Source: an optimization exercise on an open RTL-to-GDS flow (aim: small area). Production flows keep margins and buffers that such runs may drop.
RTL that was checked went through simulation tests only; none was proved equivalent to the original.
Not every run is shown, and edits may drop behaviour that the tests do not exercise.
For run 2, only the layout was checked, not whether the RTL still works.
The clock port is modelled as an ideal driver; clocking choices that lean on that would not hold on a real chip.

Run 1, hierarchy map of the flops:
Other sequential cells in the stronger grey, the rest of the logic in the fainter grey.
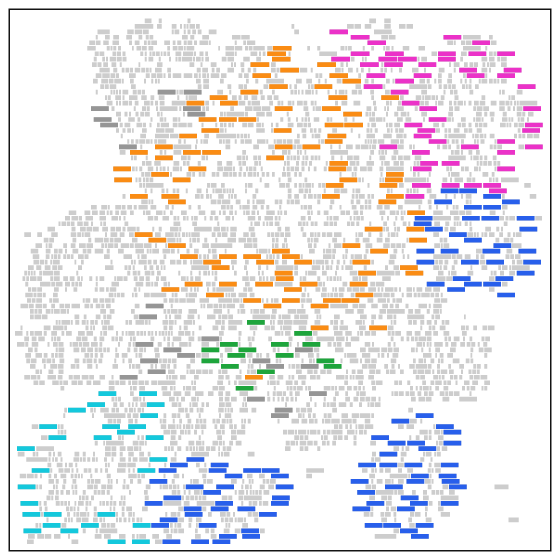
Run 1, close-up of the layout:
The bar under the picture is 5 um long. Region (124, 70) to (144, 90) um. Cells in grey, sequential cells in the stronger grey; small squares are vias.
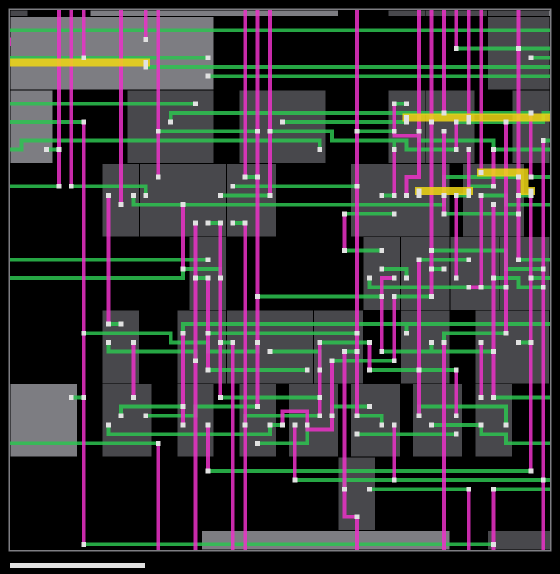
Run 1, congestion heat map:
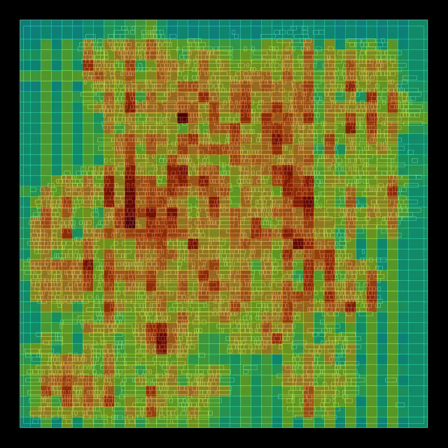
**flow/design.v**
```verilog
module divider(
    input CP,            
    input _CR,           
    output en_1Hz,       
    output en_1KHz,      
    output en_10Hz       
    );
  reg CP_1Hz;    
  reg CP_1KHz;   
  reg CP_10Hz;   
  reg [31:0] counter_1Hz;   
  reg [31:0] counter_1KHz;  
  reg [31:0] counter_10Hz;  
  parameter CLK_Freq_1Hz = 4000, CLK_Freq_1KHz = 4, CLK_Freq_10Hz = 600;
  assign en_1Hz  = (counter_1Hz  == CLK_Freq_1Hz/2 - 1)  & ~CP_1Hz;
  assign en_1KHz = (counter_1KHz == CLK_Freq_1KHz/2 - 1) & ~CP_1KHz;
  assign en_10Hz = (counter_10Hz == CLK_Freq_10Hz/2 - 1) & ~CP_10Hz;
  always @(posedge CP or negedge _CR) begin
    if (~_CR) begin       
      counter_1Hz <= 32'h0;
      counter_10Hz <= 32'h0;
      counter_1KHz <= 32'h0;
      CP_1Hz <= 0;
      CP_1KHz <= 0;
      CP_10Hz <= 0;
    end else begin
      if (counter_1Hz == CLK_Freq_1Hz/2 - 1) begin
        CP_1Hz <= ~CP_1Hz;
        counter_1Hz <= 32'h0;
      end else begin
        counter_1Hz <= counter_1Hz + 1;  
      end
      if (counter_10Hz == CLK_Freq_10Hz/2 - 1) begin
        CP_10Hz <= ~CP_10Hz;
        counter_10Hz <= 32'h0;
      end else begin
        counter_10Hz <= counter_10Hz + 1;  
      end
      if (counter_1KHz == CLK_Freq_1KHz/2 - 1) begin
        CP_1KHz <= ~CP_1KHz;
        counter_1KHz <= 32'h0;
      end else begin
        counter_1KHz <= counter_1KHz + 1;  
      end
    end
  end
endmodule
module counter_sec(
    input CP,
    input en_1Hz,
    input adjust,
    input _CR,
    input mode,
    input PE,
    input [7:0] pre_sec,
    output reg [7:0] show_sec,
    output reg cin_sec,
    output tick_min          
    );
    wire [7:0] next_sec = show_sec + 8'd1;
    wire count = en_1Hz & ~PE & (~adjust | mode);
    assign tick_min = count & (next_sec == 8'd60);
    always @(posedge CP, negedge _CR) begin
        if(~_CR) begin   
            show_sec <= 0;
            cin_sec <= 0;
        end
        else if(PE) begin    
            show_sec <= pre_sec;
            cin_sec <= 0;
        end
        else if(count)begin    
            if(next_sec == 8'd60) begin
                show_sec <= 0;
                cin_sec <= 1;
            end
            else begin
                show_sec <= next_sec;
                cin_sec <= 0;
            end
        end
    end
endmodule
module counter_min(
    input CP,
    input tick_min,          
    input [7:0] pre_min,
    input _CR,
    input PE,
    output reg cin_min,
    output reg [7:0] show_min,
    output tick_hour         
    );
    wire [7:0] next_min = show_min + 8'd1;
    assign tick_hour = tick_min & ~PE & (next_min == 8'd60);
    always@(posedge CP, negedge _CR) begin
        if(~_CR) begin   
            show_min <= 0;
            cin_min <= 0;
        end
        else if(PE) begin    
            show_min <= pre_min;
            cin_min <= 0;
        end
        else if(tick_min) begin           
            if(next_min == 8'd60) begin
                show_min <= 0;
                cin_min <= 1;
            end
            else begin
                show_min <= next_min;
                cin_min <= 0;
            end
        end
    end
endmodule
module counter_hour(
    input CP,
    input tick_hour,         
    input PE,
    input _CR,
    input [7:0] pre_hour,
    output reg [7:0] show_hour
    );
    wire [7:0] next_hour = show_hour + 8'd1;
    always@(posedge CP, negedge _CR)begin
        if(~_CR) begin   
            show_hour <= 0;
        end
        else if(PE) begin    
            show_hour <= pre_hour;
        end
        else if(tick_hour) begin           
            if(next_hour == 8'd24) show_hour <= 0;
            else show_hour <= next_hour;
        end
    end
endmodule
module alarm(
    input CP,
    input _CR,
    input PE,
    input [7:0] pre_min,
    input [7:0] pre_hour,
    input active_alarm,
    input [7:0] show_hour,
    input [7:0] show_min,
    input [7:0] show_sec,
    output start_light_alarm,
    output reg [31:0] alarm_time
    );
    always@(posedge CP, negedge _CR)begin
        if(~_CR) alarm_time <= 0;
        else if(PE) alarm_time <= {pre_hour,pre_min,16'b0};
    end
    assign start_light_alarm = ~PE & active_alarm & (alarm_time == {show_hour,show_min,show_sec,8'b0});
endmodule
module select_control(
    input _CR,
    input mode,
    input CP,
    input en_10Hz,
    input adjust,
    input [31:0] show_time,
    input [31:0] alarm_time,
    input left,
    input right,
    input up,
    input down,
    input apply,
    input time_mode,
    output reg [63:0] display_time,
    output reg [31:0] set_time,
    output reg [3:0]index,
    output reg PE
    );
    parameter s0 = 4'b0000,
              s1 = 4'b0001,
              s2 = 4'b0010,
              s3 = 4'b0011,
              s4 = 4'b0100,
              s5 = 4'b0101,
              s6 = 4'b0110,
              s7 = 4'b0111,
              s8 = 4'b1000,
              s9 = 4'b1001,
              sA = 4'b1010,
              sP = 4'b1011,
              sB = 4'b1100,
              sE = 4'b1101,
              sL = 4'b1110,
              sExcept = 4'b1111;
    parameter L0 = 8'b11000000,
              L1 = 8'b11111001,
              L2 = 8'b10100100,
              L3 = 8'b10110000,
              L4 = 8'b10011001,
              L5 = 8'b10010010,
              L6 = 8'b10000010,
              L7 = 8'b11111000,
              L8 = 8'b10000000,
              L9 = 8'b10010000,
              LA = 8'b10001000,
              LP = 8'b10001100,
              LB = 8'b10000011,
              LE = 8'b10000110,
              LL = 8'b11000111,
              LExcept = 8'b11111111;
    reg[31:0] temp_time;
    reg [31:0] n_temp_time;
    reg [63:0] n_display_time;
    reg [31:0] n_set_time;
    reg [3:0] n_index;
    reg n_PE;
    always@(*) begin
        n_display_time = display_time;
        n_set_time = set_time;
        n_index = index;
        n_temp_time = temp_time;
        n_PE = PE;
        begin
            if(adjust) begin     
                if(left) begin
                    case(n_index)
                        4'd0: begin if(mode) n_index = 4'd4; else n_index = time_mode ? 4'd5 : 4'd7; end
                        4'd1: begin n_index = 4'd0; end
                        4'd2: begin n_index = 4'd1; end
                        4'd3: begin n_index = 4'd2;  end
                        4'd4: begin n_index = 4'd3;  end
                        4'd5: begin n_index = 4'd4;  end
                        4'd7: begin n_index = 4'd5;  end
                        default begin n_index = 0; end
                    endcase
                end
                else if(right) begin
                    case(n_index)
                        4'd0: begin n_index = 4'd1; end
                        4'd1: begin n_index = 4'd2; end
                        4'd2: begin n_index = 4'd3; end
                        4'd3: begin if(mode) n_index = 4'd0; else n_index = 4'd4;  end
                        4'd4: begin n_index = 4'd5;  end
                        4'd5: begin n_index = time_mode ? 4'd0 : 4'd7;  end
                        4'd7: begin n_index = 4'd0;  end
                        default begin n_index = 0; end
                    endcase
                end
                else if(up) begin
                    case(n_index)
                        4'd0:begin  if(mode || time_mode)begin
                                        if(n_temp_time[27:24] < 4) n_temp_time[31:28] = n_temp_time[31:28] == s2 ? s0 : n_temp_time[31:28] +1; 
                                        else n_temp_time[31:28] = n_temp_time[31:28] == s1 ? s0 : n_temp_time[31:28] +1; 
                                    end
                                    else begin
                                        if(n_temp_time[27:24] > 2) n_temp_time[31:28] = 0;
                                        else n_temp_time[31:28] = n_temp_time[31:28] == s1 ? s0 : s1; 
                                    end 
                            end
                        4'd1:begin 
                            if(mode || time_mode) begin
                                if(n_temp_time[31:28] == 4'd2)begin n_temp_time[27:24] = n_temp_time[27:24] == s3 ? s0 : n_temp_time[27:24] + 4'd1;end 
                                else n_temp_time[27:24] = n_temp_time[27:24] == s9 ? s0 : n_temp_time[27:24] +4'd1;
                            end
                            else begin
                                if(n_temp_time[31:28] == 4'd1)begin 
                                    n_temp_time[27:24] = n_temp_time[27:24] == s2 ? s0 : n_temp_time[27:24] + 1;
                                end 
                                else n_temp_time[27:24] = n_temp_time[27:24] == s9 ? s0 : n_temp_time[27:24] +1;
                            end
                            end
                        4'd2:begin n_temp_time[23:20] = n_temp_time[23:20] == s5 ? s0 : n_temp_time[23:20] +1;end 
                        4'd3:begin n_temp_time[19:16] = n_temp_time[19:16] == s9 ? s0 : n_temp_time[19:16] +1;end
                        4'd4:if(~mode)begin n_temp_time[15:12] = n_temp_time[15:12] == s5 ? s0 : n_temp_time[15:12] +1;end
                        4'd5:if(~mode)begin n_temp_time[11:8]  = n_temp_time[11:8]  == s9 ? s0 : n_temp_time[11:8]  +1;end
                        4'd7:begin n_temp_time[3:0] = n_temp_time[3:0] == sA ? sP : sA;end
                        default: ;
                    endcase
                end
                else if(down) begin
                    case(n_index)
                        4'd0:begin  if(mode || time_mode)begin
                                        if(n_temp_time[27:24] < 4) n_temp_time[31:28] = n_temp_time[31:28] == s0 ? s2 : n_temp_time[31:28] - 1; 
                                        else n_temp_time[31:28] = n_temp_time[31:28] == s0 ? s1 : n_temp_time[31:28] - 1; 
                                    end
                                    else begin
                                        if(n_temp_time[27:24] > 2) n_temp_time[31:28] = 0;
                                        else n_temp_time[31:28] = n_temp_time[31:28] == s1 ? s0 : s1; 
                                    end 
                            end
                        4'd1:begin 
                            if(mode || time_mode) begin
                                if(n_temp_time[31:28] == 4'd2)begin n_temp_time[27:24] = n_temp_time[27:24] == s0 ? s3 : n_temp_time[27:24] - 4'd1;end 
                                else n_temp_time[27:24] = n_temp_time[27:24] == s0 ? s9 : n_temp_time[27:24] - 4'd1;
                            end
                            else begin
                                if(n_temp_time[31:28] == 4'd1)begin 
                                    n_temp_time[27:24] = n_temp_time[27:24] == s0 ? s2 : n_temp_time[27:24] - 1;
                                end 
                                else n_temp_time[27:24] = n_temp_time[27:24] == s0 ? s9 : n_temp_time[27:24] - 1;
                            end
                            end
                        4'd2:begin n_temp_time[23:20] = n_temp_time[23:20] == s0 ? s5 : n_temp_time[23:20] -1;end 
                        4'd3:begin n_temp_time[19:16] = n_temp_time[19:16] == s0 ? s9 : n_temp_time[19:16] -1;end
                        4'd4:if(~mode)begin n_temp_time[15:12] = n_temp_time[15:12] == s0 ? s5 : n_temp_time[15:12] -1;end
                        4'd5:if(~mode)begin n_temp_time[11:8]  = n_temp_time[11:8]  == s0 ? s9 : n_temp_time[11:8]  -1;end
                        4'd7:begin n_temp_time[3:0] = n_temp_time[3:0] == sA ? sP : sA;end
                        default: ;
                    endcase
                end
            if(mode) begin   
                    case(n_temp_time[31:28]) 
                        s0:begin n_set_time[31:28] = s0; n_display_time[63:56] = L0; end
                        s1:begin n_set_time[31:28] = s1; n_display_time[63:56] = L1; end
                        s2:begin n_set_time[31:28] = s2; n_display_time[63:56] = L2; end
                        default:begin n_set_time[31:28] = s0; n_display_time[63:56] = L0; end
                    endcase
                    case(n_temp_time[27:24]) 
                        s0:begin n_set_time[27:24] = s0; n_display_time[55:48] = L0; end
                        s1:begin n_set_time[27:24] = s1; n_display_time[55:48] = L1; end
                        s2:begin n_set_time[27:24] = s2; n_display_time[55:48] = L2; end
                        s3:begin n_set_time[27:24] = s3; n_display_time[55:48] = L3; end
                        s4:begin n_set_time[27:24] = s4; n_display_time[55:48] = L4; end
                        s5:begin n_set_time[27:24] = s5; n_display_time[55:48] = L5; end
                        s6:begin n_set_time[27:24] = s6; n_display_time[55:48] = L6; end
                        s7:begin n_set_time[27:24] = s7; n_display_time[55:48] = L7; end
                        s8:begin n_set_time[27:24] = s8; n_display_time[55:48] = L8; end
                        s9:begin n_set_time[27:24] = s9; n_display_time[55:48] = L9; end
                        default:begin n_set_time[27:24] = s0; n_display_time[55:48] = L0; end
                    endcase
                    case(n_temp_time[23:20]) 
                        s0:begin n_set_time[23:20] = s0; n_display_time[47:40] = L0; end
                        s1:begin n_set_time[23:20] = s1; n_display_time[47:40] = L1; end
                        s2:begin n_set_time[23:20] = s2; n_display_time[47:40] = L2; end
                        s3:begin n_set_time[23:20] = s3; n_display_time[47:40] = L3; end
                        s4:begin n_set_time[23:20] = s4; n_display_time[47:40] = L4; end
                        s5:begin n_set_time[23:20] = s5; n_display_time[47:40] = L5; end
                        default:begin n_set_time[23:20] = s0; n_display_time[47:40] = L0; end
                    endcase
                    case(n_temp_time[19:16]) 
                        s0:begin n_set_time[19:16] = s0; n_display_time[39:32] = L0; end
                        s1:begin n_set_time[19:16] = s1; n_display_time[39:32] = L1; end
                        s2:begin n_set_time[19:16] = s2; n_display_time[39:32] = L2; end
                        s3:begin n_set_time[19:16] = s3; n_display_time[39:32] = L3; end
                        s4:begin n_set_time[19:16] = s4; n_display_time[39:32] = L4; end
                        s5:begin n_set_time[19:16] = s5; n_display_time[39:32] = L5; end
                        s6:begin n_set_time[19:16] = s6; n_display_time[39:32] = L6; end
                        s7:begin n_set_time[19:16] = s7; n_display_time[39:32] = L7; end
                        s8:begin n_set_time[19:16] = s8; n_display_time[39:32] = L8; end
                        s9:begin n_set_time[19:16] = s9; n_display_time[39:32] = L9; end
                        default:begin n_set_time[19:16] = s0; n_display_time[39:32] = L0; end
                    endcase
                    n_set_time[15:0] = {sB,sE,sL,sL};
                    n_display_time[31:0] = {LB,LE,LL,LL};
            end
            else begin       
                    if(time_mode) n_display_time[15:0] = {LExcept,LExcept};
                    else  begin
                        n_set_time[7:0] = n_temp_time[7:0];
                        n_display_time[16:0] = {LExcept,n_temp_time[3:0] == sA ? LA : LP};
                    end
                    case(n_temp_time[31:28]) 
                        s0:begin n_set_time[31:28] = s0; n_display_time[63:56] = L0; end
                        s1:begin n_set_time[31:28] = s1; n_display_time[63:56] = L1; end
                        s2:begin n_set_time[31:28] = s2; n_display_time[63:56] = L2; end
                        default:begin n_set_time[31:28] = s0; n_display_time[63:56] = L0; end
                    endcase
                    case(n_temp_time[27:24]) 
                        s0:begin n_set_time[27:24] = s0; n_display_time[55:48] = L0; end
                        s1:begin n_set_time[27:24] = s1; n_display_time[55:48] = L1; end
                        s2:begin n_set_time[27:24] = s2; n_display_time[55:48] = L2; end
                        s3:begin n_set_time[27:24] = s3; n_display_time[55:48] = L3; end
                        s4:begin n_set_time[27:24] = s4; n_display_time[55:48] = L4; end
                        s5:begin n_set_time[27:24] = s5; n_display_time[55:48] = L5; end
                        s6:begin n_set_time[27:24] = s6; n_display_time[55:48] = L6; end
                        s7:begin n_set_time[27:24] = s7; n_display_time[55:48] = L7; end
                        s8:begin n_set_time[27:24] = s8; n_display_time[55:48] = L8; end
                        s9:begin n_set_time[27:24] = s9; n_display_time[55:48] = L9; end
                        default:begin n_set_time[27:24] = s0; n_display_time[55:48] = L0; end
                    endcase
                    case(n_temp_time[23:20]) 
                        s0:begin n_set_time[23:20] = s0; n_display_time[47:40] = L0; end
                        s1:begin n_set_time[23:20] = s1; n_display_time[47:40] = L1; end
                        s2:begin n_set_time[23:20] = s2; n_display_time[47:40] = L2; end
                        s3:begin n_set_time[23:20] = s3; n_display_time[47:40] = L3; end
                        s4:begin n_set_time[23:20] = s4; n_display_time[47:40] = L4; end
                        s5:begin n_set_time[23:20] = s5; n_display_time[47:40] = L5; end
                        default:begin n_set_time[23:20] = s0; n_display_time[47:40] = L0; end
                    endcase
                    case(n_temp_time[19:16]) 
                        s0:begin n_set_time[19:16] = s0; n_display_time[39:32] = L0; end
                        s1:begin n_set_time[19:16] = s1; n_display_time[39:32] = L1; end
                        s2:begin n_set_time[19:16] = s2; n_display_time[39:32] = L2; end
                        s3:begin n_set_time[19:16] = s3; n_display_time[39:32] = L3; end
                        s4:begin n_set_time[19:16] = s4; n_display_time[39:32] = L4; end
                        s5:begin n_set_time[19:16] = s5; n_display_time[39:32] = L5; end
                        s6:begin n_set_time[19:16] = s6; n_display_time[39:32] = L6; end
                        s7:begin n_set_time[19:16] = s7; n_display_time[39:32] = L7; end
                        s8:begin n_set_time[19:16] = s8; n_display_time[39:32] = L8; end
                        s9:begin n_set_time[19:16] = s9; n_display_time[39:32] = L9; end
                        default:begin n_set_time[19:16] = s0; n_display_time[39:32] = L0; end
                    endcase
                    case(n_temp_time[15:12]) 
                        s0:begin n_set_time[15:12] = s0; n_display_time[31:24] = L0; end
                        s1:begin n_set_time[15:12] = s1; n_display_time[31:24] = L1; end
                        s2:begin n_set_time[15:12] = s2; n_display_time[31:24] = L2; end
                        s3:begin n_set_time[15:12] = s3; n_display_time[31:24] = L3; end
                        s4:begin n_set_time[15:12] = s4; n_display_time[31:24] = L4; end
                        s5:begin n_set_time[15:12] = s5; n_display_time[31:24] = L5; end
                        default:begin n_set_time[15:12] = s0; n_display_time[31:24] = L0; end
                    endcase
                    case(n_temp_time[11:8]) 
                        s0:begin n_set_time[11:8] = s0; n_display_time[23:16] = L0; end
                        s1:begin n_set_time[11:8] = s1; n_display_time[23:16] = L1; end
                        s2:begin n_set_time[11:8] = s2; n_display_time[23:16] = L2; end
                        s3:begin n_set_time[11:8] = s3; n_display_time[23:16] = L3; end
                        s4:begin n_set_time[11:8] = s4; n_display_time[23:16] = L4; end
                        s5:begin n_set_time[11:8] = s5; n_display_time[23:16] = L5; end
                        s6:begin n_set_time[11:8] = s6; n_display_time[23:16] = L6; end
                        s7:begin n_set_time[11:8] = s7; n_display_time[23:16] = L7; end
                        s8:begin n_set_time[11:8] = s8; n_display_time[23:16] = L8; end
                        s9:begin n_set_time[11:8] = s9; n_display_time[23:16] = L9; end
                        default:begin n_set_time[11:8] = s0; n_display_time[23:16] = L0; end
                    endcase
                end    
            end
            else begin
                n_index = 0;          
                if(mode) begin   
                    n_temp_time = n_set_time;
                    case(alarm_time[31:24] / 10) 
                        s0:begin n_set_time[31:28] = s0; n_display_time[63:56] = L0; end
                        s1:begin n_set_time[31:28] = s1; n_display_time[63:56] = L1; end
                        s2:begin n_set_time[31:28] = s2; n_display_time[63:56] = L2; end
                        default:begin n_set_time[31:28] = s0; n_display_time[63:56] = L0; end
                    endcase
                    case(alarm_time[31:24] % 10) 
                        s0:begin n_set_time[27:24] = s0; n_display_time[55:48] = L0; end
                        s1:begin n_set_time[27:24] = s1; n_display_time[55:48] = L1; end
                        s2:begin n_set_time[27:24] = s2; n_display_time[55:48] = L2; end
                        s3:begin n_set_time[27:24] = s3; n_display_time[55:48] = L3; end
                        s4:begin n_set_time[27:24] = s4; n_display_time[55:48] = L4; end
                        s5:begin n_set_time[27:24] = s5; n_display_time[55:48] = L5; end
                        s6:begin n_set_time[27:24] = s6; n_display_time[55:48] = L6; end
                        s7:begin n_set_time[27:24] = s7; n_display_time[55:48] = L7; end
                        s8:begin n_set_time[27:24] = s8; n_display_time[55:48] = L8; end
                        s9:begin n_set_time[27:24] = s9; n_display_time[55:48] = L9; end
                        default:begin n_set_time[27:24] = s0; n_display_time[55:48] = L0; end
                    endcase
                    case(alarm_time[23:16] / 10) 
                        s0:begin n_set_time[23:20] = s0; n_display_time[47:40] = L0; end
                        s1:begin n_set_time[23:20] = s1; n_display_time[47:40] = L1; end
                        s2:begin n_set_time[23:20] = s2; n_display_time[47:40] = L2; end
                        s3:begin n_set_time[23:20] = s3; n_display_time[47:40] = L3; end
                        s4:begin n_set_time[23:20] = s4; n_display_time[47:40] = L4; end
                        s5:begin n_set_time[23:20] = s5; n_display_time[47:40] = L5; end
                        default:begin n_set_time[23:20] = s0; n_display_time[47:40] = L0; end
                    endcase
                    case(alarm_time[23:16] % 10) 
                        s0:begin n_set_time[19:16] = s0; n_display_time[39:32] = L0; end
                        s1:begin n_set_time[19:16] = s1; n_display_time[39:32] = L1; end
                        s2:begin n_set_time[19:16] = s2; n_display_time[39:32] = L2; end
                        s3:begin n_set_time[19:16] = s3; n_display_time[39:32] = L3; end
                        s4:begin n_set_time[19:16] = s4; n_display_time[39:32] = L4; end
                        s5:begin n_set_time[19:16] = s5; n_display_time[39:32] = L5; end
                        s6:begin n_set_time[19:16] = s6; n_display_time[39:32] = L6; end
                        s7:begin n_set_time[19:16] = s7; n_display_time[39:32] = L7; end
                        s8:begin n_set_time[19:16] = s8; n_display_time[39:32] = L8; end
                        s9:begin n_set_time[19:16] = s9; n_display_time[39:32] = L9; end
                        default:begin n_set_time[19:16] = s0; n_display_time[39:32] = L0; end
                    endcase
                    n_set_time[15:0] = {sB,sE,sL,sL};
                    n_display_time[31:0] = {LB,LE,LL,LL};
                end
                else begin       
                    if(time_mode) begin
                        n_display_time[15:0] = {LExcept,LExcept};
                        n_set_time[7:0] = 0;
                        case(show_time[31:24] / 10) 
                            s0:begin n_set_time[31:28] = s0; n_display_time[63:56] = L0; end
                            s1:begin n_set_time[31:28] = s1; n_display_time[63:56] = L1; end
                            s2:begin n_set_time[31:28] = s2; n_display_time[63:56] = L2; end
                            default:begin n_set_time[31:28] = s0; n_display_time[63:56] = L0; end
                        endcase
                        case(show_time[31:24] % 10) 
                            s0:begin n_set_time[27:24] = s0; n_display_time[55:48] = L0; end
                            s1:begin n_set_time[27:24] = s1; n_display_time[55:48] = L1; end
                            s2:begin n_set_time[27:24] = s2; n_display_time[55:48] = L2; end
                            s3:begin n_set_time[27:24] = s3; n_display_time[55:48] = L3; end
                            s4:begin n_set_time[27:24] = s4; n_display_time[55:48] = L4; end
                            s5:begin n_set_time[27:24] = s5; n_display_time[55:48] = L5; end
                            s6:begin n_set_time[27:24] = s6; n_display_time[55:48] = L6; end
                            s7:begin n_set_time[27:24] = s7; n_display_time[55:48] = L7; end
                            s8:begin n_set_time[27:24] = s8; n_display_time[55:48] = L8; end
                            s9:begin n_set_time[27:24] = s9; n_display_time[55:48] = L9; end
                            default:begin n_set_time[27:24] = s0; n_display_time[55:48] = L0; end
                        endcase
                    end
                    else begin
                        if(show_time[31:24] == 8'd12) begin n_set_time[31:24] = {s1,s2}; n_display_time[63:48] = {L1,L2}; n_display_time[7:0] = LP; n_set_time[7:0] = {s0,sP}; end
                        else if(show_time[31:24] == 8'd0) begin n_set_time[31:24] = {s1,s2}; n_display_time[63:48] = {L1,L2}; n_display_time[7:0] = LA; n_set_time[7:0] = {s0,sA};end
                        else begin
                            n_display_time[7:0] = show_time[31:24] > 8'd12 ? LP : LA;
                            n_set_time[7:0] = {s0,show_time[31:24] > 8'd12 ? sP : sA};
                        case((show_time[31:24] % 12) / 10) 
                            s0:begin n_set_time[31:28] = s0; n_display_time[63:56] = L0; end
                            s1:begin n_set_time[31:28] = s1; n_display_time[63:56] = L1; end
                            default:begin n_set_time[31:28] = s0; n_display_time[63:56] = L0; end
                        endcase
                        case((show_time[31:24] % 12) % 10) 
                            s0:begin n_set_time[27:24] = s0; n_display_time[55:48] = L0; end
                            s1:begin n_set_time[27:24] = s1; n_display_time[55:48] = L1; end
                            s2:begin n_set_time[27:24] = s2; n_display_time[55:48] = L2; end
                            s3:begin n_set_time[27:24] = s3; n_display_time[55:48] = L3; end
                            s4:begin n_set_time[27:24] = s4; n_display_time[55:48] = L4; end
                            s5:begin n_set_time[27:24] = s5; n_display_time[55:48] = L5; end
                            s6:begin n_set_time[27:24] = s6; n_display_time[55:48] = L6; end
                            s7:begin n_set_time[27:24] = s7; n_display_time[55:48] = L7; end
                            s8:begin n_set_time[27:24] = s8; n_display_time[55:48] = L8; end
                            s9:begin n_set_time[27:24] = s9; n_display_time[55:48] = L9; end
                            default:begin n_set_time[27:24] = s0; n_display_time[55:48] = L0; end
                        endcase
                        end
                    end
                    case(show_time[23:16] / 10) 
                        s0:begin n_set_time[23:20] = s0; n_display_time[47:40] = L0; end
                        s1:begin n_set_time[23:20] = s1; n_display_time[47:40] = L1; end
                        s2:begin n_set_time[23:20] = s2; n_display_time[47:40] = L2; end
                        s3:begin n_set_time[23:20] = s3; n_display_time[47:40] = L3; end
                        s4:begin n_set_time[23:20] = s4; n_display_time[47:40] = L4; end
                        s5:begin n_set_time[23:20] = s5; n_display_time[47:40] = L5; end
                        default:begin n_set_time[23:20] = s0; n_display_time[47:40] = L0; end
                    endcase
                    case(show_time[23:16] % 10) 
                        s0:begin n_set_time[19:16] = s0; n_display_time[39:32] = L0; end
                        s1:begin n_set_time[19:16] = s1; n_display_time[39:32] = L1; end
                        s2:begin n_set_time[19:16] = s2; n_display_time[39:32] = L2; end
                        s3:begin n_set_time[19:16] = s3; n_display_time[39:32] = L3; end
                        s4:begin n_set_time[19:16] = s4; n_display_time[39:32] = L4; end
                        s5:begin n_set_time[19:16] = s5; n_display_time[39:32] = L5; end
                        s6:begin n_set_time[19:16] = s6; n_display_time[39:32] = L6; end
                        s7:begin n_set_time[19:16] = s7; n_display_time[39:32] = L7; end
                        s8:begin n_set_time[19:16] = s8; n_display_time[39:32] = L8; end
                        s9:begin n_set_time[19:16] = s9; n_display_time[39:32] = L9; end
                        default:begin n_set_time[19:16] = s0; n_display_time[39:32] = L0; end
                    endcase
                    case(show_time[15:8] / 10) 
                        s0:begin n_set_time[15:12] = s0; n_display_time[31:24] = L0; end
                        s1:begin n_set_time[15:12] = s1; n_display_time[31:24] = L1; end
                        s2:begin n_set_time[15:12] = s2; n_display_time[31:24] = L2; end
                        s3:begin n_set_time[15:12] = s3; n_display_time[31:24] = L3; end
                        s4:begin n_set_time[15:12] = s4; n_display_time[31:24] = L4; end
                        s5:begin n_set_time[15:12] = s5; n_display_time[31:24] = L5; end
                        default:begin n_set_time[15:12] = s0; n_display_time[31:24] = L0; end
                    endcase
                    case(show_time[15:8] % 10) 
                        s0:begin n_set_time[11:8] = s0; n_display_time[23:16] = L0; end
                        s1:begin n_set_time[11:8] = s1; n_display_time[23:16] = L1; end
                        s2:begin n_set_time[11:8] = s2; n_display_time[23:16] = L2; end
                        s3:begin n_set_time[11:8] = s3; n_display_time[23:16] = L3; end
                        s4:begin n_set_time[11:8] = s4; n_display_time[23:16] = L4; end
                        s5:begin n_set_time[11:8] = s5; n_display_time[23:16] = L5; end
                        s6:begin n_set_time[11:8] = s6; n_display_time[23:16] = L6; end
                        s7:begin n_set_time[11:8] = s7; n_display_time[23:16] = L7; end
                        s8:begin n_set_time[11:8] = s8; n_display_time[23:16] = L8; end
                        s9:begin n_set_time[11:8] = s9; n_display_time[23:16] = L9; end
                        default:begin n_set_time[11:8] = s0; n_display_time[23:16] = L0; end
                    endcase
                    n_display_time[15:8] = LExcept;
                    n_temp_time = n_set_time;
                end
            end
            n_PE = adjust & apply;
        end
    end
    always@(posedge CP, negedge _CR) begin
        if(~_CR) begin
            PE <= 0;
            display_time <= 64'hffffffff;
            set_time <= 0;
            index <= 0;
            temp_time <= 0;
        end
        else if(en_10Hz) begin
            PE <= n_PE;
            display_time <= n_display_time;
            set_time <= n_set_time;
            index <= n_index;
            temp_time <= n_temp_time;
        end
    end
endmodule
module splitter(
    input [31:0] display_time,
    input time_mode,
    input mode,
    input PE,
    output reg [7:0] pre_sec,
    output reg [7:0] pre_min,
    output reg [7:0] pre_hour,
    output reg PE_alarm,
    output reg PE_counter
    );
    parameter s0 = 4'b0000,
              s1 = 4'b0001,
              s2 = 4'b0010,
              s3 = 4'b0011,
              s4 = 4'b0100,
              s5 = 4'b0101,
              s6 = 4'b0110,
              s7 = 4'b0111,
              s8 = 4'b1000,
              s9 = 4'b1001,
              sA = 4'b1010,
              sP = 4'b1011,
              sB = 4'b1100,
              sE = 4'b1101,
              sL = 4'b1110,
              sExcept = 4'b1111;
    always @(*) begin
        pre_sec = 0;
        pre_min = 0;
        pre_hour = 0;
        PE_alarm = 0;
        PE_counter = 0;
        if(PE) begin
            if(mode) begin   
                pre_hour = display_time[31:28]*10 + display_time[27:24];
                pre_min = display_time[23:20]*10 + display_time[19:16];
                PE_counter = 0;
                PE_alarm = 1;
            end
            else begin       
                if(time_mode) begin      
                    pre_hour = display_time[31:28]*10 + display_time[27:24];
                end
                else begin               
                    if(display_time[31:24] == {s1,s2}) begin
                        pre_hour = display_time[3:0] == sP ? 4'd12 : 4'd0;
                    end
                    else begin
                        pre_hour = display_time[31:28]*10 + display_time[27:24] + (display_time[3:0] == sP ? 4'd12 : 4'd0);
                    end
                end
                pre_min = display_time[23:20]*10 + display_time[19:16];
                pre_sec = display_time[15:12]*10 + display_time[11:8];
                PE_alarm = 0;
                PE_counter = 1;
            end
        end
    end
endmodule
module decoder(
    input _CR,
    input [63:0] display_time,
    input [3:0]index,    
    input adjust,
    input CP,
    input en_1KHz,
    output reg [7:0] select_light,
    output reg [7:0] display_char
    );
    reg [3:0] cnt_normal;
    reg [31:0] cnt_adjust;
    reg twinkle;
    always@(posedge CP, negedge _CR)begin
        if(~_CR) begin
            select_light = 8'hff;
            display_char = 8'hff;
            cnt_normal = 0;
            cnt_adjust = 0;
            twinkle = 0;
        end 
        else if(en_1KHz) begin
            if(adjust) begin    
                cnt_adjust = cnt_adjust + 1;
                if(cnt_adjust == 9'd500) begin
                    cnt_adjust = 0;
                    twinkle = ~twinkle;
                end 
            end
            else twinkle = 0;
            cnt_normal = cnt_normal + 1;
            if(cnt_normal == 4'd8) cnt_normal = 0; 
            if(cnt_normal == index & twinkle) cnt_normal = cnt_normal + 1;
            case(cnt_normal)
                4'd0:begin select_light = 8'b01111111; display_char = display_time[63:56]; end
                4'd1:begin select_light = 8'b10111111; display_char = display_time[55:48]; end
                4'd2:begin select_light = 8'b11011111; display_char = display_time[47:40]; end
                4'd3:begin select_light = 8'b11101111; display_char = display_time[39:32]; end
                4'd4:begin select_light = 8'b11110111; display_char = display_time[31:24]; end
                4'd5:begin select_light = 8'b11111011; display_char = display_time[23:16]; end
                4'd6:begin select_light = 8'b11111101; display_char = display_time[15:8]; end
                4'd7:begin select_light = 8'b11111110; display_char = display_time[7:0]; end
                default:begin select_light = 8'b11111111; display_char = 8'b11111111; end
            endcase
        end
   end
endmodule
module reminder(
    input _CR,
    input CP,
    input en_1Hz,
    input start_light_hour,
    input start_light_alarm,
    input [7:0] show_sec,
    input[7:0] show_hour,
    input active_alarm,
    output reg [15:0] start_light    
);
    reg[7:0] clock_cnt;
    reg[4:0] alarm_cnt;
    always @(posedge CP, negedge _CR) begin
        if(~_CR) begin
            start_light = 0;    
            clock_cnt = 0;
            alarm_cnt = 0;
        end
        else if(en_1Hz) begin
            if(((start_light_hour && show_sec == 0) | clock_cnt) && (show_hour != 0))begin
                if(clock_cnt == show_hour) begin clock_cnt = 0; start_light[1:0] = 0; end
                else if(clock_cnt % 2 == 0)begin start_light[1:0] = 2'b01; clock_cnt = clock_cnt + 1; end
                else if(clock_cnt % 2 == 1)begin start_light[1:0] = 2'b10; clock_cnt = clock_cnt + 1; end
            end
            else begin clock_cnt = 0; start_light[1:0] = 0; end
            if(active_alarm & (start_light_alarm || (alarm_cnt != 0))) begin
                    alarm_cnt = alarm_cnt + 1;
                case (alarm_cnt)
                    5'd1: start_light[15:2] = 16'b10000000000001;
                    5'd2: start_light[15:2] = 16'b11000000000011;
                    5'd3: start_light[15:2] = 16'b11100000000111;
                    5'd4: start_light[15:2] = 16'b11110000001111;
                    5'd5: start_light[15:2] = 16'b11111000011111;
                    5'd6: start_light[15:2] = 16'b11111100111111;
                    5'd7: start_light[15:2] = 16'b11111111111111;
                    5'd8: start_light[15:2] = 16'b10111111111101;
                    5'd9: start_light[15:2] = 16'b10011111111001;
                    5'd10: start_light[15:2] =16'b10001111110001; 
                    5'd11: start_light[15:2] = 16'b10001111000001;
                    5'd12: start_light[15:2] = 16'b10000110000001;
                    5'd13: start_light[15:2] = 16'b11001100110011;
                    5'd14: start_light[15:2] = 16'b00110011001100;
                    5'd15: start_light[15:2] = 16'b01010101010101;
                    5'd16: start_light[15:2] = 16'b10101010101010;
                    5'd17: start_light[15:2] = 16'b00000011111100;
                    5'd18: start_light[15:2] = 16'b11111100000011;
                    5'd19: start_light[15:2] = 16'b10101001111101;
                    5'd20: start_light[15:2] = 16'b01010110000010;
                    5'd21: start_light[15:2] = 16'b00001111110000;
                    5'd22: start_light[15:2] = 16'b11110000001111;
                    5'd23: start_light[15:2] = 16'b11000011100001;
                    5'd24: start_light[15:2] = 16'b01100110011000;
                    5'd25: start_light[15:2] = 16'b10011001100111;
                    5'd26: start_light[15:2] = 16'b00011110000011;
                    5'd27: start_light[15:2] = 16'b11100001111100;
                    5'd28: start_light[15:2] = 16'b01010111101010;
                    5'd29: start_light[15:2] = 16'b10101000010101;
                    5'd30: start_light[15:2] = 16'b01111100000111;
                    5'd31: start_light[15:2] = 16'b11111111111111;
                    default: begin start_light[15:2] = 0; alarm_cnt = 0; end
                endcase
            end
            else begin
                alarm_cnt = 0;
                start_light[15:2] = 0;
            end 
        end
    end
endmodule
module clock(
    input CP,                    
    input _CR,                   
    input mode,                  
    input adjust,                
    input time_mode,             
    input active_alarm,          
    input left,                  
    input right,                 
    input up,                    
    input down,                  
    input apply,                 
    output [15:0] start_light,   
    output [7:0] select_light,   
    output [7:0] display_char    
    );
    wire en_1Hz, en_1KHz, en_10Hz;      
    wire PE;                             
    wire cin_sec, cin_min;               
    wire tick_min, tick_hour;            
    wire PE_alarm, PE_counter;           
    wire [3:0]index;                     
    wire [7:0] pre_sec;
    wire [7:0] pre_min;
    wire [7:0] pre_hour;     
    wire [7:0] show_sec;
    wire [7:0] show_min;
    wire [7:0] show_hour;    
    wire[31:0] alarm_time;   
    wire[63:0] display_time; 
    wire[31:0] set_time;     
    wire start_light_alarm;    
    divider divider_u0(         
        ._CR(_CR),
        .CP(CP),
        .en_1Hz(en_1Hz),
        .en_1KHz(en_1KHz),
        .en_10Hz(en_10Hz)
    );
    counter_sec counter_sec_u0(
        .CP(CP),
        .en_1Hz(en_1Hz),
        .adjust(adjust),
        ._CR(_CR),
        .mode(mode),
        .PE(PE_counter),
        .pre_sec(pre_sec),
        .show_sec(show_sec),
        .cin_sec(cin_sec),
        .tick_min(tick_min)
    );
    counter_min counter_min_u0(
        .CP(CP),
        .tick_min(tick_min),
        .pre_min(pre_min),
        ._CR(_CR),
        .PE(PE_counter),
        .cin_min(cin_min),
        .show_min(show_min),
        .tick_hour(tick_hour)
    );
    counter_hour counter_hour_u0(
        .CP(CP),
        .tick_hour(tick_hour),
        .pre_hour(pre_hour),
        .PE(PE_counter),
        ._CR(_CR),
        .show_hour(show_hour)
    );
    alarm alarm_u0(
        .CP(CP),
        ._CR(_CR),
        .PE(PE_alarm),
        .pre_min(pre_min),
        .pre_hour(pre_hour),
        .active_alarm(active_alarm),
        .show_hour(show_hour),
        .show_min(show_min),
        .show_sec(show_sec),
        .start_light_alarm(start_light_alarm),
        .alarm_time(alarm_time)
    );
    select_control select_control_u0(
        ._CR(_CR),
        .mode(mode),
        .CP(CP),
        .en_10Hz(en_10Hz),
        .adjust(adjust),
        .show_time({show_hour,show_min,show_sec,8'b0}),
        .alarm_time(alarm_time),
        .left(left),
        .right(right),
        .up(up),
        .down(down),
        .apply(apply),
        .time_mode(time_mode),
        .display_time(display_time),
        .set_time(set_time),
        .index(index),
        .PE(PE)
    );
    splitter splitter_u0(
        .display_time(set_time),
        .time_mode(time_mode),
        .mode(mode),
        .PE(PE),
        .pre_sec(pre_sec),
        .pre_min(pre_min),
        .pre_hour(pre_hour),
        .PE_alarm(PE_alarm),
        .PE_counter(PE_counter)
    );
    decoder decoder_u0(
        ._CR(_CR),
        .display_time(display_time),
        .index(index),
        .adjust(adjust),
        .CP(CP),
        .en_1KHz(en_1KHz),
        .select_light(select_light),
        .display_char(display_char)
    );
    reminder reminder_u0(
        ._CR(_CR),
        .CP(CP),
        .en_1Hz(en_1Hz),
        .start_light_hour(cin_min),
        .start_light_alarm(start_light_alarm),
        .show_hour(show_hour),
        .show_sec(show_sec),
        .active_alarm(active_alarm),
        .start_light(start_light)
    );
endmodule
```
**flow/run.sh**
```bash
#!/bin/bash
# synth_recipe.tcl (not shown) runs the flow's synth.tcl, then flattens the netlist and writes it again
# the make line also repeats each setting of config.mk as NAME=value (left out here)
make -C /OpenROAD-flow-scripts/flow DESIGN_CONFIG=/design/flow/config.mk WORK_HOME=/design/flow/orfs CLKGATE_MAP_FILE= SYNTH_SCRIPT=/design/flow/synth_recipe.tcl finish
```
**flow/config.mk**
```make
export PLATFORM = sky130hd
export DESIGN_NAME = clock
export DESIGN_NICKNAME = clock
export VERILOG_FILES = /design/flow/design.v
export SDC_FILE = /design/flow/constraint.sdc
export NUM_CORES = 4
export LEC_CHECK = 0
export CAP_MARGIN = 20
export CORE_MARGIN = 2
export CORE_UTILIZATION = 40
export SLEW_MARGIN = 20
```
**flow/constraint.sdc**
```tcl
create_clock -name core_clock -period 10.0 [get_ports {CP}]
set_input_delay 2.0000 -clock core_clock [delete_from_list [all_inputs] [get_ports {CP}]]
set_output_delay 2.0000 -clock core_clock [all_outputs]
set_load 0.01 [all_outputs]
```
==> metrics.yaml, run 1 <==
seq_cells: 319
portBuffers: 42
via_count: 26470
mostFrequentLayoutCells: "nand2_1, nor2_1, dfrtp_1"
drive_gt1_share_pct: 7.670
setup_tns_ps: 0
wl_met1_um: 38510
clock_latency_ps: 590
viasPerCell: 6.034
die_w_um: 267.9
placed_area_mm2: 0.02885
synth_top_area_share_pct: 25.61
mostFrequentLayoutCell: "nand2_1"
wl_um: 81690
nClkBuffers: 56
fin_crit_sh_pct: 59.84
yosys.area.top_type: "dfrtp_1"
n_fill_cell: 6906
hold_viol_final: 0
rows: 96
buffer_area_share_pct: 2.500
post_cts_buffers: 0
dominant_cells: "multi-input combinational cells"
yosys-top-cells-count: "nand2_1, nor2_1, dfrtp_1"
syn2layout_area_growth_pct: 8.901
cp_slowest_cell: "o21ai_1"
required_ps: 10510
sh_seq_area_pct: 26.46
hold_class: "reg2reg"
synth_top_family_by_area: "simple AND/OR/NAND/NOR gates"
synthArstFlopShare_pct: 100.0
synth_area_leaders: "dfrtp_1, xnor2_1, nand2_1"
route.met2.wl_um: 36300
hold_buffers: 0
startpoint: "counter_min_u0.show_min[6]"
path_class: "reg2reg"
cts_max_level: 2
slowest_delay_ps: 660
hp-start: "select_control_u0.display_time[29]"
regArea_mm2: 0.008025
outcome: "no timing/DRC/antenna violations"
syn-instance-count: 3517
clk_path_buf_depth: 3
io-pin-count: 43
start_util_pct: 40.53
holdPathEnd: "select_control_u0.display_time[29]"
skew_ps: 45.70
multi_input_area_mm2: 0.01849
antenna_cells: 1
cap_violations: 0
n_all_buffers: 86
synthMuxAreaShare_pct: 2.440
fmax_mhz: 167.1
pre_cts_ws_ps: 3973
core_mm2: 0.06871
Notes on 'hierarchy map of the flops' above:
legend:
  alarm_u0:
    colour: green
    placed_flops: 15
  select_control_u0:
    colour: orange
    placed_flops: 98
  reminder_u0:
    colour: cyan
    placed_flops: 29
    where: bottom left
  decoder_u0:
    colour: magenta
    placed_flops: 53
    where: top right
  divider_u0:
    colour: blue
    placed_flops: 99
not coloured: 25
post-route insts no fill: 4387
Final Util: 44.14%
die area: 0.07174 mm2

Notes on 'close-up of the layout' above:
legend:
  M3:
    colour: yellow
  M1:
    colour: green
  M2:
    colour: magenta
most frequent: nand2_1 (6), nand3_1 (4), o21ai_0 (4)
cells with their middle in the window: 30
sequential cells in the window: 1
netlist names of flops here include: alarm_u0.alarm_time (1)

Notes on 'congestion heat map' above:
met2 Use GR: 34.81%
Routed wire per std cell: 18.62 um
Most Crowded Layer GR: met2
GRT met3 Usage: 2.722%
grt met1 use: 32.49%

Run 1, pin map:
Pins as bars across the die edge, other pins in grey.
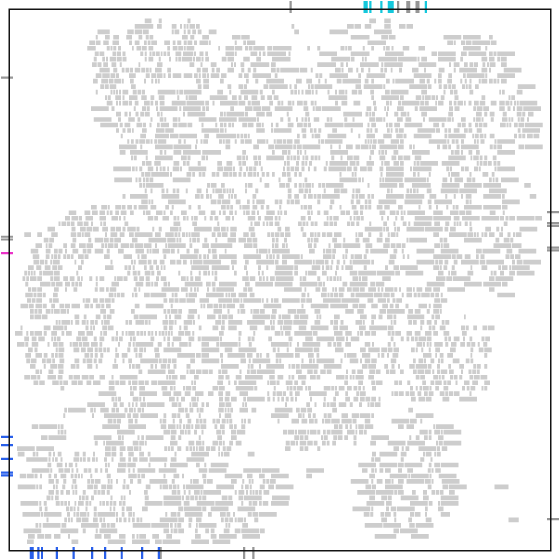

## Run 2: files that changed since run 1, shown whole
==> flow/design.v <==
module divider(
    input CP,
    input _CR,
    output en_1Hz,
    output en_1KHz,
    output en_10Hz,
    output reg early,
    output init
    );
    reg [7:0] c;     
    reg [4:0] a;     
    reg [1:0] b;     
    wire c_199 = c[7] & c[6] & c[2] & c[1] & c[0];
    wire c_99  = c[6] & c[5] & ~c[4] & ~c[3] & ~c[2] & c[1] & c[0];
    wire c_101 = c[6] & c[5] & ~c[4] & ~c[3] & c[2] & ~c[1] & c[0];
    assign en_1KHz = ~c[1] & c[0];
    assign en_10Hz = c_99 & b[0];
    assign en_1Hz  = c_199 & a[3] & ~a[2] & ~a[1] & a[0];
    assign init    = early & ~b[0] & (c[7:1] == 7'd0);
    always @(posedge CP or negedge _CR) begin
        if (~_CR) begin
            c <= 0;
            a <= 0;
            b <= 0;
            early <= 1'b1;
        end else begin
            if (c_199) begin
                c <= 0;
                a <= (a[4] & a[1] & a[0]) ? 5'd0 : a + 5'd1;
                b <= b[1] ? 2'd0 : b + 2'd1;
            end else begin
                c <= c + 8'd1;
            end
            if (c_101 & b[0]) early <= 1'b0;
        end
    end
endmodule
module counter_sec(
    input CP,
    input _CR,
    input count,             
    input PE,                
    input [4:0] pre_st,
    input [3:0] pre_su,
    output reg [4:0] st,
    output reg [3:0] su,
    output tick_min          
    );
    wire is59  = (st == 5'd5) & (su == 4'd9);
    wire is255 = (st == 5'd25) & (su == 4'd5);
    assign tick_min = count & is59;
    always @(posedge CP, negedge _CR) begin
        if (~_CR) begin
            st <= 0;
            su <= 0;
        end else if (PE) begin
            st <= pre_st;
            su <= pre_su;
        end else if (count) begin
            if (is59 | is255) begin
                st <= 0;
                su <= 0;
            end else if (su == 4'd9) begin
                st <= st + 5'd1;
                su <= 0;
            end else begin
                su <= su + 4'd1;
            end
        end
    end
endmodule
module counter_min(
    input CP,
    input _CR,
    input tick_min,          
    input PE,
    input [2:0] pre_mt,
    input [3:0] pre_mu,
    output reg cin_min,
    output reg [2:0] mt,
    output reg [3:0] mu,
    output tick_hour         
    );
    wire is59 = (mt == 3'd5) & (mu == 4'd9);
    assign tick_hour = tick_min & is59;
    always @(posedge CP, negedge _CR) begin
        if (~_CR) begin
            mt <= 0;
            mu <= 0;
            cin_min <= 0;
        end else if (PE) begin
            mt <= pre_mt;
            mu <= pre_mu;
            cin_min <= 0;
        end else if (tick_min) begin
            cin_min <= is59;
            if (is59) begin
                mt <= 0;
                mu <= 0;
            end else if (mu == 4'd9) begin
                mt <= mt + 3'd1;
                mu <= 0;
            end else begin
                mu <= mu + 4'd1;
            end
        end
    end
endmodule
module counter_hour(
    input CP,
    input _CR,
    input tick_hour,         
    input PE,
    input [4:0] pre_ht,
    input [3:0] pre_hu,
    output reg [4:0] ht,
    output reg [3:0] hu
    );
    wire is23  = (ht == 5'd2) & (hu == 4'd3);
    wire is255 = (ht == 5'd25) & (hu == 4'd5);
    always @(posedge CP, negedge _CR) begin
        if (~_CR) begin
            ht <= 0;
            hu <= 0;
        end else if (PE) begin
            ht <= pre_ht;
            hu <= pre_hu;
        end else if (tick_hour) begin
            if (is23 | is255) begin
                ht <= 0;
                hu <= 0;
            end else if (hu == 4'd9) begin
                ht <= ht + 5'd1;
                hu <= 0;
            end else begin
                hu <= hu + 4'd1;
            end
        end
    end
endmodule
module alarm(
    input CP,
    input _CR,
    input PE,                
    input en_10Hz,
    input adjust,
    input [1:0] pre_h1,      
    input [3:0] pre_h0,
    input [2:0] pre_m1,
    input [3:0] pre_m0,
    input active_alarm,
    input [4:0] ht,
    input [3:0] hu,
    input [2:0] mt,
    input [3:0] mu,
    input [4:0] st,
    input [3:0] su,
    output start_light_alarm,
    output reg [1:0] ah1,
    output reg [3:0] ah0,
    output reg [2:0] am1,
    output reg [3:0] am0
    );
    reg pending;
    wire hold = en_10Hz & ~adjust;
    always @(posedge CP, negedge _CR) begin
        if (~_CR) begin
            ah1 <= 0;
            ah0 <= 0;
            am1 <= 0;
            am0 <= 0;
            pending <= 0;
        end else begin
            if ((PE & ~hold) | (en_10Hz & pending)) begin
                ah1 <= pre_h1;
                ah0 <= pre_h0;
                am1 <= pre_m1;
                am0 <= pre_m0;
            end
            if (en_10Hz) pending <= PE & ~adjust;
        end
    end
    wire [1:0] eh1 = pending ? pre_h1 : ah1;
    wire [3:0] eh0 = pending ? pre_h0 : ah0;
    wire [2:0] em1 = pending ? pre_m1 : am1;
    wire [3:0] em0 = pending ? pre_m0 : am0;
    assign start_light_alarm = ~PE & active_alarm &
        (ht == {3'b000, eh1}) & (hu == eh0) & (mt == em1) & (mu == em0) &
        (st == 5'd0) & (su == 4'd0);
endmodule
module select_control(
    input _CR,
    input mode,
    input CP,
    input en_10Hz,
    input adjust,
    input [4:0] ht,          
    input [3:0] hu,
    input [2:0] mt,
    input [3:0] mu,
    input [4:0] st,
    input [3:0] su,
    input [1:0] ah1,         
    input [3:0] ah0,
    input [2:0] am1,
    input [3:0] am0,
    input left,
    input right,
    input up,
    input down,
    input apply,
    input time_mode,
    output [31:0] disp,      
    output [1:0] set_h1,     
    output [3:0] set_h0,
    output [2:0] set_m1,
    output [3:0] set_m0,
    output set_bell,         
    output [2:0] set_s1,
    output [3:0] set_s0,
    output set_p,            
    output reg [2:0] index,
    output reg PE
    );
    localparam SA = 4'd10, SP = 4'd11, SB = 4'd12, SE = 4'd13, SL = 4'd14, SX = 4'd15;
    reg [3:0] th1, th0;      
    reg [2:0] tm1;           
    reg [3:0] tm0;           
    reg [3:0] ts1, ts0;      
    reg [1:0] tap;           
    reg [1:0] sap;           
    reg lmode, ltm, ladj;    
    wire naa = lmode & ~ladj;    
    wire [1:0] ch1 = (th1 == 4'd1) ? 2'd1 : (th1 == 4'd2) ? 2'd2 : 2'd0;
    wire [3:0] ch0 = (th0 > 4'd9) ? 4'd0 : th0;
    wire [2:0] cs1 = (ts1 > 4'd5) ? 3'd0 : ts1[2:0];
    wire [3:0] cs0 = (ts0 > 4'd9) ? 4'd0 : ts0;
    assign set_h1 = ch1;
    assign set_h0 = ch0;
    assign set_m1 = tm1;
    assign set_m0 = tm0;
    assign set_bell = lmode;
    assign set_s1 = cs1;
    assign set_s0 = cs0;
    assign set_p = sap[1];
    wire [1:0] g_h1 = naa ? ah1 : ch1;
    wire [3:0] g_h0 = naa ? ah0 : ch0;
    wire [2:0] g_m1 = naa ? am1 : tm1;
    wire [3:0] g_m0 = naa ? am0 : tm0;
    assign disp[31:28] = {2'b00, g_h1};
    assign disp[27:24] = g_h0;
    assign disp[23:20] = {1'b0, g_m1};
    assign disp[19:16] = g_m0;
    assign disp[15:12] = lmode ? SB : {1'b0, cs1};
    assign disp[11:8]  = lmode ? SE : cs0;
    assign disp[7:4]   = lmode ? SL : SX;
    assign disp[3:0]   = lmode ? SL : ltm ? SX : (sap == 2'd1) ? SA : SP;
    reg [3:0] b10;
    always @(*) begin
        case (ht)
            5'd0, 5'd6, 5'd12, 5'd18, 5'd24: b10 = 4'd0;
            5'd1, 5'd7, 5'd13, 5'd19, 5'd25: b10 = 4'd10;
            5'd2, 5'd8, 5'd14, 5'd20:        b10 = 4'd8;
            5'd3, 5'd9, 5'd15, 5'd21:        b10 = 4'd6;
            5'd4, 5'd10, 5'd16, 5'd22:       b10 = 4'd4;
            default:                         b10 = 4'd2;
        endcase
    end
    wire [4:0] rs = b10 + hu;
    wire [3:0] r12 = (rs >= 5'd12) ? rs - 5'd12 : rs[3:0];
    wire h_is0  = (ht == 5'd0) & (hu == 4'd0);
    wire h_is12 = (ht == 5'd1) & (hu == 4'd2);
    wire h_gt12 = (ht > 5'd1) | ((ht == 5'd1) & (hu > 4'd2));
    wire mt24 = mode | time_mode;
    reg [3:0] x, lim;
    always @(*) begin
        case (index)
            3'd0: begin x = th1; lim = (th0 < 4'd4) ? 4'd2 : 4'd1; end
            3'd1: begin x = th0; lim = (mt24 ? (th1 == 4'd2) : (th1 == 4'd1)) ? (mt24 ? 4'd3 : 4'd2) : 4'd9; end
            3'd2: begin x = {1'b0, tm1}; lim = 4'd5; end
            3'd3: begin x = tm0; lim = 4'd9; end
            3'd4: begin x = ts1; lim = 4'd5; end
            default: begin x = ts0; lim = 4'd9; end
        endcase
    end
    wire [3:0] step = up ? ((x == lim) ? 4'd0 : x + 4'd1)
                         : ((x == 4'd0) ? lim : x - 4'd1);
    wire [3:0] h1_12 = ((th0 > 4'd2) | (th1 == 4'd1)) ? 4'd0 : 4'd1;
    wire edit = adjust & ~left & ~right & (up | down);
    wire e_h1 = edit & (index == 3'd0);
    wire e_h0 = edit & (index == 3'd1);
    wire e_m1 = edit & (index == 3'd2);
    wire e_m0 = edit & (index == 3'd3);
    wire e_s1 = edit & (index == 3'd4) & ~mode;
    wire e_s0 = edit & (index == 3'd5) & ~mode;
    wire e_ap = edit & (index == 3'd7);
    reg [3:0] n_th1, n_th0, n_ts1, n_ts0, n_tm0;
    reg [2:0] n_tm1, n_index;
    reg [1:0] n_tap, n_sap;
    always @(*) begin
        n_th1 = th1; n_th0 = th0; n_tm1 = tm1; n_tm0 = tm0;
        n_ts1 = ts1; n_ts0 = ts0; n_tap = tap; n_sap = sap;
        n_index = index;
        if (adjust) begin
            if (left) begin
                case (index)
                    3'd0: n_index = mode ? 3'd4 : time_mode ? 3'd5 : 3'd7;
                    3'd1: n_index = 3'd0;
                    3'd2: n_index = 3'd1;
                    3'd3: n_index = 3'd2;
                    3'd4: n_index = 3'd3;
                    3'd5: n_index = 3'd4;
                    3'd7: n_index = 3'd5;
                    default: n_index = 3'd0;
                endcase
            end else if (right) begin
                case (index)
                    3'd0: n_index = 3'd1;
                    3'd1: n_index = 3'd2;
                    3'd2: n_index = 3'd3;
                    3'd3: n_index = mode ? 3'd0 : 3'd4;
                    3'd4: n_index = 3'd5;
                    3'd5: n_index = time_mode ? 3'd0 : 3'd7;
                    3'd7: n_index = 3'd0;
                    default: n_index = 3'd0;
                endcase
            end
            if (e_h1) n_th1 = mt24 ? step : h1_12;
            if (e_h0) n_th0 = step;
            if (e_m1) n_tm1 = step[2:0];
            if (e_m0) n_tm0 = step;
            if (e_s1) n_ts1 = step;
            if (e_s0) n_ts0 = step;
            if (e_ap) n_tap = (tap == 2'd1) ? 2'd2 : 2'd1;
            if (mode) n_sap = 2'd0;
            else if (~time_mode) n_sap = n_tap;
        end else begin
            n_index = 3'd0;
            if (mode) begin
                n_th1 = {2'b00, g_h1};
                n_th0 = g_h0;
                n_tm1 = g_m1;
                n_tm0 = g_m0;
                n_ts1 = lmode ? SB : {1'b0, cs1};
                n_ts0 = lmode ? SE : cs0;
                n_tap = sap;
                n_sap = 2'd0;
            end else begin
                if (time_mode) begin
                    n_th1 = (ht > 5'd2) ? 4'd0 : {2'b00, ht[1:0]};
                    n_th0 = hu;
                    n_sap = 2'd0;
                end else if (h_is12 | h_is0) begin
                    n_th1 = 4'd1;
                    n_th0 = 4'd2;
                    n_sap = h_is12 ? 2'd2 : 2'd1;
                end else begin
                    n_th1 = (r12 >= 4'd10) ? 4'd1 : 4'd0;
                    n_th0 = (r12 >= 4'd10) ? r12 - 4'd10 : r12;
                    n_sap = h_gt12 ? 2'd2 : 2'd1;
                end
                n_tm1 = mt;
                n_tm0 = mu;
                n_ts1 = (st > 5'd5) ? 4'd0 : {1'b0, st[2:0]};
                n_ts0 = su;
                n_tap = n_sap;
            end
        end
    end
    always @(posedge CP, negedge _CR) begin
        if (~_CR) begin
            PE <= 0;
            index <= 0;
            th1 <= 0; th0 <= 0; tm1 <= 0; tm0 <= 0; ts1 <= 0; ts0 <= 0;
            tap <= 0; sap <= 0;
            lmode <= 0; ltm <= 0; ladj <= 0;
        end else if (en_10Hz) begin
            PE <= adjust & apply;
            index <= n_index;
            th1 <= n_th1; th0 <= n_th0; tm1 <= n_tm1; tm0 <= n_tm0;
            ts1 <= n_ts1; ts0 <= n_ts0;
            tap <= n_tap; sap <= n_sap;
            lmode <= mode; ltm <= time_mode; ladj <= adjust;
        end
    end
endmodule
module splitter(
    input time_mode,
    input mode,
    input PE,
    input [1:0] set_h1,
    input [3:0] set_h0,
    input [2:0] set_m1,
    input [3:0] set_m0,
    input set_bell,
    input [2:0] set_s1,
    input [3:0] set_s0,
    input set_p,
    output reg [4:0] pre_st,
    output reg [3:0] pre_su,
    output [2:0] pre_mt,
    output [3:0] pre_mu,
    output reg [4:0] pre_ht,
    output reg [3:0] pre_hu,
    output PE_alarm,
    output PE_counter
    );
    assign PE_alarm = PE & mode;
    assign PE_counter = PE & ~mode;
    assign pre_mt = set_m1;
    assign pre_mu = set_m0;
    always @(*) begin
        if (set_bell) begin
            pre_st = 5'd13;
            pre_su = 4'd3;
        end else begin
            pre_st = {2'b00, set_s1};
            pre_su = set_s0;
        end
        if (time_mode | ~set_p) begin
            if (~time_mode & (set_h1 == 2'd1) & (set_h0 == 4'd2)) begin
                pre_ht = 5'd0;       
                pre_hu = 4'd0;
            end else begin
                pre_ht = {3'b000, set_h1};
                pre_hu = set_h0;
            end
        end else begin
            if ((set_h1 == 2'd1) & (set_h0 == 4'd2)) begin
                pre_ht = 5'd1;       
                pre_hu = 4'd2;
            end else if (set_h0 > 4'd7) begin
                pre_ht = set_h1 + 5'd2;
                pre_hu = set_h0 - 4'd8;
            end else begin
                pre_ht = set_h1 + 5'd1;
                pre_hu = set_h0 + 4'd2;
            end
        end
    end
endmodule
module decoder(
    input _CR,
    input [31:0] disp,
    input [2:0] index,
    input adjust,
    input CP,
    input en_1KHz,
    input early,
    input init,
    output [7:0] select_light,
    output [7:0] display_char
    );
    reg [3:0] cnt_normal;
    reg [8:0] cnt_adjust;
    reg twinkle;
    reg [3:0] code;
    wire [8:0] ca_inc = cnt_adjust + 9'd1;
    wire ca_wrap = ca_inc == 9'd500;
    wire n_twinkle = adjust ? twinkle ^ ca_wrap : 1'b0;
    wire [3:0] cn_inc = (cnt_normal == 4'd7) ? 4'd0 : cnt_normal + 4'd1;
    wire [3:0] n_cnt = cn_inc + {3'b000, (cn_inc == {1'b0, index}) & n_twinkle};
    reg [3:0] n_code;
    always @(*) begin
        case (n_cnt)
            4'd0: n_code = disp[31:28];
            4'd1: n_code = disp[27:24];
            4'd2: n_code = disp[23:20];
            4'd3: n_code = disp[19:16];
            4'd4: n_code = disp[15:12];
            4'd5: n_code = disp[11:8];
            4'd6: n_code = disp[7:4];
            4'd7: n_code = disp[3:0];
            default: n_code = 4'd15;
        endcase
    end
    always @(posedge CP, negedge _CR) begin
        if (~_CR) begin
            cnt_normal <= 0;
            cnt_adjust <= 0;
            twinkle <= 0;
        end else if (en_1KHz) begin
            if (adjust) cnt_adjust <= ca_wrap ? 9'd0 : ca_inc;
            twinkle <= n_twinkle;
            cnt_normal <= n_cnt;
        end
    end
    always @(posedge CP) begin
        if (en_1KHz) code <= n_code;
    end
    assign select_light = (init | cnt_normal[3]) ? 8'hff : ~(8'h80 >> cnt_normal[2:0]);
    reg [7:0] seg;
    always @(*) begin
        case (code)
            4'd0:  seg = 8'b11000000;
            4'd1:  seg = 8'b11111001;
            4'd2:  seg = 8'b10100100;
            4'd3:  seg = 8'b10110000;
            4'd4:  seg = 8'b10011001;
            4'd5:  seg = 8'b10010010;
            4'd6:  seg = 8'b10000010;
            4'd7:  seg = 8'b11111000;
            4'd8:  seg = 8'b10000000;
            4'd9:  seg = 8'b10010000;
            4'd10: seg = 8'b10001000;
            4'd11: seg = 8'b10001100;
            4'd12: seg = 8'b10000011;
            4'd13: seg = 8'b10000110;
            4'd14: seg = 8'b11000111;
            default: seg = 8'b11111111;
        endcase
    end
    assign display_char = early ? ((~init & (cnt_normal[3:2] == 2'b00)) ? 8'h00 : 8'hff) : seg;
endmodule
module reminder(
    input _CR,
    input CP,
    input en_1Hz,
    input start_light_hour,
    input start_light_alarm,
    input [4:0] st,
    input [3:0] su,
    input [4:0] ht,
    input [3:0] hu,
    input active_alarm,
    output [15:0] start_light    
);
    reg [4:0] ct;
    reg [3:0] cu;
    reg lit1;
    reg [4:0] alarm_cnt;
    reg [13:0] pattern;
    wire sec0  = (st == 5'd0) & (su == 4'd0);
    wire hour0 = (ht == 5'd0) & (hu == 4'd0);
    wire cnt0  = (ct == 5'd0) & (cu == 4'd0);
    always @(posedge CP, negedge _CR) begin
        if (~_CR) begin
            ct <= 0;
            cu <= 0;
            lit1 <= 0;
            alarm_cnt <= 0;
        end else if (en_1Hz) begin
            if (((start_light_hour & sec0) | ~cnt0) & ~hour0) begin
                if ((ct == ht) & (cu == hu)) begin
                    ct <= 0; cu <= 0; lit1 <= 0;
                end else begin
                    lit1 <= cu[0];
                    if ((ct == 5'd25) & (cu == 4'd5)) begin
                        ct <= 0; cu <= 0;
                    end else if (cu == 4'd9) begin
                        ct <= ct + 5'd1; cu <= 0;
                    end else begin
                        cu <= cu + 4'd1;
                    end
                end
            end else begin
                ct <= 0; cu <= 0; lit1 <= 0;
            end
            if (active_alarm & (start_light_alarm | (alarm_cnt != 0)))
                alarm_cnt <= alarm_cnt + 5'd1;
            else
                alarm_cnt <= 0;
        end
    end
    always @(*) begin
        case (alarm_cnt)
            5'd1:  pattern = 14'b10000000000001;
            5'd2:  pattern = 14'b11000000000011;
            5'd3:  pattern = 14'b11100000000111;
            5'd4:  pattern = 14'b11110000001111;
            5'd5:  pattern = 14'b11111000011111;
            5'd6:  pattern = 14'b11111100111111;
            5'd7:  pattern = 14'b11111111111111;
            5'd8:  pattern = 14'b10111111111101;
            5'd9:  pattern = 14'b10011111111001;
            5'd10: pattern = 14'b10001111110001;
            5'd11: pattern = 14'b10001111000001;
            5'd12: pattern = 14'b10000110000001;
            5'd13: pattern = 14'b11001100110011;
            5'd14: pattern = 14'b00110011001100;
            5'd15: pattern = 14'b01010101010101;
            5'd16: pattern = 14'b10101010101010;
            5'd17: pattern = 14'b00000011111100;
            5'd18: pattern = 14'b11111100000011;
            5'd19: pattern = 14'b10101001111101;
            5'd20: pattern = 14'b01010110000010;
            5'd21: pattern = 14'b00001111110000;
            5'd22: pattern = 14'b11110000001111;
            5'd23: pattern = 14'b11000011100001;
            5'd24: pattern = 14'b01100110011000;
            5'd25: pattern = 14'b10011001100111;
            5'd26: pattern = 14'b00011110000011;
            5'd27: pattern = 14'b11100001111100;
            5'd28: pattern = 14'b01010111101010;
            5'd29: pattern = 14'b10101000010101;
            5'd30: pattern = 14'b01111100000111;
            5'd31: pattern = 14'b11111111111111;
            default: pattern = 14'b0;
        endcase
    end
    assign start_light = {pattern, lit1, cu[0]};
endmodule
module clock(
    input CP,                    
    input _CR,                   
    input mode,                  
    input adjust,                
    input time_mode,             
    input active_alarm,          
    input left,                  
    input right,                 
    input up,                    
    input down,                  
    input apply,                 
    output [15:0] start_light,   
    output [7:0] select_light,   
    output [7:0] display_char    
    );
    wire en_1Hz, en_1KHz, en_10Hz;       
    wire early, init;                    
    wire PE, PE_alarm, PE_counter;       
    wire cin_min;                        
    wire tick_min, tick_hour;            
    wire [2:0] index;                    
    wire [4:0] ht, st;
    wire [3:0] hu, mu, su;
    wire [2:0] mt;
    wire [1:0] ah1;
    wire [3:0] ah0, am0;
    wire [2:0] am1;
    wire [1:0] set_h1;
    wire [3:0] set_h0, set_m0, set_s0;
    wire [2:0] set_m1, set_s1;
    wire set_bell, set_p;
    wire [4:0] pre_ht, pre_st;
    wire [3:0] pre_hu, pre_mu, pre_su;
    wire [2:0] pre_mt;
    wire [31:0] disp;
    wire start_light_alarm;
    divider divider_u0(
        ._CR(_CR),
        .CP(CP),
        .en_1Hz(en_1Hz),
        .en_1KHz(en_1KHz),
        .en_10Hz(en_10Hz),
        .early(early),
        .init(init)
    );
    counter_sec counter_sec_u0(
        .CP(CP),
        ._CR(_CR),
        .count(en_1Hz & ~PE_counter & (~adjust | mode)),
        .PE(PE_counter),
        .pre_st(pre_st),
        .pre_su(pre_su),
        .st(st),
        .su(su),
        .tick_min(tick_min)
    );
    counter_min counter_min_u0(
        .CP(CP),
        ._CR(_CR),
        .tick_min(tick_min),
        .PE(PE_counter),
        .pre_mt(pre_mt),
        .pre_mu(pre_mu),
        .cin_min(cin_min),
        .mt(mt),
        .mu(mu),
        .tick_hour(tick_hour)
    );
    counter_hour counter_hour_u0(
        .CP(CP),
        ._CR(_CR),
        .tick_hour(tick_hour),
        .PE(PE_counter),
        .pre_ht(pre_ht),
        .pre_hu(pre_hu),
        .ht(ht),
        .hu(hu)
    );
    alarm alarm_u0(
        .CP(CP),
        ._CR(_CR),
        .PE(PE_alarm),
        .en_10Hz(en_10Hz),
        .adjust(adjust),
        .pre_h1(set_h1),
        .pre_h0(set_h0),
        .pre_m1(set_m1),
        .pre_m0(set_m0),
        .active_alarm(active_alarm),
        .ht(ht), .hu(hu), .mt(mt), .mu(mu), .st(st), .su(su),
        .start_light_alarm(start_light_alarm),
        .ah1(ah1), .ah0(ah0), .am1(am1), .am0(am0)
    );
    select_control select_control_u0(
        ._CR(_CR),
        .mode(mode),
        .CP(CP),
        .en_10Hz(en_10Hz),
        .adjust(adjust),
        .ht(ht), .hu(hu), .mt(mt), .mu(mu), .st(st), .su(su),
        .ah1(ah1), .ah0(ah0), .am1(am1), .am0(am0),
        .left(left),
        .right(right),
        .up(up),
        .down(down),
        .apply(apply),
        .time_mode(time_mode),
        .disp(disp),
        .set_h1(set_h1), .set_h0(set_h0), .set_m1(set_m1), .set_m0(set_m0),
        .set_bell(set_bell), .set_s1(set_s1), .set_s0(set_s0), .set_p(set_p),
        .index(index),
        .PE(PE)
    );
    splitter splitter_u0(
        .time_mode(time_mode),
        .mode(mode),
        .PE(PE),
        .set_h1(set_h1), .set_h0(set_h0), .set_m1(set_m1), .set_m0(set_m0),
        .set_bell(set_bell), .set_s1(set_s1), .set_s0(set_s0), .set_p(set_p),
        .pre_st(pre_st), .pre_su(pre_su),
        .pre_mt(pre_mt), .pre_mu(pre_mu),
        .pre_ht(pre_ht), .pre_hu(pre_hu),
        .PE_alarm(PE_alarm),
        .PE_counter(PE_counter)
    );
    decoder decoder_u0(
        ._CR(_CR),
        .disp(disp),
        .index(index),
        .adjust(adjust),
        .CP(CP),
        .en_1KHz(en_1KHz),
        .early(early),
        .init(init),
        .select_light(select_light),
        .display_char(display_char)
    );
    reminder reminder_u0(
        ._CR(_CR),
        .CP(CP),
        .en_1Hz(en_1Hz),
        .start_light_hour(cin_min),
        .start_light_alarm(start_light_alarm),
        .st(st), .su(su),
        .ht(ht), .hu(hu),
        .active_alarm(active_alarm),
        .start_light(start_light)
    );
endmodule
==> flow/config.mk <==
export PLATFORM = sky130hd
export DESIGN_NAME = clock
export DESIGN_NICKNAME = clock
export VERILOG_FILES = /design/flow/design.v
export SDC_FILE = /design/flow/constraint.sdc
export NUM_CORES = 4
export LEC_CHECK = 0
export CAP_MARGIN = 20
export CORE_MARGIN = 2
export CORE_UTILIZATION = 40
export CTS_BUF_LIST = sky130_fd_sc_hd__clkbuf_2 sky130_fd_sc_hd__clkbuf_4 sky130_fd_sc_hd__clkbuf_8
export CTS_CLUSTER_DIAMETER = 200
export CTS_CLUSTER_SIZE = 40
export SLEW_MARGIN = 20
Run 2, pin map:
Pins as bars across the die edge, other pins in grey.
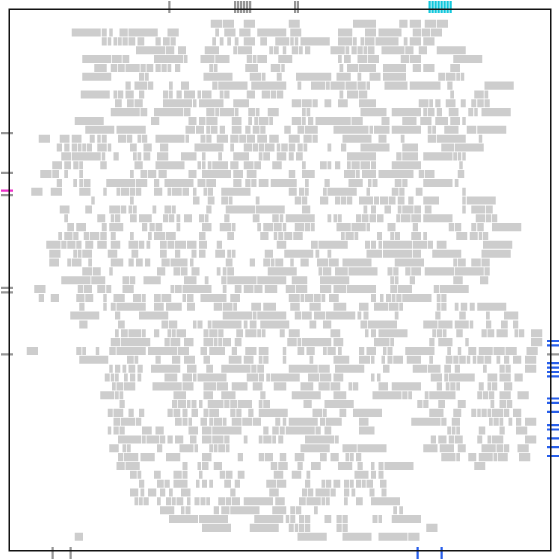
legend:
  down:
    colour: magenta
    pins: 1
    direction: input
    edge: left
  display_char:
    colour: cyan
    pins: 8
    direction: output
    edge: top
  start_light:
    colour: blue
    pins: 16
    direction: output
    edge: 14 right, 2 bottom
all pins by edge: 17 top, 15 right, 7 left, 4 bottom
height of the die: 166.1 um
# port buffers: 42
Die Wd: 166.1 um

Run 2, close-up of the layout:
The bar under the picture is 5 um long. Region (73, 40) to (93, 60) um. Cells in grey, sequential cells in the stronger grey; small squares are vias.
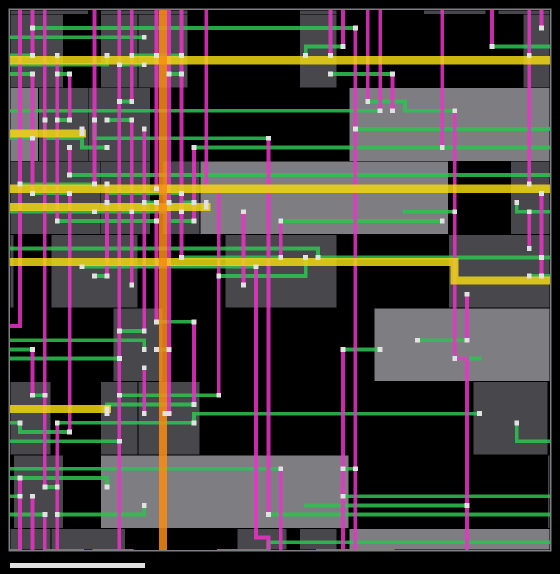
legend:
  M3:
    colour: yellow
  M1:
    colour: green
  M2:
    colour: magenta
  M4:
    colour: orange
cells with their middle in the window: 22
sequential cells in the window: 4
most frequent: dfrtp_1 (4), a21oi_1 (3)

==> run 2 against run 1 <==
Against the previous run: still clean on timing, DRC and antenna; first-iteration DRC count down 57%; maximum frequency increased by 1.0%; synthesized cell count shrank 63%; sequential share of layout area up 1.7 points; area after synthesis fell by 62%; non-clock buffer count shrank 32; wire length is 64% lower; cell count shrank 63%.
==> metrics.yaml, run 2 <==
core_mm2: 0.02591  # -62%
multi_input_area_share_pct: 58.53
yosysWarningCount: 9
holdPathEnd: "reminder_u0.lit1"
synth-seq-area-share_pct: 30.84
setup_ws_ps: 4078
final_nets: 1357
fin_crit_sh_pct: 59.22  # -0.61 points
mostFrequentLayoutCells: "nand2_1, dfrtp_1, o21ai_0"
grtUsageMet2_pct: 33.29  # -1.5 points
io-pin-count: 43  # unchanged
busiest_layer: "met2"
setup_tns_ps: 0  # unchanged
antenna_cells: 0  # -1
seq_cells: 130  # -59%
hold_class: "reg2reg"
reg2reg_depth: 14
crit_top_cell: "mux2i_1"
rows: 59  # -39%
clk_pin_slew_ps: 80
synth_top_family_by_area: "compound AO/OA/AOI/OAI gates"
synthMuxAreaShare_pct: 6.897  # +4.5 points
synthArstFlopShare_pct: 91.54  # -8.5 points
multi_input_area_mm2: 0.006723  # -64%
crit_path_max_fanout: 36
placed_area_mm2: 0.01110  # -62%
startpoint: "adjust"
buffer_area_share_pct: 4.379  # +1.9 points
dominant_cells: "multi-input combinational cells"
fmax_mhz: 168.9  # +1.0%
cts_max_level: 4  # +2
sh_seq_area_pct: 28.20  # +1.7 points
clk_path_buf_depth: 2  # -1
taps: 335
gr-usage-met3_pct: 3.670  # +0.95 points
slowest_delay_ps: 830  # +170 ps
viasPerCell: 5.919  # -1.9%
drc: 0
cap_violations: 0  # unchanged
mostFrequentLayoutCell: "nand2_1"
hp-start: "reminder_u0.lit1"
holdWs_ps: 472.2
pre_cts_ws_ps: 3679  # -294.2 ps
via_count: 9684  # -63%
route.met2.wl_um: 13300  # -63%
hold_buffers: 0  # unchanged
grt-ovfl-total: 0
synth_top_area_share_pct: 28.11  # +2.5 points
grt_antenna_before_repair: 0
yosys-top-cells-count: "nand2_1, dfrtp_1, o21ai_0"
wl_um: 29530  # -64%
n_fill_cell: 2552  # -63%
nClkBuffers: 18  # -68%
cp_top_family: "compound AO/OA/AOI/OAI gates"
post_cts_buffers: 0  # unchanged
largest_register: "decoder_u0.cnt_adjust"
synth_area_leaders: "dfrtp_1, ha_1, o21ai_0"
grt_start_max_net_pins: 70
outcome: "no timing/DRC/antenna violations"
syn2layout_area_growth_pct: 9.351
regArea_mm2: 0.003239  # -60%
synth.avg_cell_area_um2: 8.130
cp.buffers_inverters: 2
drt-wirelength-per-cell_um: 18.05  # -3.1%
grt_pass1_wl_um: 48550
finish.utilization_pct: 44.33  # +0.19 points
start_util_pct: 40.54  # about the same
cts_made_buffers: 17
path_cells: "clkdlybuf4s50_1, buf_4, a21bo_2, nor4_1, ha_1, xor2_1, nor2_1, nor4b_1, a221oi_1, o311ai_1, mux2i_1, mux2i_1, a221oi_2"
hold_viol_final: 0  # unchanged
syn-instance-count: 1292  # -63%
stdcell_area_mm2: 0.01149
period_needed_ps: 5922
synth_compound_area_share_pct: 24.25
use_met1_pct: 30.70  # -1.8 points
clock_latency_ps: 460  # -130 ps
path_class: "in2reg"
drive_gt1_share_pct: 7.763  # +0.093 points
cp_slowest_cell: "mux2i_1"
required_ps: 10370  # -140 ps
skew_ps: 11.15  # -34.55 ps
yosys.area.top_type: "dfrtp_1"
grt_pass1_vias: 9036
largest_reg_flops: 9
cp.depth: 13
wl_met1_um: 14040  # -64%
n_all_buffers: 54  # -37%
Run 2, hierarchy map of the flops:
Other sequential cells in the stronger grey, the rest of the logic in the fainter grey.
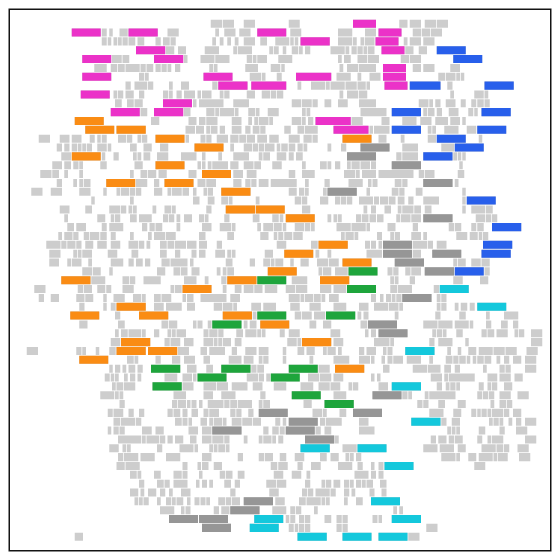
legend:
  decoder_u0:
    colour: magenta
    placed_flops: 25
  select_control_u0:
    colour: orange
    placed_flops: 34
  divider_u0:
    colour: blue
    placed_flops: 16
    where: top right
  alarm_u0:
    colour: green
    placed_flops: 14
  reminder_u0:
    colour: cyan
    placed_flops: 15
not coloured: 26
die area: 0.02757 mm2
post-route insts no fill: 1636

Run 2, congestion heat map:
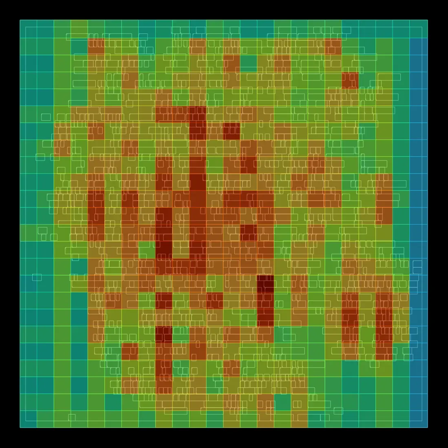

==> run 3: changes to the inputs <==
--- a/flow/design.v
+++ b/flow/design.v
@@ -272,27 +272,4 @@
     wire h_is12 = (ht == 5'd1) & (hu == 4'd2);
     wire h_gt12 = (ht > 5'd1) | ((ht == 5'd1) & (hu > 4'd2));
-    wire mt24 = mode | time_mode;
-    reg [3:0] x, lim;
-    always @(*) begin
-        case (index)
-            3'd0: begin x = th1; lim = (th0 < 4'd4) ? 4'd2 : 4'd1; end
-            3'd1: begin x = th0; lim = (mt24 ? (th1 == 4'd2) : (th1 == 4'd1)) ? (mt24 ? 4'd3 : 4'd2) : 4'd9; end
-            3'd2: begin x = {1'b0, tm1}; lim = 4'd5; end
-            3'd3: begin x = tm0; lim = 4'd9; end
-            3'd4: begin x = ts1; lim = 4'd5; end
-            default: begin x = ts0; lim = 4'd9; end
-        endcase
-    end
-    wire [3:0] step = up ? ((x == lim) ? 4'd0 : x + 4'd1)
-                         : ((x == 4'd0) ? lim : x - 4'd1);
-    wire [3:0] h1_12 = ((th0 > 4'd2) | (th1 == 4'd1)) ? 4'd0 : 4'd1;
-    wire edit = adjust & ~left & ~right & (up | down);
-    wire e_h1 = edit & (index == 3'd0);
-    wire e_h0 = edit & (index == 3'd1);
-    wire e_m1 = edit & (index == 3'd2);
-    wire e_m0 = edit & (index == 3'd3);
-    wire e_s1 = edit & (index == 3'd4) & ~mode;
-    wire e_s0 = edit & (index == 3'd5) & ~mode;
-    wire e_ap = edit & (index == 3'd7);
     reg [3:0] n_th1, n_th0, n_ts1, n_ts0, n_tm0;
     reg [2:0] n_tm1, n_index;
@@ -325,12 +302,51 @@
                     default: n_index = 3'd0;
                 endcase
+            end else if (up) begin
+                case (index)
+                    3'd0: if (mode | time_mode) begin
+                              if (th0 < 4'd4) n_th1 = (th1 == 4'd2) ? 4'd0 : th1 + 4'd1;
+                              else            n_th1 = (th1 == 4'd1) ? 4'd0 : th1 + 4'd1;
+                          end else begin
+                              if (th0 > 4'd2) n_th1 = 4'd0;
+                              else            n_th1 = (th1 == 4'd1) ? 4'd0 : 4'd1;
+                          end
+                    3'd1: if (mode | time_mode) begin
+                              if (th1 == 4'd2) n_th0 = (th0 == 4'd3) ? 4'd0 : th0 + 4'd1;
+                              else             n_th0 = (th0 == 4'd9) ? 4'd0 : th0 + 4'd1;
+                          end else begin
+                              if (th1 == 4'd1) n_th0 = (th0 == 4'd2) ? 4'd0 : th0 + 4'd1;
+                              else             n_th0 = (th0 == 4'd9) ? 4'd0 : th0 + 4'd1;
+                          end
+                    3'd2: n_tm1 = (tm1 == 3'd5) ? 3'd0 : tm1 + 3'd1;
+                    3'd3: n_tm0 = (tm0 == 4'd9) ? 4'd0 : tm0 + 4'd1;
+                    3'd4: if (~mode) n_ts1 = (ts1 == 4'd5) ? 4'd0 : ts1 + 4'd1;
+                    3'd5: if (~mode) n_ts0 = (ts0 == 4'd9) ? 4'd0 : ts0 + 4'd1;
+                    3'd7: n_tap = (tap == 2'd1) ? 2'd2 : 2'd1;
+                    default: ;
+                endcase
+            end else if (down) begin
+                case (index)
+                    3'd0: if (mode | time_mode) begin
+                              if (th0 < 4'd4) n_th1 = (th1 == 4'd0) ? 4'd2 : th1 - 4'd1;
+                              else            n_th1 = (th1 == 4'd0) ? 4'd1 : th1 - 4'd1;
+                          end else begin
+                              if (th0 > 4'd2) n_th1 = 4'd0;
+                              else            n_th1 = (th1 == 4'd1) ? 4'd0 : 4'd1;
+                          end
+                    3'd1: if (mode | time_mode) begin
+                              if (th1 == 4'd2) n_th0 = (th0 == 4'd0) ? 4'd3 : th0 - 4'd1;
+                              else             n_th0 = (th0 == 4'd0) ? 4'd9 : th0 - 4'd1;
+                          end else begin
+                              if (th1 == 4'd1) n_th0 = (th0 == 4'd0) ? 4'd2 : th0 - 4'd1;
+                              else             n_th0 = (th0 == 4'd0) ? 4'd9 : th0 - 4'd1;
+                          end
+                    3'd2: n_tm1 = (tm1 == 3'd0) ? 3'd5 : tm1 - 3'd1;
+                    3'd3: n_tm0 = (tm0 == 4'd0) ? 4'd9 : tm0 - 4'd1;
+                    3'd4: if (~mode) n_ts1 = (ts1 == 4'd0) ? 4'd5 : ts1 - 4'd1;
+                    3'd5: if (~mode) n_ts0 = (ts0 == 4'd0) ? 4'd9 : ts0 - 4'd1;
+                    3'd7: n_tap = (tap == 2'd1) ? 2'd2 : 2'd1;
+                    default: ;
+                endcase
             end
-            if (e_h1) n_th1 = mt24 ? step : h1_12;
-            if (e_h0) n_th0 = step;
-            if (e_m1) n_tm1 = step[2:0];
-            if (e_m0) n_tm0 = step;
-            if (e_s1) n_ts1 = step;
-            if (e_s0) n_ts0 = step;
-            if (e_ap) n_tap = (tap == 2'd1) ? 2'd2 : 2'd1;
             if (mode) n_sap = 2'd0;
             else if (~time_mode) n_sap = n_tap;
--- a/flow/config.mk
+++ b/flow/config.mk
@@ -9,6 +9,3 @@
 export CORE_MARGIN = 2
 export CORE_UTILIZATION = 40
-export CTS_BUF_LIST = sky130_fd_sc_hd__clkbuf_2 sky130_fd_sc_hd__clkbuf_4 sky130_fd_sc_hd__clkbuf_8
-export CTS_CLUSTER_DIAMETER = 200
-export CTS_CLUSTER_SIZE = 40
 export SLEW_MARGIN = 20
Run 3, congestion heat map:
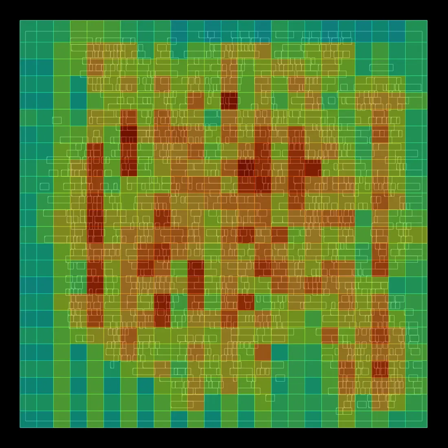
grt met1 use: 27.69%
Routed wire per std cell: 17.12 um
met2 Use GR: 33.41%
Final Util: 45.24%
GRT met3 Usage: 2.954%

Run 3, routed clock nets over the placement:
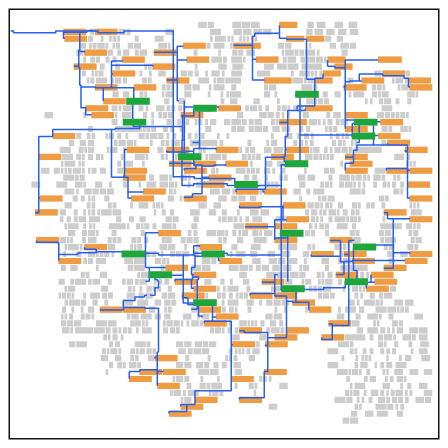
legend:
  clock-net drivers:
    colour: green
    count: 17
  flip-flops:
    colour: orange
    count: 130
  clock wires:
    colour: blue
    length: 2070 um
flops lie: widely spread
routed clock nets: 18
skew final: 7.124 ps
Skew-Pair Late Insertion Delay: 430 ps

==> run 3 against run 2 <==
Against the previous run: still clean; hold slack better by 6.5 ps; worst setup slack better by 640 ps; synthesized cell count up 3.6%; global-route usage down 1.1 points; critical path type is now reg2out.
==> metrics.yaml, run 3 <==
synth_top_family_by_area: "compound AO/OA/AOI/OAI gates"
yosys.area.top_type: "dfrtp_1"
grt_antenna_before_repair: 0  # unchanged
seq_cells: 130  # unchanged
portBuffers: 42  # unchanged
grt_pass1_vias: 8987  # -0.54%
cap_violations: 0  # unchanged
syn-instance-count: 1339  # +3.6%
cp.depth: 7  # -6
outcome: "no timing/DRC/antenna violations"
die_h_um: 167.7  # +0.98%
multi_input_area_share_pct: 57.39  # -1.1 points
post_cts_buffers: 0  # unchanged
route.met2.wl_um: 13140  # -1.2%
cts_max_level: 4  # unchanged
cp.buffers_inverters: 2  # unchanged
drc: 0  # unchanged
wl_um: 28440  # -3.7%
path_cells: "clkinv_1, ha_1, nor2b_1, a31oi_1, nor2_1, a21oi_1, clkdlybuf4s50_1"
pre_cts_ws_ps: 4738  # +1059 ps
synth_top_area_share_pct: 27.55  # -0.56 points
reg2reg_depth: 14  # unchanged
synth.avg_cell_area_um2: 8.003  # -1.6%
mostFrequentLayoutCell: "nand2_1"
taps: 335  # unchanged
yosys-top-cells-count: "nand2_1, o21ai_0, dfrtp_1"
crit_path_max_fanout: 32  # -11%
hold_buffers: 0  # unchanged
setup_ws_ps: 4716  # +638.6 ps
busiest_layer: "met2"
cp_top_family: "buffers and inverters"
synthArstFlopShare_pct: 91.54  # unchanged
synthMuxAreaShare_pct: 6.795  # -0.10 points
mostFrequentLayoutCells: "nand2_1, o21ai_0, dfrtp_1"
n_all_buffers: 51  # -5.6%
final_nets: 1388  # +2.3%
core_mm2: 0.02621  # +1.1%
fin_crit_sh_pct: 52.84  # -6.4 points
clk_pin_slew_ps: 60  # -20 ps
io-pin-count: 43  # unchanged
dominant_cells: "multi-input combinational cells"
multi_input_area_mm2: 0.006804  # +1.2%
n_fill_cell: 2533  # -0.74%
clk_path_buf_depth: 2  # unchanged
antenna_cells: 0  # unchanged
grt-ovfl-total: 0  # unchanged
viasPerCell: 5.872  # -0.79%
grt_start_max_net_pins: 66  # -5.7%
largest_reg_flops: 9  # unchanged
slowest_delay_ps: 930  # +100 ps
holdWs_ps: 478.7  # +6.473 ps
path_class: "reg2out"
fmax_mhz: 189.3  # +12%
hp-start: "divider_u0.b[1]"
required_ps: 8000  # -2370 ps
buffer_area_share_pct: 4.052  # -0.33 points
regArea_mm2: 0.003239  # unchanged
rows: 59  # unchanged
grt_pass1_wl_um: 46780  # -3.7%
via_count: 9754  # +0.72%
yosysWarningCount: 9  # unchanged
period_needed_ps: 5284  # -638.6 ps
Run 3, hierarchy map of the flops:
Other sequential cells in the stronger grey, the rest of the logic in the fainter grey.
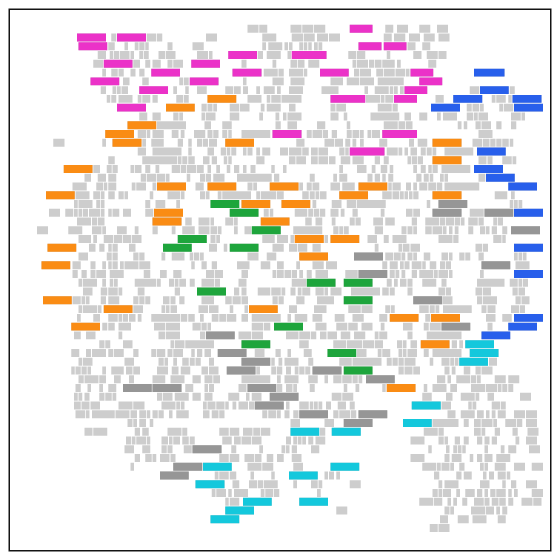
legend:
  decoder_u0:
    colour: magenta
    placed_flops: 25
  divider_u0:
    colour: blue
    placed_flops: 16
  reminder_u0:
    colour: cyan
    placed_flops: 15
  select_control_u0:
    colour: orange
    placed_flops: 34
  alarm_u0:
    colour: green
    placed_flops: 14
    where: middle
die area: 0.02812 mm2
post-route insts no fill: 1661

Run 3, close-up of the layout:
The bar under the picture is 5 um long. Region (74, 40) to (94, 60) um. Cells in grey, sequential cells in the stronger grey; small squares are vias.
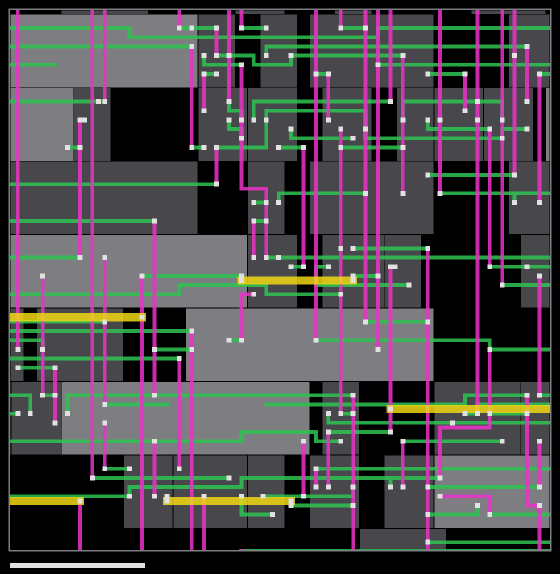

==> run 4: changes to the inputs <==
--- a/flow/design.v
+++ b/flow/design.v
@@ -272,4 +272,27 @@
     wire h_is12 = (ht == 5'd1) & (hu == 4'd2);
     wire h_gt12 = (ht > 5'd1) | ((ht == 5'd1) & (hu > 4'd2));
+    wire mt24 = mode | time_mode;
+    reg [3:0] x, lim;
+    always @(*) begin
+        case (index)
+            3'd0: begin x = th1; lim = (th0 < 4'd4) ? 4'd2 : 4'd1; end
+            3'd1: begin x = th0; lim = (mt24 ? (th1 == 4'd2) : (th1 == 4'd1)) ? (mt24 ? 4'd3 : 4'd2) : 4'd9; end
+            3'd2: begin x = {1'b0, tm1}; lim = 4'd5; end
+            3'd3: begin x = tm0; lim = 4'd9; end
+            3'd4: begin x = ts1; lim = 4'd5; end
+            default: begin x = ts0; lim = 4'd9; end
+        endcase
+    end
+    wire [3:0] step = up ? ((x == lim) ? 4'd0 : x + 4'd1)
+                         : ((x == 4'd0) ? lim : x - 4'd1);
+    wire [3:0] h1_12 = ((th0 > 4'd2) | (th1 == 4'd1)) ? 4'd0 : 4'd1;
+    wire edit = adjust & ~left & ~right & (up | down);
+    wire e_h1 = edit & (index == 3'd0);
+    wire e_h0 = edit & (index == 3'd1);
+    wire e_m1 = edit & (index == 3'd2);
+    wire e_m0 = edit & (index == 3'd3);
+    wire e_s1 = edit & (index == 3'd4) & ~mode;
+    wire e_s0 = edit & (index == 3'd5) & ~mode;
+    wire e_ap = edit & (index == 3'd7);
     reg [3:0] n_th1, n_th0, n_ts1, n_ts0, n_tm0;
     reg [2:0] n_tm1, n_index;
@@ -302,51 +325,12 @@
                     default: n_index = 3'd0;
                 endcase
-            end else if (up) begin
-                case (index)
-                    3'd0: if (mode | time_mode) begin
-                              if (th0 < 4'd4) n_th1 = (th1 == 4'd2) ? 4'd0 : th1 + 4'd1;
-                              else            n_th1 = (th1 == 4'd1) ? 4'd0 : th1 + 4'd1;
-                          end else begin
-                              if (th0 > 4'd2) n_th1 = 4'd0;
-                              else            n_th1 = (th1 == 4'd1) ? 4'd0 : 4'd1;
-                          end
-                    3'd1: if (mode | time_mode) begin
-                              if (th1 == 4'd2) n_th0 = (th0 == 4'd3) ? 4'd0 : th0 + 4'd1;
-                              else             n_th0 = (th0 == 4'd9) ? 4'd0 : th0 + 4'd1;
-                          end else begin
-                              if (th1 == 4'd1) n_th0 = (th0 == 4'd2) ? 4'd0 : th0 + 4'd1;
-                              else             n_th0 = (th0 == 4'd9) ? 4'd0 : th0 + 4'd1;
-                          end
-                    3'd2: n_tm1 = (tm1 == 3'd5) ? 3'd0 : tm1 + 3'd1;
-                    3'd3: n_tm0 = (tm0 == 4'd9) ? 4'd0 : tm0 + 4'd1;
-                    3'd4: if (~mode) n_ts1 = (ts1 == 4'd5) ? 4'd0 : ts1 + 4'd1;
-                    3'd5: if (~mode) n_ts0 = (ts0 == 4'd9) ? 4'd0 : ts0 + 4'd1;
-                    3'd7: n_tap = (tap == 2'd1) ? 2'd2 : 2'd1;
-                    default: ;
-                endcase
-            end else if (down) begin
-                case (index)
-                    3'd0: if (mode | time_mode) begin
-                              if (th0 < 4'd4) n_th1 = (th1 == 4'd0) ? 4'd2 : th1 - 4'd1;
-                              else            n_th1 = (th1 == 4'd0) ? 4'd1 : th1 - 4'd1;
-                          end else begin
-                              if (th0 > 4'd2) n_th1 = 4'd0;
-                              else            n_th1 = (th1 == 4'd1) ? 4'd0 : 4'd1;
-                          end
-                    3'd1: if (mode | time_mode) begin
-                              if (th1 == 4'd2) n_th0 = (th0 == 4'd0) ? 4'd3 : th0 - 4'd1;
-                              else             n_th0 = (th0 == 4'd0) ? 4'd9 : th0 - 4'd1;
-                          end else begin
-                              if (th1 == 4'd1) n_th0 = (th0 == 4'd0) ? 4'd2 : th0 - 4'd1;
-                              else             n_th0 = (th0 == 4'd0) ? 4'd9 : th0 - 4'd1;
-                          end
-                    3'd2: n_tm1 = (tm1 == 3'd0) ? 3'd5 : tm1 - 3'd1;
-                    3'd3: n_tm0 = (tm0 == 4'd0) ? 4'd9 : tm0 - 4'd1;
-                    3'd4: if (~mode) n_ts1 = (ts1 == 4'd0) ? 4'd5 : ts1 - 4'd1;
-                    3'd5: if (~mode) n_ts0 = (ts0 == 4'd0) ? 4'd9 : ts0 - 4'd1;
-                    3'd7: n_tap = (tap == 2'd1) ? 2'd2 : 2'd1;
-                    default: ;
-                endcase
             end
+            if (e_h1) n_th1 = mt24 ? step : h1_12;
+            if (e_h0) n_th0 = step;
+            if (e_m1) n_tm1 = step[2:0];
+            if (e_m0) n_tm0 = step;
+            if (e_s1) n_ts1 = step;
+            if (e_s0) n_ts0 = step;
+            if (e_ap) n_tap = (tap == 2'd1) ? 2'd2 : 2'd1;
             if (mode) n_sap = 2'd0;
             else if (~time_mode) n_sap = n_tap;
@@ -506,25 +490,10 @@
     end
     assign select_light = (init | cnt_normal[3]) ? 8'hff : ~(8'h80 >> cnt_normal[2:0]);
-    reg [7:0] seg;
-    always @(*) begin
-        case (code)
-            4'd0:  seg = 8'b11000000;
-            4'd1:  seg = 8'b11111001;
-            4'd2:  seg = 8'b10100100;
-            4'd3:  seg = 8'b10110000;
-            4'd4:  seg = 8'b10011001;
-            4'd5:  seg = 8'b10010010;
-            4'd6:  seg = 8'b10000010;
-            4'd7:  seg = 8'b11111000;
-            4'd8:  seg = 8'b10000000;
-            4'd9:  seg = 8'b10010000;
-            4'd10: seg = 8'b10001000;
-            4'd11: seg = 8'b10001100;
-            4'd12: seg = 8'b10000011;
-            4'd13: seg = 8'b10000110;
-            4'd14: seg = 8'b11000111;
-            default: seg = 8'b11111111;
-        endcase
-    end
+    localparam [127:0] SEGS = {
+        8'b11111111, 8'b11000111, 8'b10000110, 8'b10000011,    
+        8'b10001100, 8'b10001000, 8'b10010000, 8'b10000000,    
+        8'b11111000, 8'b10000010, 8'b10010010, 8'b10011001,    
+        8'b10110000, 8'b10100100, 8'b11111001, 8'b11000000};   
+    wire [7:0] seg = SEGS[{code, 3'b000} +: 8];
     assign display_char = early ? ((~init & (cnt_normal[3:2] == 2'b00)) ? 8'h00 : 8'hff) : seg;
 endmodule
@@ -546,5 +515,4 @@
     reg lit1;
     reg [4:0] alarm_cnt;
-    reg [13:0] pattern;
     wire sec0  = (st == 5'd0) & (su == 4'd0);
     wire hour0 = (ht == 5'd0) & (hu == 4'd0);
@@ -579,40 +547,14 @@
         end
     end
-    always @(*) begin
-        case (alarm_cnt)
-            5'd1:  pattern = 14'b10000000000001;
-            5'd2:  pattern = 14'b11000000000011;
-            5'd3:  pattern = 14'b11100000000111;
-            5'd4:  pattern = 14'b11110000001111;
-            5'd5:  pattern = 14'b11111000011111;
-            5'd6:  pattern = 14'b11111100111111;
-            5'd7:  pattern = 14'b11111111111111;
-            5'd8:  pattern = 14'b10111111111101;
-            5'd9:  pattern = 14'b10011111111001;
-            5'd10: pattern = 14'b10001111110001;
-            5'd11: pattern = 14'b10001111000001;
-            5'd12: pattern = 14'b10000110000001;
-            5'd13: pattern = 14'b11001100110011;
-            5'd14: pattern = 14'b00110011001100;
-            5'd15: pattern = 14'b01010101010101;
-            5'd16: pattern = 14'b10101010101010;
-            5'd17: pattern = 14'b00000011111100;
-            5'd18: pattern = 14'b11111100000011;
-            5'd19: pattern = 14'b10101001111101;
-            5'd20: pattern = 14'b01010110000010;
-            5'd21: pattern = 14'b00001111110000;
-            5'd22: pattern = 14'b11110000001111;
-            5'd23: pattern = 14'b11000011100001;
-            5'd24: pattern = 14'b01100110011000;
-            5'd25: pattern = 14'b10011001100111;
-            5'd26: pattern = 14'b00011110000011;
-            5'd27: pattern = 14'b11100001111100;
-            5'd28: pattern = 14'b01010111101010;
-            5'd29: pattern = 14'b10101000010101;
-            5'd30: pattern = 14'b01111100000111;
-            5'd31: pattern = 14'b11111111111111;
-            default: pattern = 14'b0;
-        endcase
-    end
+    localparam [447:0] PATS = {
+        14'b11111111111111, 14'b01111100000111, 14'b10101000010101, 14'b01010111101010,
+        14'b11100001111100, 14'b00011110000011, 14'b10011001100111, 14'b01100110011000,
+        14'b11000011100001, 14'b11110000001111, 14'b00001111110000, 14'b01010110000010,
+        14'b10101001111101, 14'b11111100000011, 14'b00000011111100, 14'b10101010101010,
+        14'b01010101010101, 14'b00110011001100, 14'b11001100110011, 14'b10000110000001,
+        14'b10001111000001, 14'b10001111110001, 14'b10011111111001, 14'b10111111111101,
+        14'b11111111111111, 14'b11111100111111, 14'b11111000011111, 14'b11110000001111,
+        14'b11100000000111, 14'b11000000000011, 14'b10000000000001, 14'b00000000000000};
+    wire [13:0] pattern = PATS[alarm_cnt * 14 +: 14];
     assign start_light = {pattern, lit1, cu[0]};
 endmodule
--- a/flow/config.mk
+++ b/flow/config.mk
@@ -6,6 +6,10 @@
 export NUM_CORES = 4
 export LEC_CHECK = 0
+export ABC_AREA = 1
 export CAP_MARGIN = 20
 export CORE_MARGIN = 2
 export CORE_UTILIZATION = 40
+export CTS_BUF_LIST = sky130_fd_sc_hd__clkbuf_4 sky130_fd_sc_hd__clkbuf_8
+export CTS_CLUSTER_DIAMETER = 50
+export CTS_CLUSTER_SIZE = 20
 export SLEW_MARGIN = 20
Run 4, close-up of the layout:
The bar under the picture is 5 um long. Region (71, 38) to (91, 58) um. Cells in grey, sequential cells in the stronger grey; small squares are vias.
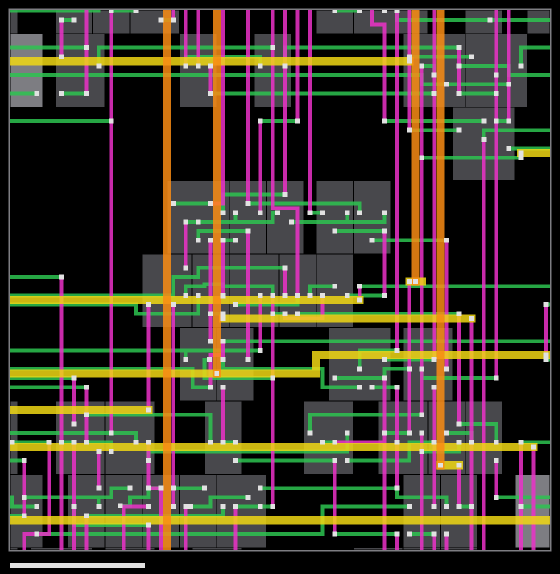
legend:
  M1:
    colour: green
  M4:
    colour: orange
  M3:
    colour: yellow
  M2:
    colour: magenta
sequential cells in the window: 0
most frequent: nor2_1 (10), nand2_1 (7)
cells with their middle in the window: 35

Run 4, hierarchy map of the flops:
Other sequential cells in the stronger grey, the rest of the logic in the fainter grey.
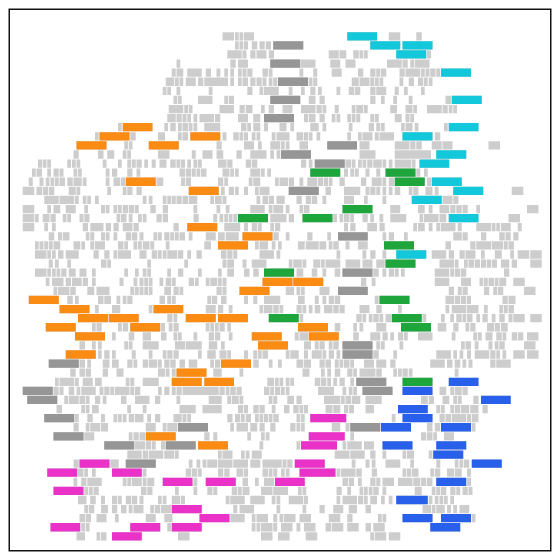
legend:
  select_control_u0:
    colour: orange
    placed_flops: 34
  alarm_u0:
    colour: green
    placed_flops: 14
  reminder_u0:
    colour: cyan
    placed_flops: 15
    where: top right
  decoder_u0:
    colour: magenta
    placed_flops: 18
  divider_u0:
    colour: blue
    placed_flops: 16
    where: bottom right
post-route insts no fill: 1811
die area: 0.02610 mm2

Run 4, congestion heat map:
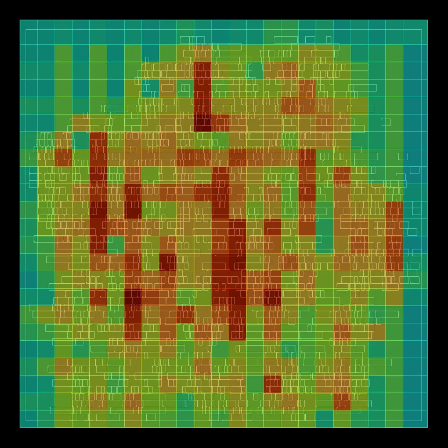
Final Util: 45.06%
global-route usage over all layers: 21.85%
Routed wire per std cell: 15.36 um
met2 Use GR: 34.91%
grt met1 use: 30.82%

==> run 4 against run 3 <==
Against the previous run: worst setup slack worse by 54 ps; utilization shrank 0.18 points; die area decreased by 7.2%; hold slack improved by 15 ps; clock skew rose by 9.6 ps; sequential share of layout area increased by 0.96 points; via count decreased by 1.1%; first-iteration DRC count increased by 15%; cell count increased by 9.0%; count of clock-buffer cells in the layout is 1 lower.
==> metrics.yaml, run 4 <==
outcome: "no timing/DRC/antenna violations"
buffer_area_share_pct: 4.019  # -0.034 points
n_fill_cell: 2513  # -0.79%
path_class: "reg2out"
grt_pass1_wl_um: 46270  # -1.1%
grt-ovfl-total: 0  # unchanged
crit_path_max_fanout: 22  # -31%
io-pin-count: 43  # unchanged
mostFrequentLayoutCells: "nand2_1, inv_1, nor2_1"
hold_buffers: 0  # unchanged
synthMuxAreaShare_pct: 0  # -6.8 points
yosys.area.top_type: "dfrtp_1"
cp.buffers_inverters: 3  # +1
skew_ps: 16.68  # +9.554 ps
grt_antenna_before_repair: 0  # unchanged
hp-start: "select_control_u0.ltm"
holdWs_ps: 493.9  # +15.26 ps
setup_ws_ps: 4662  # -54.25 ps
multi_input_area_mm2: 0.005833  # -14%
route.met2.wl_um: 12600  # -4.1%
rows: 57  # -3.4%
path_cells: "clkinv_1, o21ai_0, o21ai_0, o21ai_0, a21oi_1, inv_1, clkdlybuf4s50_1"
dominant_cells: "multi-input combinational cells"
reg2reg_depth: 21  # +7
busiest_layer: "met2"
via_count: 9649  # -1.1%
gr-usage-met3_pct: 2.773  # -0.18 points
clock_latency_ps: 450  # +20 ps
clk_pin_slew_ps: 80  # +20 ps
fin_crit_sh_pct: 53.38  # +0.54 points
seq_cells: 123  # -5.4%
yosys-top-cells-count: "nand2_1, inv_1, nor2_1"
yosysWarningCount: 9  # unchanged
die_h_um: 161.5  # -3.7%
synth_top_area_share_pct: 29.74  # +2.2 points
fmax_mhz: 187.3  # -1.0%
cp_top_family: "buffers and inverters"
grt_start_max_net_pins: 70  # +6.1%
regArea_mm2: 0.003099  # -4.3%
multi_input_area_share_pct: 53.23  # -4.2 points
Run 4, routed clock nets over the placement:
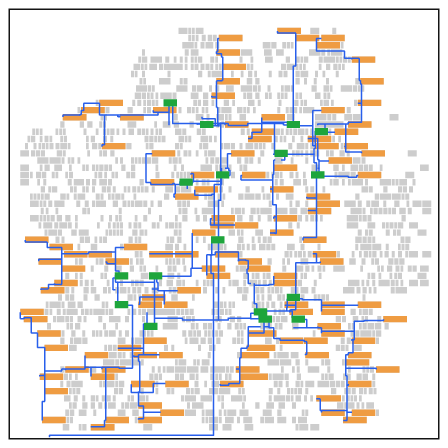

==> run 5: changes to the inputs <==
--- a/flow/config.mk
+++ b/flow/config.mk
@@ -10,6 +10,4 @@
 export CORE_MARGIN = 2
 export CORE_UTILIZATION = 40
-export CTS_BUF_LIST = sky130_fd_sc_hd__clkbuf_4 sky130_fd_sc_hd__clkbuf_8
-export CTS_CLUSTER_DIAMETER = 50
-export CTS_CLUSTER_SIZE = 20
+export CTS_BUF_LIST = sky130_fd_sc_hd__clkbuf_8
 export SLEW_MARGIN = 20
Run 5, routed clock nets over the placement:
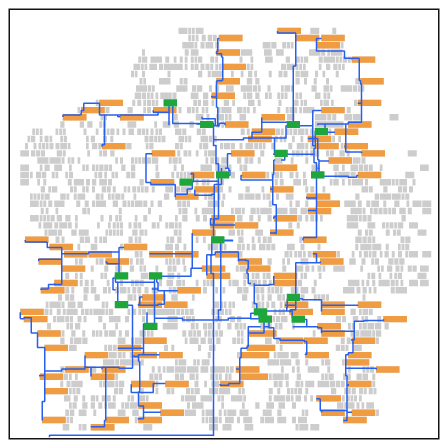
legend:
  clock wires:
    colour: blue
    length: 1790 um
  clock-net drivers:
    colour: green
    count: 17
  flip-flops:
    colour: orange
    count: 123
routed clock nets: 18

Run 5, pin map:
Pins as bars across the die edge, other pins in grey.
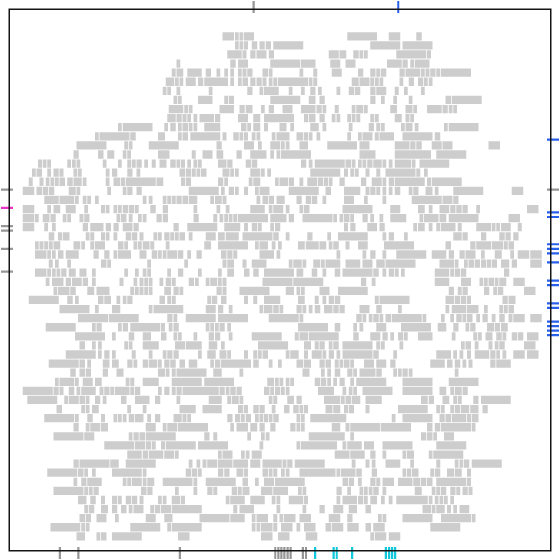
legend:
  start_light:
    colour: blue
    pins: 16
    direction: output
    edge: 15 right, 1 top
  down:
    colour: magenta
    pins: 1
    direction: input
    edge: left
  display_char:
    colour: cyan
    pins: 8
    direction: output
    edge: bottom
Die Wd: 161.5 um
height of the die: 161.5 um

==> run 5 against run 4 <==
Against the previous run: utilization about the same; still clean; largest cell class unchanged; register-to-register slack is essentially flat; hold slack hardly changed.
==> metrics.yaml, run 5 <==
grt_use_total_pct: 21.85  # unchanged
fin_crit_sh_pct: 53.43  # about the same
reg2reg_depth: 21  # unchanged
grt-ovfl-total: 0  # unchanged
mostFrequentLayoutCells: "nand2_1, inv_1, nor2_1"
cp_top_family: "buffers and inverters"
multi_input_area_mm2: 0.005833  # unchanged
io-pin-count: 43  # unchanged
route.met2.wl_um: 12600  # about the same
via_count: 9699  # +0.52%
synthMuxAreaShare_pct: 0  # unchanged
instances_no_fill: 1811  # unchanged
grt_start_max_net_pins: 70  # unchanged
synth_top_area_share_pct: 29.74  # unchanged
clk_pin_slew_ps: 80  # about the same
path_class: "reg2out"
setup_ws_ps: 4657  # -5.060 ps
outcome: "no timing/DRC/antenna violations"
seq_cells: 123  # unchanged
skew_ps: 16.77  # +0.09670 ps
path_cells: "clkinv_1, o21ai_0, o21ai_0, o21ai_0, a21oi_1, inv_1, clkdlybuf4s50_1"
clock_latency_ps: 460  # about the same
rows: 57  # unchanged
busiest_layer: "met2"
yosys-top-cells-count: "nand2_1, inv_1, nor2_1"
hp-start: "select_control_u0.ltm"
yosysWarningCount: 9  # unchanged
dominant_cells: "multi-input combinational cells"
grtUsageMet2_pct: 34.91  # unchanged
grt_pass1_wl_um: 46270  # unchanged
holdWs_ps: 493.9  # +0.01500 ps
multi_input_area_share_pct: 53.24  # about the same
crit_path_max_fanout: 22  # unchanged
buffer_area_share_pct: 4.020  # about the same
die_area_mm2: 0.02610  # unchanged
gp_congestion: 0.9171
hold_buffers: 0  # unchanged
Run 5, congestion heat map:
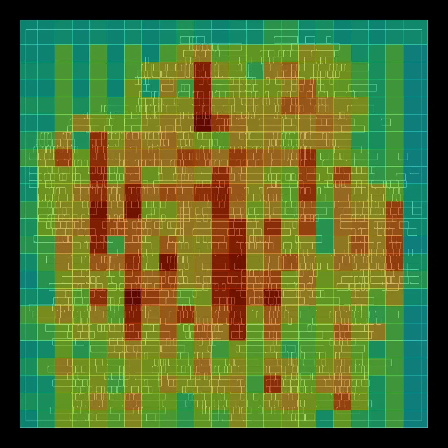
Routed wire per std cell: 15.36 um
Final Util: 45.05%
GRT met3 Usage: 2.773%

Run 5, close-up of the layout:
The bar under the picture is 5 um long. Region (71, 38) to (91, 58) um. Cells in grey, sequential cells in the stronger grey; small squares are vias.
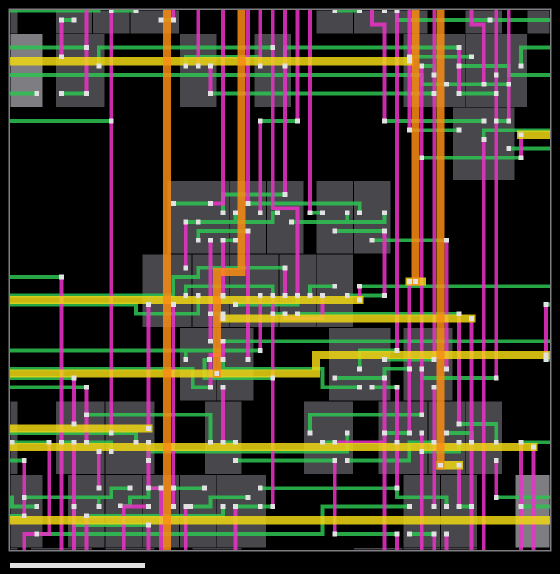

==> run 6: changes to the inputs <==
--- a/flow/design.v
+++ b/flow/design.v
@@ -547,14 +547,14 @@
         end
     end
-    localparam [447:0] PATS = {
-        14'b11111111111111, 14'b01111100000111, 14'b10101000010101, 14'b01010111101010,
-        14'b11100001111100, 14'b00011110000011, 14'b10011001100111, 14'b01100110011000,
-        14'b11000011100001, 14'b11110000001111, 14'b00001111110000, 14'b01010110000010,
-        14'b10101001111101, 14'b11111100000011, 14'b00000011111100, 14'b10101010101010,
-        14'b01010101010101, 14'b00110011001100, 14'b11001100110011, 14'b10000110000001,
-        14'b10001111000001, 14'b10001111110001, 14'b10011111111001, 14'b10111111111101,
-        14'b11111111111111, 14'b11111100111111, 14'b11111000011111, 14'b11110000001111,
-        14'b11100000000111, 14'b11000000000011, 14'b10000000000001, 14'b00000000000000};
-    wire [13:0] pattern = PATS[alarm_cnt * 14 +: 14];
+    localparam [511:0] PATS = {
+        16'b0011111111111111, 16'b0001111100000111, 16'b0010101000010101, 16'b0001010111101010,
+        16'b0011100001111100, 16'b0000011110000011, 16'b0010011001100111, 16'b0001100110011000,
+        16'b0011000011100001, 16'b0011110000001111, 16'b0000001111110000, 16'b0001010110000010,
+        16'b0010101001111101, 16'b0011111100000011, 16'b0000000011111100, 16'b0010101010101010,
+        16'b0001010101010101, 16'b0000110011001100, 16'b0011001100110011, 16'b0010000110000001,
+        16'b0010001111000001, 16'b0010001111110001, 16'b0010011111111001, 16'b0010111111111101,
+        16'b0011111111111111, 16'b0011111100111111, 16'b0011111000011111, 16'b0011110000001111,
+        16'b0011100000000111, 16'b0011000000000011, 16'b0010000000000001, 16'b0000000000000000};
+    wire [13:0] pattern = PATS[{alarm_cnt, 4'b0000} +: 14];
     assign start_light = {pattern, lit1, cu[0]};
 endmodule
==> flow/flow/run.sh (new file) <==
#!/bin/bash
# Own flow: the standard layout (standard.sh) with these ORFS changes:
#  - synthesis maps logic with an area-only ABC script (flow/area.abc) and
#    without the half/full adder cell extraction (ADDER_MAP_FILE empty);
#  - ports are buffered with sky130_fd_sc_hd__buf_1;
#  - CTS without dummy loads.
# Each tool's output stays in orfs/logs; make's output goes to standard.log.
set -euo pipefail
here=$(pwd)
rm -rf "$here/scripts"
cp -r "$FLOW_HOME/scripts" "$here/scripts"
cp "$here/flow/area.abc" "$here/scripts/abc_area.script"
export SCRIPTS_DIR="$here/scripts"
export ADDER_MAP_FILE=
export BUFFER_PORTS_ARGS="-buffer_cell sky130_fd_sc_hd__buf_1"
export CTS_ARGS="-sink_clustering_enable -repair_clock_nets -buf_list sky130_fd_sc_hd__clkbuf_4 -root_buf sky130_fd_sc_hd__clkbuf_8 -dont_use_dummy_load"
bash standard.sh > "$here/standard.log" 2>&1
==> flow/flow/area.abc (new file) <==
strash
dc2
dch -f
amap
strash
dc2
dch -f
amap
topo
==> flow/standard.sh (new file) <==
#!/bin/bash
# synth_recipe.tcl (not shown) runs the flow's synth.tcl, then flattens the netlist and writes it again
# the make line also repeats each setting of config.mk as NAME=value (left out here)
make -C /OpenROAD-flow-scripts/flow DESIGN_CONFIG=/design/flow/config.mk WORK_HOME=/design/flow/orfs CLKGATE_MAP_FILE= SYNTH_SCRIPT=/design/flow/synth_recipe.tcl "${@:-finish}"
--- a/flow/config.mk
+++ b/flow/config.mk
@@ -10,4 +10,3 @@
 export CORE_MARGIN = 2
 export CORE_UTILIZATION = 40
-export CTS_BUF_LIST = sky130_fd_sc_hd__clkbuf_8
 export SLEW_MARGIN = 20
removed: flow/run.sh
Run 6, close-up of the layout:
The bar under the picture is 5 um long. Region (63, 34) to (83, 54) um. Cells in grey, sequential cells in the stronger grey; small squares are vias.
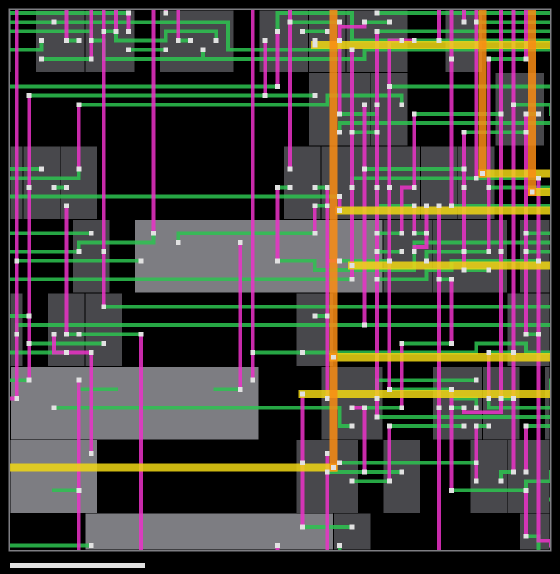
legend:
  M4:
    colour: orange
  M2:
    colour: magenta
  M3:
    colour: yellow
  M1:
    colour: green
netlist names of flops here include: select_control_u0.sap (2), select_control_u0.tap (1)
sequential cells in the window: 3
cells with their middle in the window: 36
most frequent: o21ai_0 (8), nor2_1 (8), clkinv_1 (7)

Run 6, routed clock nets over the placement:
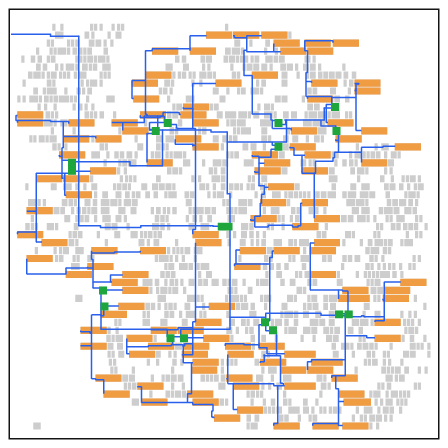
legend:
  flip-flops:
    colour: orange
    count: 123
  clock-net drivers:
    colour: green
    count: 17
  clock wires:
    colour: blue
    length: 1730 um
flops lie: widely spread
skew final: 37.13 ps

Run 6, pin map:
Pins as bars across the die edge, other pins in grey.
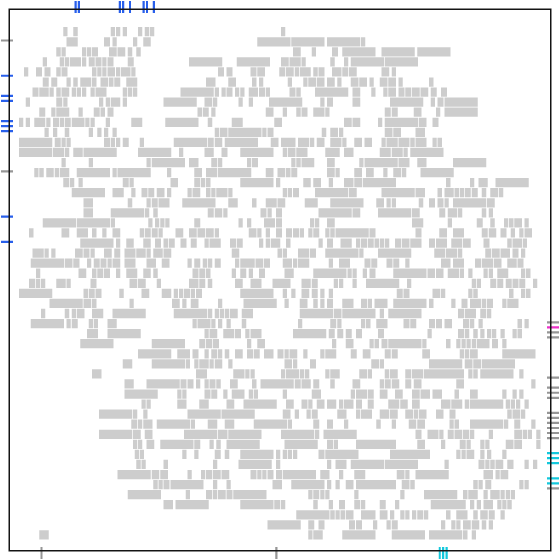
legend:
  start_light:
    colour: blue
    pins: 16
    direction: output
    edge: 8 left, 8 top
  display_char:
    colour: cyan
    pins: 8
    direction: output
    edge: 5 right, 3 bottom
  down:
    colour: magenta
    pins: 1
    direction: input
    edge: right
all pins by edge: 20 right, 10 left, 8 top, 5 bottom

==> run 6 against run 5 <==
Against the previous run: register-to-register slack worse by 1300 ps; cell count down 21%; via count down 12%; first-iteration DRC count up 11%; critical path type is now in2reg; utilization down 0.44 points; non-clock buffer count up 6; sequential cell count unchanged.
==> metrics.yaml, run 6 <==
post_cts_buffers: 0
cts_tree: "done"
yosysWarningCount: 9  # unchanged
clkCellAreaFrac_pct: 1.532
synthArstFlopShare_pct: 96.75
synth-seq-area-share_pct: 38.45
mostFrequentLayoutCells: "nor2_1, clkinv_1, dfrtp_1"
die_h_um: 146.0  # -9.7%
dp_cells: 1413
core_mm2: 0.01959
cts_made_buffers: 17
drt-initial-drc-count: 977
cp_data_arrival_time_ps: 6160
grt-ovfl-total: 0  # unchanged
wl_met1_um: 12060
holdWs_ps: 485.8  # -8.119 ps
clk_pin_slew_ps: 100  # +20 ps
synthAdderAreaFrac_pct: 0
r2r-start: "decoder_u0.cnt_adjust[3]"
cp_top_family: "simple AND/OR/NAND/NOR gates"
gp_congestion: 0.9378  # +2.3%
multi_input_area_mm2: 0.004282  # -27%
slew_viol_final: 0
synth_seq_cells: 123
synth_xor_area_share_pct: 0
sh_seq_area_pct: 35.46
multi_input_gates: 797
synthSimpleGateAreaFrac_pct: 23.27
crit_path_max_fanout: 15  # -32%
synth_area_leaders: "dfrtp_1, nor2_1, clkinv_1"
setup_violations: 0
grt_use_total_pct: 24.38  # +2.5 points
grt_start_max_net_pins: 44  # -37%
die_w_um: 146.0  # -9.7%
synth_most_common_cell: "nor2_1"
dominant_cells: "multi-input combinational cells"
rsz0062_at_grt: "false"
grtUsageMet2_pct: 35.64  # +0.73 points
busiest_layer: "met1"
cap_violations: 0
outcome: "no timing/DRC/antenna violations"
die_area_mm2: 0.02130  # -18%
critPathCaptureType: "flop"
hp-start: "divider_u0.c[0]"
drt-wirelength-per-cell_um: 18.08  # +18%
multi_input_area_share_pct: 48.99  # -4.3 points
yosys-top-cells-count: "nor2_1, clkinv_1, dfrtp_1"
fmax_mhz: 169.5
placed_area_mm2: 0.008606
cp.depth: 12
path_cells: "buf_1, clkinv_1, or4_1, a2111oi_0, nor2_1, a21oi_1, clkinv_1, or3_1, or3_1, a31oi_1, nor3_1, o221ai_1"
rows: 51  # -11%
hold_buffers: 0  # unchanged
via_count: 8528  # -12%
io-pin-count: 43  # unchanged
largest_reg_flops: 9
instances_no_fill: 1430  # -21%
hpwl_um: 19700
worst_pin_slew_ps: 1122
start_util_pct: 41.14
ys.flop_type: "dfrtp_1"
fin_crit_sh_pct: 59.01  # +5.6 points
stdcell_area_mm2: 0.008740
setup_ws_ps: 4099  # -557.5 ps
hold_class: "reg2reg"
synth_top_area_share_pct: 36.63  # +6.9 points
clock_latency_ps: 430  # -30 ps
cts_resized: 0
final_antenna_net_count: 0
worst_r2r_endpoint: "decoder_u0.code[0]"
synthMuxAreaShare_pct: 0  # unchanged
finish.utilization_pct: 44.61  # -0.44 points
clk_path_buf_depth: 2
grt_pass1_wl_um: 41850  # -9.6%
seq_cells: 123  # unchanged
route.met2.wl_um: 11200  # -11%
buffer_area_share_pct: 2.620  # -1.4 points
nClkBuffers: 17
cp.buffers_inverters: 3
slowest_delay_ps: 670
reg2reg_depth: 16  # -24%
taps: 265
gr-usage-met3_pct: 4.890  # +2.1 points
use_met1_pct: 35.75
n_all_buffers: 51
path_class: "in2reg"
cts_root_buf: "clkbuf_8"
antenna_cells: 0
Run 6, hierarchy map of the flops:
Other sequential cells in the stronger grey, the rest of the logic in the fainter grey.
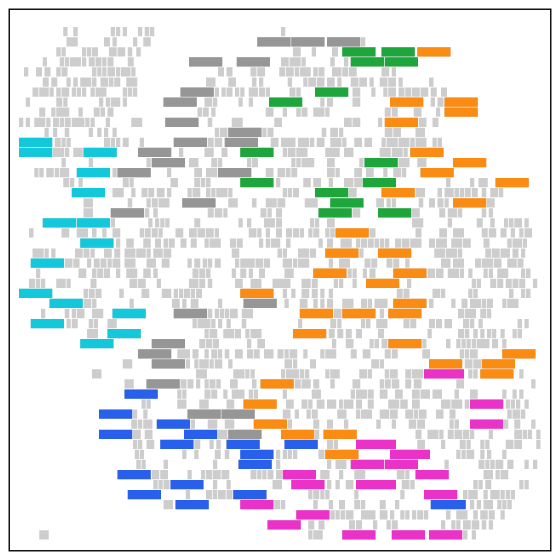

==> run 7: changes to the inputs <==
--- a/flow/flow/run.sh
+++ b/flow/flow/run.sh
@@ -14,4 +14,4 @@
 export ADDER_MAP_FILE=
 export BUFFER_PORTS_ARGS="-buffer_cell sky130_fd_sc_hd__buf_1"
-export CTS_ARGS="-sink_clustering_enable -repair_clock_nets -buf_list sky130_fd_sc_hd__clkbuf_4 -root_buf sky130_fd_sc_hd__clkbuf_8 -dont_use_dummy_load"
+export CTS_ARGS="-sink_clustering_enable -repair_clock_nets -buf_list sky130_fd_sc_hd__clkbuf_8 -dont_use_dummy_load"
 bash standard.sh > "$here/standard.log" 2>&1
==> flow/flow/area.abc (replaced) <==
strash
dch -f
amap
topo
Run 7, hierarchy map of the flops:
Other sequential cells in the stronger grey, the rest of the logic in the fainter grey.
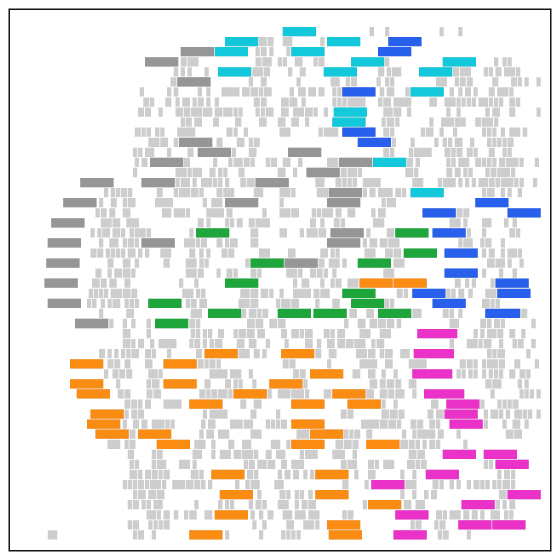
legend:
  reminder_u0:
    colour: cyan
    placed_flops: 15
  divider_u0:
    colour: blue
    placed_flops: 16
  alarm_u0:
    colour: green
    placed_flops: 14
  decoder_u0:
    colour: magenta
    placed_flops: 18
    where: bottom right
  select_control_u0:
    colour: orange
    placed_flops: 34
Final Util: 45.10%
die area: 0.02129 mm2
post-route insts no fill: 1428

Run 7, close-up of the layout:
The bar under the picture is 5 um long. Region (63, 34) to (83, 54) um. Cells in grey, sequential cells in the stronger grey; small squares are vias.
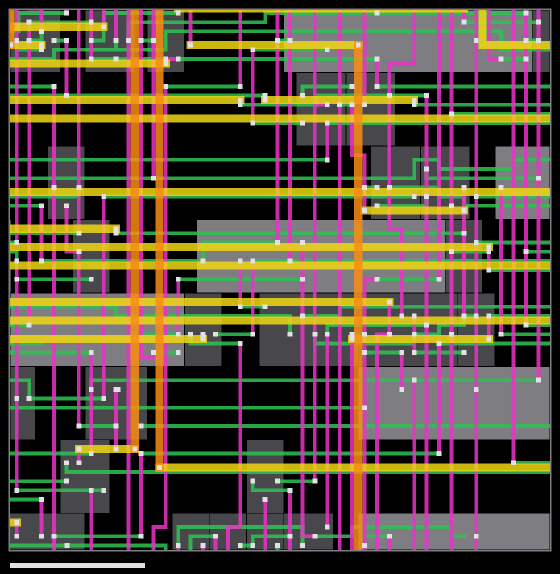
legend:
  M3:
    colour: yellow
  M1:
    colour: green
  M4:
    colour: orange
  M2:
    colour: magenta
cells with their middle in the window: 28
netlist names of flops here include: select_control_u0.tm0 (3)
most frequent: clkinv_1 (5), nor2_1 (5), dfrtp_1 (5)
sequential cells in the window: 5

==> run 7 against run 6 <==
Against the previous run: via count increased by 1.2%; utilization is 0.49 points higher; final area rose by 1.1%; wire length decreased by 0.93%; critical endpoint is now select_control_u0.th1[0]; largest cell class unchanged.
==> metrics.yaml, run 7 <==
outcome: "no timing/DRC/antenna violations"
placed_area_mm2: 0.008601  # about the same
hold_class: "reg2reg"
core_mm2: 0.01959  # unchanged
hold_buffers: 0  # unchanged
holdWs_ps: 454.7  # -31.12 ps
synth_area_leaders: "dfrtp_1, nor2_1, o22ai_1"
n_all_buffers: 51  # unchanged
reg2reg_depth: 21  # +5
cts_root_buf: "clkbuf_8"
drt-wirelength-per-cell_um: 17.93  # -0.79%
rows: 51  # unchanged
drt-initial-drc-count: 680  # -30%
slowest_delay_ps: 680  # about the same
rsz0062_at_grt: "false"
wl_met1_um: 11210  # -7.1%
grt_pass1_wl_um: 41040  # -1.9%
largest_reg_flops: 9  # unchanged
antenna_cells: 0  # unchanged
synthSimpleGateAreaFrac_pct: 22.12  # -1.2 points
cp.depth: 8  # -4
multi_input_gates: 809  # +1.5%
synth_seq_cells: 123  # unchanged
synthAdderAreaFrac_pct: 0  # unchanged
r2r-start: "counter_hour_u0.ht[0]"
synth_most_common_cell: "nor2_1"
synthMuxAreaShare_pct: 0  # unchanged
nClkBuffers: 17  # unchanged
worst_r2r_endpoint: "select_control_u0.th1[0]"
yosysWarningCount: 9  # unchanged
path_class: "in2reg"
fin_crit_sh_pct: 48.83  # -10 points
path_cells: "buf_1, clkinv_1, nor3_1, o21ai_0, or2_0, o21ai_0, clkinv_1, a32oi_1"
setup_ws_ps: 5117  # +1017 ps
busiest_layer: "met2"
critPathCaptureType: "flop"
route.met2.wl_um: 11750  # +4.9%
synth_xor_area_share_pct: 0.1087  # +0.11 points
multi_input_area_mm2: 0.004329  # +1.1%
mostFrequentLayoutCells: "nor2_1, clkinv_1, dfrtp_1"
dominant_cells: "multi-input combinational cells"
grt-ovfl-total: 0  # unchanged
multi_input_area_share_pct: 49.00  # about the same
yosys-top-cells-count: "nor2_1, clkinv_1, dfrtp_1"
synth_top_area_share_pct: 36.66  # about the same
ys.flop_type: "dfrtp_1"
clkCellAreaFrac_pct: 2.648  # +1.1 points
taps: 265  # unchanged
post_cts_buffers: 0  # unchanged
skew_ps: 24.71  # -12.42 ps
worst_pin_slew_ps: 1094  # -27.89 ps
crit_path_max_fanout: 16  # +1
stdcell_area_mm2: 0.008835  # +1.1%
gp_congestion: 0.9949  # +6.1%
io-pin-count: 43  # unchanged
setup_violations: 0  # unchanged
synth-seq-area-share_pct: 38.47  # about the same
clk_pin_slew_ps: 60  # -40 ps
synthArstFlopShare_pct: 96.75  # unchanged
cap_violations: 0  # unchanged
cp_top_family: "buffers and inverters"
cts_tree: "done"
die_w_um: 145.9  # about the same
clock_latency_ps: 460  # +30 ps
hpwl_um: 19390  # -1.6%
Run 7, congestion heat map:
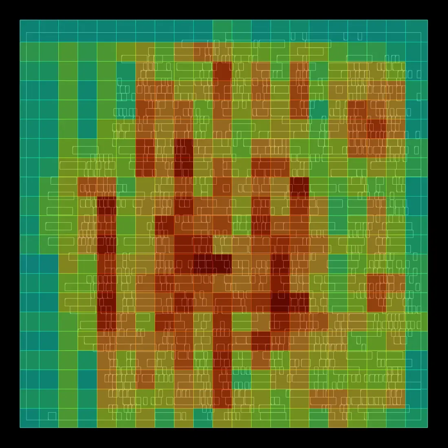
grt met1 use: 31.92%
met2 Use GR: 38.35%
global-route usage over all layers: 24.02%
GRT met3 Usage: 5.078%

Run 7, routed clock nets over the placement:
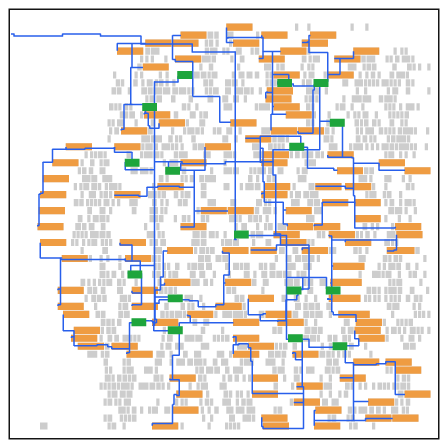

==> run 8: changes to the inputs <==
--- a/flow/design.v
+++ b/flow/design.v
@@ -256,17 +256,17 @@
     assign disp[7:4]   = lmode ? SL : SX;
     assign disp[3:0]   = lmode ? SL : ltm ? SX : (sap == 2'd1) ? SA : SP;
-    reg [3:0] b10;
+    reg [2:0] m6;
     always @(*) begin
         case (ht)
-            5'd0, 5'd6, 5'd12, 5'd18, 5'd24: b10 = 4'd0;
-            5'd1, 5'd7, 5'd13, 5'd19, 5'd25: b10 = 4'd10;
-            5'd2, 5'd8, 5'd14, 5'd20:        b10 = 4'd8;
-            5'd3, 5'd9, 5'd15, 5'd21:        b10 = 4'd6;
-            5'd4, 5'd10, 5'd16, 5'd22:       b10 = 4'd4;
-            default:                         b10 = 4'd2;
+            5'd0, 5'd6, 5'd12, 5'd18, 5'd24: m6 = 3'd0;
+            5'd1, 5'd7, 5'd13, 5'd19, 5'd25: m6 = 3'd1;
+            5'd2, 5'd8, 5'd14, 5'd20:        m6 = 3'd2;
+            5'd3, 5'd9, 5'd15, 5'd21:        m6 = 3'd3;
+            5'd4, 5'd10, 5'd16, 5'd22:       m6 = 3'd4;
+            default:                         m6 = 3'd5;
         endcase
     end
-    wire [4:0] rs = b10 + hu;
-    wire [3:0] r12 = (rs >= 5'd12) ? rs - 5'd12 : rs[3:0];
+    wire [4:0] rd = {1'b0, hu} - {1'b0, m6, 1'b0};
+    wire [3:0] r12 = rd[4] ? rd[3:0] + 4'd12 : rd[3:0];
     wire h_is0  = (ht == 5'd0) & (hu == 4'd0);
     wire h_is12 = (ht == 5'd1) & (hu == 4'd2);
--- a/flow/flow/run.sh
+++ b/flow/flow/run.sh
@@ -4,5 +4,5 @@
 #    without the half/full adder cell extraction (ADDER_MAP_FILE empty);
 #  - ports are buffered with sky130_fd_sc_hd__buf_1;
-#  - CTS without dummy loads.
+#  - CTS with clkbuf_4 (clkbuf_8 at the root) and without dummy loads.
 # Each tool's output stays in orfs/logs; make's output goes to standard.log.
 set -euo pipefail
@@ -14,4 +14,4 @@
 export ADDER_MAP_FILE=
 export BUFFER_PORTS_ARGS="-buffer_cell sky130_fd_sc_hd__buf_1"
-export CTS_ARGS="-sink_clustering_enable -repair_clock_nets -buf_list sky130_fd_sc_hd__clkbuf_8 -dont_use_dummy_load"
+export CTS_ARGS="-sink_clustering_enable -repair_clock_nets -buf_list sky130_fd_sc_hd__clkbuf_4 -root_buf sky130_fd_sc_hd__clkbuf_8 -dont_use_dummy_load"
 bash standard.sh > "$here/standard.log" 2>&1
==> flow/flow/area.abc (replaced) <==
strash
&get -n
&deepsyn -T 60
&put
dch -f
amap
topo
--- a/flow/config.mk
+++ b/flow/config.mk
@@ -10,3 +10,4 @@
 export CORE_MARGIN = 2
 export CORE_UTILIZATION = 40
+export GPL_TIMING_DRIVEN = 0
 export SLEW_MARGIN = 20
Run 8, routed clock nets over the placement:
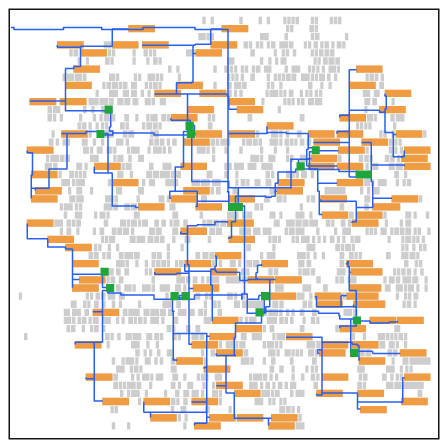
legend:
  clock wires:
    colour: blue
    length: 1760 um
  clock-net drivers:
    colour: green
    count: 17
  flip-flops:
    colour: orange
    count: 123
routed clock nets: 18

Run 8, pin map:
Pins as bars across the die edge, other pins in grey.
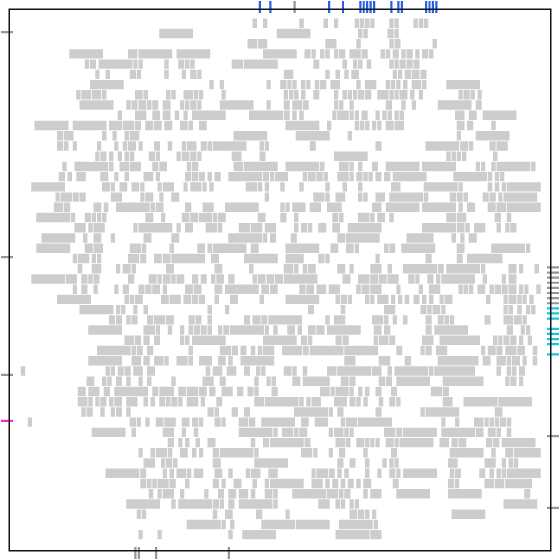
legend:
  display_char:
    colour: cyan
    pins: 8
    direction: output
    edge: right
  start_light:
    colour: blue
    pins: 16
    direction: output
    edge: top
  down:
    colour: magenta
    pins: 1
    direction: input
    edge: left
all pins by edge: 18 right, 17 top, 4 left, 4 bottom

==> run 8 against run 7 <==
Against the previous run: critical path type unchanged; count of clock-buffer cells in the layout stayed put; sequential cell count stayed put; still clean; die area is 3.1% lower; highest routed layer unchanged; critical endpoint is now counter_hour_u0.ht[4]; synthesized cell count is 3.9% lower; maximum frequency is 23% lower; largest cell class unchanged; critical path depth is 14 higher.
==> metrics.yaml, run 8 <==
final_nets: 1131
post_cts_buffers: 0  # unchanged
clk_pin_slew_ps: 90  # +30 ps
hold_class: "reg2reg"
synth_xor_area_share_pct: 0  # -0.11 points
mostFrequentLayoutCells: "nor2_1, clkinv_1, dfrtp_1"
viasPerCell: 6.027
n_fill_cell: 2056
reg2reg_depth: 28  # +33%
portBuffers: 42
holdWs_ps: 478.8  # +24.07 ps
synth_area_leaders: "dfrtp_1, nor2_1, clkinv_1"
synthMuxAreaShare_pct: 0  # unchanged
synth-seq-area-share_pct: 39.76  # +1.3 points
use_met1_pct: 35.20  # +3.3 points
cap_violations: 0  # unchanged
crit_end: "counter_hour_u0.ht[4]"
synthSimpleGateAreaFrac_pct: 22.79  # +0.67 points
cp.depth: 22  # +14
start_util_pct: 40.45
multi_input_area_mm2: 0.004079  # -5.8%
setup_violations: 0  # unchanged
busiest_layer: "met2"
synth_top_area_share_pct: 37.88  # +1.2 points
rsz0062_at_grt: "false"
holdPathEnd: "divider_u0.c[0]"
worst_r2r_endpoint: "counter_hour_u0.ht[4]"
clkCellAreaFrac_pct: 1.572  # -1.1 points
nClkBuffers: 17  # unchanged
synthArstFlopShare_pct: 96.75  # unchanged
cts_made_buffers: 17
finish.utilization_pct: 44.20  # -0.90 points
multi_input_area_share_pct: 47.89  # -1.1 points
taps: 265  # unchanged
hpwl_um: 19090  # -1.5%
rows: 51  # unchanged
crit_path_max_fanout: 18  # +2
io-pin-count: 43  # unchanged
path_cells: "buf_1, nor2_2, clkinv_1, a22oi_1, nand2_1, clkinv_1, nand2_1, o21ai_0, nor2_1, nand2_1, nor2_1, nand3_1, nor2_1, nor2_1, a31oi_1, o221ai_1, nand3_1, nor2_1, clkinv_1, nor2_1, o21ai_0, a21oi_1"
dominant_cells: "multi-input combinational cells"
path_class: "in2reg"
cp.buffers_inverters: 4
stdcell_area_mm2: 0.008517  # -3.6%
required_ps: 10340
worst_pin_slew_ps: 1061  # -33.24 ps
grt_use_total_pct: 25.11  # +1.1 points
dr.pass1.iters: 5
route.met2.wl_um: 10940  # -6.9%
hold_viol_final: 0
outcome: "no timing/DRC/antenna violations"
yosys-top-cells-count: "nor2_1, clkinv_1, dfrtp_1"
synthAdderAreaFrac_pct: 0  # unchanged
largest_reg_flops: 9  # unchanged
grt_start_max_net_pins: 32
final_antenna_net_count: 0
yosysWarningCount: 9  # unchanged
multi_input_gates: 768  # -5.1%
n_all_buffers: 49  # -3.9%
skew_ps: 41.52  # +16.81 ps
clock_sinks: 123
r2r-start: "divider_u0.c[1]"
instances_no_fill: 1383  # -3.2%
drt-wirelength-per-cell_um: 18.14  # +1.2%
die_w_um: 143.6  # -1.6%
setup_ws_ps: 3657  # -1460 ps
synth_seq_cells: 123  # unchanged
core_mm2: 0.01927  # -1.6%
clock_latency_ps: 430  # -30 ps
gp_congestion: 0.9413  # -5.4%
slowest_delay_ps: 710  # +30 ps
grtUsageMet2_pct: 37.52  # -0.83 points
maxSlewHeadroom_pct: 28.26
synth_most_common_cell: "nor2_1"
wl_met1_um: 11400  # +1.8%
grt_pass1_wl_um: 40520  # -1.3%
antenna_cells: 0  # unchanged
fin_crit_sh_pct: 63.43  # +15 points
grt-ovfl-total: 0  # unchanged
cts_root_buf: "clkbuf_8"
hold_buffers: 0  # unchanged
critPathCaptureType: "flop"
gr-usage-met3_pct: 6.098  # +1.0 points
drt-initial-drc-count: 851  # +25%
cp_top_family: "simple AND/OR/NAND/NOR gates"
die_area_mm2: 0.02062  # -3.1%
placed_area_mm2: 0.008383  # -2.5%
cts_tree: "done"
ys.flop_type: "dfrtp_1"
Run 8, hierarchy map of the flops:
Other sequential cells in the stronger grey, the rest of the logic in the fainter grey.
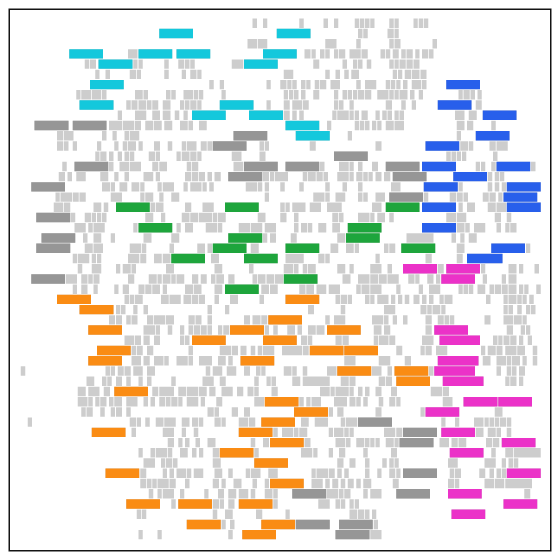
legend:
  decoder_u0:
    colour: magenta
    placed_flops: 18
  divider_u0:
    colour: blue
    placed_flops: 16
  select_control_u0:
    colour: orange
    placed_flops: 34
  alarm_u0:
    colour: green
    placed_flops: 14
  reminder_u0:
    colour: cyan
    placed_flops: 15
not coloured: 26

==> run 9: changes to the inputs <==
==> flow/flow/run.sh (replaced) <==
#!/bin/bash
# Own flow: the standard layout (standard.sh) with these ORFS changes:
#  - synthesis maps logic with an area-only ABC script (flow/area.abc) and
#    without the half/full adder cell extraction (ADDER_MAP_FILE empty);
#  - ports are buffered with sky130_fd_sc_hd__buf_1;
#  - the largest buffers are left out of repair (DONT_USE_CELLS);
#  - CTS with small clock buffers and without dummy loads.
# Each tool's output stays in orfs/logs; make's output goes to standard.log.
set -euo pipefail
here=$(pwd)
rm -rf "$here/scripts"
cp -r "$FLOW_HOME/scripts" "$here/scripts"
cp "$here/flow/area.abc" "$here/scripts/abc_area.script"
export SCRIPTS_DIR="$here/scripts"
export ADDER_MAP_FILE=
export DONT_USE_CELLS="sky130_fd_sc_hd__buf_8 sky130_fd_sc_hd__buf_12 sky130_fd_sc_hd__buf_16 sky130_fd_sc_hd__bufbuf_8 sky130_fd_sc_hd__bufbuf_16"
export BUFFER_PORTS_ARGS="-buffer_cell sky130_fd_sc_hd__buf_1"
export CTS_ARGS="-sink_clustering_enable -repair_clock_nets -buf_list sky130_fd_sc_hd__clkbuf_4 -root_buf sky130_fd_sc_hd__clkbuf_8 -sink_clustering_size 10 -dont_use_dummy_load"
bash standard.sh > "$here/standard.log" 2>&1
Run 9, congestion heat map:
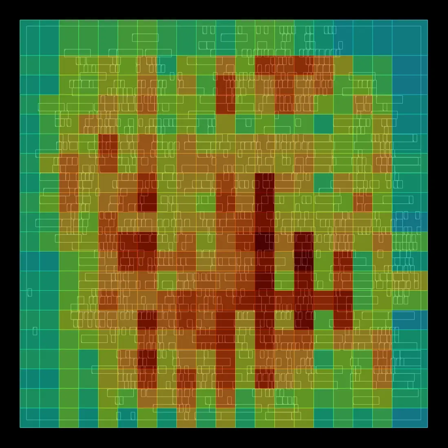
GRT met3 Usage: 6.098%
grt met1 use: 35.20%
Routed wire per std cell: 18.14 um

Run 9, close-up of the layout:
The bar under the picture is 5 um long. Region (62, 33) to (82, 53) um. Cells in grey, sequential cells in the stronger grey; small squares are vias.
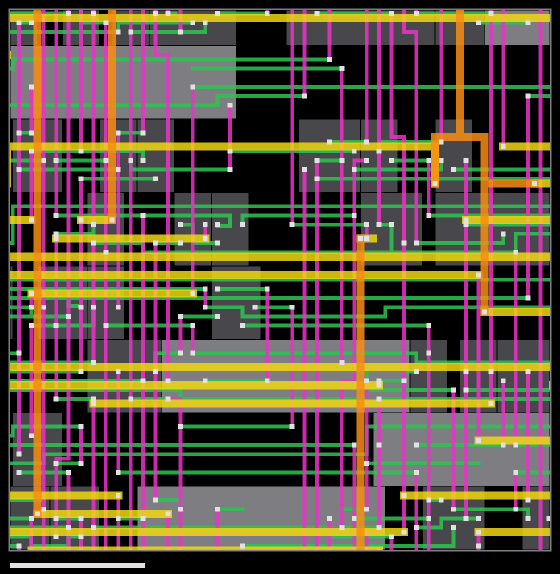
legend:
  M2:
    colour: magenta
  M4:
    colour: orange
  M1:
    colour: green
  M3:
    colour: yellow
sequential cells in the window: 4
cells with their middle in the window: 26
most frequent: nor2_1 (7), dfrtp_1 (4), clkinv_1 (3)

==> run 9 against run 8 <==
Against the previous run: wire length unchanged; synthesized cell count is the same; sequential share of layout area is the same; non-clock buffer count is the same; critical path depth is the same; maximum frequency did not move; critical path type unchanged; register-to-register slack hardly changed; count of clock-buffer cells in the layout is the same.
==> metrics.yaml, run 9 <==
wl_met1_um: 11400  # unchanged
critPathCaptureType: "flop"
fin_crit_sh_pct: 63.43  # unchanged
rsz0062_at_grt: "false"
clkCellAreaFrac_pct: 1.572  # unchanged
synth-seq-area-share_pct: 39.76  # unchanged
grt_start_max_net_pins: 32  # unchanged
synthSimpleGateAreaFrac_pct: 22.79  # unchanged
mostFrequentLayoutCells: "nor2_1, clkinv_1, dfrtp_1"
cp.buffers_inverters: 4  # unchanged
busiest_layer: "met2"
stdcell_area_mm2: 0.008517  # unchanged
clk_pin_slew_ps: 90  # about the same
reg2reg_depth: 28  # unchanged
ys.flop_type: "dfrtp_1"
taps: 265  # unchanged
core_mm2: 0.01927  # unchanged
drt-initial-drc-count: 851  # unchanged
dr.pass1.iters: 5  # unchanged
crit_path_max_fanout: 18  # unchanged
rows: 51  # unchanged
multi_input_area_share_pct: 47.89  # unchanged
cp_top_family: "simple AND/OR/NAND/NOR gates"
synth_area_leaders: "dfrtp_1, nor2_1, clkinv_1"
final_antenna_net_count: 0  # unchanged
antenna_cells: 0  # unchanged
hpwl_um: 19090  # unchanged
portBuffers: 42  # unchanged
io-pin-count: 43  # unchanged
clock_latency_ps: 430  # about the same
synthArstFlopShare_pct: 96.75  # unchanged
grtUsageMet2_pct: 37.52  # unchanged
n_fill_cell: 2056  # unchanged
outcome: "no timing/DRC/antenna violations"
crit_end: "counter_hour_u0.ht[4]"
path_cells: "buf_1, nor2_2, clkinv_1, a22oi_1, nand2_1, clkinv_1, nand2_1, o21ai_0, nor2_1, nand2_1, nor2_1, nand3_1, nor2_1, nor2_1, a31oi_1, o221ai_1, nand3_1, nor2_1, clkinv_1, nor2_1, o21ai_0, a21oi_1"
placed_area_mm2: 0.008383  # unchanged
synth_xor_area_share_pct: 0  # unchanged
==> run 10: changes to the inputs <==
--- a/flow/flow/run.sh
+++ b/flow/flow/run.sh
@@ -16,4 +16,4 @@
 export DONT_USE_CELLS="sky130_fd_sc_hd__buf_8 sky130_fd_sc_hd__buf_12 sky130_fd_sc_hd__buf_16 sky130_fd_sc_hd__bufbuf_8 sky130_fd_sc_hd__bufbuf_16"
 export BUFFER_PORTS_ARGS="-buffer_cell sky130_fd_sc_hd__buf_1"
-export CTS_ARGS="-sink_clustering_enable -repair_clock_nets -buf_list sky130_fd_sc_hd__clkbuf_4 -root_buf sky130_fd_sc_hd__clkbuf_8 -sink_clustering_size 10 -dont_use_dummy_load"
+export CTS_ARGS="-sink_clustering_enable -repair_clock_nets -buf_list {sky130_fd_sc_hd__clkbuf_4 sky130_fd_sc_hd__clkbuf_8} -root_buf sky130_fd_sc_hd__clkbuf_8 -dont_use_dummy_load"
 bash standard.sh > "$here/standard.log" 2>&1
Run 10, hierarchy map of the flops:
Other sequential cells in the stronger grey, the rest of the logic in the fainter grey.
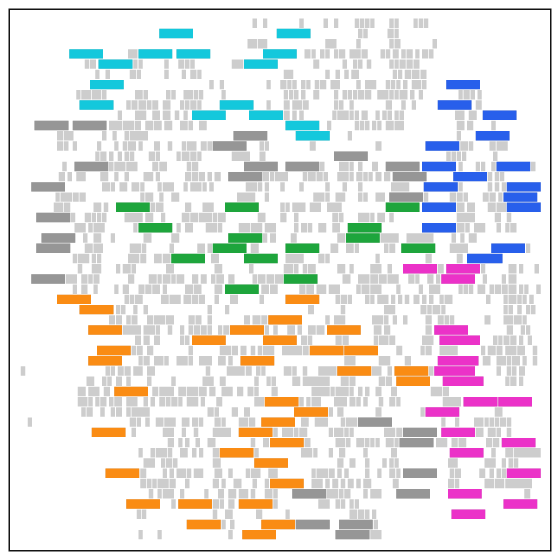
legend:
  alarm_u0:
    colour: green
    placed_flops: 14
  select_control_u0:
    colour: orange
    placed_flops: 34
  divider_u0:
    colour: blue
    placed_flops: 16
  decoder_u0:
    colour: magenta
    placed_flops: 18
  reminder_u0:
    colour: cyan
    placed_flops: 15
post-route insts no fill: 1383
Final Util: 44.71%
die area: 0.02062 mm2

Run 10, close-up of the layout:
The bar under the picture is 5 um long. Region (62, 33) to (82, 53) um. Cells in grey, sequential cells in the stronger grey; small squares are vias.
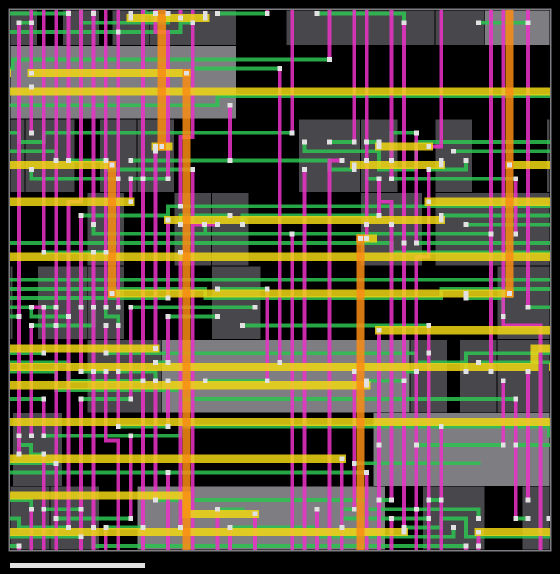
legend:
  M3:
    colour: yellow
  M2:
    colour: magenta
  M1:
    colour: green
  M4:
    colour: orange
most frequent: nor2_1 (7), dfrtp_1 (4), clkinv_1 (3)
sequential cells in the window: 4
cells with their middle in the window: 26

Run 10, routed clock nets over the placement:
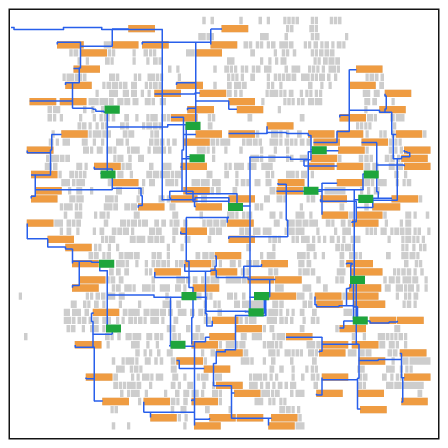
legend:
  clock-net drivers:
    colour: green
    count: 17
  flip-flops:
    colour: orange
    count: 123
  clock wires:
    colour: blue
    length: 1810 um
routed clock nets: 18
flops lie: widely spread

==> run 10 against run 9 <==
Against the previous run: still clean on timing, DRC and antenna; register-to-register slack hardly changed; cell count stayed put; maximum frequency is 1.2% higher; non-clock buffer count stayed put; first-iteration DRC count is 4.0% lower; final area is 1.2% higher; sequential cell count stayed put; count of clock-buffer cells in the layout stayed put; area after synthesis stayed put; critical endpoint unchanged.
==> metrics.yaml, run 10 <==
cp.depth: 22
cp.buffers_inverters: 4  # unchanged
clock_latency_ps: 460  # +30 ps
grt-ovfl-total: 0
synth_compound_area_share_pct: 29.50
dp_cells: 1366
synth_xor_area_share_pct: 0  # unchanged
portBuffers: 42  # unchanged
critPathCaptureType: "flop"
clkCellAreaFrac_pct: 2.715  # +1.1 points
r2r-start: "divider_u0.c[1]"
cp_top_family: "simple AND/OR/NAND/NOR gates"
cts_tree: "done"
mostFrequentLayoutCells: "nor2_1, clkinv_1, dfrtp_1"
ys.flop_type: "dfrtp_1"
io-pin-count: 43  # unchanged
hp-start: "divider_u0.c[0]"
holdPathEnd: "divider_u0.c[0]"
final_antenna_net_count: 0  # unchanged
multi_input_gates: 768
slowest_delay_ps: 690
fin_crit_sh_pct: 62.69  # -0.74 points
wl_um: 25060
path_cells: "buf_1, nor2_2, clkinv_1, a22oi_1, nand2_1, clkinv_1, nand2_1, o21ai_0, nor2_1, nand2_1, nor2_1, nand3_1, nor2_1, nor2_1, a31oi_1, o221ai_1, nand3_1, nor2_1, clkinv_1, nor2_1, o21ai_0, a21oi_1"
dominant_cells: "multi-input combinational cells"
skew_ps: 27.99
drt-initial-drc-count: 817  # -4.0%
synth-seq-area-share_pct: 39.76  # unchanged
stdcell_area_mm2: 0.008617  # +1.2%
busiest_layer: "met2"
reg2reg_depth: 28  # unchanged
cts_root_buf: "clkbuf_8"
synth_most_common_cell: "nor2_1"
highest_layer: "met4"
setup_violations: 0
seq_cells: 123
crit_path_max_fanout: 18  # unchanged
rsz0062_at_grt: "false"
antenna_cells: 0  # unchanged
drc: 0
route.met2.wl_um: 10880
rows: 51  # unchanged
cap_violations: 0
largest_register: "decoder_u0.cnt_adjust"
crit_end: "counter_hour_u0.ht[4]"
grt_start_max_net_pins: 32  # unchanged
taps: 265  # unchanged
use_met1_pct: 35.18  # about the same
synthAdderAreaFrac_pct: 0
n_fill_cell: 2039  # -0.83%
sh_seq_area_pct: 35.97
synth_area_leaders: "dfrtp_1, nor2_1, clkinv_1"
wl_met1_um: 11270  # -1.2%
nClkBuffers: 17
synth.avg_cell_area_um2: 7.396
hpwl_um: 19090  # unchanged
outcome: "no timing/DRC/antenna violations"
syn-instance-count: 1054
syn2layout_area_growth_pct: 10.55
clk_pin_slew_ps: 60  # -30 ps
multi_input_area_share_pct: 47.34  # -0.56 points
synthArstFlopShare_pct: 96.75  # unchanged
hold_class: "reg2reg"
cts_resized: 0
grtUsageMet2_pct: 37.32  # -0.20 points
drt-wirelength-per-cell_um: 18.12  # -0.14%
r2r_slack_ps: 4330
synthSimpleGateAreaFrac_pct: 22.79  # unchanged
placed_area_mm2: 0.008383  # unchanged
core_mm2: 0.01927  # unchanged
largest_reg_flops: 9
dr.pass1.iters: 5  # unchanged
gr-usage-met3_pct: 5.565  # -0.53 points
Run 10, congestion heat map:
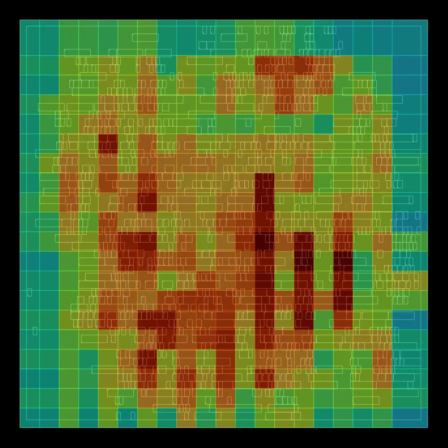

==> run 11: changes to the inputs <==
==> flow/flow/run.sh (replaced) <==
#!/bin/bash
# Own flow: the standard layout (standard.sh) with these ORFS changes:
#  - synthesis maps logic with an area-only ABC script (flow/area.abc) and
#    without the half/full adder cell extraction (ADDER_MAP_FILE empty);
#  - ports are buffered with sky130_fd_sc_hd__buf_1;
#  - repair does not use the largest buffers (added to each step's dont-use list);
#  - CTS with clkbuf_4 (clkbuf_8 at the root) and without dummy loads.
# ORFS's scripts are copied to ./scripts and used from there (SCRIPTS_DIR).
# Each tool's output stays in orfs/logs; make's output goes to standard.log.
set -euo pipefail
here=$(pwd)
rm -rf "$here/scripts"
cp -r "$FLOW_HOME/scripts" "$here/scripts"
cp "$here/flow/area.abc" "$here/scripts/abc_area.script"
extra="sky130_fd_sc_hd__buf_8 sky130_fd_sc_hd__buf_12 sky130_fd_sc_hd__buf_16 sky130_fd_sc_hd__bufbuf_8 sky130_fd_sc_hd__bufbuf_16"
for f in floorplan global_place resize cts global_route repair_timing_post_place; do
  sed -i "s/^\(\s*\)set_dont_use \$::env(DONT_USE_CELLS)/\1set_dont_use \$::env(DONT_USE_CELLS)\n\1set_dont_use {$extra}/" "$here/scripts/$f.tcl"
done
grep -n "set_dont_use" "$here/scripts"/*.tcl > "$here/dont_use_patch.log" || true
export SCRIPTS_DIR="$here/scripts"
export ADDER_MAP_FILE=
export BUFFER_PORTS_ARGS="-buffer_cell sky130_fd_sc_hd__buf_1"
export CTS_ARGS="-sink_clustering_enable -repair_clock_nets -buf_list sky130_fd_sc_hd__clkbuf_4 -root_buf sky130_fd_sc_hd__clkbuf_8 -sink_buffer_max_cap_derate 0.5 -dont_use_dummy_load"
bash standard.sh > "$here/standard.log" 2>&1
--- a/flow/config.mk
+++ b/flow/config.mk
@@ -9,5 +9,5 @@
 export CAP_MARGIN = 20
 export CORE_MARGIN = 2
-export CORE_UTILIZATION = 40
+export CORE_UTILIZATION = 55
 export GPL_TIMING_DRIVEN = 0
 export SLEW_MARGIN = 20
Run 11, congestion heat map:
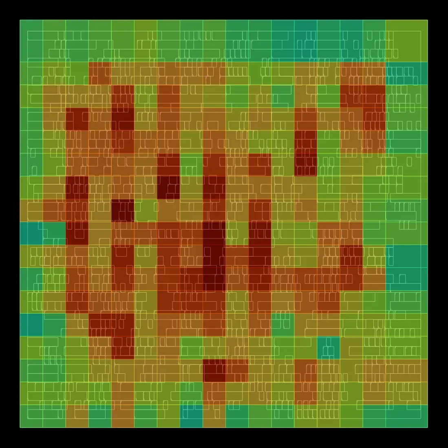
GRT met3 Usage: 7.518%
Final Util: 60.28%
grt met1 use: 47.63%

Run 11, close-up of the layout:
The bar under the picture is 5 um long. Region (52, 27) to (72, 47) um. Cells in grey, sequential cells in the stronger grey; small squares are vias.
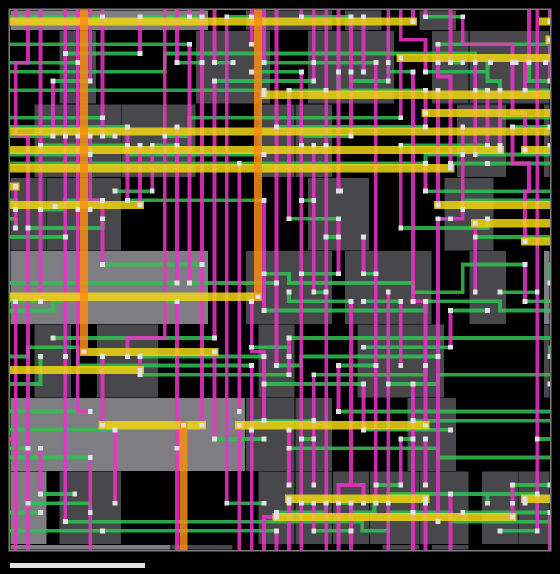
legend:
  M2:
    colour: magenta
  M4:
    colour: orange
  M3:
    colour: yellow
  M1:
    colour: green
cells with their middle in the window: 33
most frequent: nor2_1 (6), nand2_1 (4)
netlist names of flops here include: select_control_u0.lmode (1), select_control_u0.ts1 (1)
sequential cells in the window: 2

Run 11, pin map:
Pins as bars across the die edge, other pins in grey.
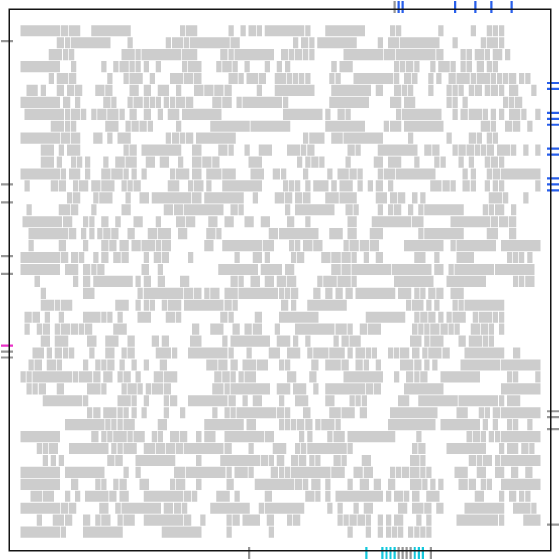
legend:
  down:
    colour: magenta
    pins: 1
    direction: input
    edge: left
  start_light:
    colour: blue
    pins: 16
    direction: output
    edge: 10 right, 6 top
  display_char:
    colour: cyan
    pins: 8
    direction: output
    edge: bottom
all pins by edge: 14 right, 14 bottom, 8 left, 7 top

==> run 11 against run 10 <==
Against the previous run: synthesized cell count unchanged; critical path depth unchanged; worst setup slack worse by 260 ps; via count up 0.60%; cell count down 6.2%; area after synthesis unchanged; wire length down 2.9%; die area down 27%; sequential cell count unchanged; final area down 2.9%; utilization up 16 points.
==> metrics.yaml, run 11 <==
outcome: "no timing/DRC/antenna violations"
synth_most_common_cell: "nor2_1"
largest_register: "decoder_u0.cnt_adjust"
r2r_slack_ps: 4760  # +430 ps
setup_violations: 0  # unchanged
seq_cells: 123  # unchanged
cts_resized: 0  # unchanged
placed_area_mm2: 0.008227  # -1.9%
r2r-start: "divider_u0.c[1]"
drt-wirelength-per-cell_um: 18.76  # +3.5%
grtUsageMet2_pct: 49.03  # +12 points
synth_compound_area_share_pct: 29.50  # unchanged
wl_um: 24330  # -2.9%
largest_reg_flops: 9  # unchanged
busiest_layer: "met2"
clock_latency_ps: 450  # about the same
cts_tree: "done"
rows: 43  # -16%
io-pin-count: 43  # unchanged
crit_path_max_fanout: 18  # unchanged
mostFrequentLayoutCells: "nor2_1, clkinv_1, dfrtp_1"
synthAdderAreaFrac_pct: 0  # unchanged
grt_pass1_wl_um: 38660
grt-ovfl-total: 0  # unchanged
cp.buffers_inverters: 4  # unchanged
synth_xor_area_share_pct: 0  # unchanged
dr.pass1.iters: 14  # +9
sh_seq_area_pct: 37.04  # +1.1 points
fin_crit_sh_pct: 65.29  # +2.6 points
critPathCaptureType: "flop"
rsz0062_at_grt: "false"
slowest_delay_ps: 770  # +80 ps
multi_input_area_share_pct: 48.83  # +1.5 points
cap_violations: 0  # unchanged
portBuffers: 42  # unchanged
die_area_mm2: 0.01514  # -27%
nClkBuffers: 17  # unchanged
route.met2.wl_um: 10560  # -2.9%
n_fill_cell: 1330  # -35%
synth.avg_cell_area_um2: 7.396  # unchanged
taps: 180  # -32%
wl_met1_um: 10840  # -3.8%
holdPathEnd: "counter_sec_u0.st[4]"
stdcell_area_mm2: 0.008367  # -2.9%
multi_input_gates: 768  # unchanged
crit_end: "counter_hour_u0.ht[4]"
core_mm2: 0.01388  # -28%
dominant_cells: "multi-input combinational cells"
synth-seq-area-share_pct: 39.76  # unchanged
cp_top_family: "simple AND/OR/NAND/NOR gates"
synthSimpleGateAreaFrac_pct: 22.79  # unchanged
highest_layer: "met4"
path_cells: "buf_1, nor2_2, clkinv_1, a22oi_1, nand2_1, clkinv_1, nand2_1, o21ai_0, nor2_1, nand2_1, nor2_1, nand3_1, nor2_1, nor2_1, a31oi_1, o221ai_1, nand3_1, nor2_1, clkinv_1, nor2_1, o21ai_0, a21oi_1"
hpwl_um: 18370  # -3.8%
dp_cells: 1280  # -6.3%
skew_ps: 35.75  # +7.760 ps
cp.depth: 22  # unchanged
==> run 12: changes to the inputs <==
--- a/flow/flow/run.sh
+++ b/flow/flow/run.sh
@@ -21,4 +21,4 @@
 export ADDER_MAP_FILE=
 export BUFFER_PORTS_ARGS="-buffer_cell sky130_fd_sc_hd__buf_1"
-export CTS_ARGS="-sink_clustering_enable -repair_clock_nets -buf_list sky130_fd_sc_hd__clkbuf_4 -root_buf sky130_fd_sc_hd__clkbuf_8 -sink_buffer_max_cap_derate 0.5 -dont_use_dummy_load"
+export CTS_ARGS="-sink_clustering_enable -repair_clock_nets -buf_list sky130_fd_sc_hd__clkbuf_4 -root_buf sky130_fd_sc_hd__clkbuf_8 -dont_use_dummy_load"
 bash standard.sh > "$here/standard.log" 2>&1
Run 12, hierarchy map of the flops:
Other sequential cells in the stronger grey, the rest of the logic in the fainter grey.
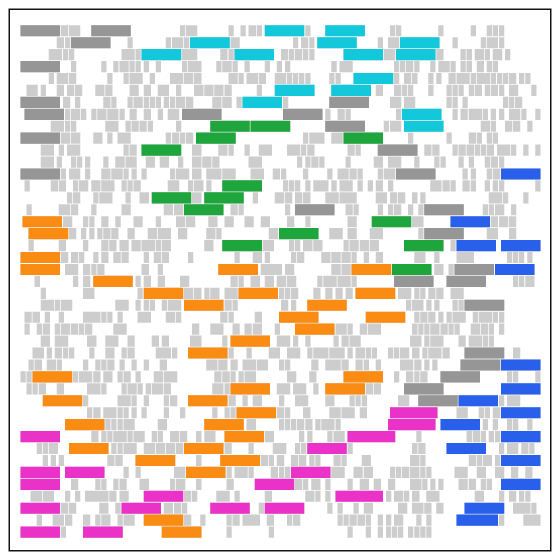
legend:
  reminder_u0:
    colour: cyan
    placed_flops: 15
  decoder_u0:
    colour: magenta
    placed_flops: 18
  divider_u0:
    colour: blue
    placed_flops: 16
  alarm_u0:
    colour: green
    placed_flops: 14
  select_control_u0:
    colour: orange
    placed_flops: 34

Run 12, routed clock nets over the placement:
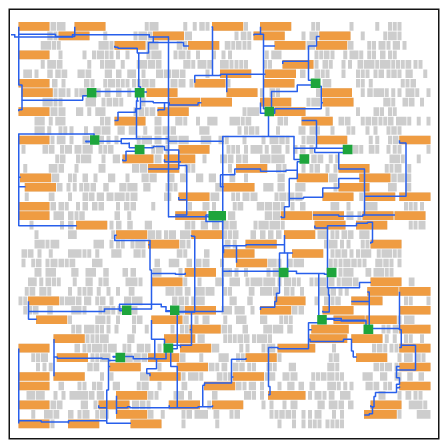
legend:
  clock wires:
    colour: blue
    length: 1680 um
  flip-flops:
    colour: orange
    count: 123
  clock-net drivers:
    colour: green
    count: 17
routed clock nets: 18
flops lie: widely spread
skew final: 35.75 ps
Skew-Pair Late Insertion Delay: 450 ps

==> run 12 against run 11 <==
Against the previous run: utilization unchanged; sequential share of layout area unchanged; final area unchanged; wire length unchanged; critical path type unchanged; register-to-register slack about the same; cell count unchanged; maximum frequency unchanged; hold slack unchanged; worst setup slack unchanged; first-iteration DRC count unchanged; global-route usage unchanged.
==> metrics.yaml, run 12 <==
placed_area_mm2: 0.008227  # unchanged
final_nets: 1130
core_mm2: 0.01388  # unchanged
synthSimpleGateAreaFrac_pct: 22.79  # unchanged
fmax_mhz: 153.2
n_all_buffers: 48
final_antenna_net_count: 0
dp_cells: 1280  # unchanged
grt_pass1_wl_um: 38660  # unchanged
syn-instance-count: 1054
r2r-start: "divider_u0.c[1]"
instances_no_fill: 1297
wl_um: 24330  # unchanged
seq_cells: 123  # unchanged
synth_top_family_by_area: "compound AO/OA/AOI/OAI gates"
gr-usage-met3_pct: 7.518  # unchanged
worst_r2r_endpoint: "counter_hour_u0.ht[4]"
dr.pass1.iters: 14  # unchanged
die_h_um: 123.1
grt_start_max_net_pins: 33
clock_sinks: 123
route.met2.wl_um: 10560  # unchanged
stdcell_area_mm2: 0.008367  # unchanged
grtUsageMet2_pct: 49.03  # unchanged
cp_top_family: "simple AND/OR/NAND/NOR gates"
r2r_slack_ps: 4760  # about the same
outcome: "no timing/DRC/antenna violations"
rows: 43  # unchanged
hp-start: "counter_sec_u0.st[4]"
synth-seq-area-share_pct: 39.76  # unchanged
rsz0062_at_grt: "false"
synthMuxAreaShare_pct: 0
critPathCaptureType: "flop"
taps: 180  # unchanged
largest_reg_flops: 9  # unchanged
grt_antenna_before_repair: 0
multi_input_gates: 768  # unchanged
cp.depth: 22  # unchanged
clk_path_buf_depth: 2
required_ps: 10340
nClkBuffers: 17  # unchanged
n_fill_cell: 1330  # unchanged
setup_violations: 0  # unchanged
cap_violations: 0  # unchanged
path_cells: "buf_1, nor2_2, clkinv_1, a22oi_1, nand2_1, clkinv_1, nand2_1, o21ai_0, nor2_1, nand2_1, nor2_1, nand3_1, nor2_1, nor2_1, a31oi_1, o221ai_1, nand3_1, nor2_1, clkinv_1, nor2_1, o21ai_0, a21oi_1"
mostFrequentLayoutCells: "nor2_1, clkinv_1, dfrtp_1"
crit_end: "counter_hour_u0.ht[4]"
use_met1_pct: 47.63  # unchanged
largest_register: "decoder_u0.cnt_adjust"
cp_slowest_cell: "nor2_2"
hold_class: "reg2reg"
met3_length_um: 2323
synth_xor_area_share_pct: 0  # unchanged
grt-ovfl-total: 0  # unchanged
cts_tree: "done"
drt-wirelength-per-cell_um: 18.76  # unchanged
synth.avg_cell_area_um2: 7.396  # unchanged
cp.buffers_inverters: 4  # unchanged
grt_pass1_vias: 7607
syn_nets: 1065
cp_data_arrival_time_ps: 6870
busiest_layer: "met2"
syn_area_mm2: 0.007795
via_count: 8400
wl_met1_um: 10840  # unchanged
worstSetupStartpointType: "input port"
post_cts_buffers: 0
die_w_um: 123.1
crit_path_max_fanout: 18  # unchanged
drt-initial-drc-count: 982
cts_root_buf: "clkbuf_8"
fin_crit_sh_pct: 65.29  # unchanged
synthAdderAreaFrac_pct: 0  # unchanged
crit_top_cell: "nor2_1"
highest_layer: "met4"
worst_pin_slew_ps: 1103
hpwl_um: 18370  # unchanged
finish.utilization_pct: 60.28  # unchanged
portBuffers: 42  # unchanged
yosys-top-cells-count: "nor2_1, clkinv_1, dfrtp_1"
drc: 0
multi_input_area_share_pct: 48.83  # unchanged
synth_top_area_share_pct: 37.88
synth_most_common_cell: "nor2_1"
hold_viol_final: 0
hold_buffers: 0
cts_resized: 0  # unchanged
holdPathEnd: "counter_sec_u0.st[4]"
drive_gt1_share_pct: 2.417
dominant_cells: "multi-input combinational cells"
sh_seq_area_pct: 37.04  # unchanged
start_util_pct: 56.16
slowest_delay_ps: 770  # about the same
pre_cts_ws_ps: 3192
viasPerCell: 6.476
die_area_mm2: 0.01514  # unchanged
synth_compound_area_share_pct: 29.50  # unchanged
io-pin-count: 43  # unchanged
==> run 13: changes to the inputs <==
--- a/flow/flow/run.sh
+++ b/flow/flow/run.sh
@@ -13,5 +13,5 @@
 cp -r "$FLOW_HOME/scripts" "$here/scripts"
 cp "$here/flow/area.abc" "$here/scripts/abc_area.script"
-extra="sky130_fd_sc_hd__buf_8 sky130_fd_sc_hd__buf_12 sky130_fd_sc_hd__buf_16 sky130_fd_sc_hd__bufbuf_8 sky130_fd_sc_hd__bufbuf_16"
+extra="sky130_fd_sc_hd__buf_6 sky130_fd_sc_hd__buf_8 sky130_fd_sc_hd__buf_12 sky130_fd_sc_hd__buf_16 sky130_fd_sc_hd__bufbuf_8 sky130_fd_sc_hd__bufbuf_16"
 for f in floorplan global_place resize cts global_route repair_timing_post_place; do
   sed -i "s/^\(\s*\)set_dont_use \$::env(DONT_USE_CELLS)/\1set_dont_use \$::env(DONT_USE_CELLS)\n\1set_dont_use {$extra}/" "$here/scripts/$f.tcl"
==> flow/flow/area.abc (replaced) <==
strash
&get -n
&deepsyn -T 240
&put
dch -f
amap
topo
Run 13, hierarchy map of the flops:
Other sequential cells in the stronger grey, the rest of the logic in the fainter grey.
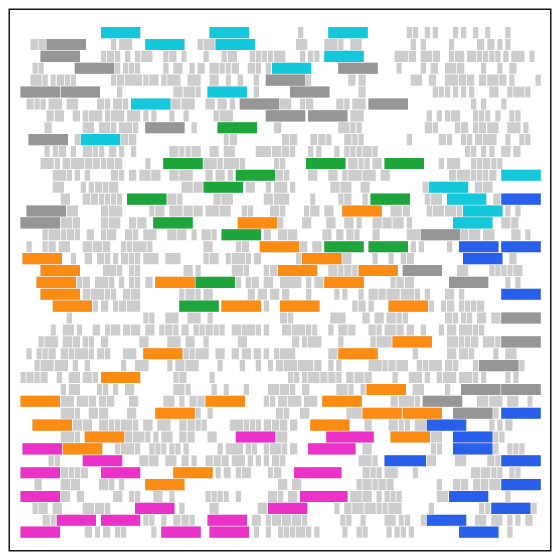
legend:
  decoder_u0:
    colour: magenta
    placed_flops: 18
  alarm_u0:
    colour: green
    placed_flops: 14
  reminder_u0:
    colour: cyan
    placed_flops: 15
  divider_u0:
    colour: blue
    placed_flops: 16
  select_control_u0:
    colour: orange
    placed_flops: 34

Run 13, close-up of the layout:
The bar under the picture is 5 um long. Region (52, 27) to (72, 47) um. Cells in grey, sequential cells in the stronger grey; small squares are vias.
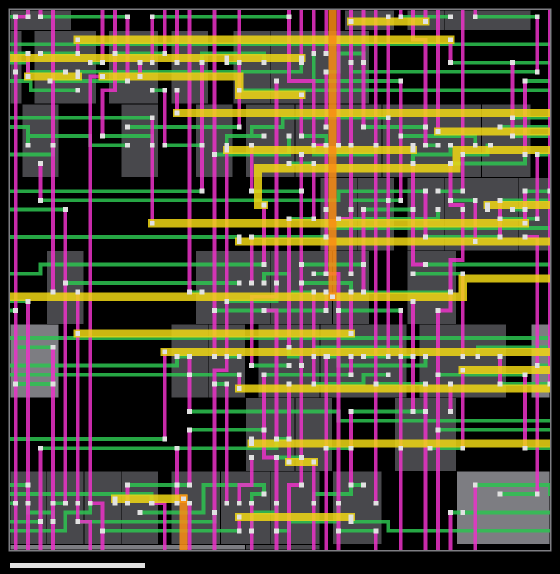
legend:
  M2:
    colour: magenta
  M1:
    colour: green
  M4:
    colour: orange
  M3:
    colour: yellow
most frequent: nor2_1 (9)
sequential cells in the window: 0
cells with their middle in the window: 37

Run 13, routed clock nets over the placement:
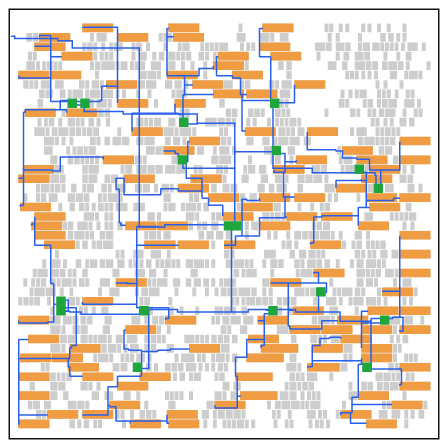
legend:
  clock wires:
    colour: blue
    length: 1620 um
  clock-net drivers:
    colour: green
    count: 17
  flip-flops:
    colour: orange
    count: 123
flops lie: widely spread
skew final: 31.61 ps
Skew-Pair Late Insertion Delay: 430 ps

==> run 13 against run 12 <==
Against the previous run: global-route usage is 0.67 points lower; hold slack worse by 4.9 ps; non-clock buffer count stayed put; via count is 0.40% lower; critical path type unchanged; largest cell class unchanged.
==> metrics.yaml, run 13 <==
synth_compound_area_share_pct: 30.15  # +0.64 points
worst_pin_slew_ps: 1125  # +21.97 ps
placed_area_mm2: 0.008267  # +0.49%
crit_path_max_fanout: 16  # -2
r2r-start: "divider_u0.c[2]"
highest_layer: "met5"
cts_resized: 0  # unchanged
critPathCaptureType: "flop"
clock_sinks: 123  # unchanged
rsz0062_at_grt: "false"
drt-initial-drc-count: 872  # -11%
start_util_pct: 56.35  # +0.20 points
grtUsageMet2_pct: 47.53  # -1.5 points
cts_tree: "done"
final_nets: 1131  # +0.088%
required_ps: 10370  # +30 ps
setup_violations: 0  # unchanged
synth_xor_area_share_pct: 0  # unchanged
io-pin-count: 43  # unchanged
drc: 0  # unchanged
sh_seq_area_pct: 36.89  # -0.15 points
grt-ovfl-total: 0  # unchanged
fmax_mhz: 139.8  # -8.7%
slowest_delay_ps: 770  # about the same
cp_data_arrival_time_ps: 7520  # +650 ps
post_cts_buffers: 0  # unchanged
fin_crit_sh_pct: 71.54  # +6.2 points
finish.utilization_pct: 60.29  # about the same
portBuffers: 42  # unchanged
path_cells: "buf_1, clkinv_1, a21oi_1, nand2_1, clkinv_1, nand2_1, nor4_1, nand2_1, nor2_1, nand3_1, nor2_1, clkinv_1, nor3_1, nand2_1, nor2_1, nand2_1, or3_1, nor2_1, clkinv_1, nor2_1, o21ai_0, a21oi_1"
drt-wirelength-per-cell_um: 18.28  # -2.6%
largest_register: "decoder_u0.cnt_adjust"
dr.pass1.iters: 5  # -9
final_antenna_net_count: 0  # unchanged
clk_path_buf_depth: 2  # unchanged
syn_area_mm2: 0.007853  # +0.74%
stdcell_area_mm2: 0.008402  # +0.42%
use_met1_pct: 47.15  # -0.48 points
synthMuxAreaShare_pct: 0  # unchanged
pre_cts_ws_ps: 2576  # -615.3 ps
outcome: "no timing/DRC/antenna violations"
synth_top_family_by_area: "compound AO/OA/AOI/OAI gates"
cp.depth: 22  # unchanged
grt_pass1_wl_um: 38070  # -1.5%
nClkBuffers: 17  # unchanged
core_mm2: 0.01393  # +0.39%
Run 13, congestion heat map:
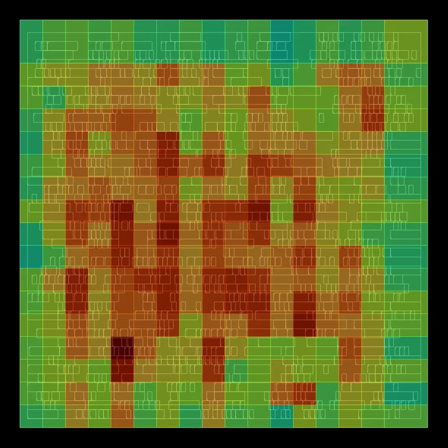

==> run 14: changes to the inputs <==
--- a/flow/flow/run.sh
+++ b/flow/flow/run.sh
@@ -5,5 +5,5 @@
 #  - ports are buffered with sky130_fd_sc_hd__buf_1;
 #  - repair does not use the largest buffers (added to each step's dont-use list);
-#  - CTS with clkbuf_4 (clkbuf_8 at the root) and without dummy loads.
+#  - CTS with clkbuf_8 and without dummy loads.
 # ORFS's scripts are copied to ./scripts and used from there (SCRIPTS_DIR).
 # Each tool's output stays in orfs/logs; make's output goes to standard.log.
@@ -21,4 +21,4 @@
 export ADDER_MAP_FILE=
 export BUFFER_PORTS_ARGS="-buffer_cell sky130_fd_sc_hd__buf_1"
-export CTS_ARGS="-sink_clustering_enable -repair_clock_nets -buf_list sky130_fd_sc_hd__clkbuf_4 -root_buf sky130_fd_sc_hd__clkbuf_8 -dont_use_dummy_load"
+export CTS_ARGS="-sink_clustering_enable -repair_clock_nets -buf_list sky130_fd_sc_hd__clkbuf_8 -root_buf sky130_fd_sc_hd__clkbuf_8 -dont_use_dummy_load"
 bash standard.sh > "$here/standard.log" 2>&1
==> flow/flow/area.abc (replaced) <==
strash
&get -n
&deepsyn -T 60
&put
dch -f
amap
topo
Run 14, congestion heat map:
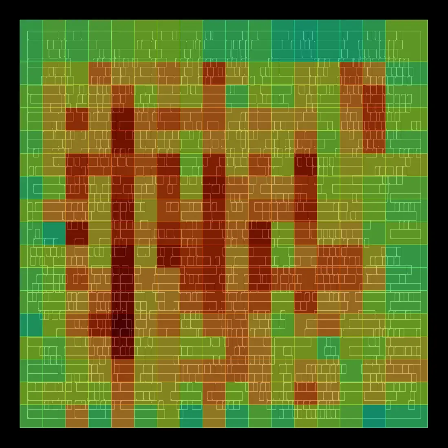
met2 Use GR: 49.00%
Final Util: 60.83%
global-route usage over all layers: 32.85%
Routed wire per std cell: 18.62 um

Run 14, routed clock nets over the placement:
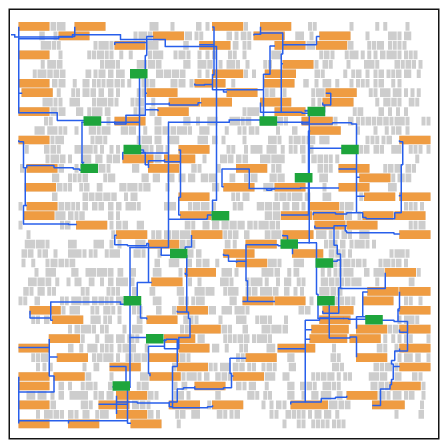
legend:
  clock wires:
    colour: blue
    length: 1700 um
  clock-net drivers:
    colour: green
    count: 17
  flip-flops:
    colour: orange
    count: 123
flops lie: widely spread
routed clock nets: 18
skew final: 26.07 ps
Skew-Pair Late Insertion Delay: 460 ps

==> run 14 against run 13 <==
Against the previous run: largest cell class unchanged; sequential share of layout area fell by 0.19 points; utilization rose by 0.54 points; global-route usage rose by 0.52 points; count of clock-buffer cells in the layout did not move.
==> metrics.yaml, run 14 <==
outcome: "no timing/DRC/antenna violations"
fmax_mhz: 154.0  # +10%
wl_um: 24130
synth_area_leaders: "dfrtp_1, nor2_1, clkinv_1"
cap_violations: 0
mostFrequentLayoutCell: "nor2_1"
dr.pass1.iters: 6  # +1
critPathCaptureType: "flop"
start_util_pct: 56.16  # -0.20 points
use_met1_pct: 47.55  # +0.39 points
drc: 0  # unchanged
largest_register: "decoder_u0.cnt_adjust"
cp.depth: 22  # unchanged
inverters: 161
setup_violations: 0  # unchanged
path_cells: "buf_1, nor2_2, clkinv_1, a22oi_1, nand2_1, clkinv_1, nand2_1, o21ai_0, nor2_1, nand2_1, nor2_1, nand3_1, nor2_1, nor2_1, a31oi_1, o221ai_1, nand3_1, nor2_1, clkinv_1, nor2_1, o21ai_0, a21oi_1"
final_antenna_net_count: 0  # unchanged
synth-edff-count: 4
highest_layer: "met4"
cts_tree: "done"
post_cts_buffers: 0  # unchanged
cts_max_level: 4
cts_resized: 0  # unchanged
setup_tns_ps: 0
sh_seq_area_pct: 36.70  # -0.19 points
fin_crit_sh_pct: 64.93  # -6.6 points
slowest_delay_ps: 760  # about the same
multi_input_area_mm2: 0.004085
hold_buffers: 0
holdWs_ps: 473.5
seq_cells: 123
synthMuxAreaShare_pct: 0  # unchanged
required_ps: 10370  # about the same
rsz0062_at_grt: "false"
clock_sinks: 123  # unchanged
synth_top_family_by_area: "compound AO/OA/AOI/OAI gates"
portBuffers: 42  # unchanged
slew_viol_final: 0
synth_xor_area_share_pct: 0  # unchanged
syn-instance-count: 1054
worst_r2r_endpoint: "counter_hour_u0.ht[4]"
io-pin-count: 43  # unchanged
cp_data_arrival_time_ps: 6860  # -660 ps
yosys-top-cells-count: "nor2_1, clkinv_1, dfrtp_1"
grt-ovfl-total: 0  # unchanged
crit_path_max_fanout: 18  # +2
cts_root_buf: "clkbuf_8"
hold_viol_final: 0
placed_area_mm2: 0.008204  # -0.76%
synthArstFlopShare_pct: 96.75
final_nets: 1129  # -0.18%
largest_reg_flops: 9
syn_nets: 1065
via_count: 8377
busiest_layer: "met2"
clk_path_buf_depth: 2  # unchanged
ys.flop_type: "dfrtp_1"
worst_pin_slew_ps: 1113  # -11.05 ps
cp_slowest_cell: "nor2_2"
synth_seq_cells: 123
stdcell_area_mm2: 0.008444  # +0.51%
regArea_mm2: 0.003099
mostFrequentLayoutCells: "nor2_1, clkinv_1, dfrtp_1"
n_fill_cell: 1285
period_needed_ps: 6493
grt_pass1_wl_um: 38450  # +1.0%
antenna_cells: 0
r2r-start: "divider_u0.c[0]"
synth.avg_cell_area_um2: 7.396
cp_top_family: "simple AND/OR/NAND/NOR gates"
setup_ws_ps: 3507
nClkBuffers: 17  # unchanged
taps: 180
core_mm2: 0.01388  # -0.39%
met3_length_um: 2286
multi_input_area_share_pct: 48.38
n_all_buffers: 47
clk_pin_slew_ps: 70
synth_compound_area_share_pct: 29.50  # -0.64 points
pre_cts_ws_ps: 3198  # +621.6 ps
grt_antenna_before_repair: 0
drt-initial-drc-count: 988  # +13%
syn_area_mm2: 0.007795  # -0.73%
Run 14, hierarchy map of the flops:
Other sequential cells in the stronger grey, the rest of the logic in the fainter grey.
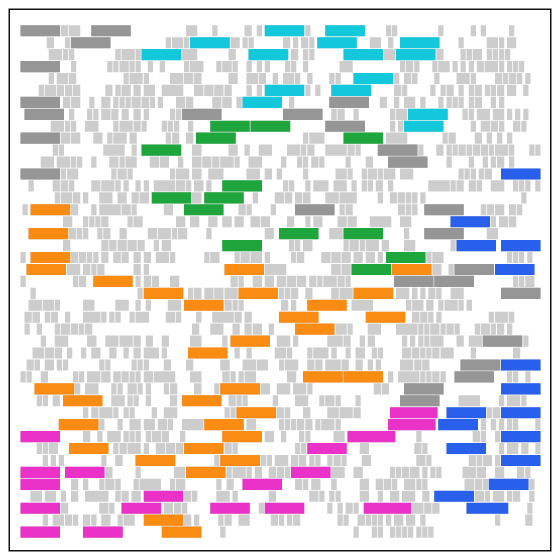
legend:
  select_control_u0:
    colour: orange
    placed_flops: 34
  reminder_u0:
    colour: cyan
    placed_flops: 15
  alarm_u0:
    colour: green
    placed_flops: 14
  decoder_u0:
    colour: magenta
    placed_flops: 18
  divider_u0:
    colour: blue
    placed_flops: 16
post-route insts no fill: 1296
die area: 0.01514 mm2

Run 14, pin map:
Pins as bars across the die edge, other pins in grey.
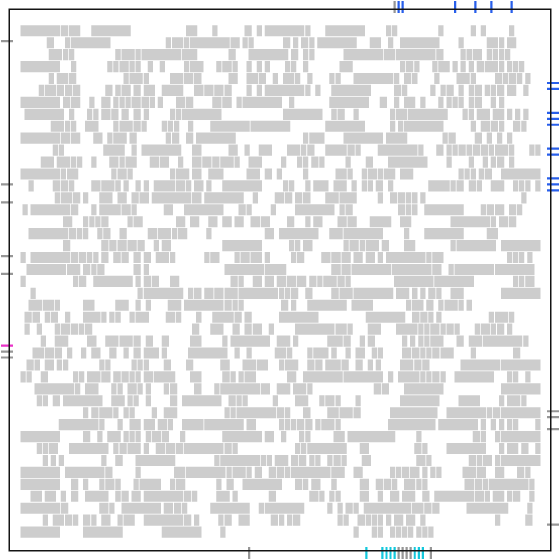

==> run 15: changes to the inputs <==
--- a/flow/flow/run.sh
+++ b/flow/flow/run.sh
@@ -5,5 +5,7 @@
 #  - ports are buffered with sky130_fd_sc_hd__buf_1;
 #  - repair does not use the largest buffers (added to each step's dont-use list);
-#  - CTS with clkbuf_8 and without dummy loads.
+#  - CTS with clkbuf_4 (clkbuf_8 at the root) and without dummy loads; leaf
+#    clock buffers that drive 9 or more pins are then upsized to clkbuf_8
+#    (flow/cts_leaf.tcl, run inside cts.tcl before its detailed placement).
 # ORFS's scripts are copied to ./scripts and used from there (SCRIPTS_DIR).
 # Each tool's output stays in orfs/logs; make's output goes to standard.log.
@@ -18,7 +20,9 @@
 done
 grep -n "set_dont_use" "$here/scripts"/*.tcl > "$here/dont_use_patch.log" || true
+sed -i "s|^log_cmd clock_tree_synthesis {\*}\$cts_args|&\nsource $here/flow/cts_leaf.tcl|" "$here/scripts/cts.tcl"
+grep -n -A1 "log_cmd clock_tree_synthesis" "$here/scripts/cts.tcl" > "$here/cts_patch.log" || true
 export SCRIPTS_DIR="$here/scripts"
 export ADDER_MAP_FILE=
 export BUFFER_PORTS_ARGS="-buffer_cell sky130_fd_sc_hd__buf_1"
-export CTS_ARGS="-sink_clustering_enable -repair_clock_nets -buf_list sky130_fd_sc_hd__clkbuf_8 -root_buf sky130_fd_sc_hd__clkbuf_8 -dont_use_dummy_load"
+export CTS_ARGS="-sink_clustering_enable -repair_clock_nets -buf_list sky130_fd_sc_hd__clkbuf_4 -root_buf sky130_fd_sc_hd__clkbuf_8 -dont_use_dummy_load"
 bash standard.sh > "$here/standard.log" 2>&1
==> flow/flow/cts_leaf.tcl (new file) <==
# After clock_tree_synthesis: leaf clock buffers (clkbuf_4) that drive 9 or
# more pins get the next size up (clkbuf_8), so that the flip-flop clock
# pins they drive keep a low slew. detailed_placement in cts.tcl legalizes.
set my_big [[ord::get_db] findMaster sky130_fd_sc_hd__clkbuf_8]
set my_n 0
foreach inst [[ord::get_db_block] getInsts] {
  if { [[$inst getMaster] getName] eq "sky130_fd_sc_hd__clkbuf_4" } {
    set onet [[$inst findITerm X] getNet]
    if { $onet ne "NULL" && [llength [$onet getITerms]] > 9 } {
      $inst swapMaster $my_big
      incr my_n
    }
  }
}
puts "cts_leaf: upsized $my_n leaf clock buffers to clkbuf_8"
Run 15, pin map:
Pins as bars across the die edge, other pins in grey.
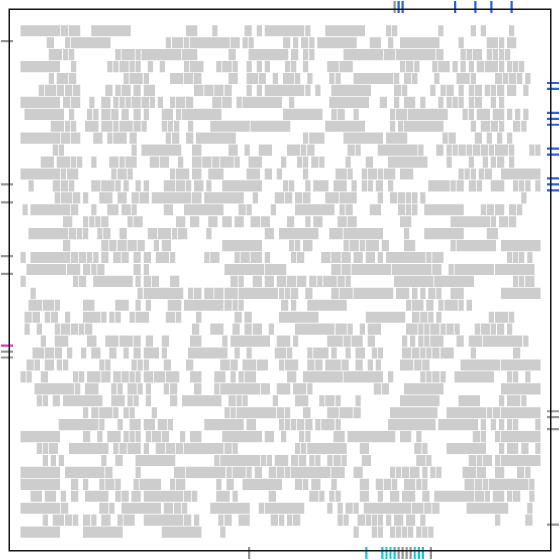
legend:
  display_char:
    colour: cyan
    pins: 8
    direction: output
    edge: bottom
  start_light:
    colour: blue
    pins: 16
    direction: output
    edge: 10 right, 6 top
  down:
    colour: magenta
    pins: 1
    direction: input
    edge: left
all pins by edge: 14 right, 14 bottom, 8 left, 7 top

Run 15, routed clock nets over the placement:
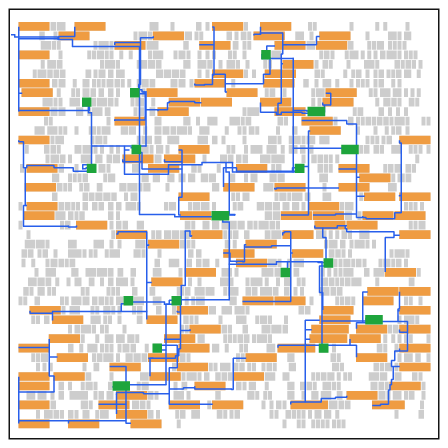
legend:
  flip-flops:
    colour: orange
    count: 123
  clock-net drivers:
    colour: green
    count: 17
  clock wires:
    colour: blue
    length: 1720 um
routed clock nets: 18
flops lie: widely spread

Run 15, close-up of the layout:
The bar under the picture is 5 um long. Region (52, 27) to (72, 47) um. Cells in grey, sequential cells in the stronger grey; small squares are vias.
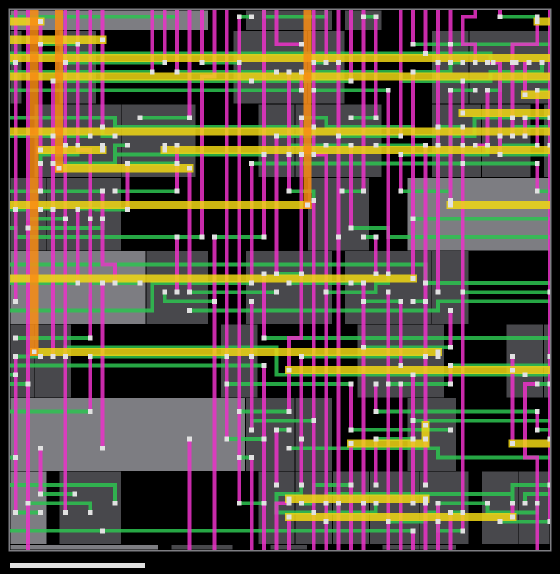
legend:
  M2:
    colour: magenta
  M1:
    colour: green
  M4:
    colour: orange
  M3:
    colour: yellow
cells with their middle in the window: 36
sequential cells in the window: 3
most frequent: nor2_1 (6), clkinv_1 (5), nand2_1 (4)

==> run 15 against run 14 <==
Against the previous run: area after synthesis did not move; synthesized cell count did not move; via count fell by 0.48%; register-to-register slack improved by 30 ps; utilization fell by 0.52 points; hold slack barely moved; sequential share of layout area rose by 0.32 points; wire length fell by 0.16%; sequential cell count did not move.
==> metrics.yaml, run 15 <==
instances_no_fill: 1297  # +0.077%
synth.avg_cell_area_um2: 7.396  # unchanged
wl_um: 24090  # -0.16%
final_nets: 1129  # unchanged
use_met1_pct: 46.86  # -0.68 points
met3_length_um: 2293  # +0.31%
n_all_buffers: 47  # unchanged
pre_cts_ws_ps: 3198  # unchanged
seq_cells: 123  # unchanged
mostFrequentLayoutCell: "nor2_1"
busiest_layer: "met2"
drt-wirelength-per-cell_um: 18.58  # -0.24%
cap_violations: 0  # unchanged
drc: 0  # unchanged
slew_viol_final: 0  # unchanged
grt-ovfl-total: 0  # unchanged
drt-initial-drc-count: 934  # -5.5%
syn_nets: 1065  # unchanged
path_cells: "buf_1, nor2_2, clkinv_1, a22oi_1, nand2_1, nor2_1, nand2_1, nor2_1, nand3_1, nor2_1, nor2_1, a31oi_1, o221ai_1, nand3_1, nor2_1, clkinv_1, nor2_1, o21ai_0, a21oi_1"
synthMuxAreaShare_pct: 0  # unchanged
die_area_mm2: 0.01514  # unchanged
required_ps: 10330  # -40 ps
synth_top_family_by_area: "compound AO/OA/AOI/OAI gates"
clk_pin_slew_ps: 80  # about the same
taps: 180  # unchanged
skew_ps: 33.30  # +7.233 ps
mostFrequentLayoutCells: "nor2_1, clkinv_1, dfrtp_1"
synth_xor_area_share_pct: 0  # unchanged
grtUsageMet2_pct: 48.76  # -0.24 points
rsz0062_at_grt: "false"
syn_area_mm2: 0.007795  # unchanged
synth_compound_area_share_pct: 29.50  # unchanged
clock_sinks: 123  # unchanged
via_count: 8337  # -0.48%
dr.pass1.iters: 7  # +1
synth-edff-count: 4  # unchanged
cp_top_family: "simple AND/OR/NAND/NOR gates"
multi_input_area_share_pct: 48.80  # +0.42 points
hold_buffers: 0  # unchanged
post_cts_buffers: 0  # unchanged
cp.depth: 19  # -14%
cp_slowest_cell: "nor2_2"
cts_resized: 0  # unchanged
cp_data_arrival_time_ps: 6800  # -60 ps
fin_crit_sh_pct: 64.68  # -0.25 points
hold_viol_final: 0  # unchanged
multi_input_area_mm2: 0.004085  # unchanged
placed_area_mm2: 0.008204  # unchanged
grt_antenna_before_repair: 0  # unchanged
crit_path_max_fanout: 18  # unchanged
regArea_mm2: 0.003099  # unchanged
worst_pin_slew_ps: 1147  # +33.58 ps
holdWs_ps: 473.4  # -0.03600 ps
slowest_delay_ps: 750  # about the same
inverters: 161  # unchanged
grt_pass1_wl_um: 38380  # -0.20%
setup_ws_ps: 3532  # +24.54 ps
outcome: "no timing/DRC/antenna violations"

==> layout pictures side by side <==
Pin map.
Pins as bars across the die edge, other pins in grey.
Plate I
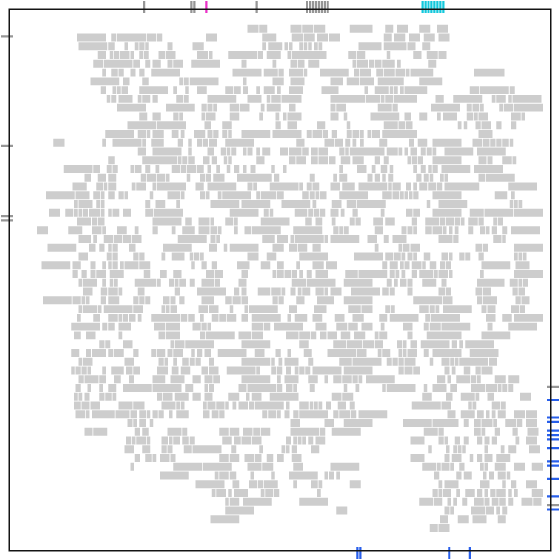
Plate II
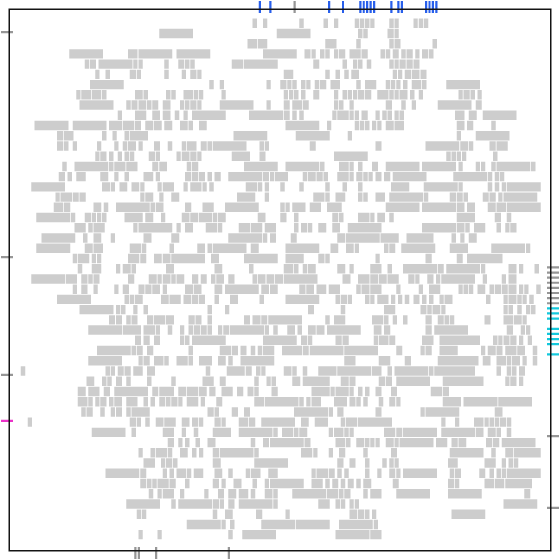
Plate III
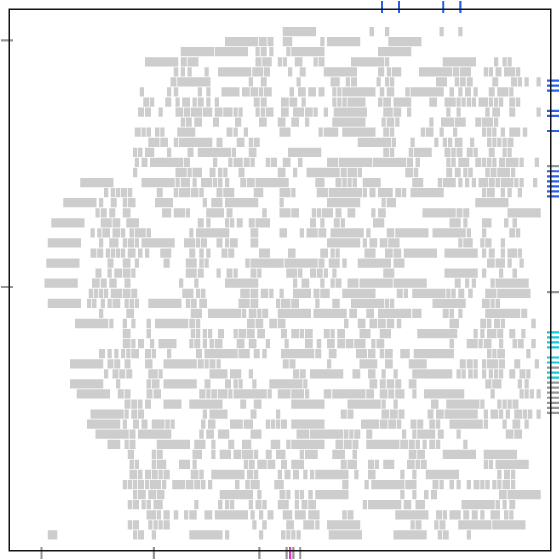
Plate IV
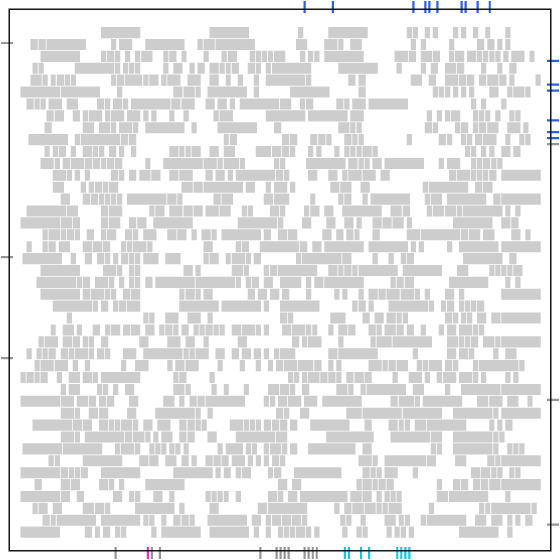
Plate V
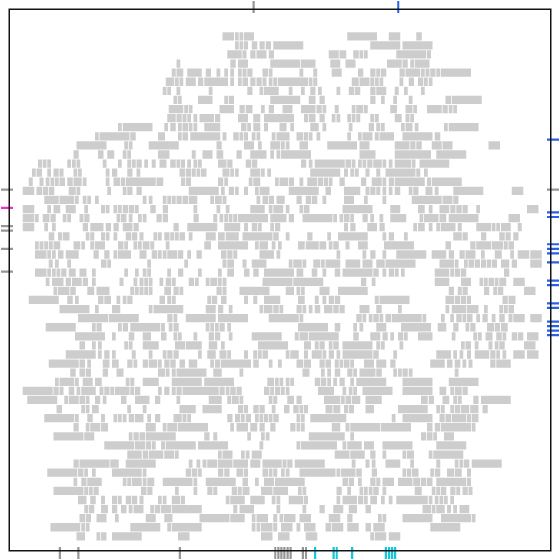
Plate III: run 7
Plate V: run 4
Plate IV: run 13
Plate II: run 10
Plate I: run 3

Key to Plate I:
legend:
  down:
    colour: magenta
    pins: 1
    direction: input
    edge: top
  start_light:
    colour: blue
    pins: 16
    direction: output
    edge: 12 right, 4 bottom
  display_char:
    colour: cyan
    pins: 8
    direction: output
    edge: top
all pins by edge: 21 top, 14 right, 4 left, 4 bottom

==> separate check: timing with driven ports <==
In the flow no input, the clock included, has a driving cell. The finished layouts below were timed again as built, in two steps. Step 1 assumes that a clkbuf_16 drives the clock port and a buf_2 every other input. Step 2 also shifts input and output timing later by t, the mid clock arrival at the registers, as if the neighbouring blocks saw the same clock. Slacks: no drivers / after step 1 / after step 2; pairs: no drivers / after step 1.
| run | shift t [ns] | slack for setup (ns) | hold WS [ns] | worst data-port slew with drivers (ns) | pins driven straight from the clock port |
|---|---|---|---|---|---|
| run 1 | 0.631 | 4.016 / 4.016 / 3.849 | 0.466 / 0.466 / 0.466 | 0.10 | 1 |
| run 2 | 0.496 | 4.078 / 4.096 / 3.600 | 0.472 / 0.472 / 0.472 | 0.03 | 1 |
| run 3 | 0.471 | 4.716 / 4.669 / 4.747 | 0.479 / 0.479 / 0.479 | 0.03 | 1 |
| run 4 | 0.483 | 4.662 / 4.624 / 5.037 | 0.494 / 0.494 / 0.494 | 0.03 | 1 |
| run 5 | 0.485 | 4.657 / 4.620 / 5.037 | 0.494 / 0.494 / 0.494 | 0.03 | 1 |
| run 6 | 0.455 | 4.099 / 4.115 / 3.660 | 0.486 / 0.486 / 0.486 | 0.03 | 1 |
| run 7 | 0.492 | 5.117 / 5.133 / 4.641 | 0.455 / 0.455 / 0.455 | 0.05 | 1 |
| run 8 | 0.447 | 3.657 / 3.677 / 3.230 | 0.479 / 0.479 / 0.479 | 0.03 | 1 |
| run 9 | 0.447 | 3.657 / 3.677 / 3.230 | 0.479 / 0.479 / 0.479 | 0.03 | 1 |
| run 10 | 0.483 | 3.731 / 3.753 / 3.270 | 0.473 / 0.473 / 0.473 | 0.03 | 1 |
| run 11 | 0.467 | 3.471 / 3.489 / 3.023 | 0.481 / 0.481 / 0.481 | 0.03 | 1 |
| run 12 | 0.467 | 3.471 / 3.489 / 3.023 | 0.481 / 0.481 / 0.481 | 0.03 | 1 |
| run 13 | 0.461 | 2.846 / 2.863 / 2.403 | 0.476 / 0.476 / 0.476 | 0.03 | 1 |
| run 14 | 0.483 | 3.507 / 3.527 / 3.044 | 0.473 / 0.473 / 0.473 | 0.03 | 1 |
| run 15 | 0.476 | 3.532 / 3.551 / 3.076 | 0.473 / 0.473 / 0.473 | 0.03 | 1 |
After both steps setup and hold are still met in every run listed. The setup slack of run 2, which loses most, moves by +0.018 ns with the drivers and by -0.478 ns with both steps.
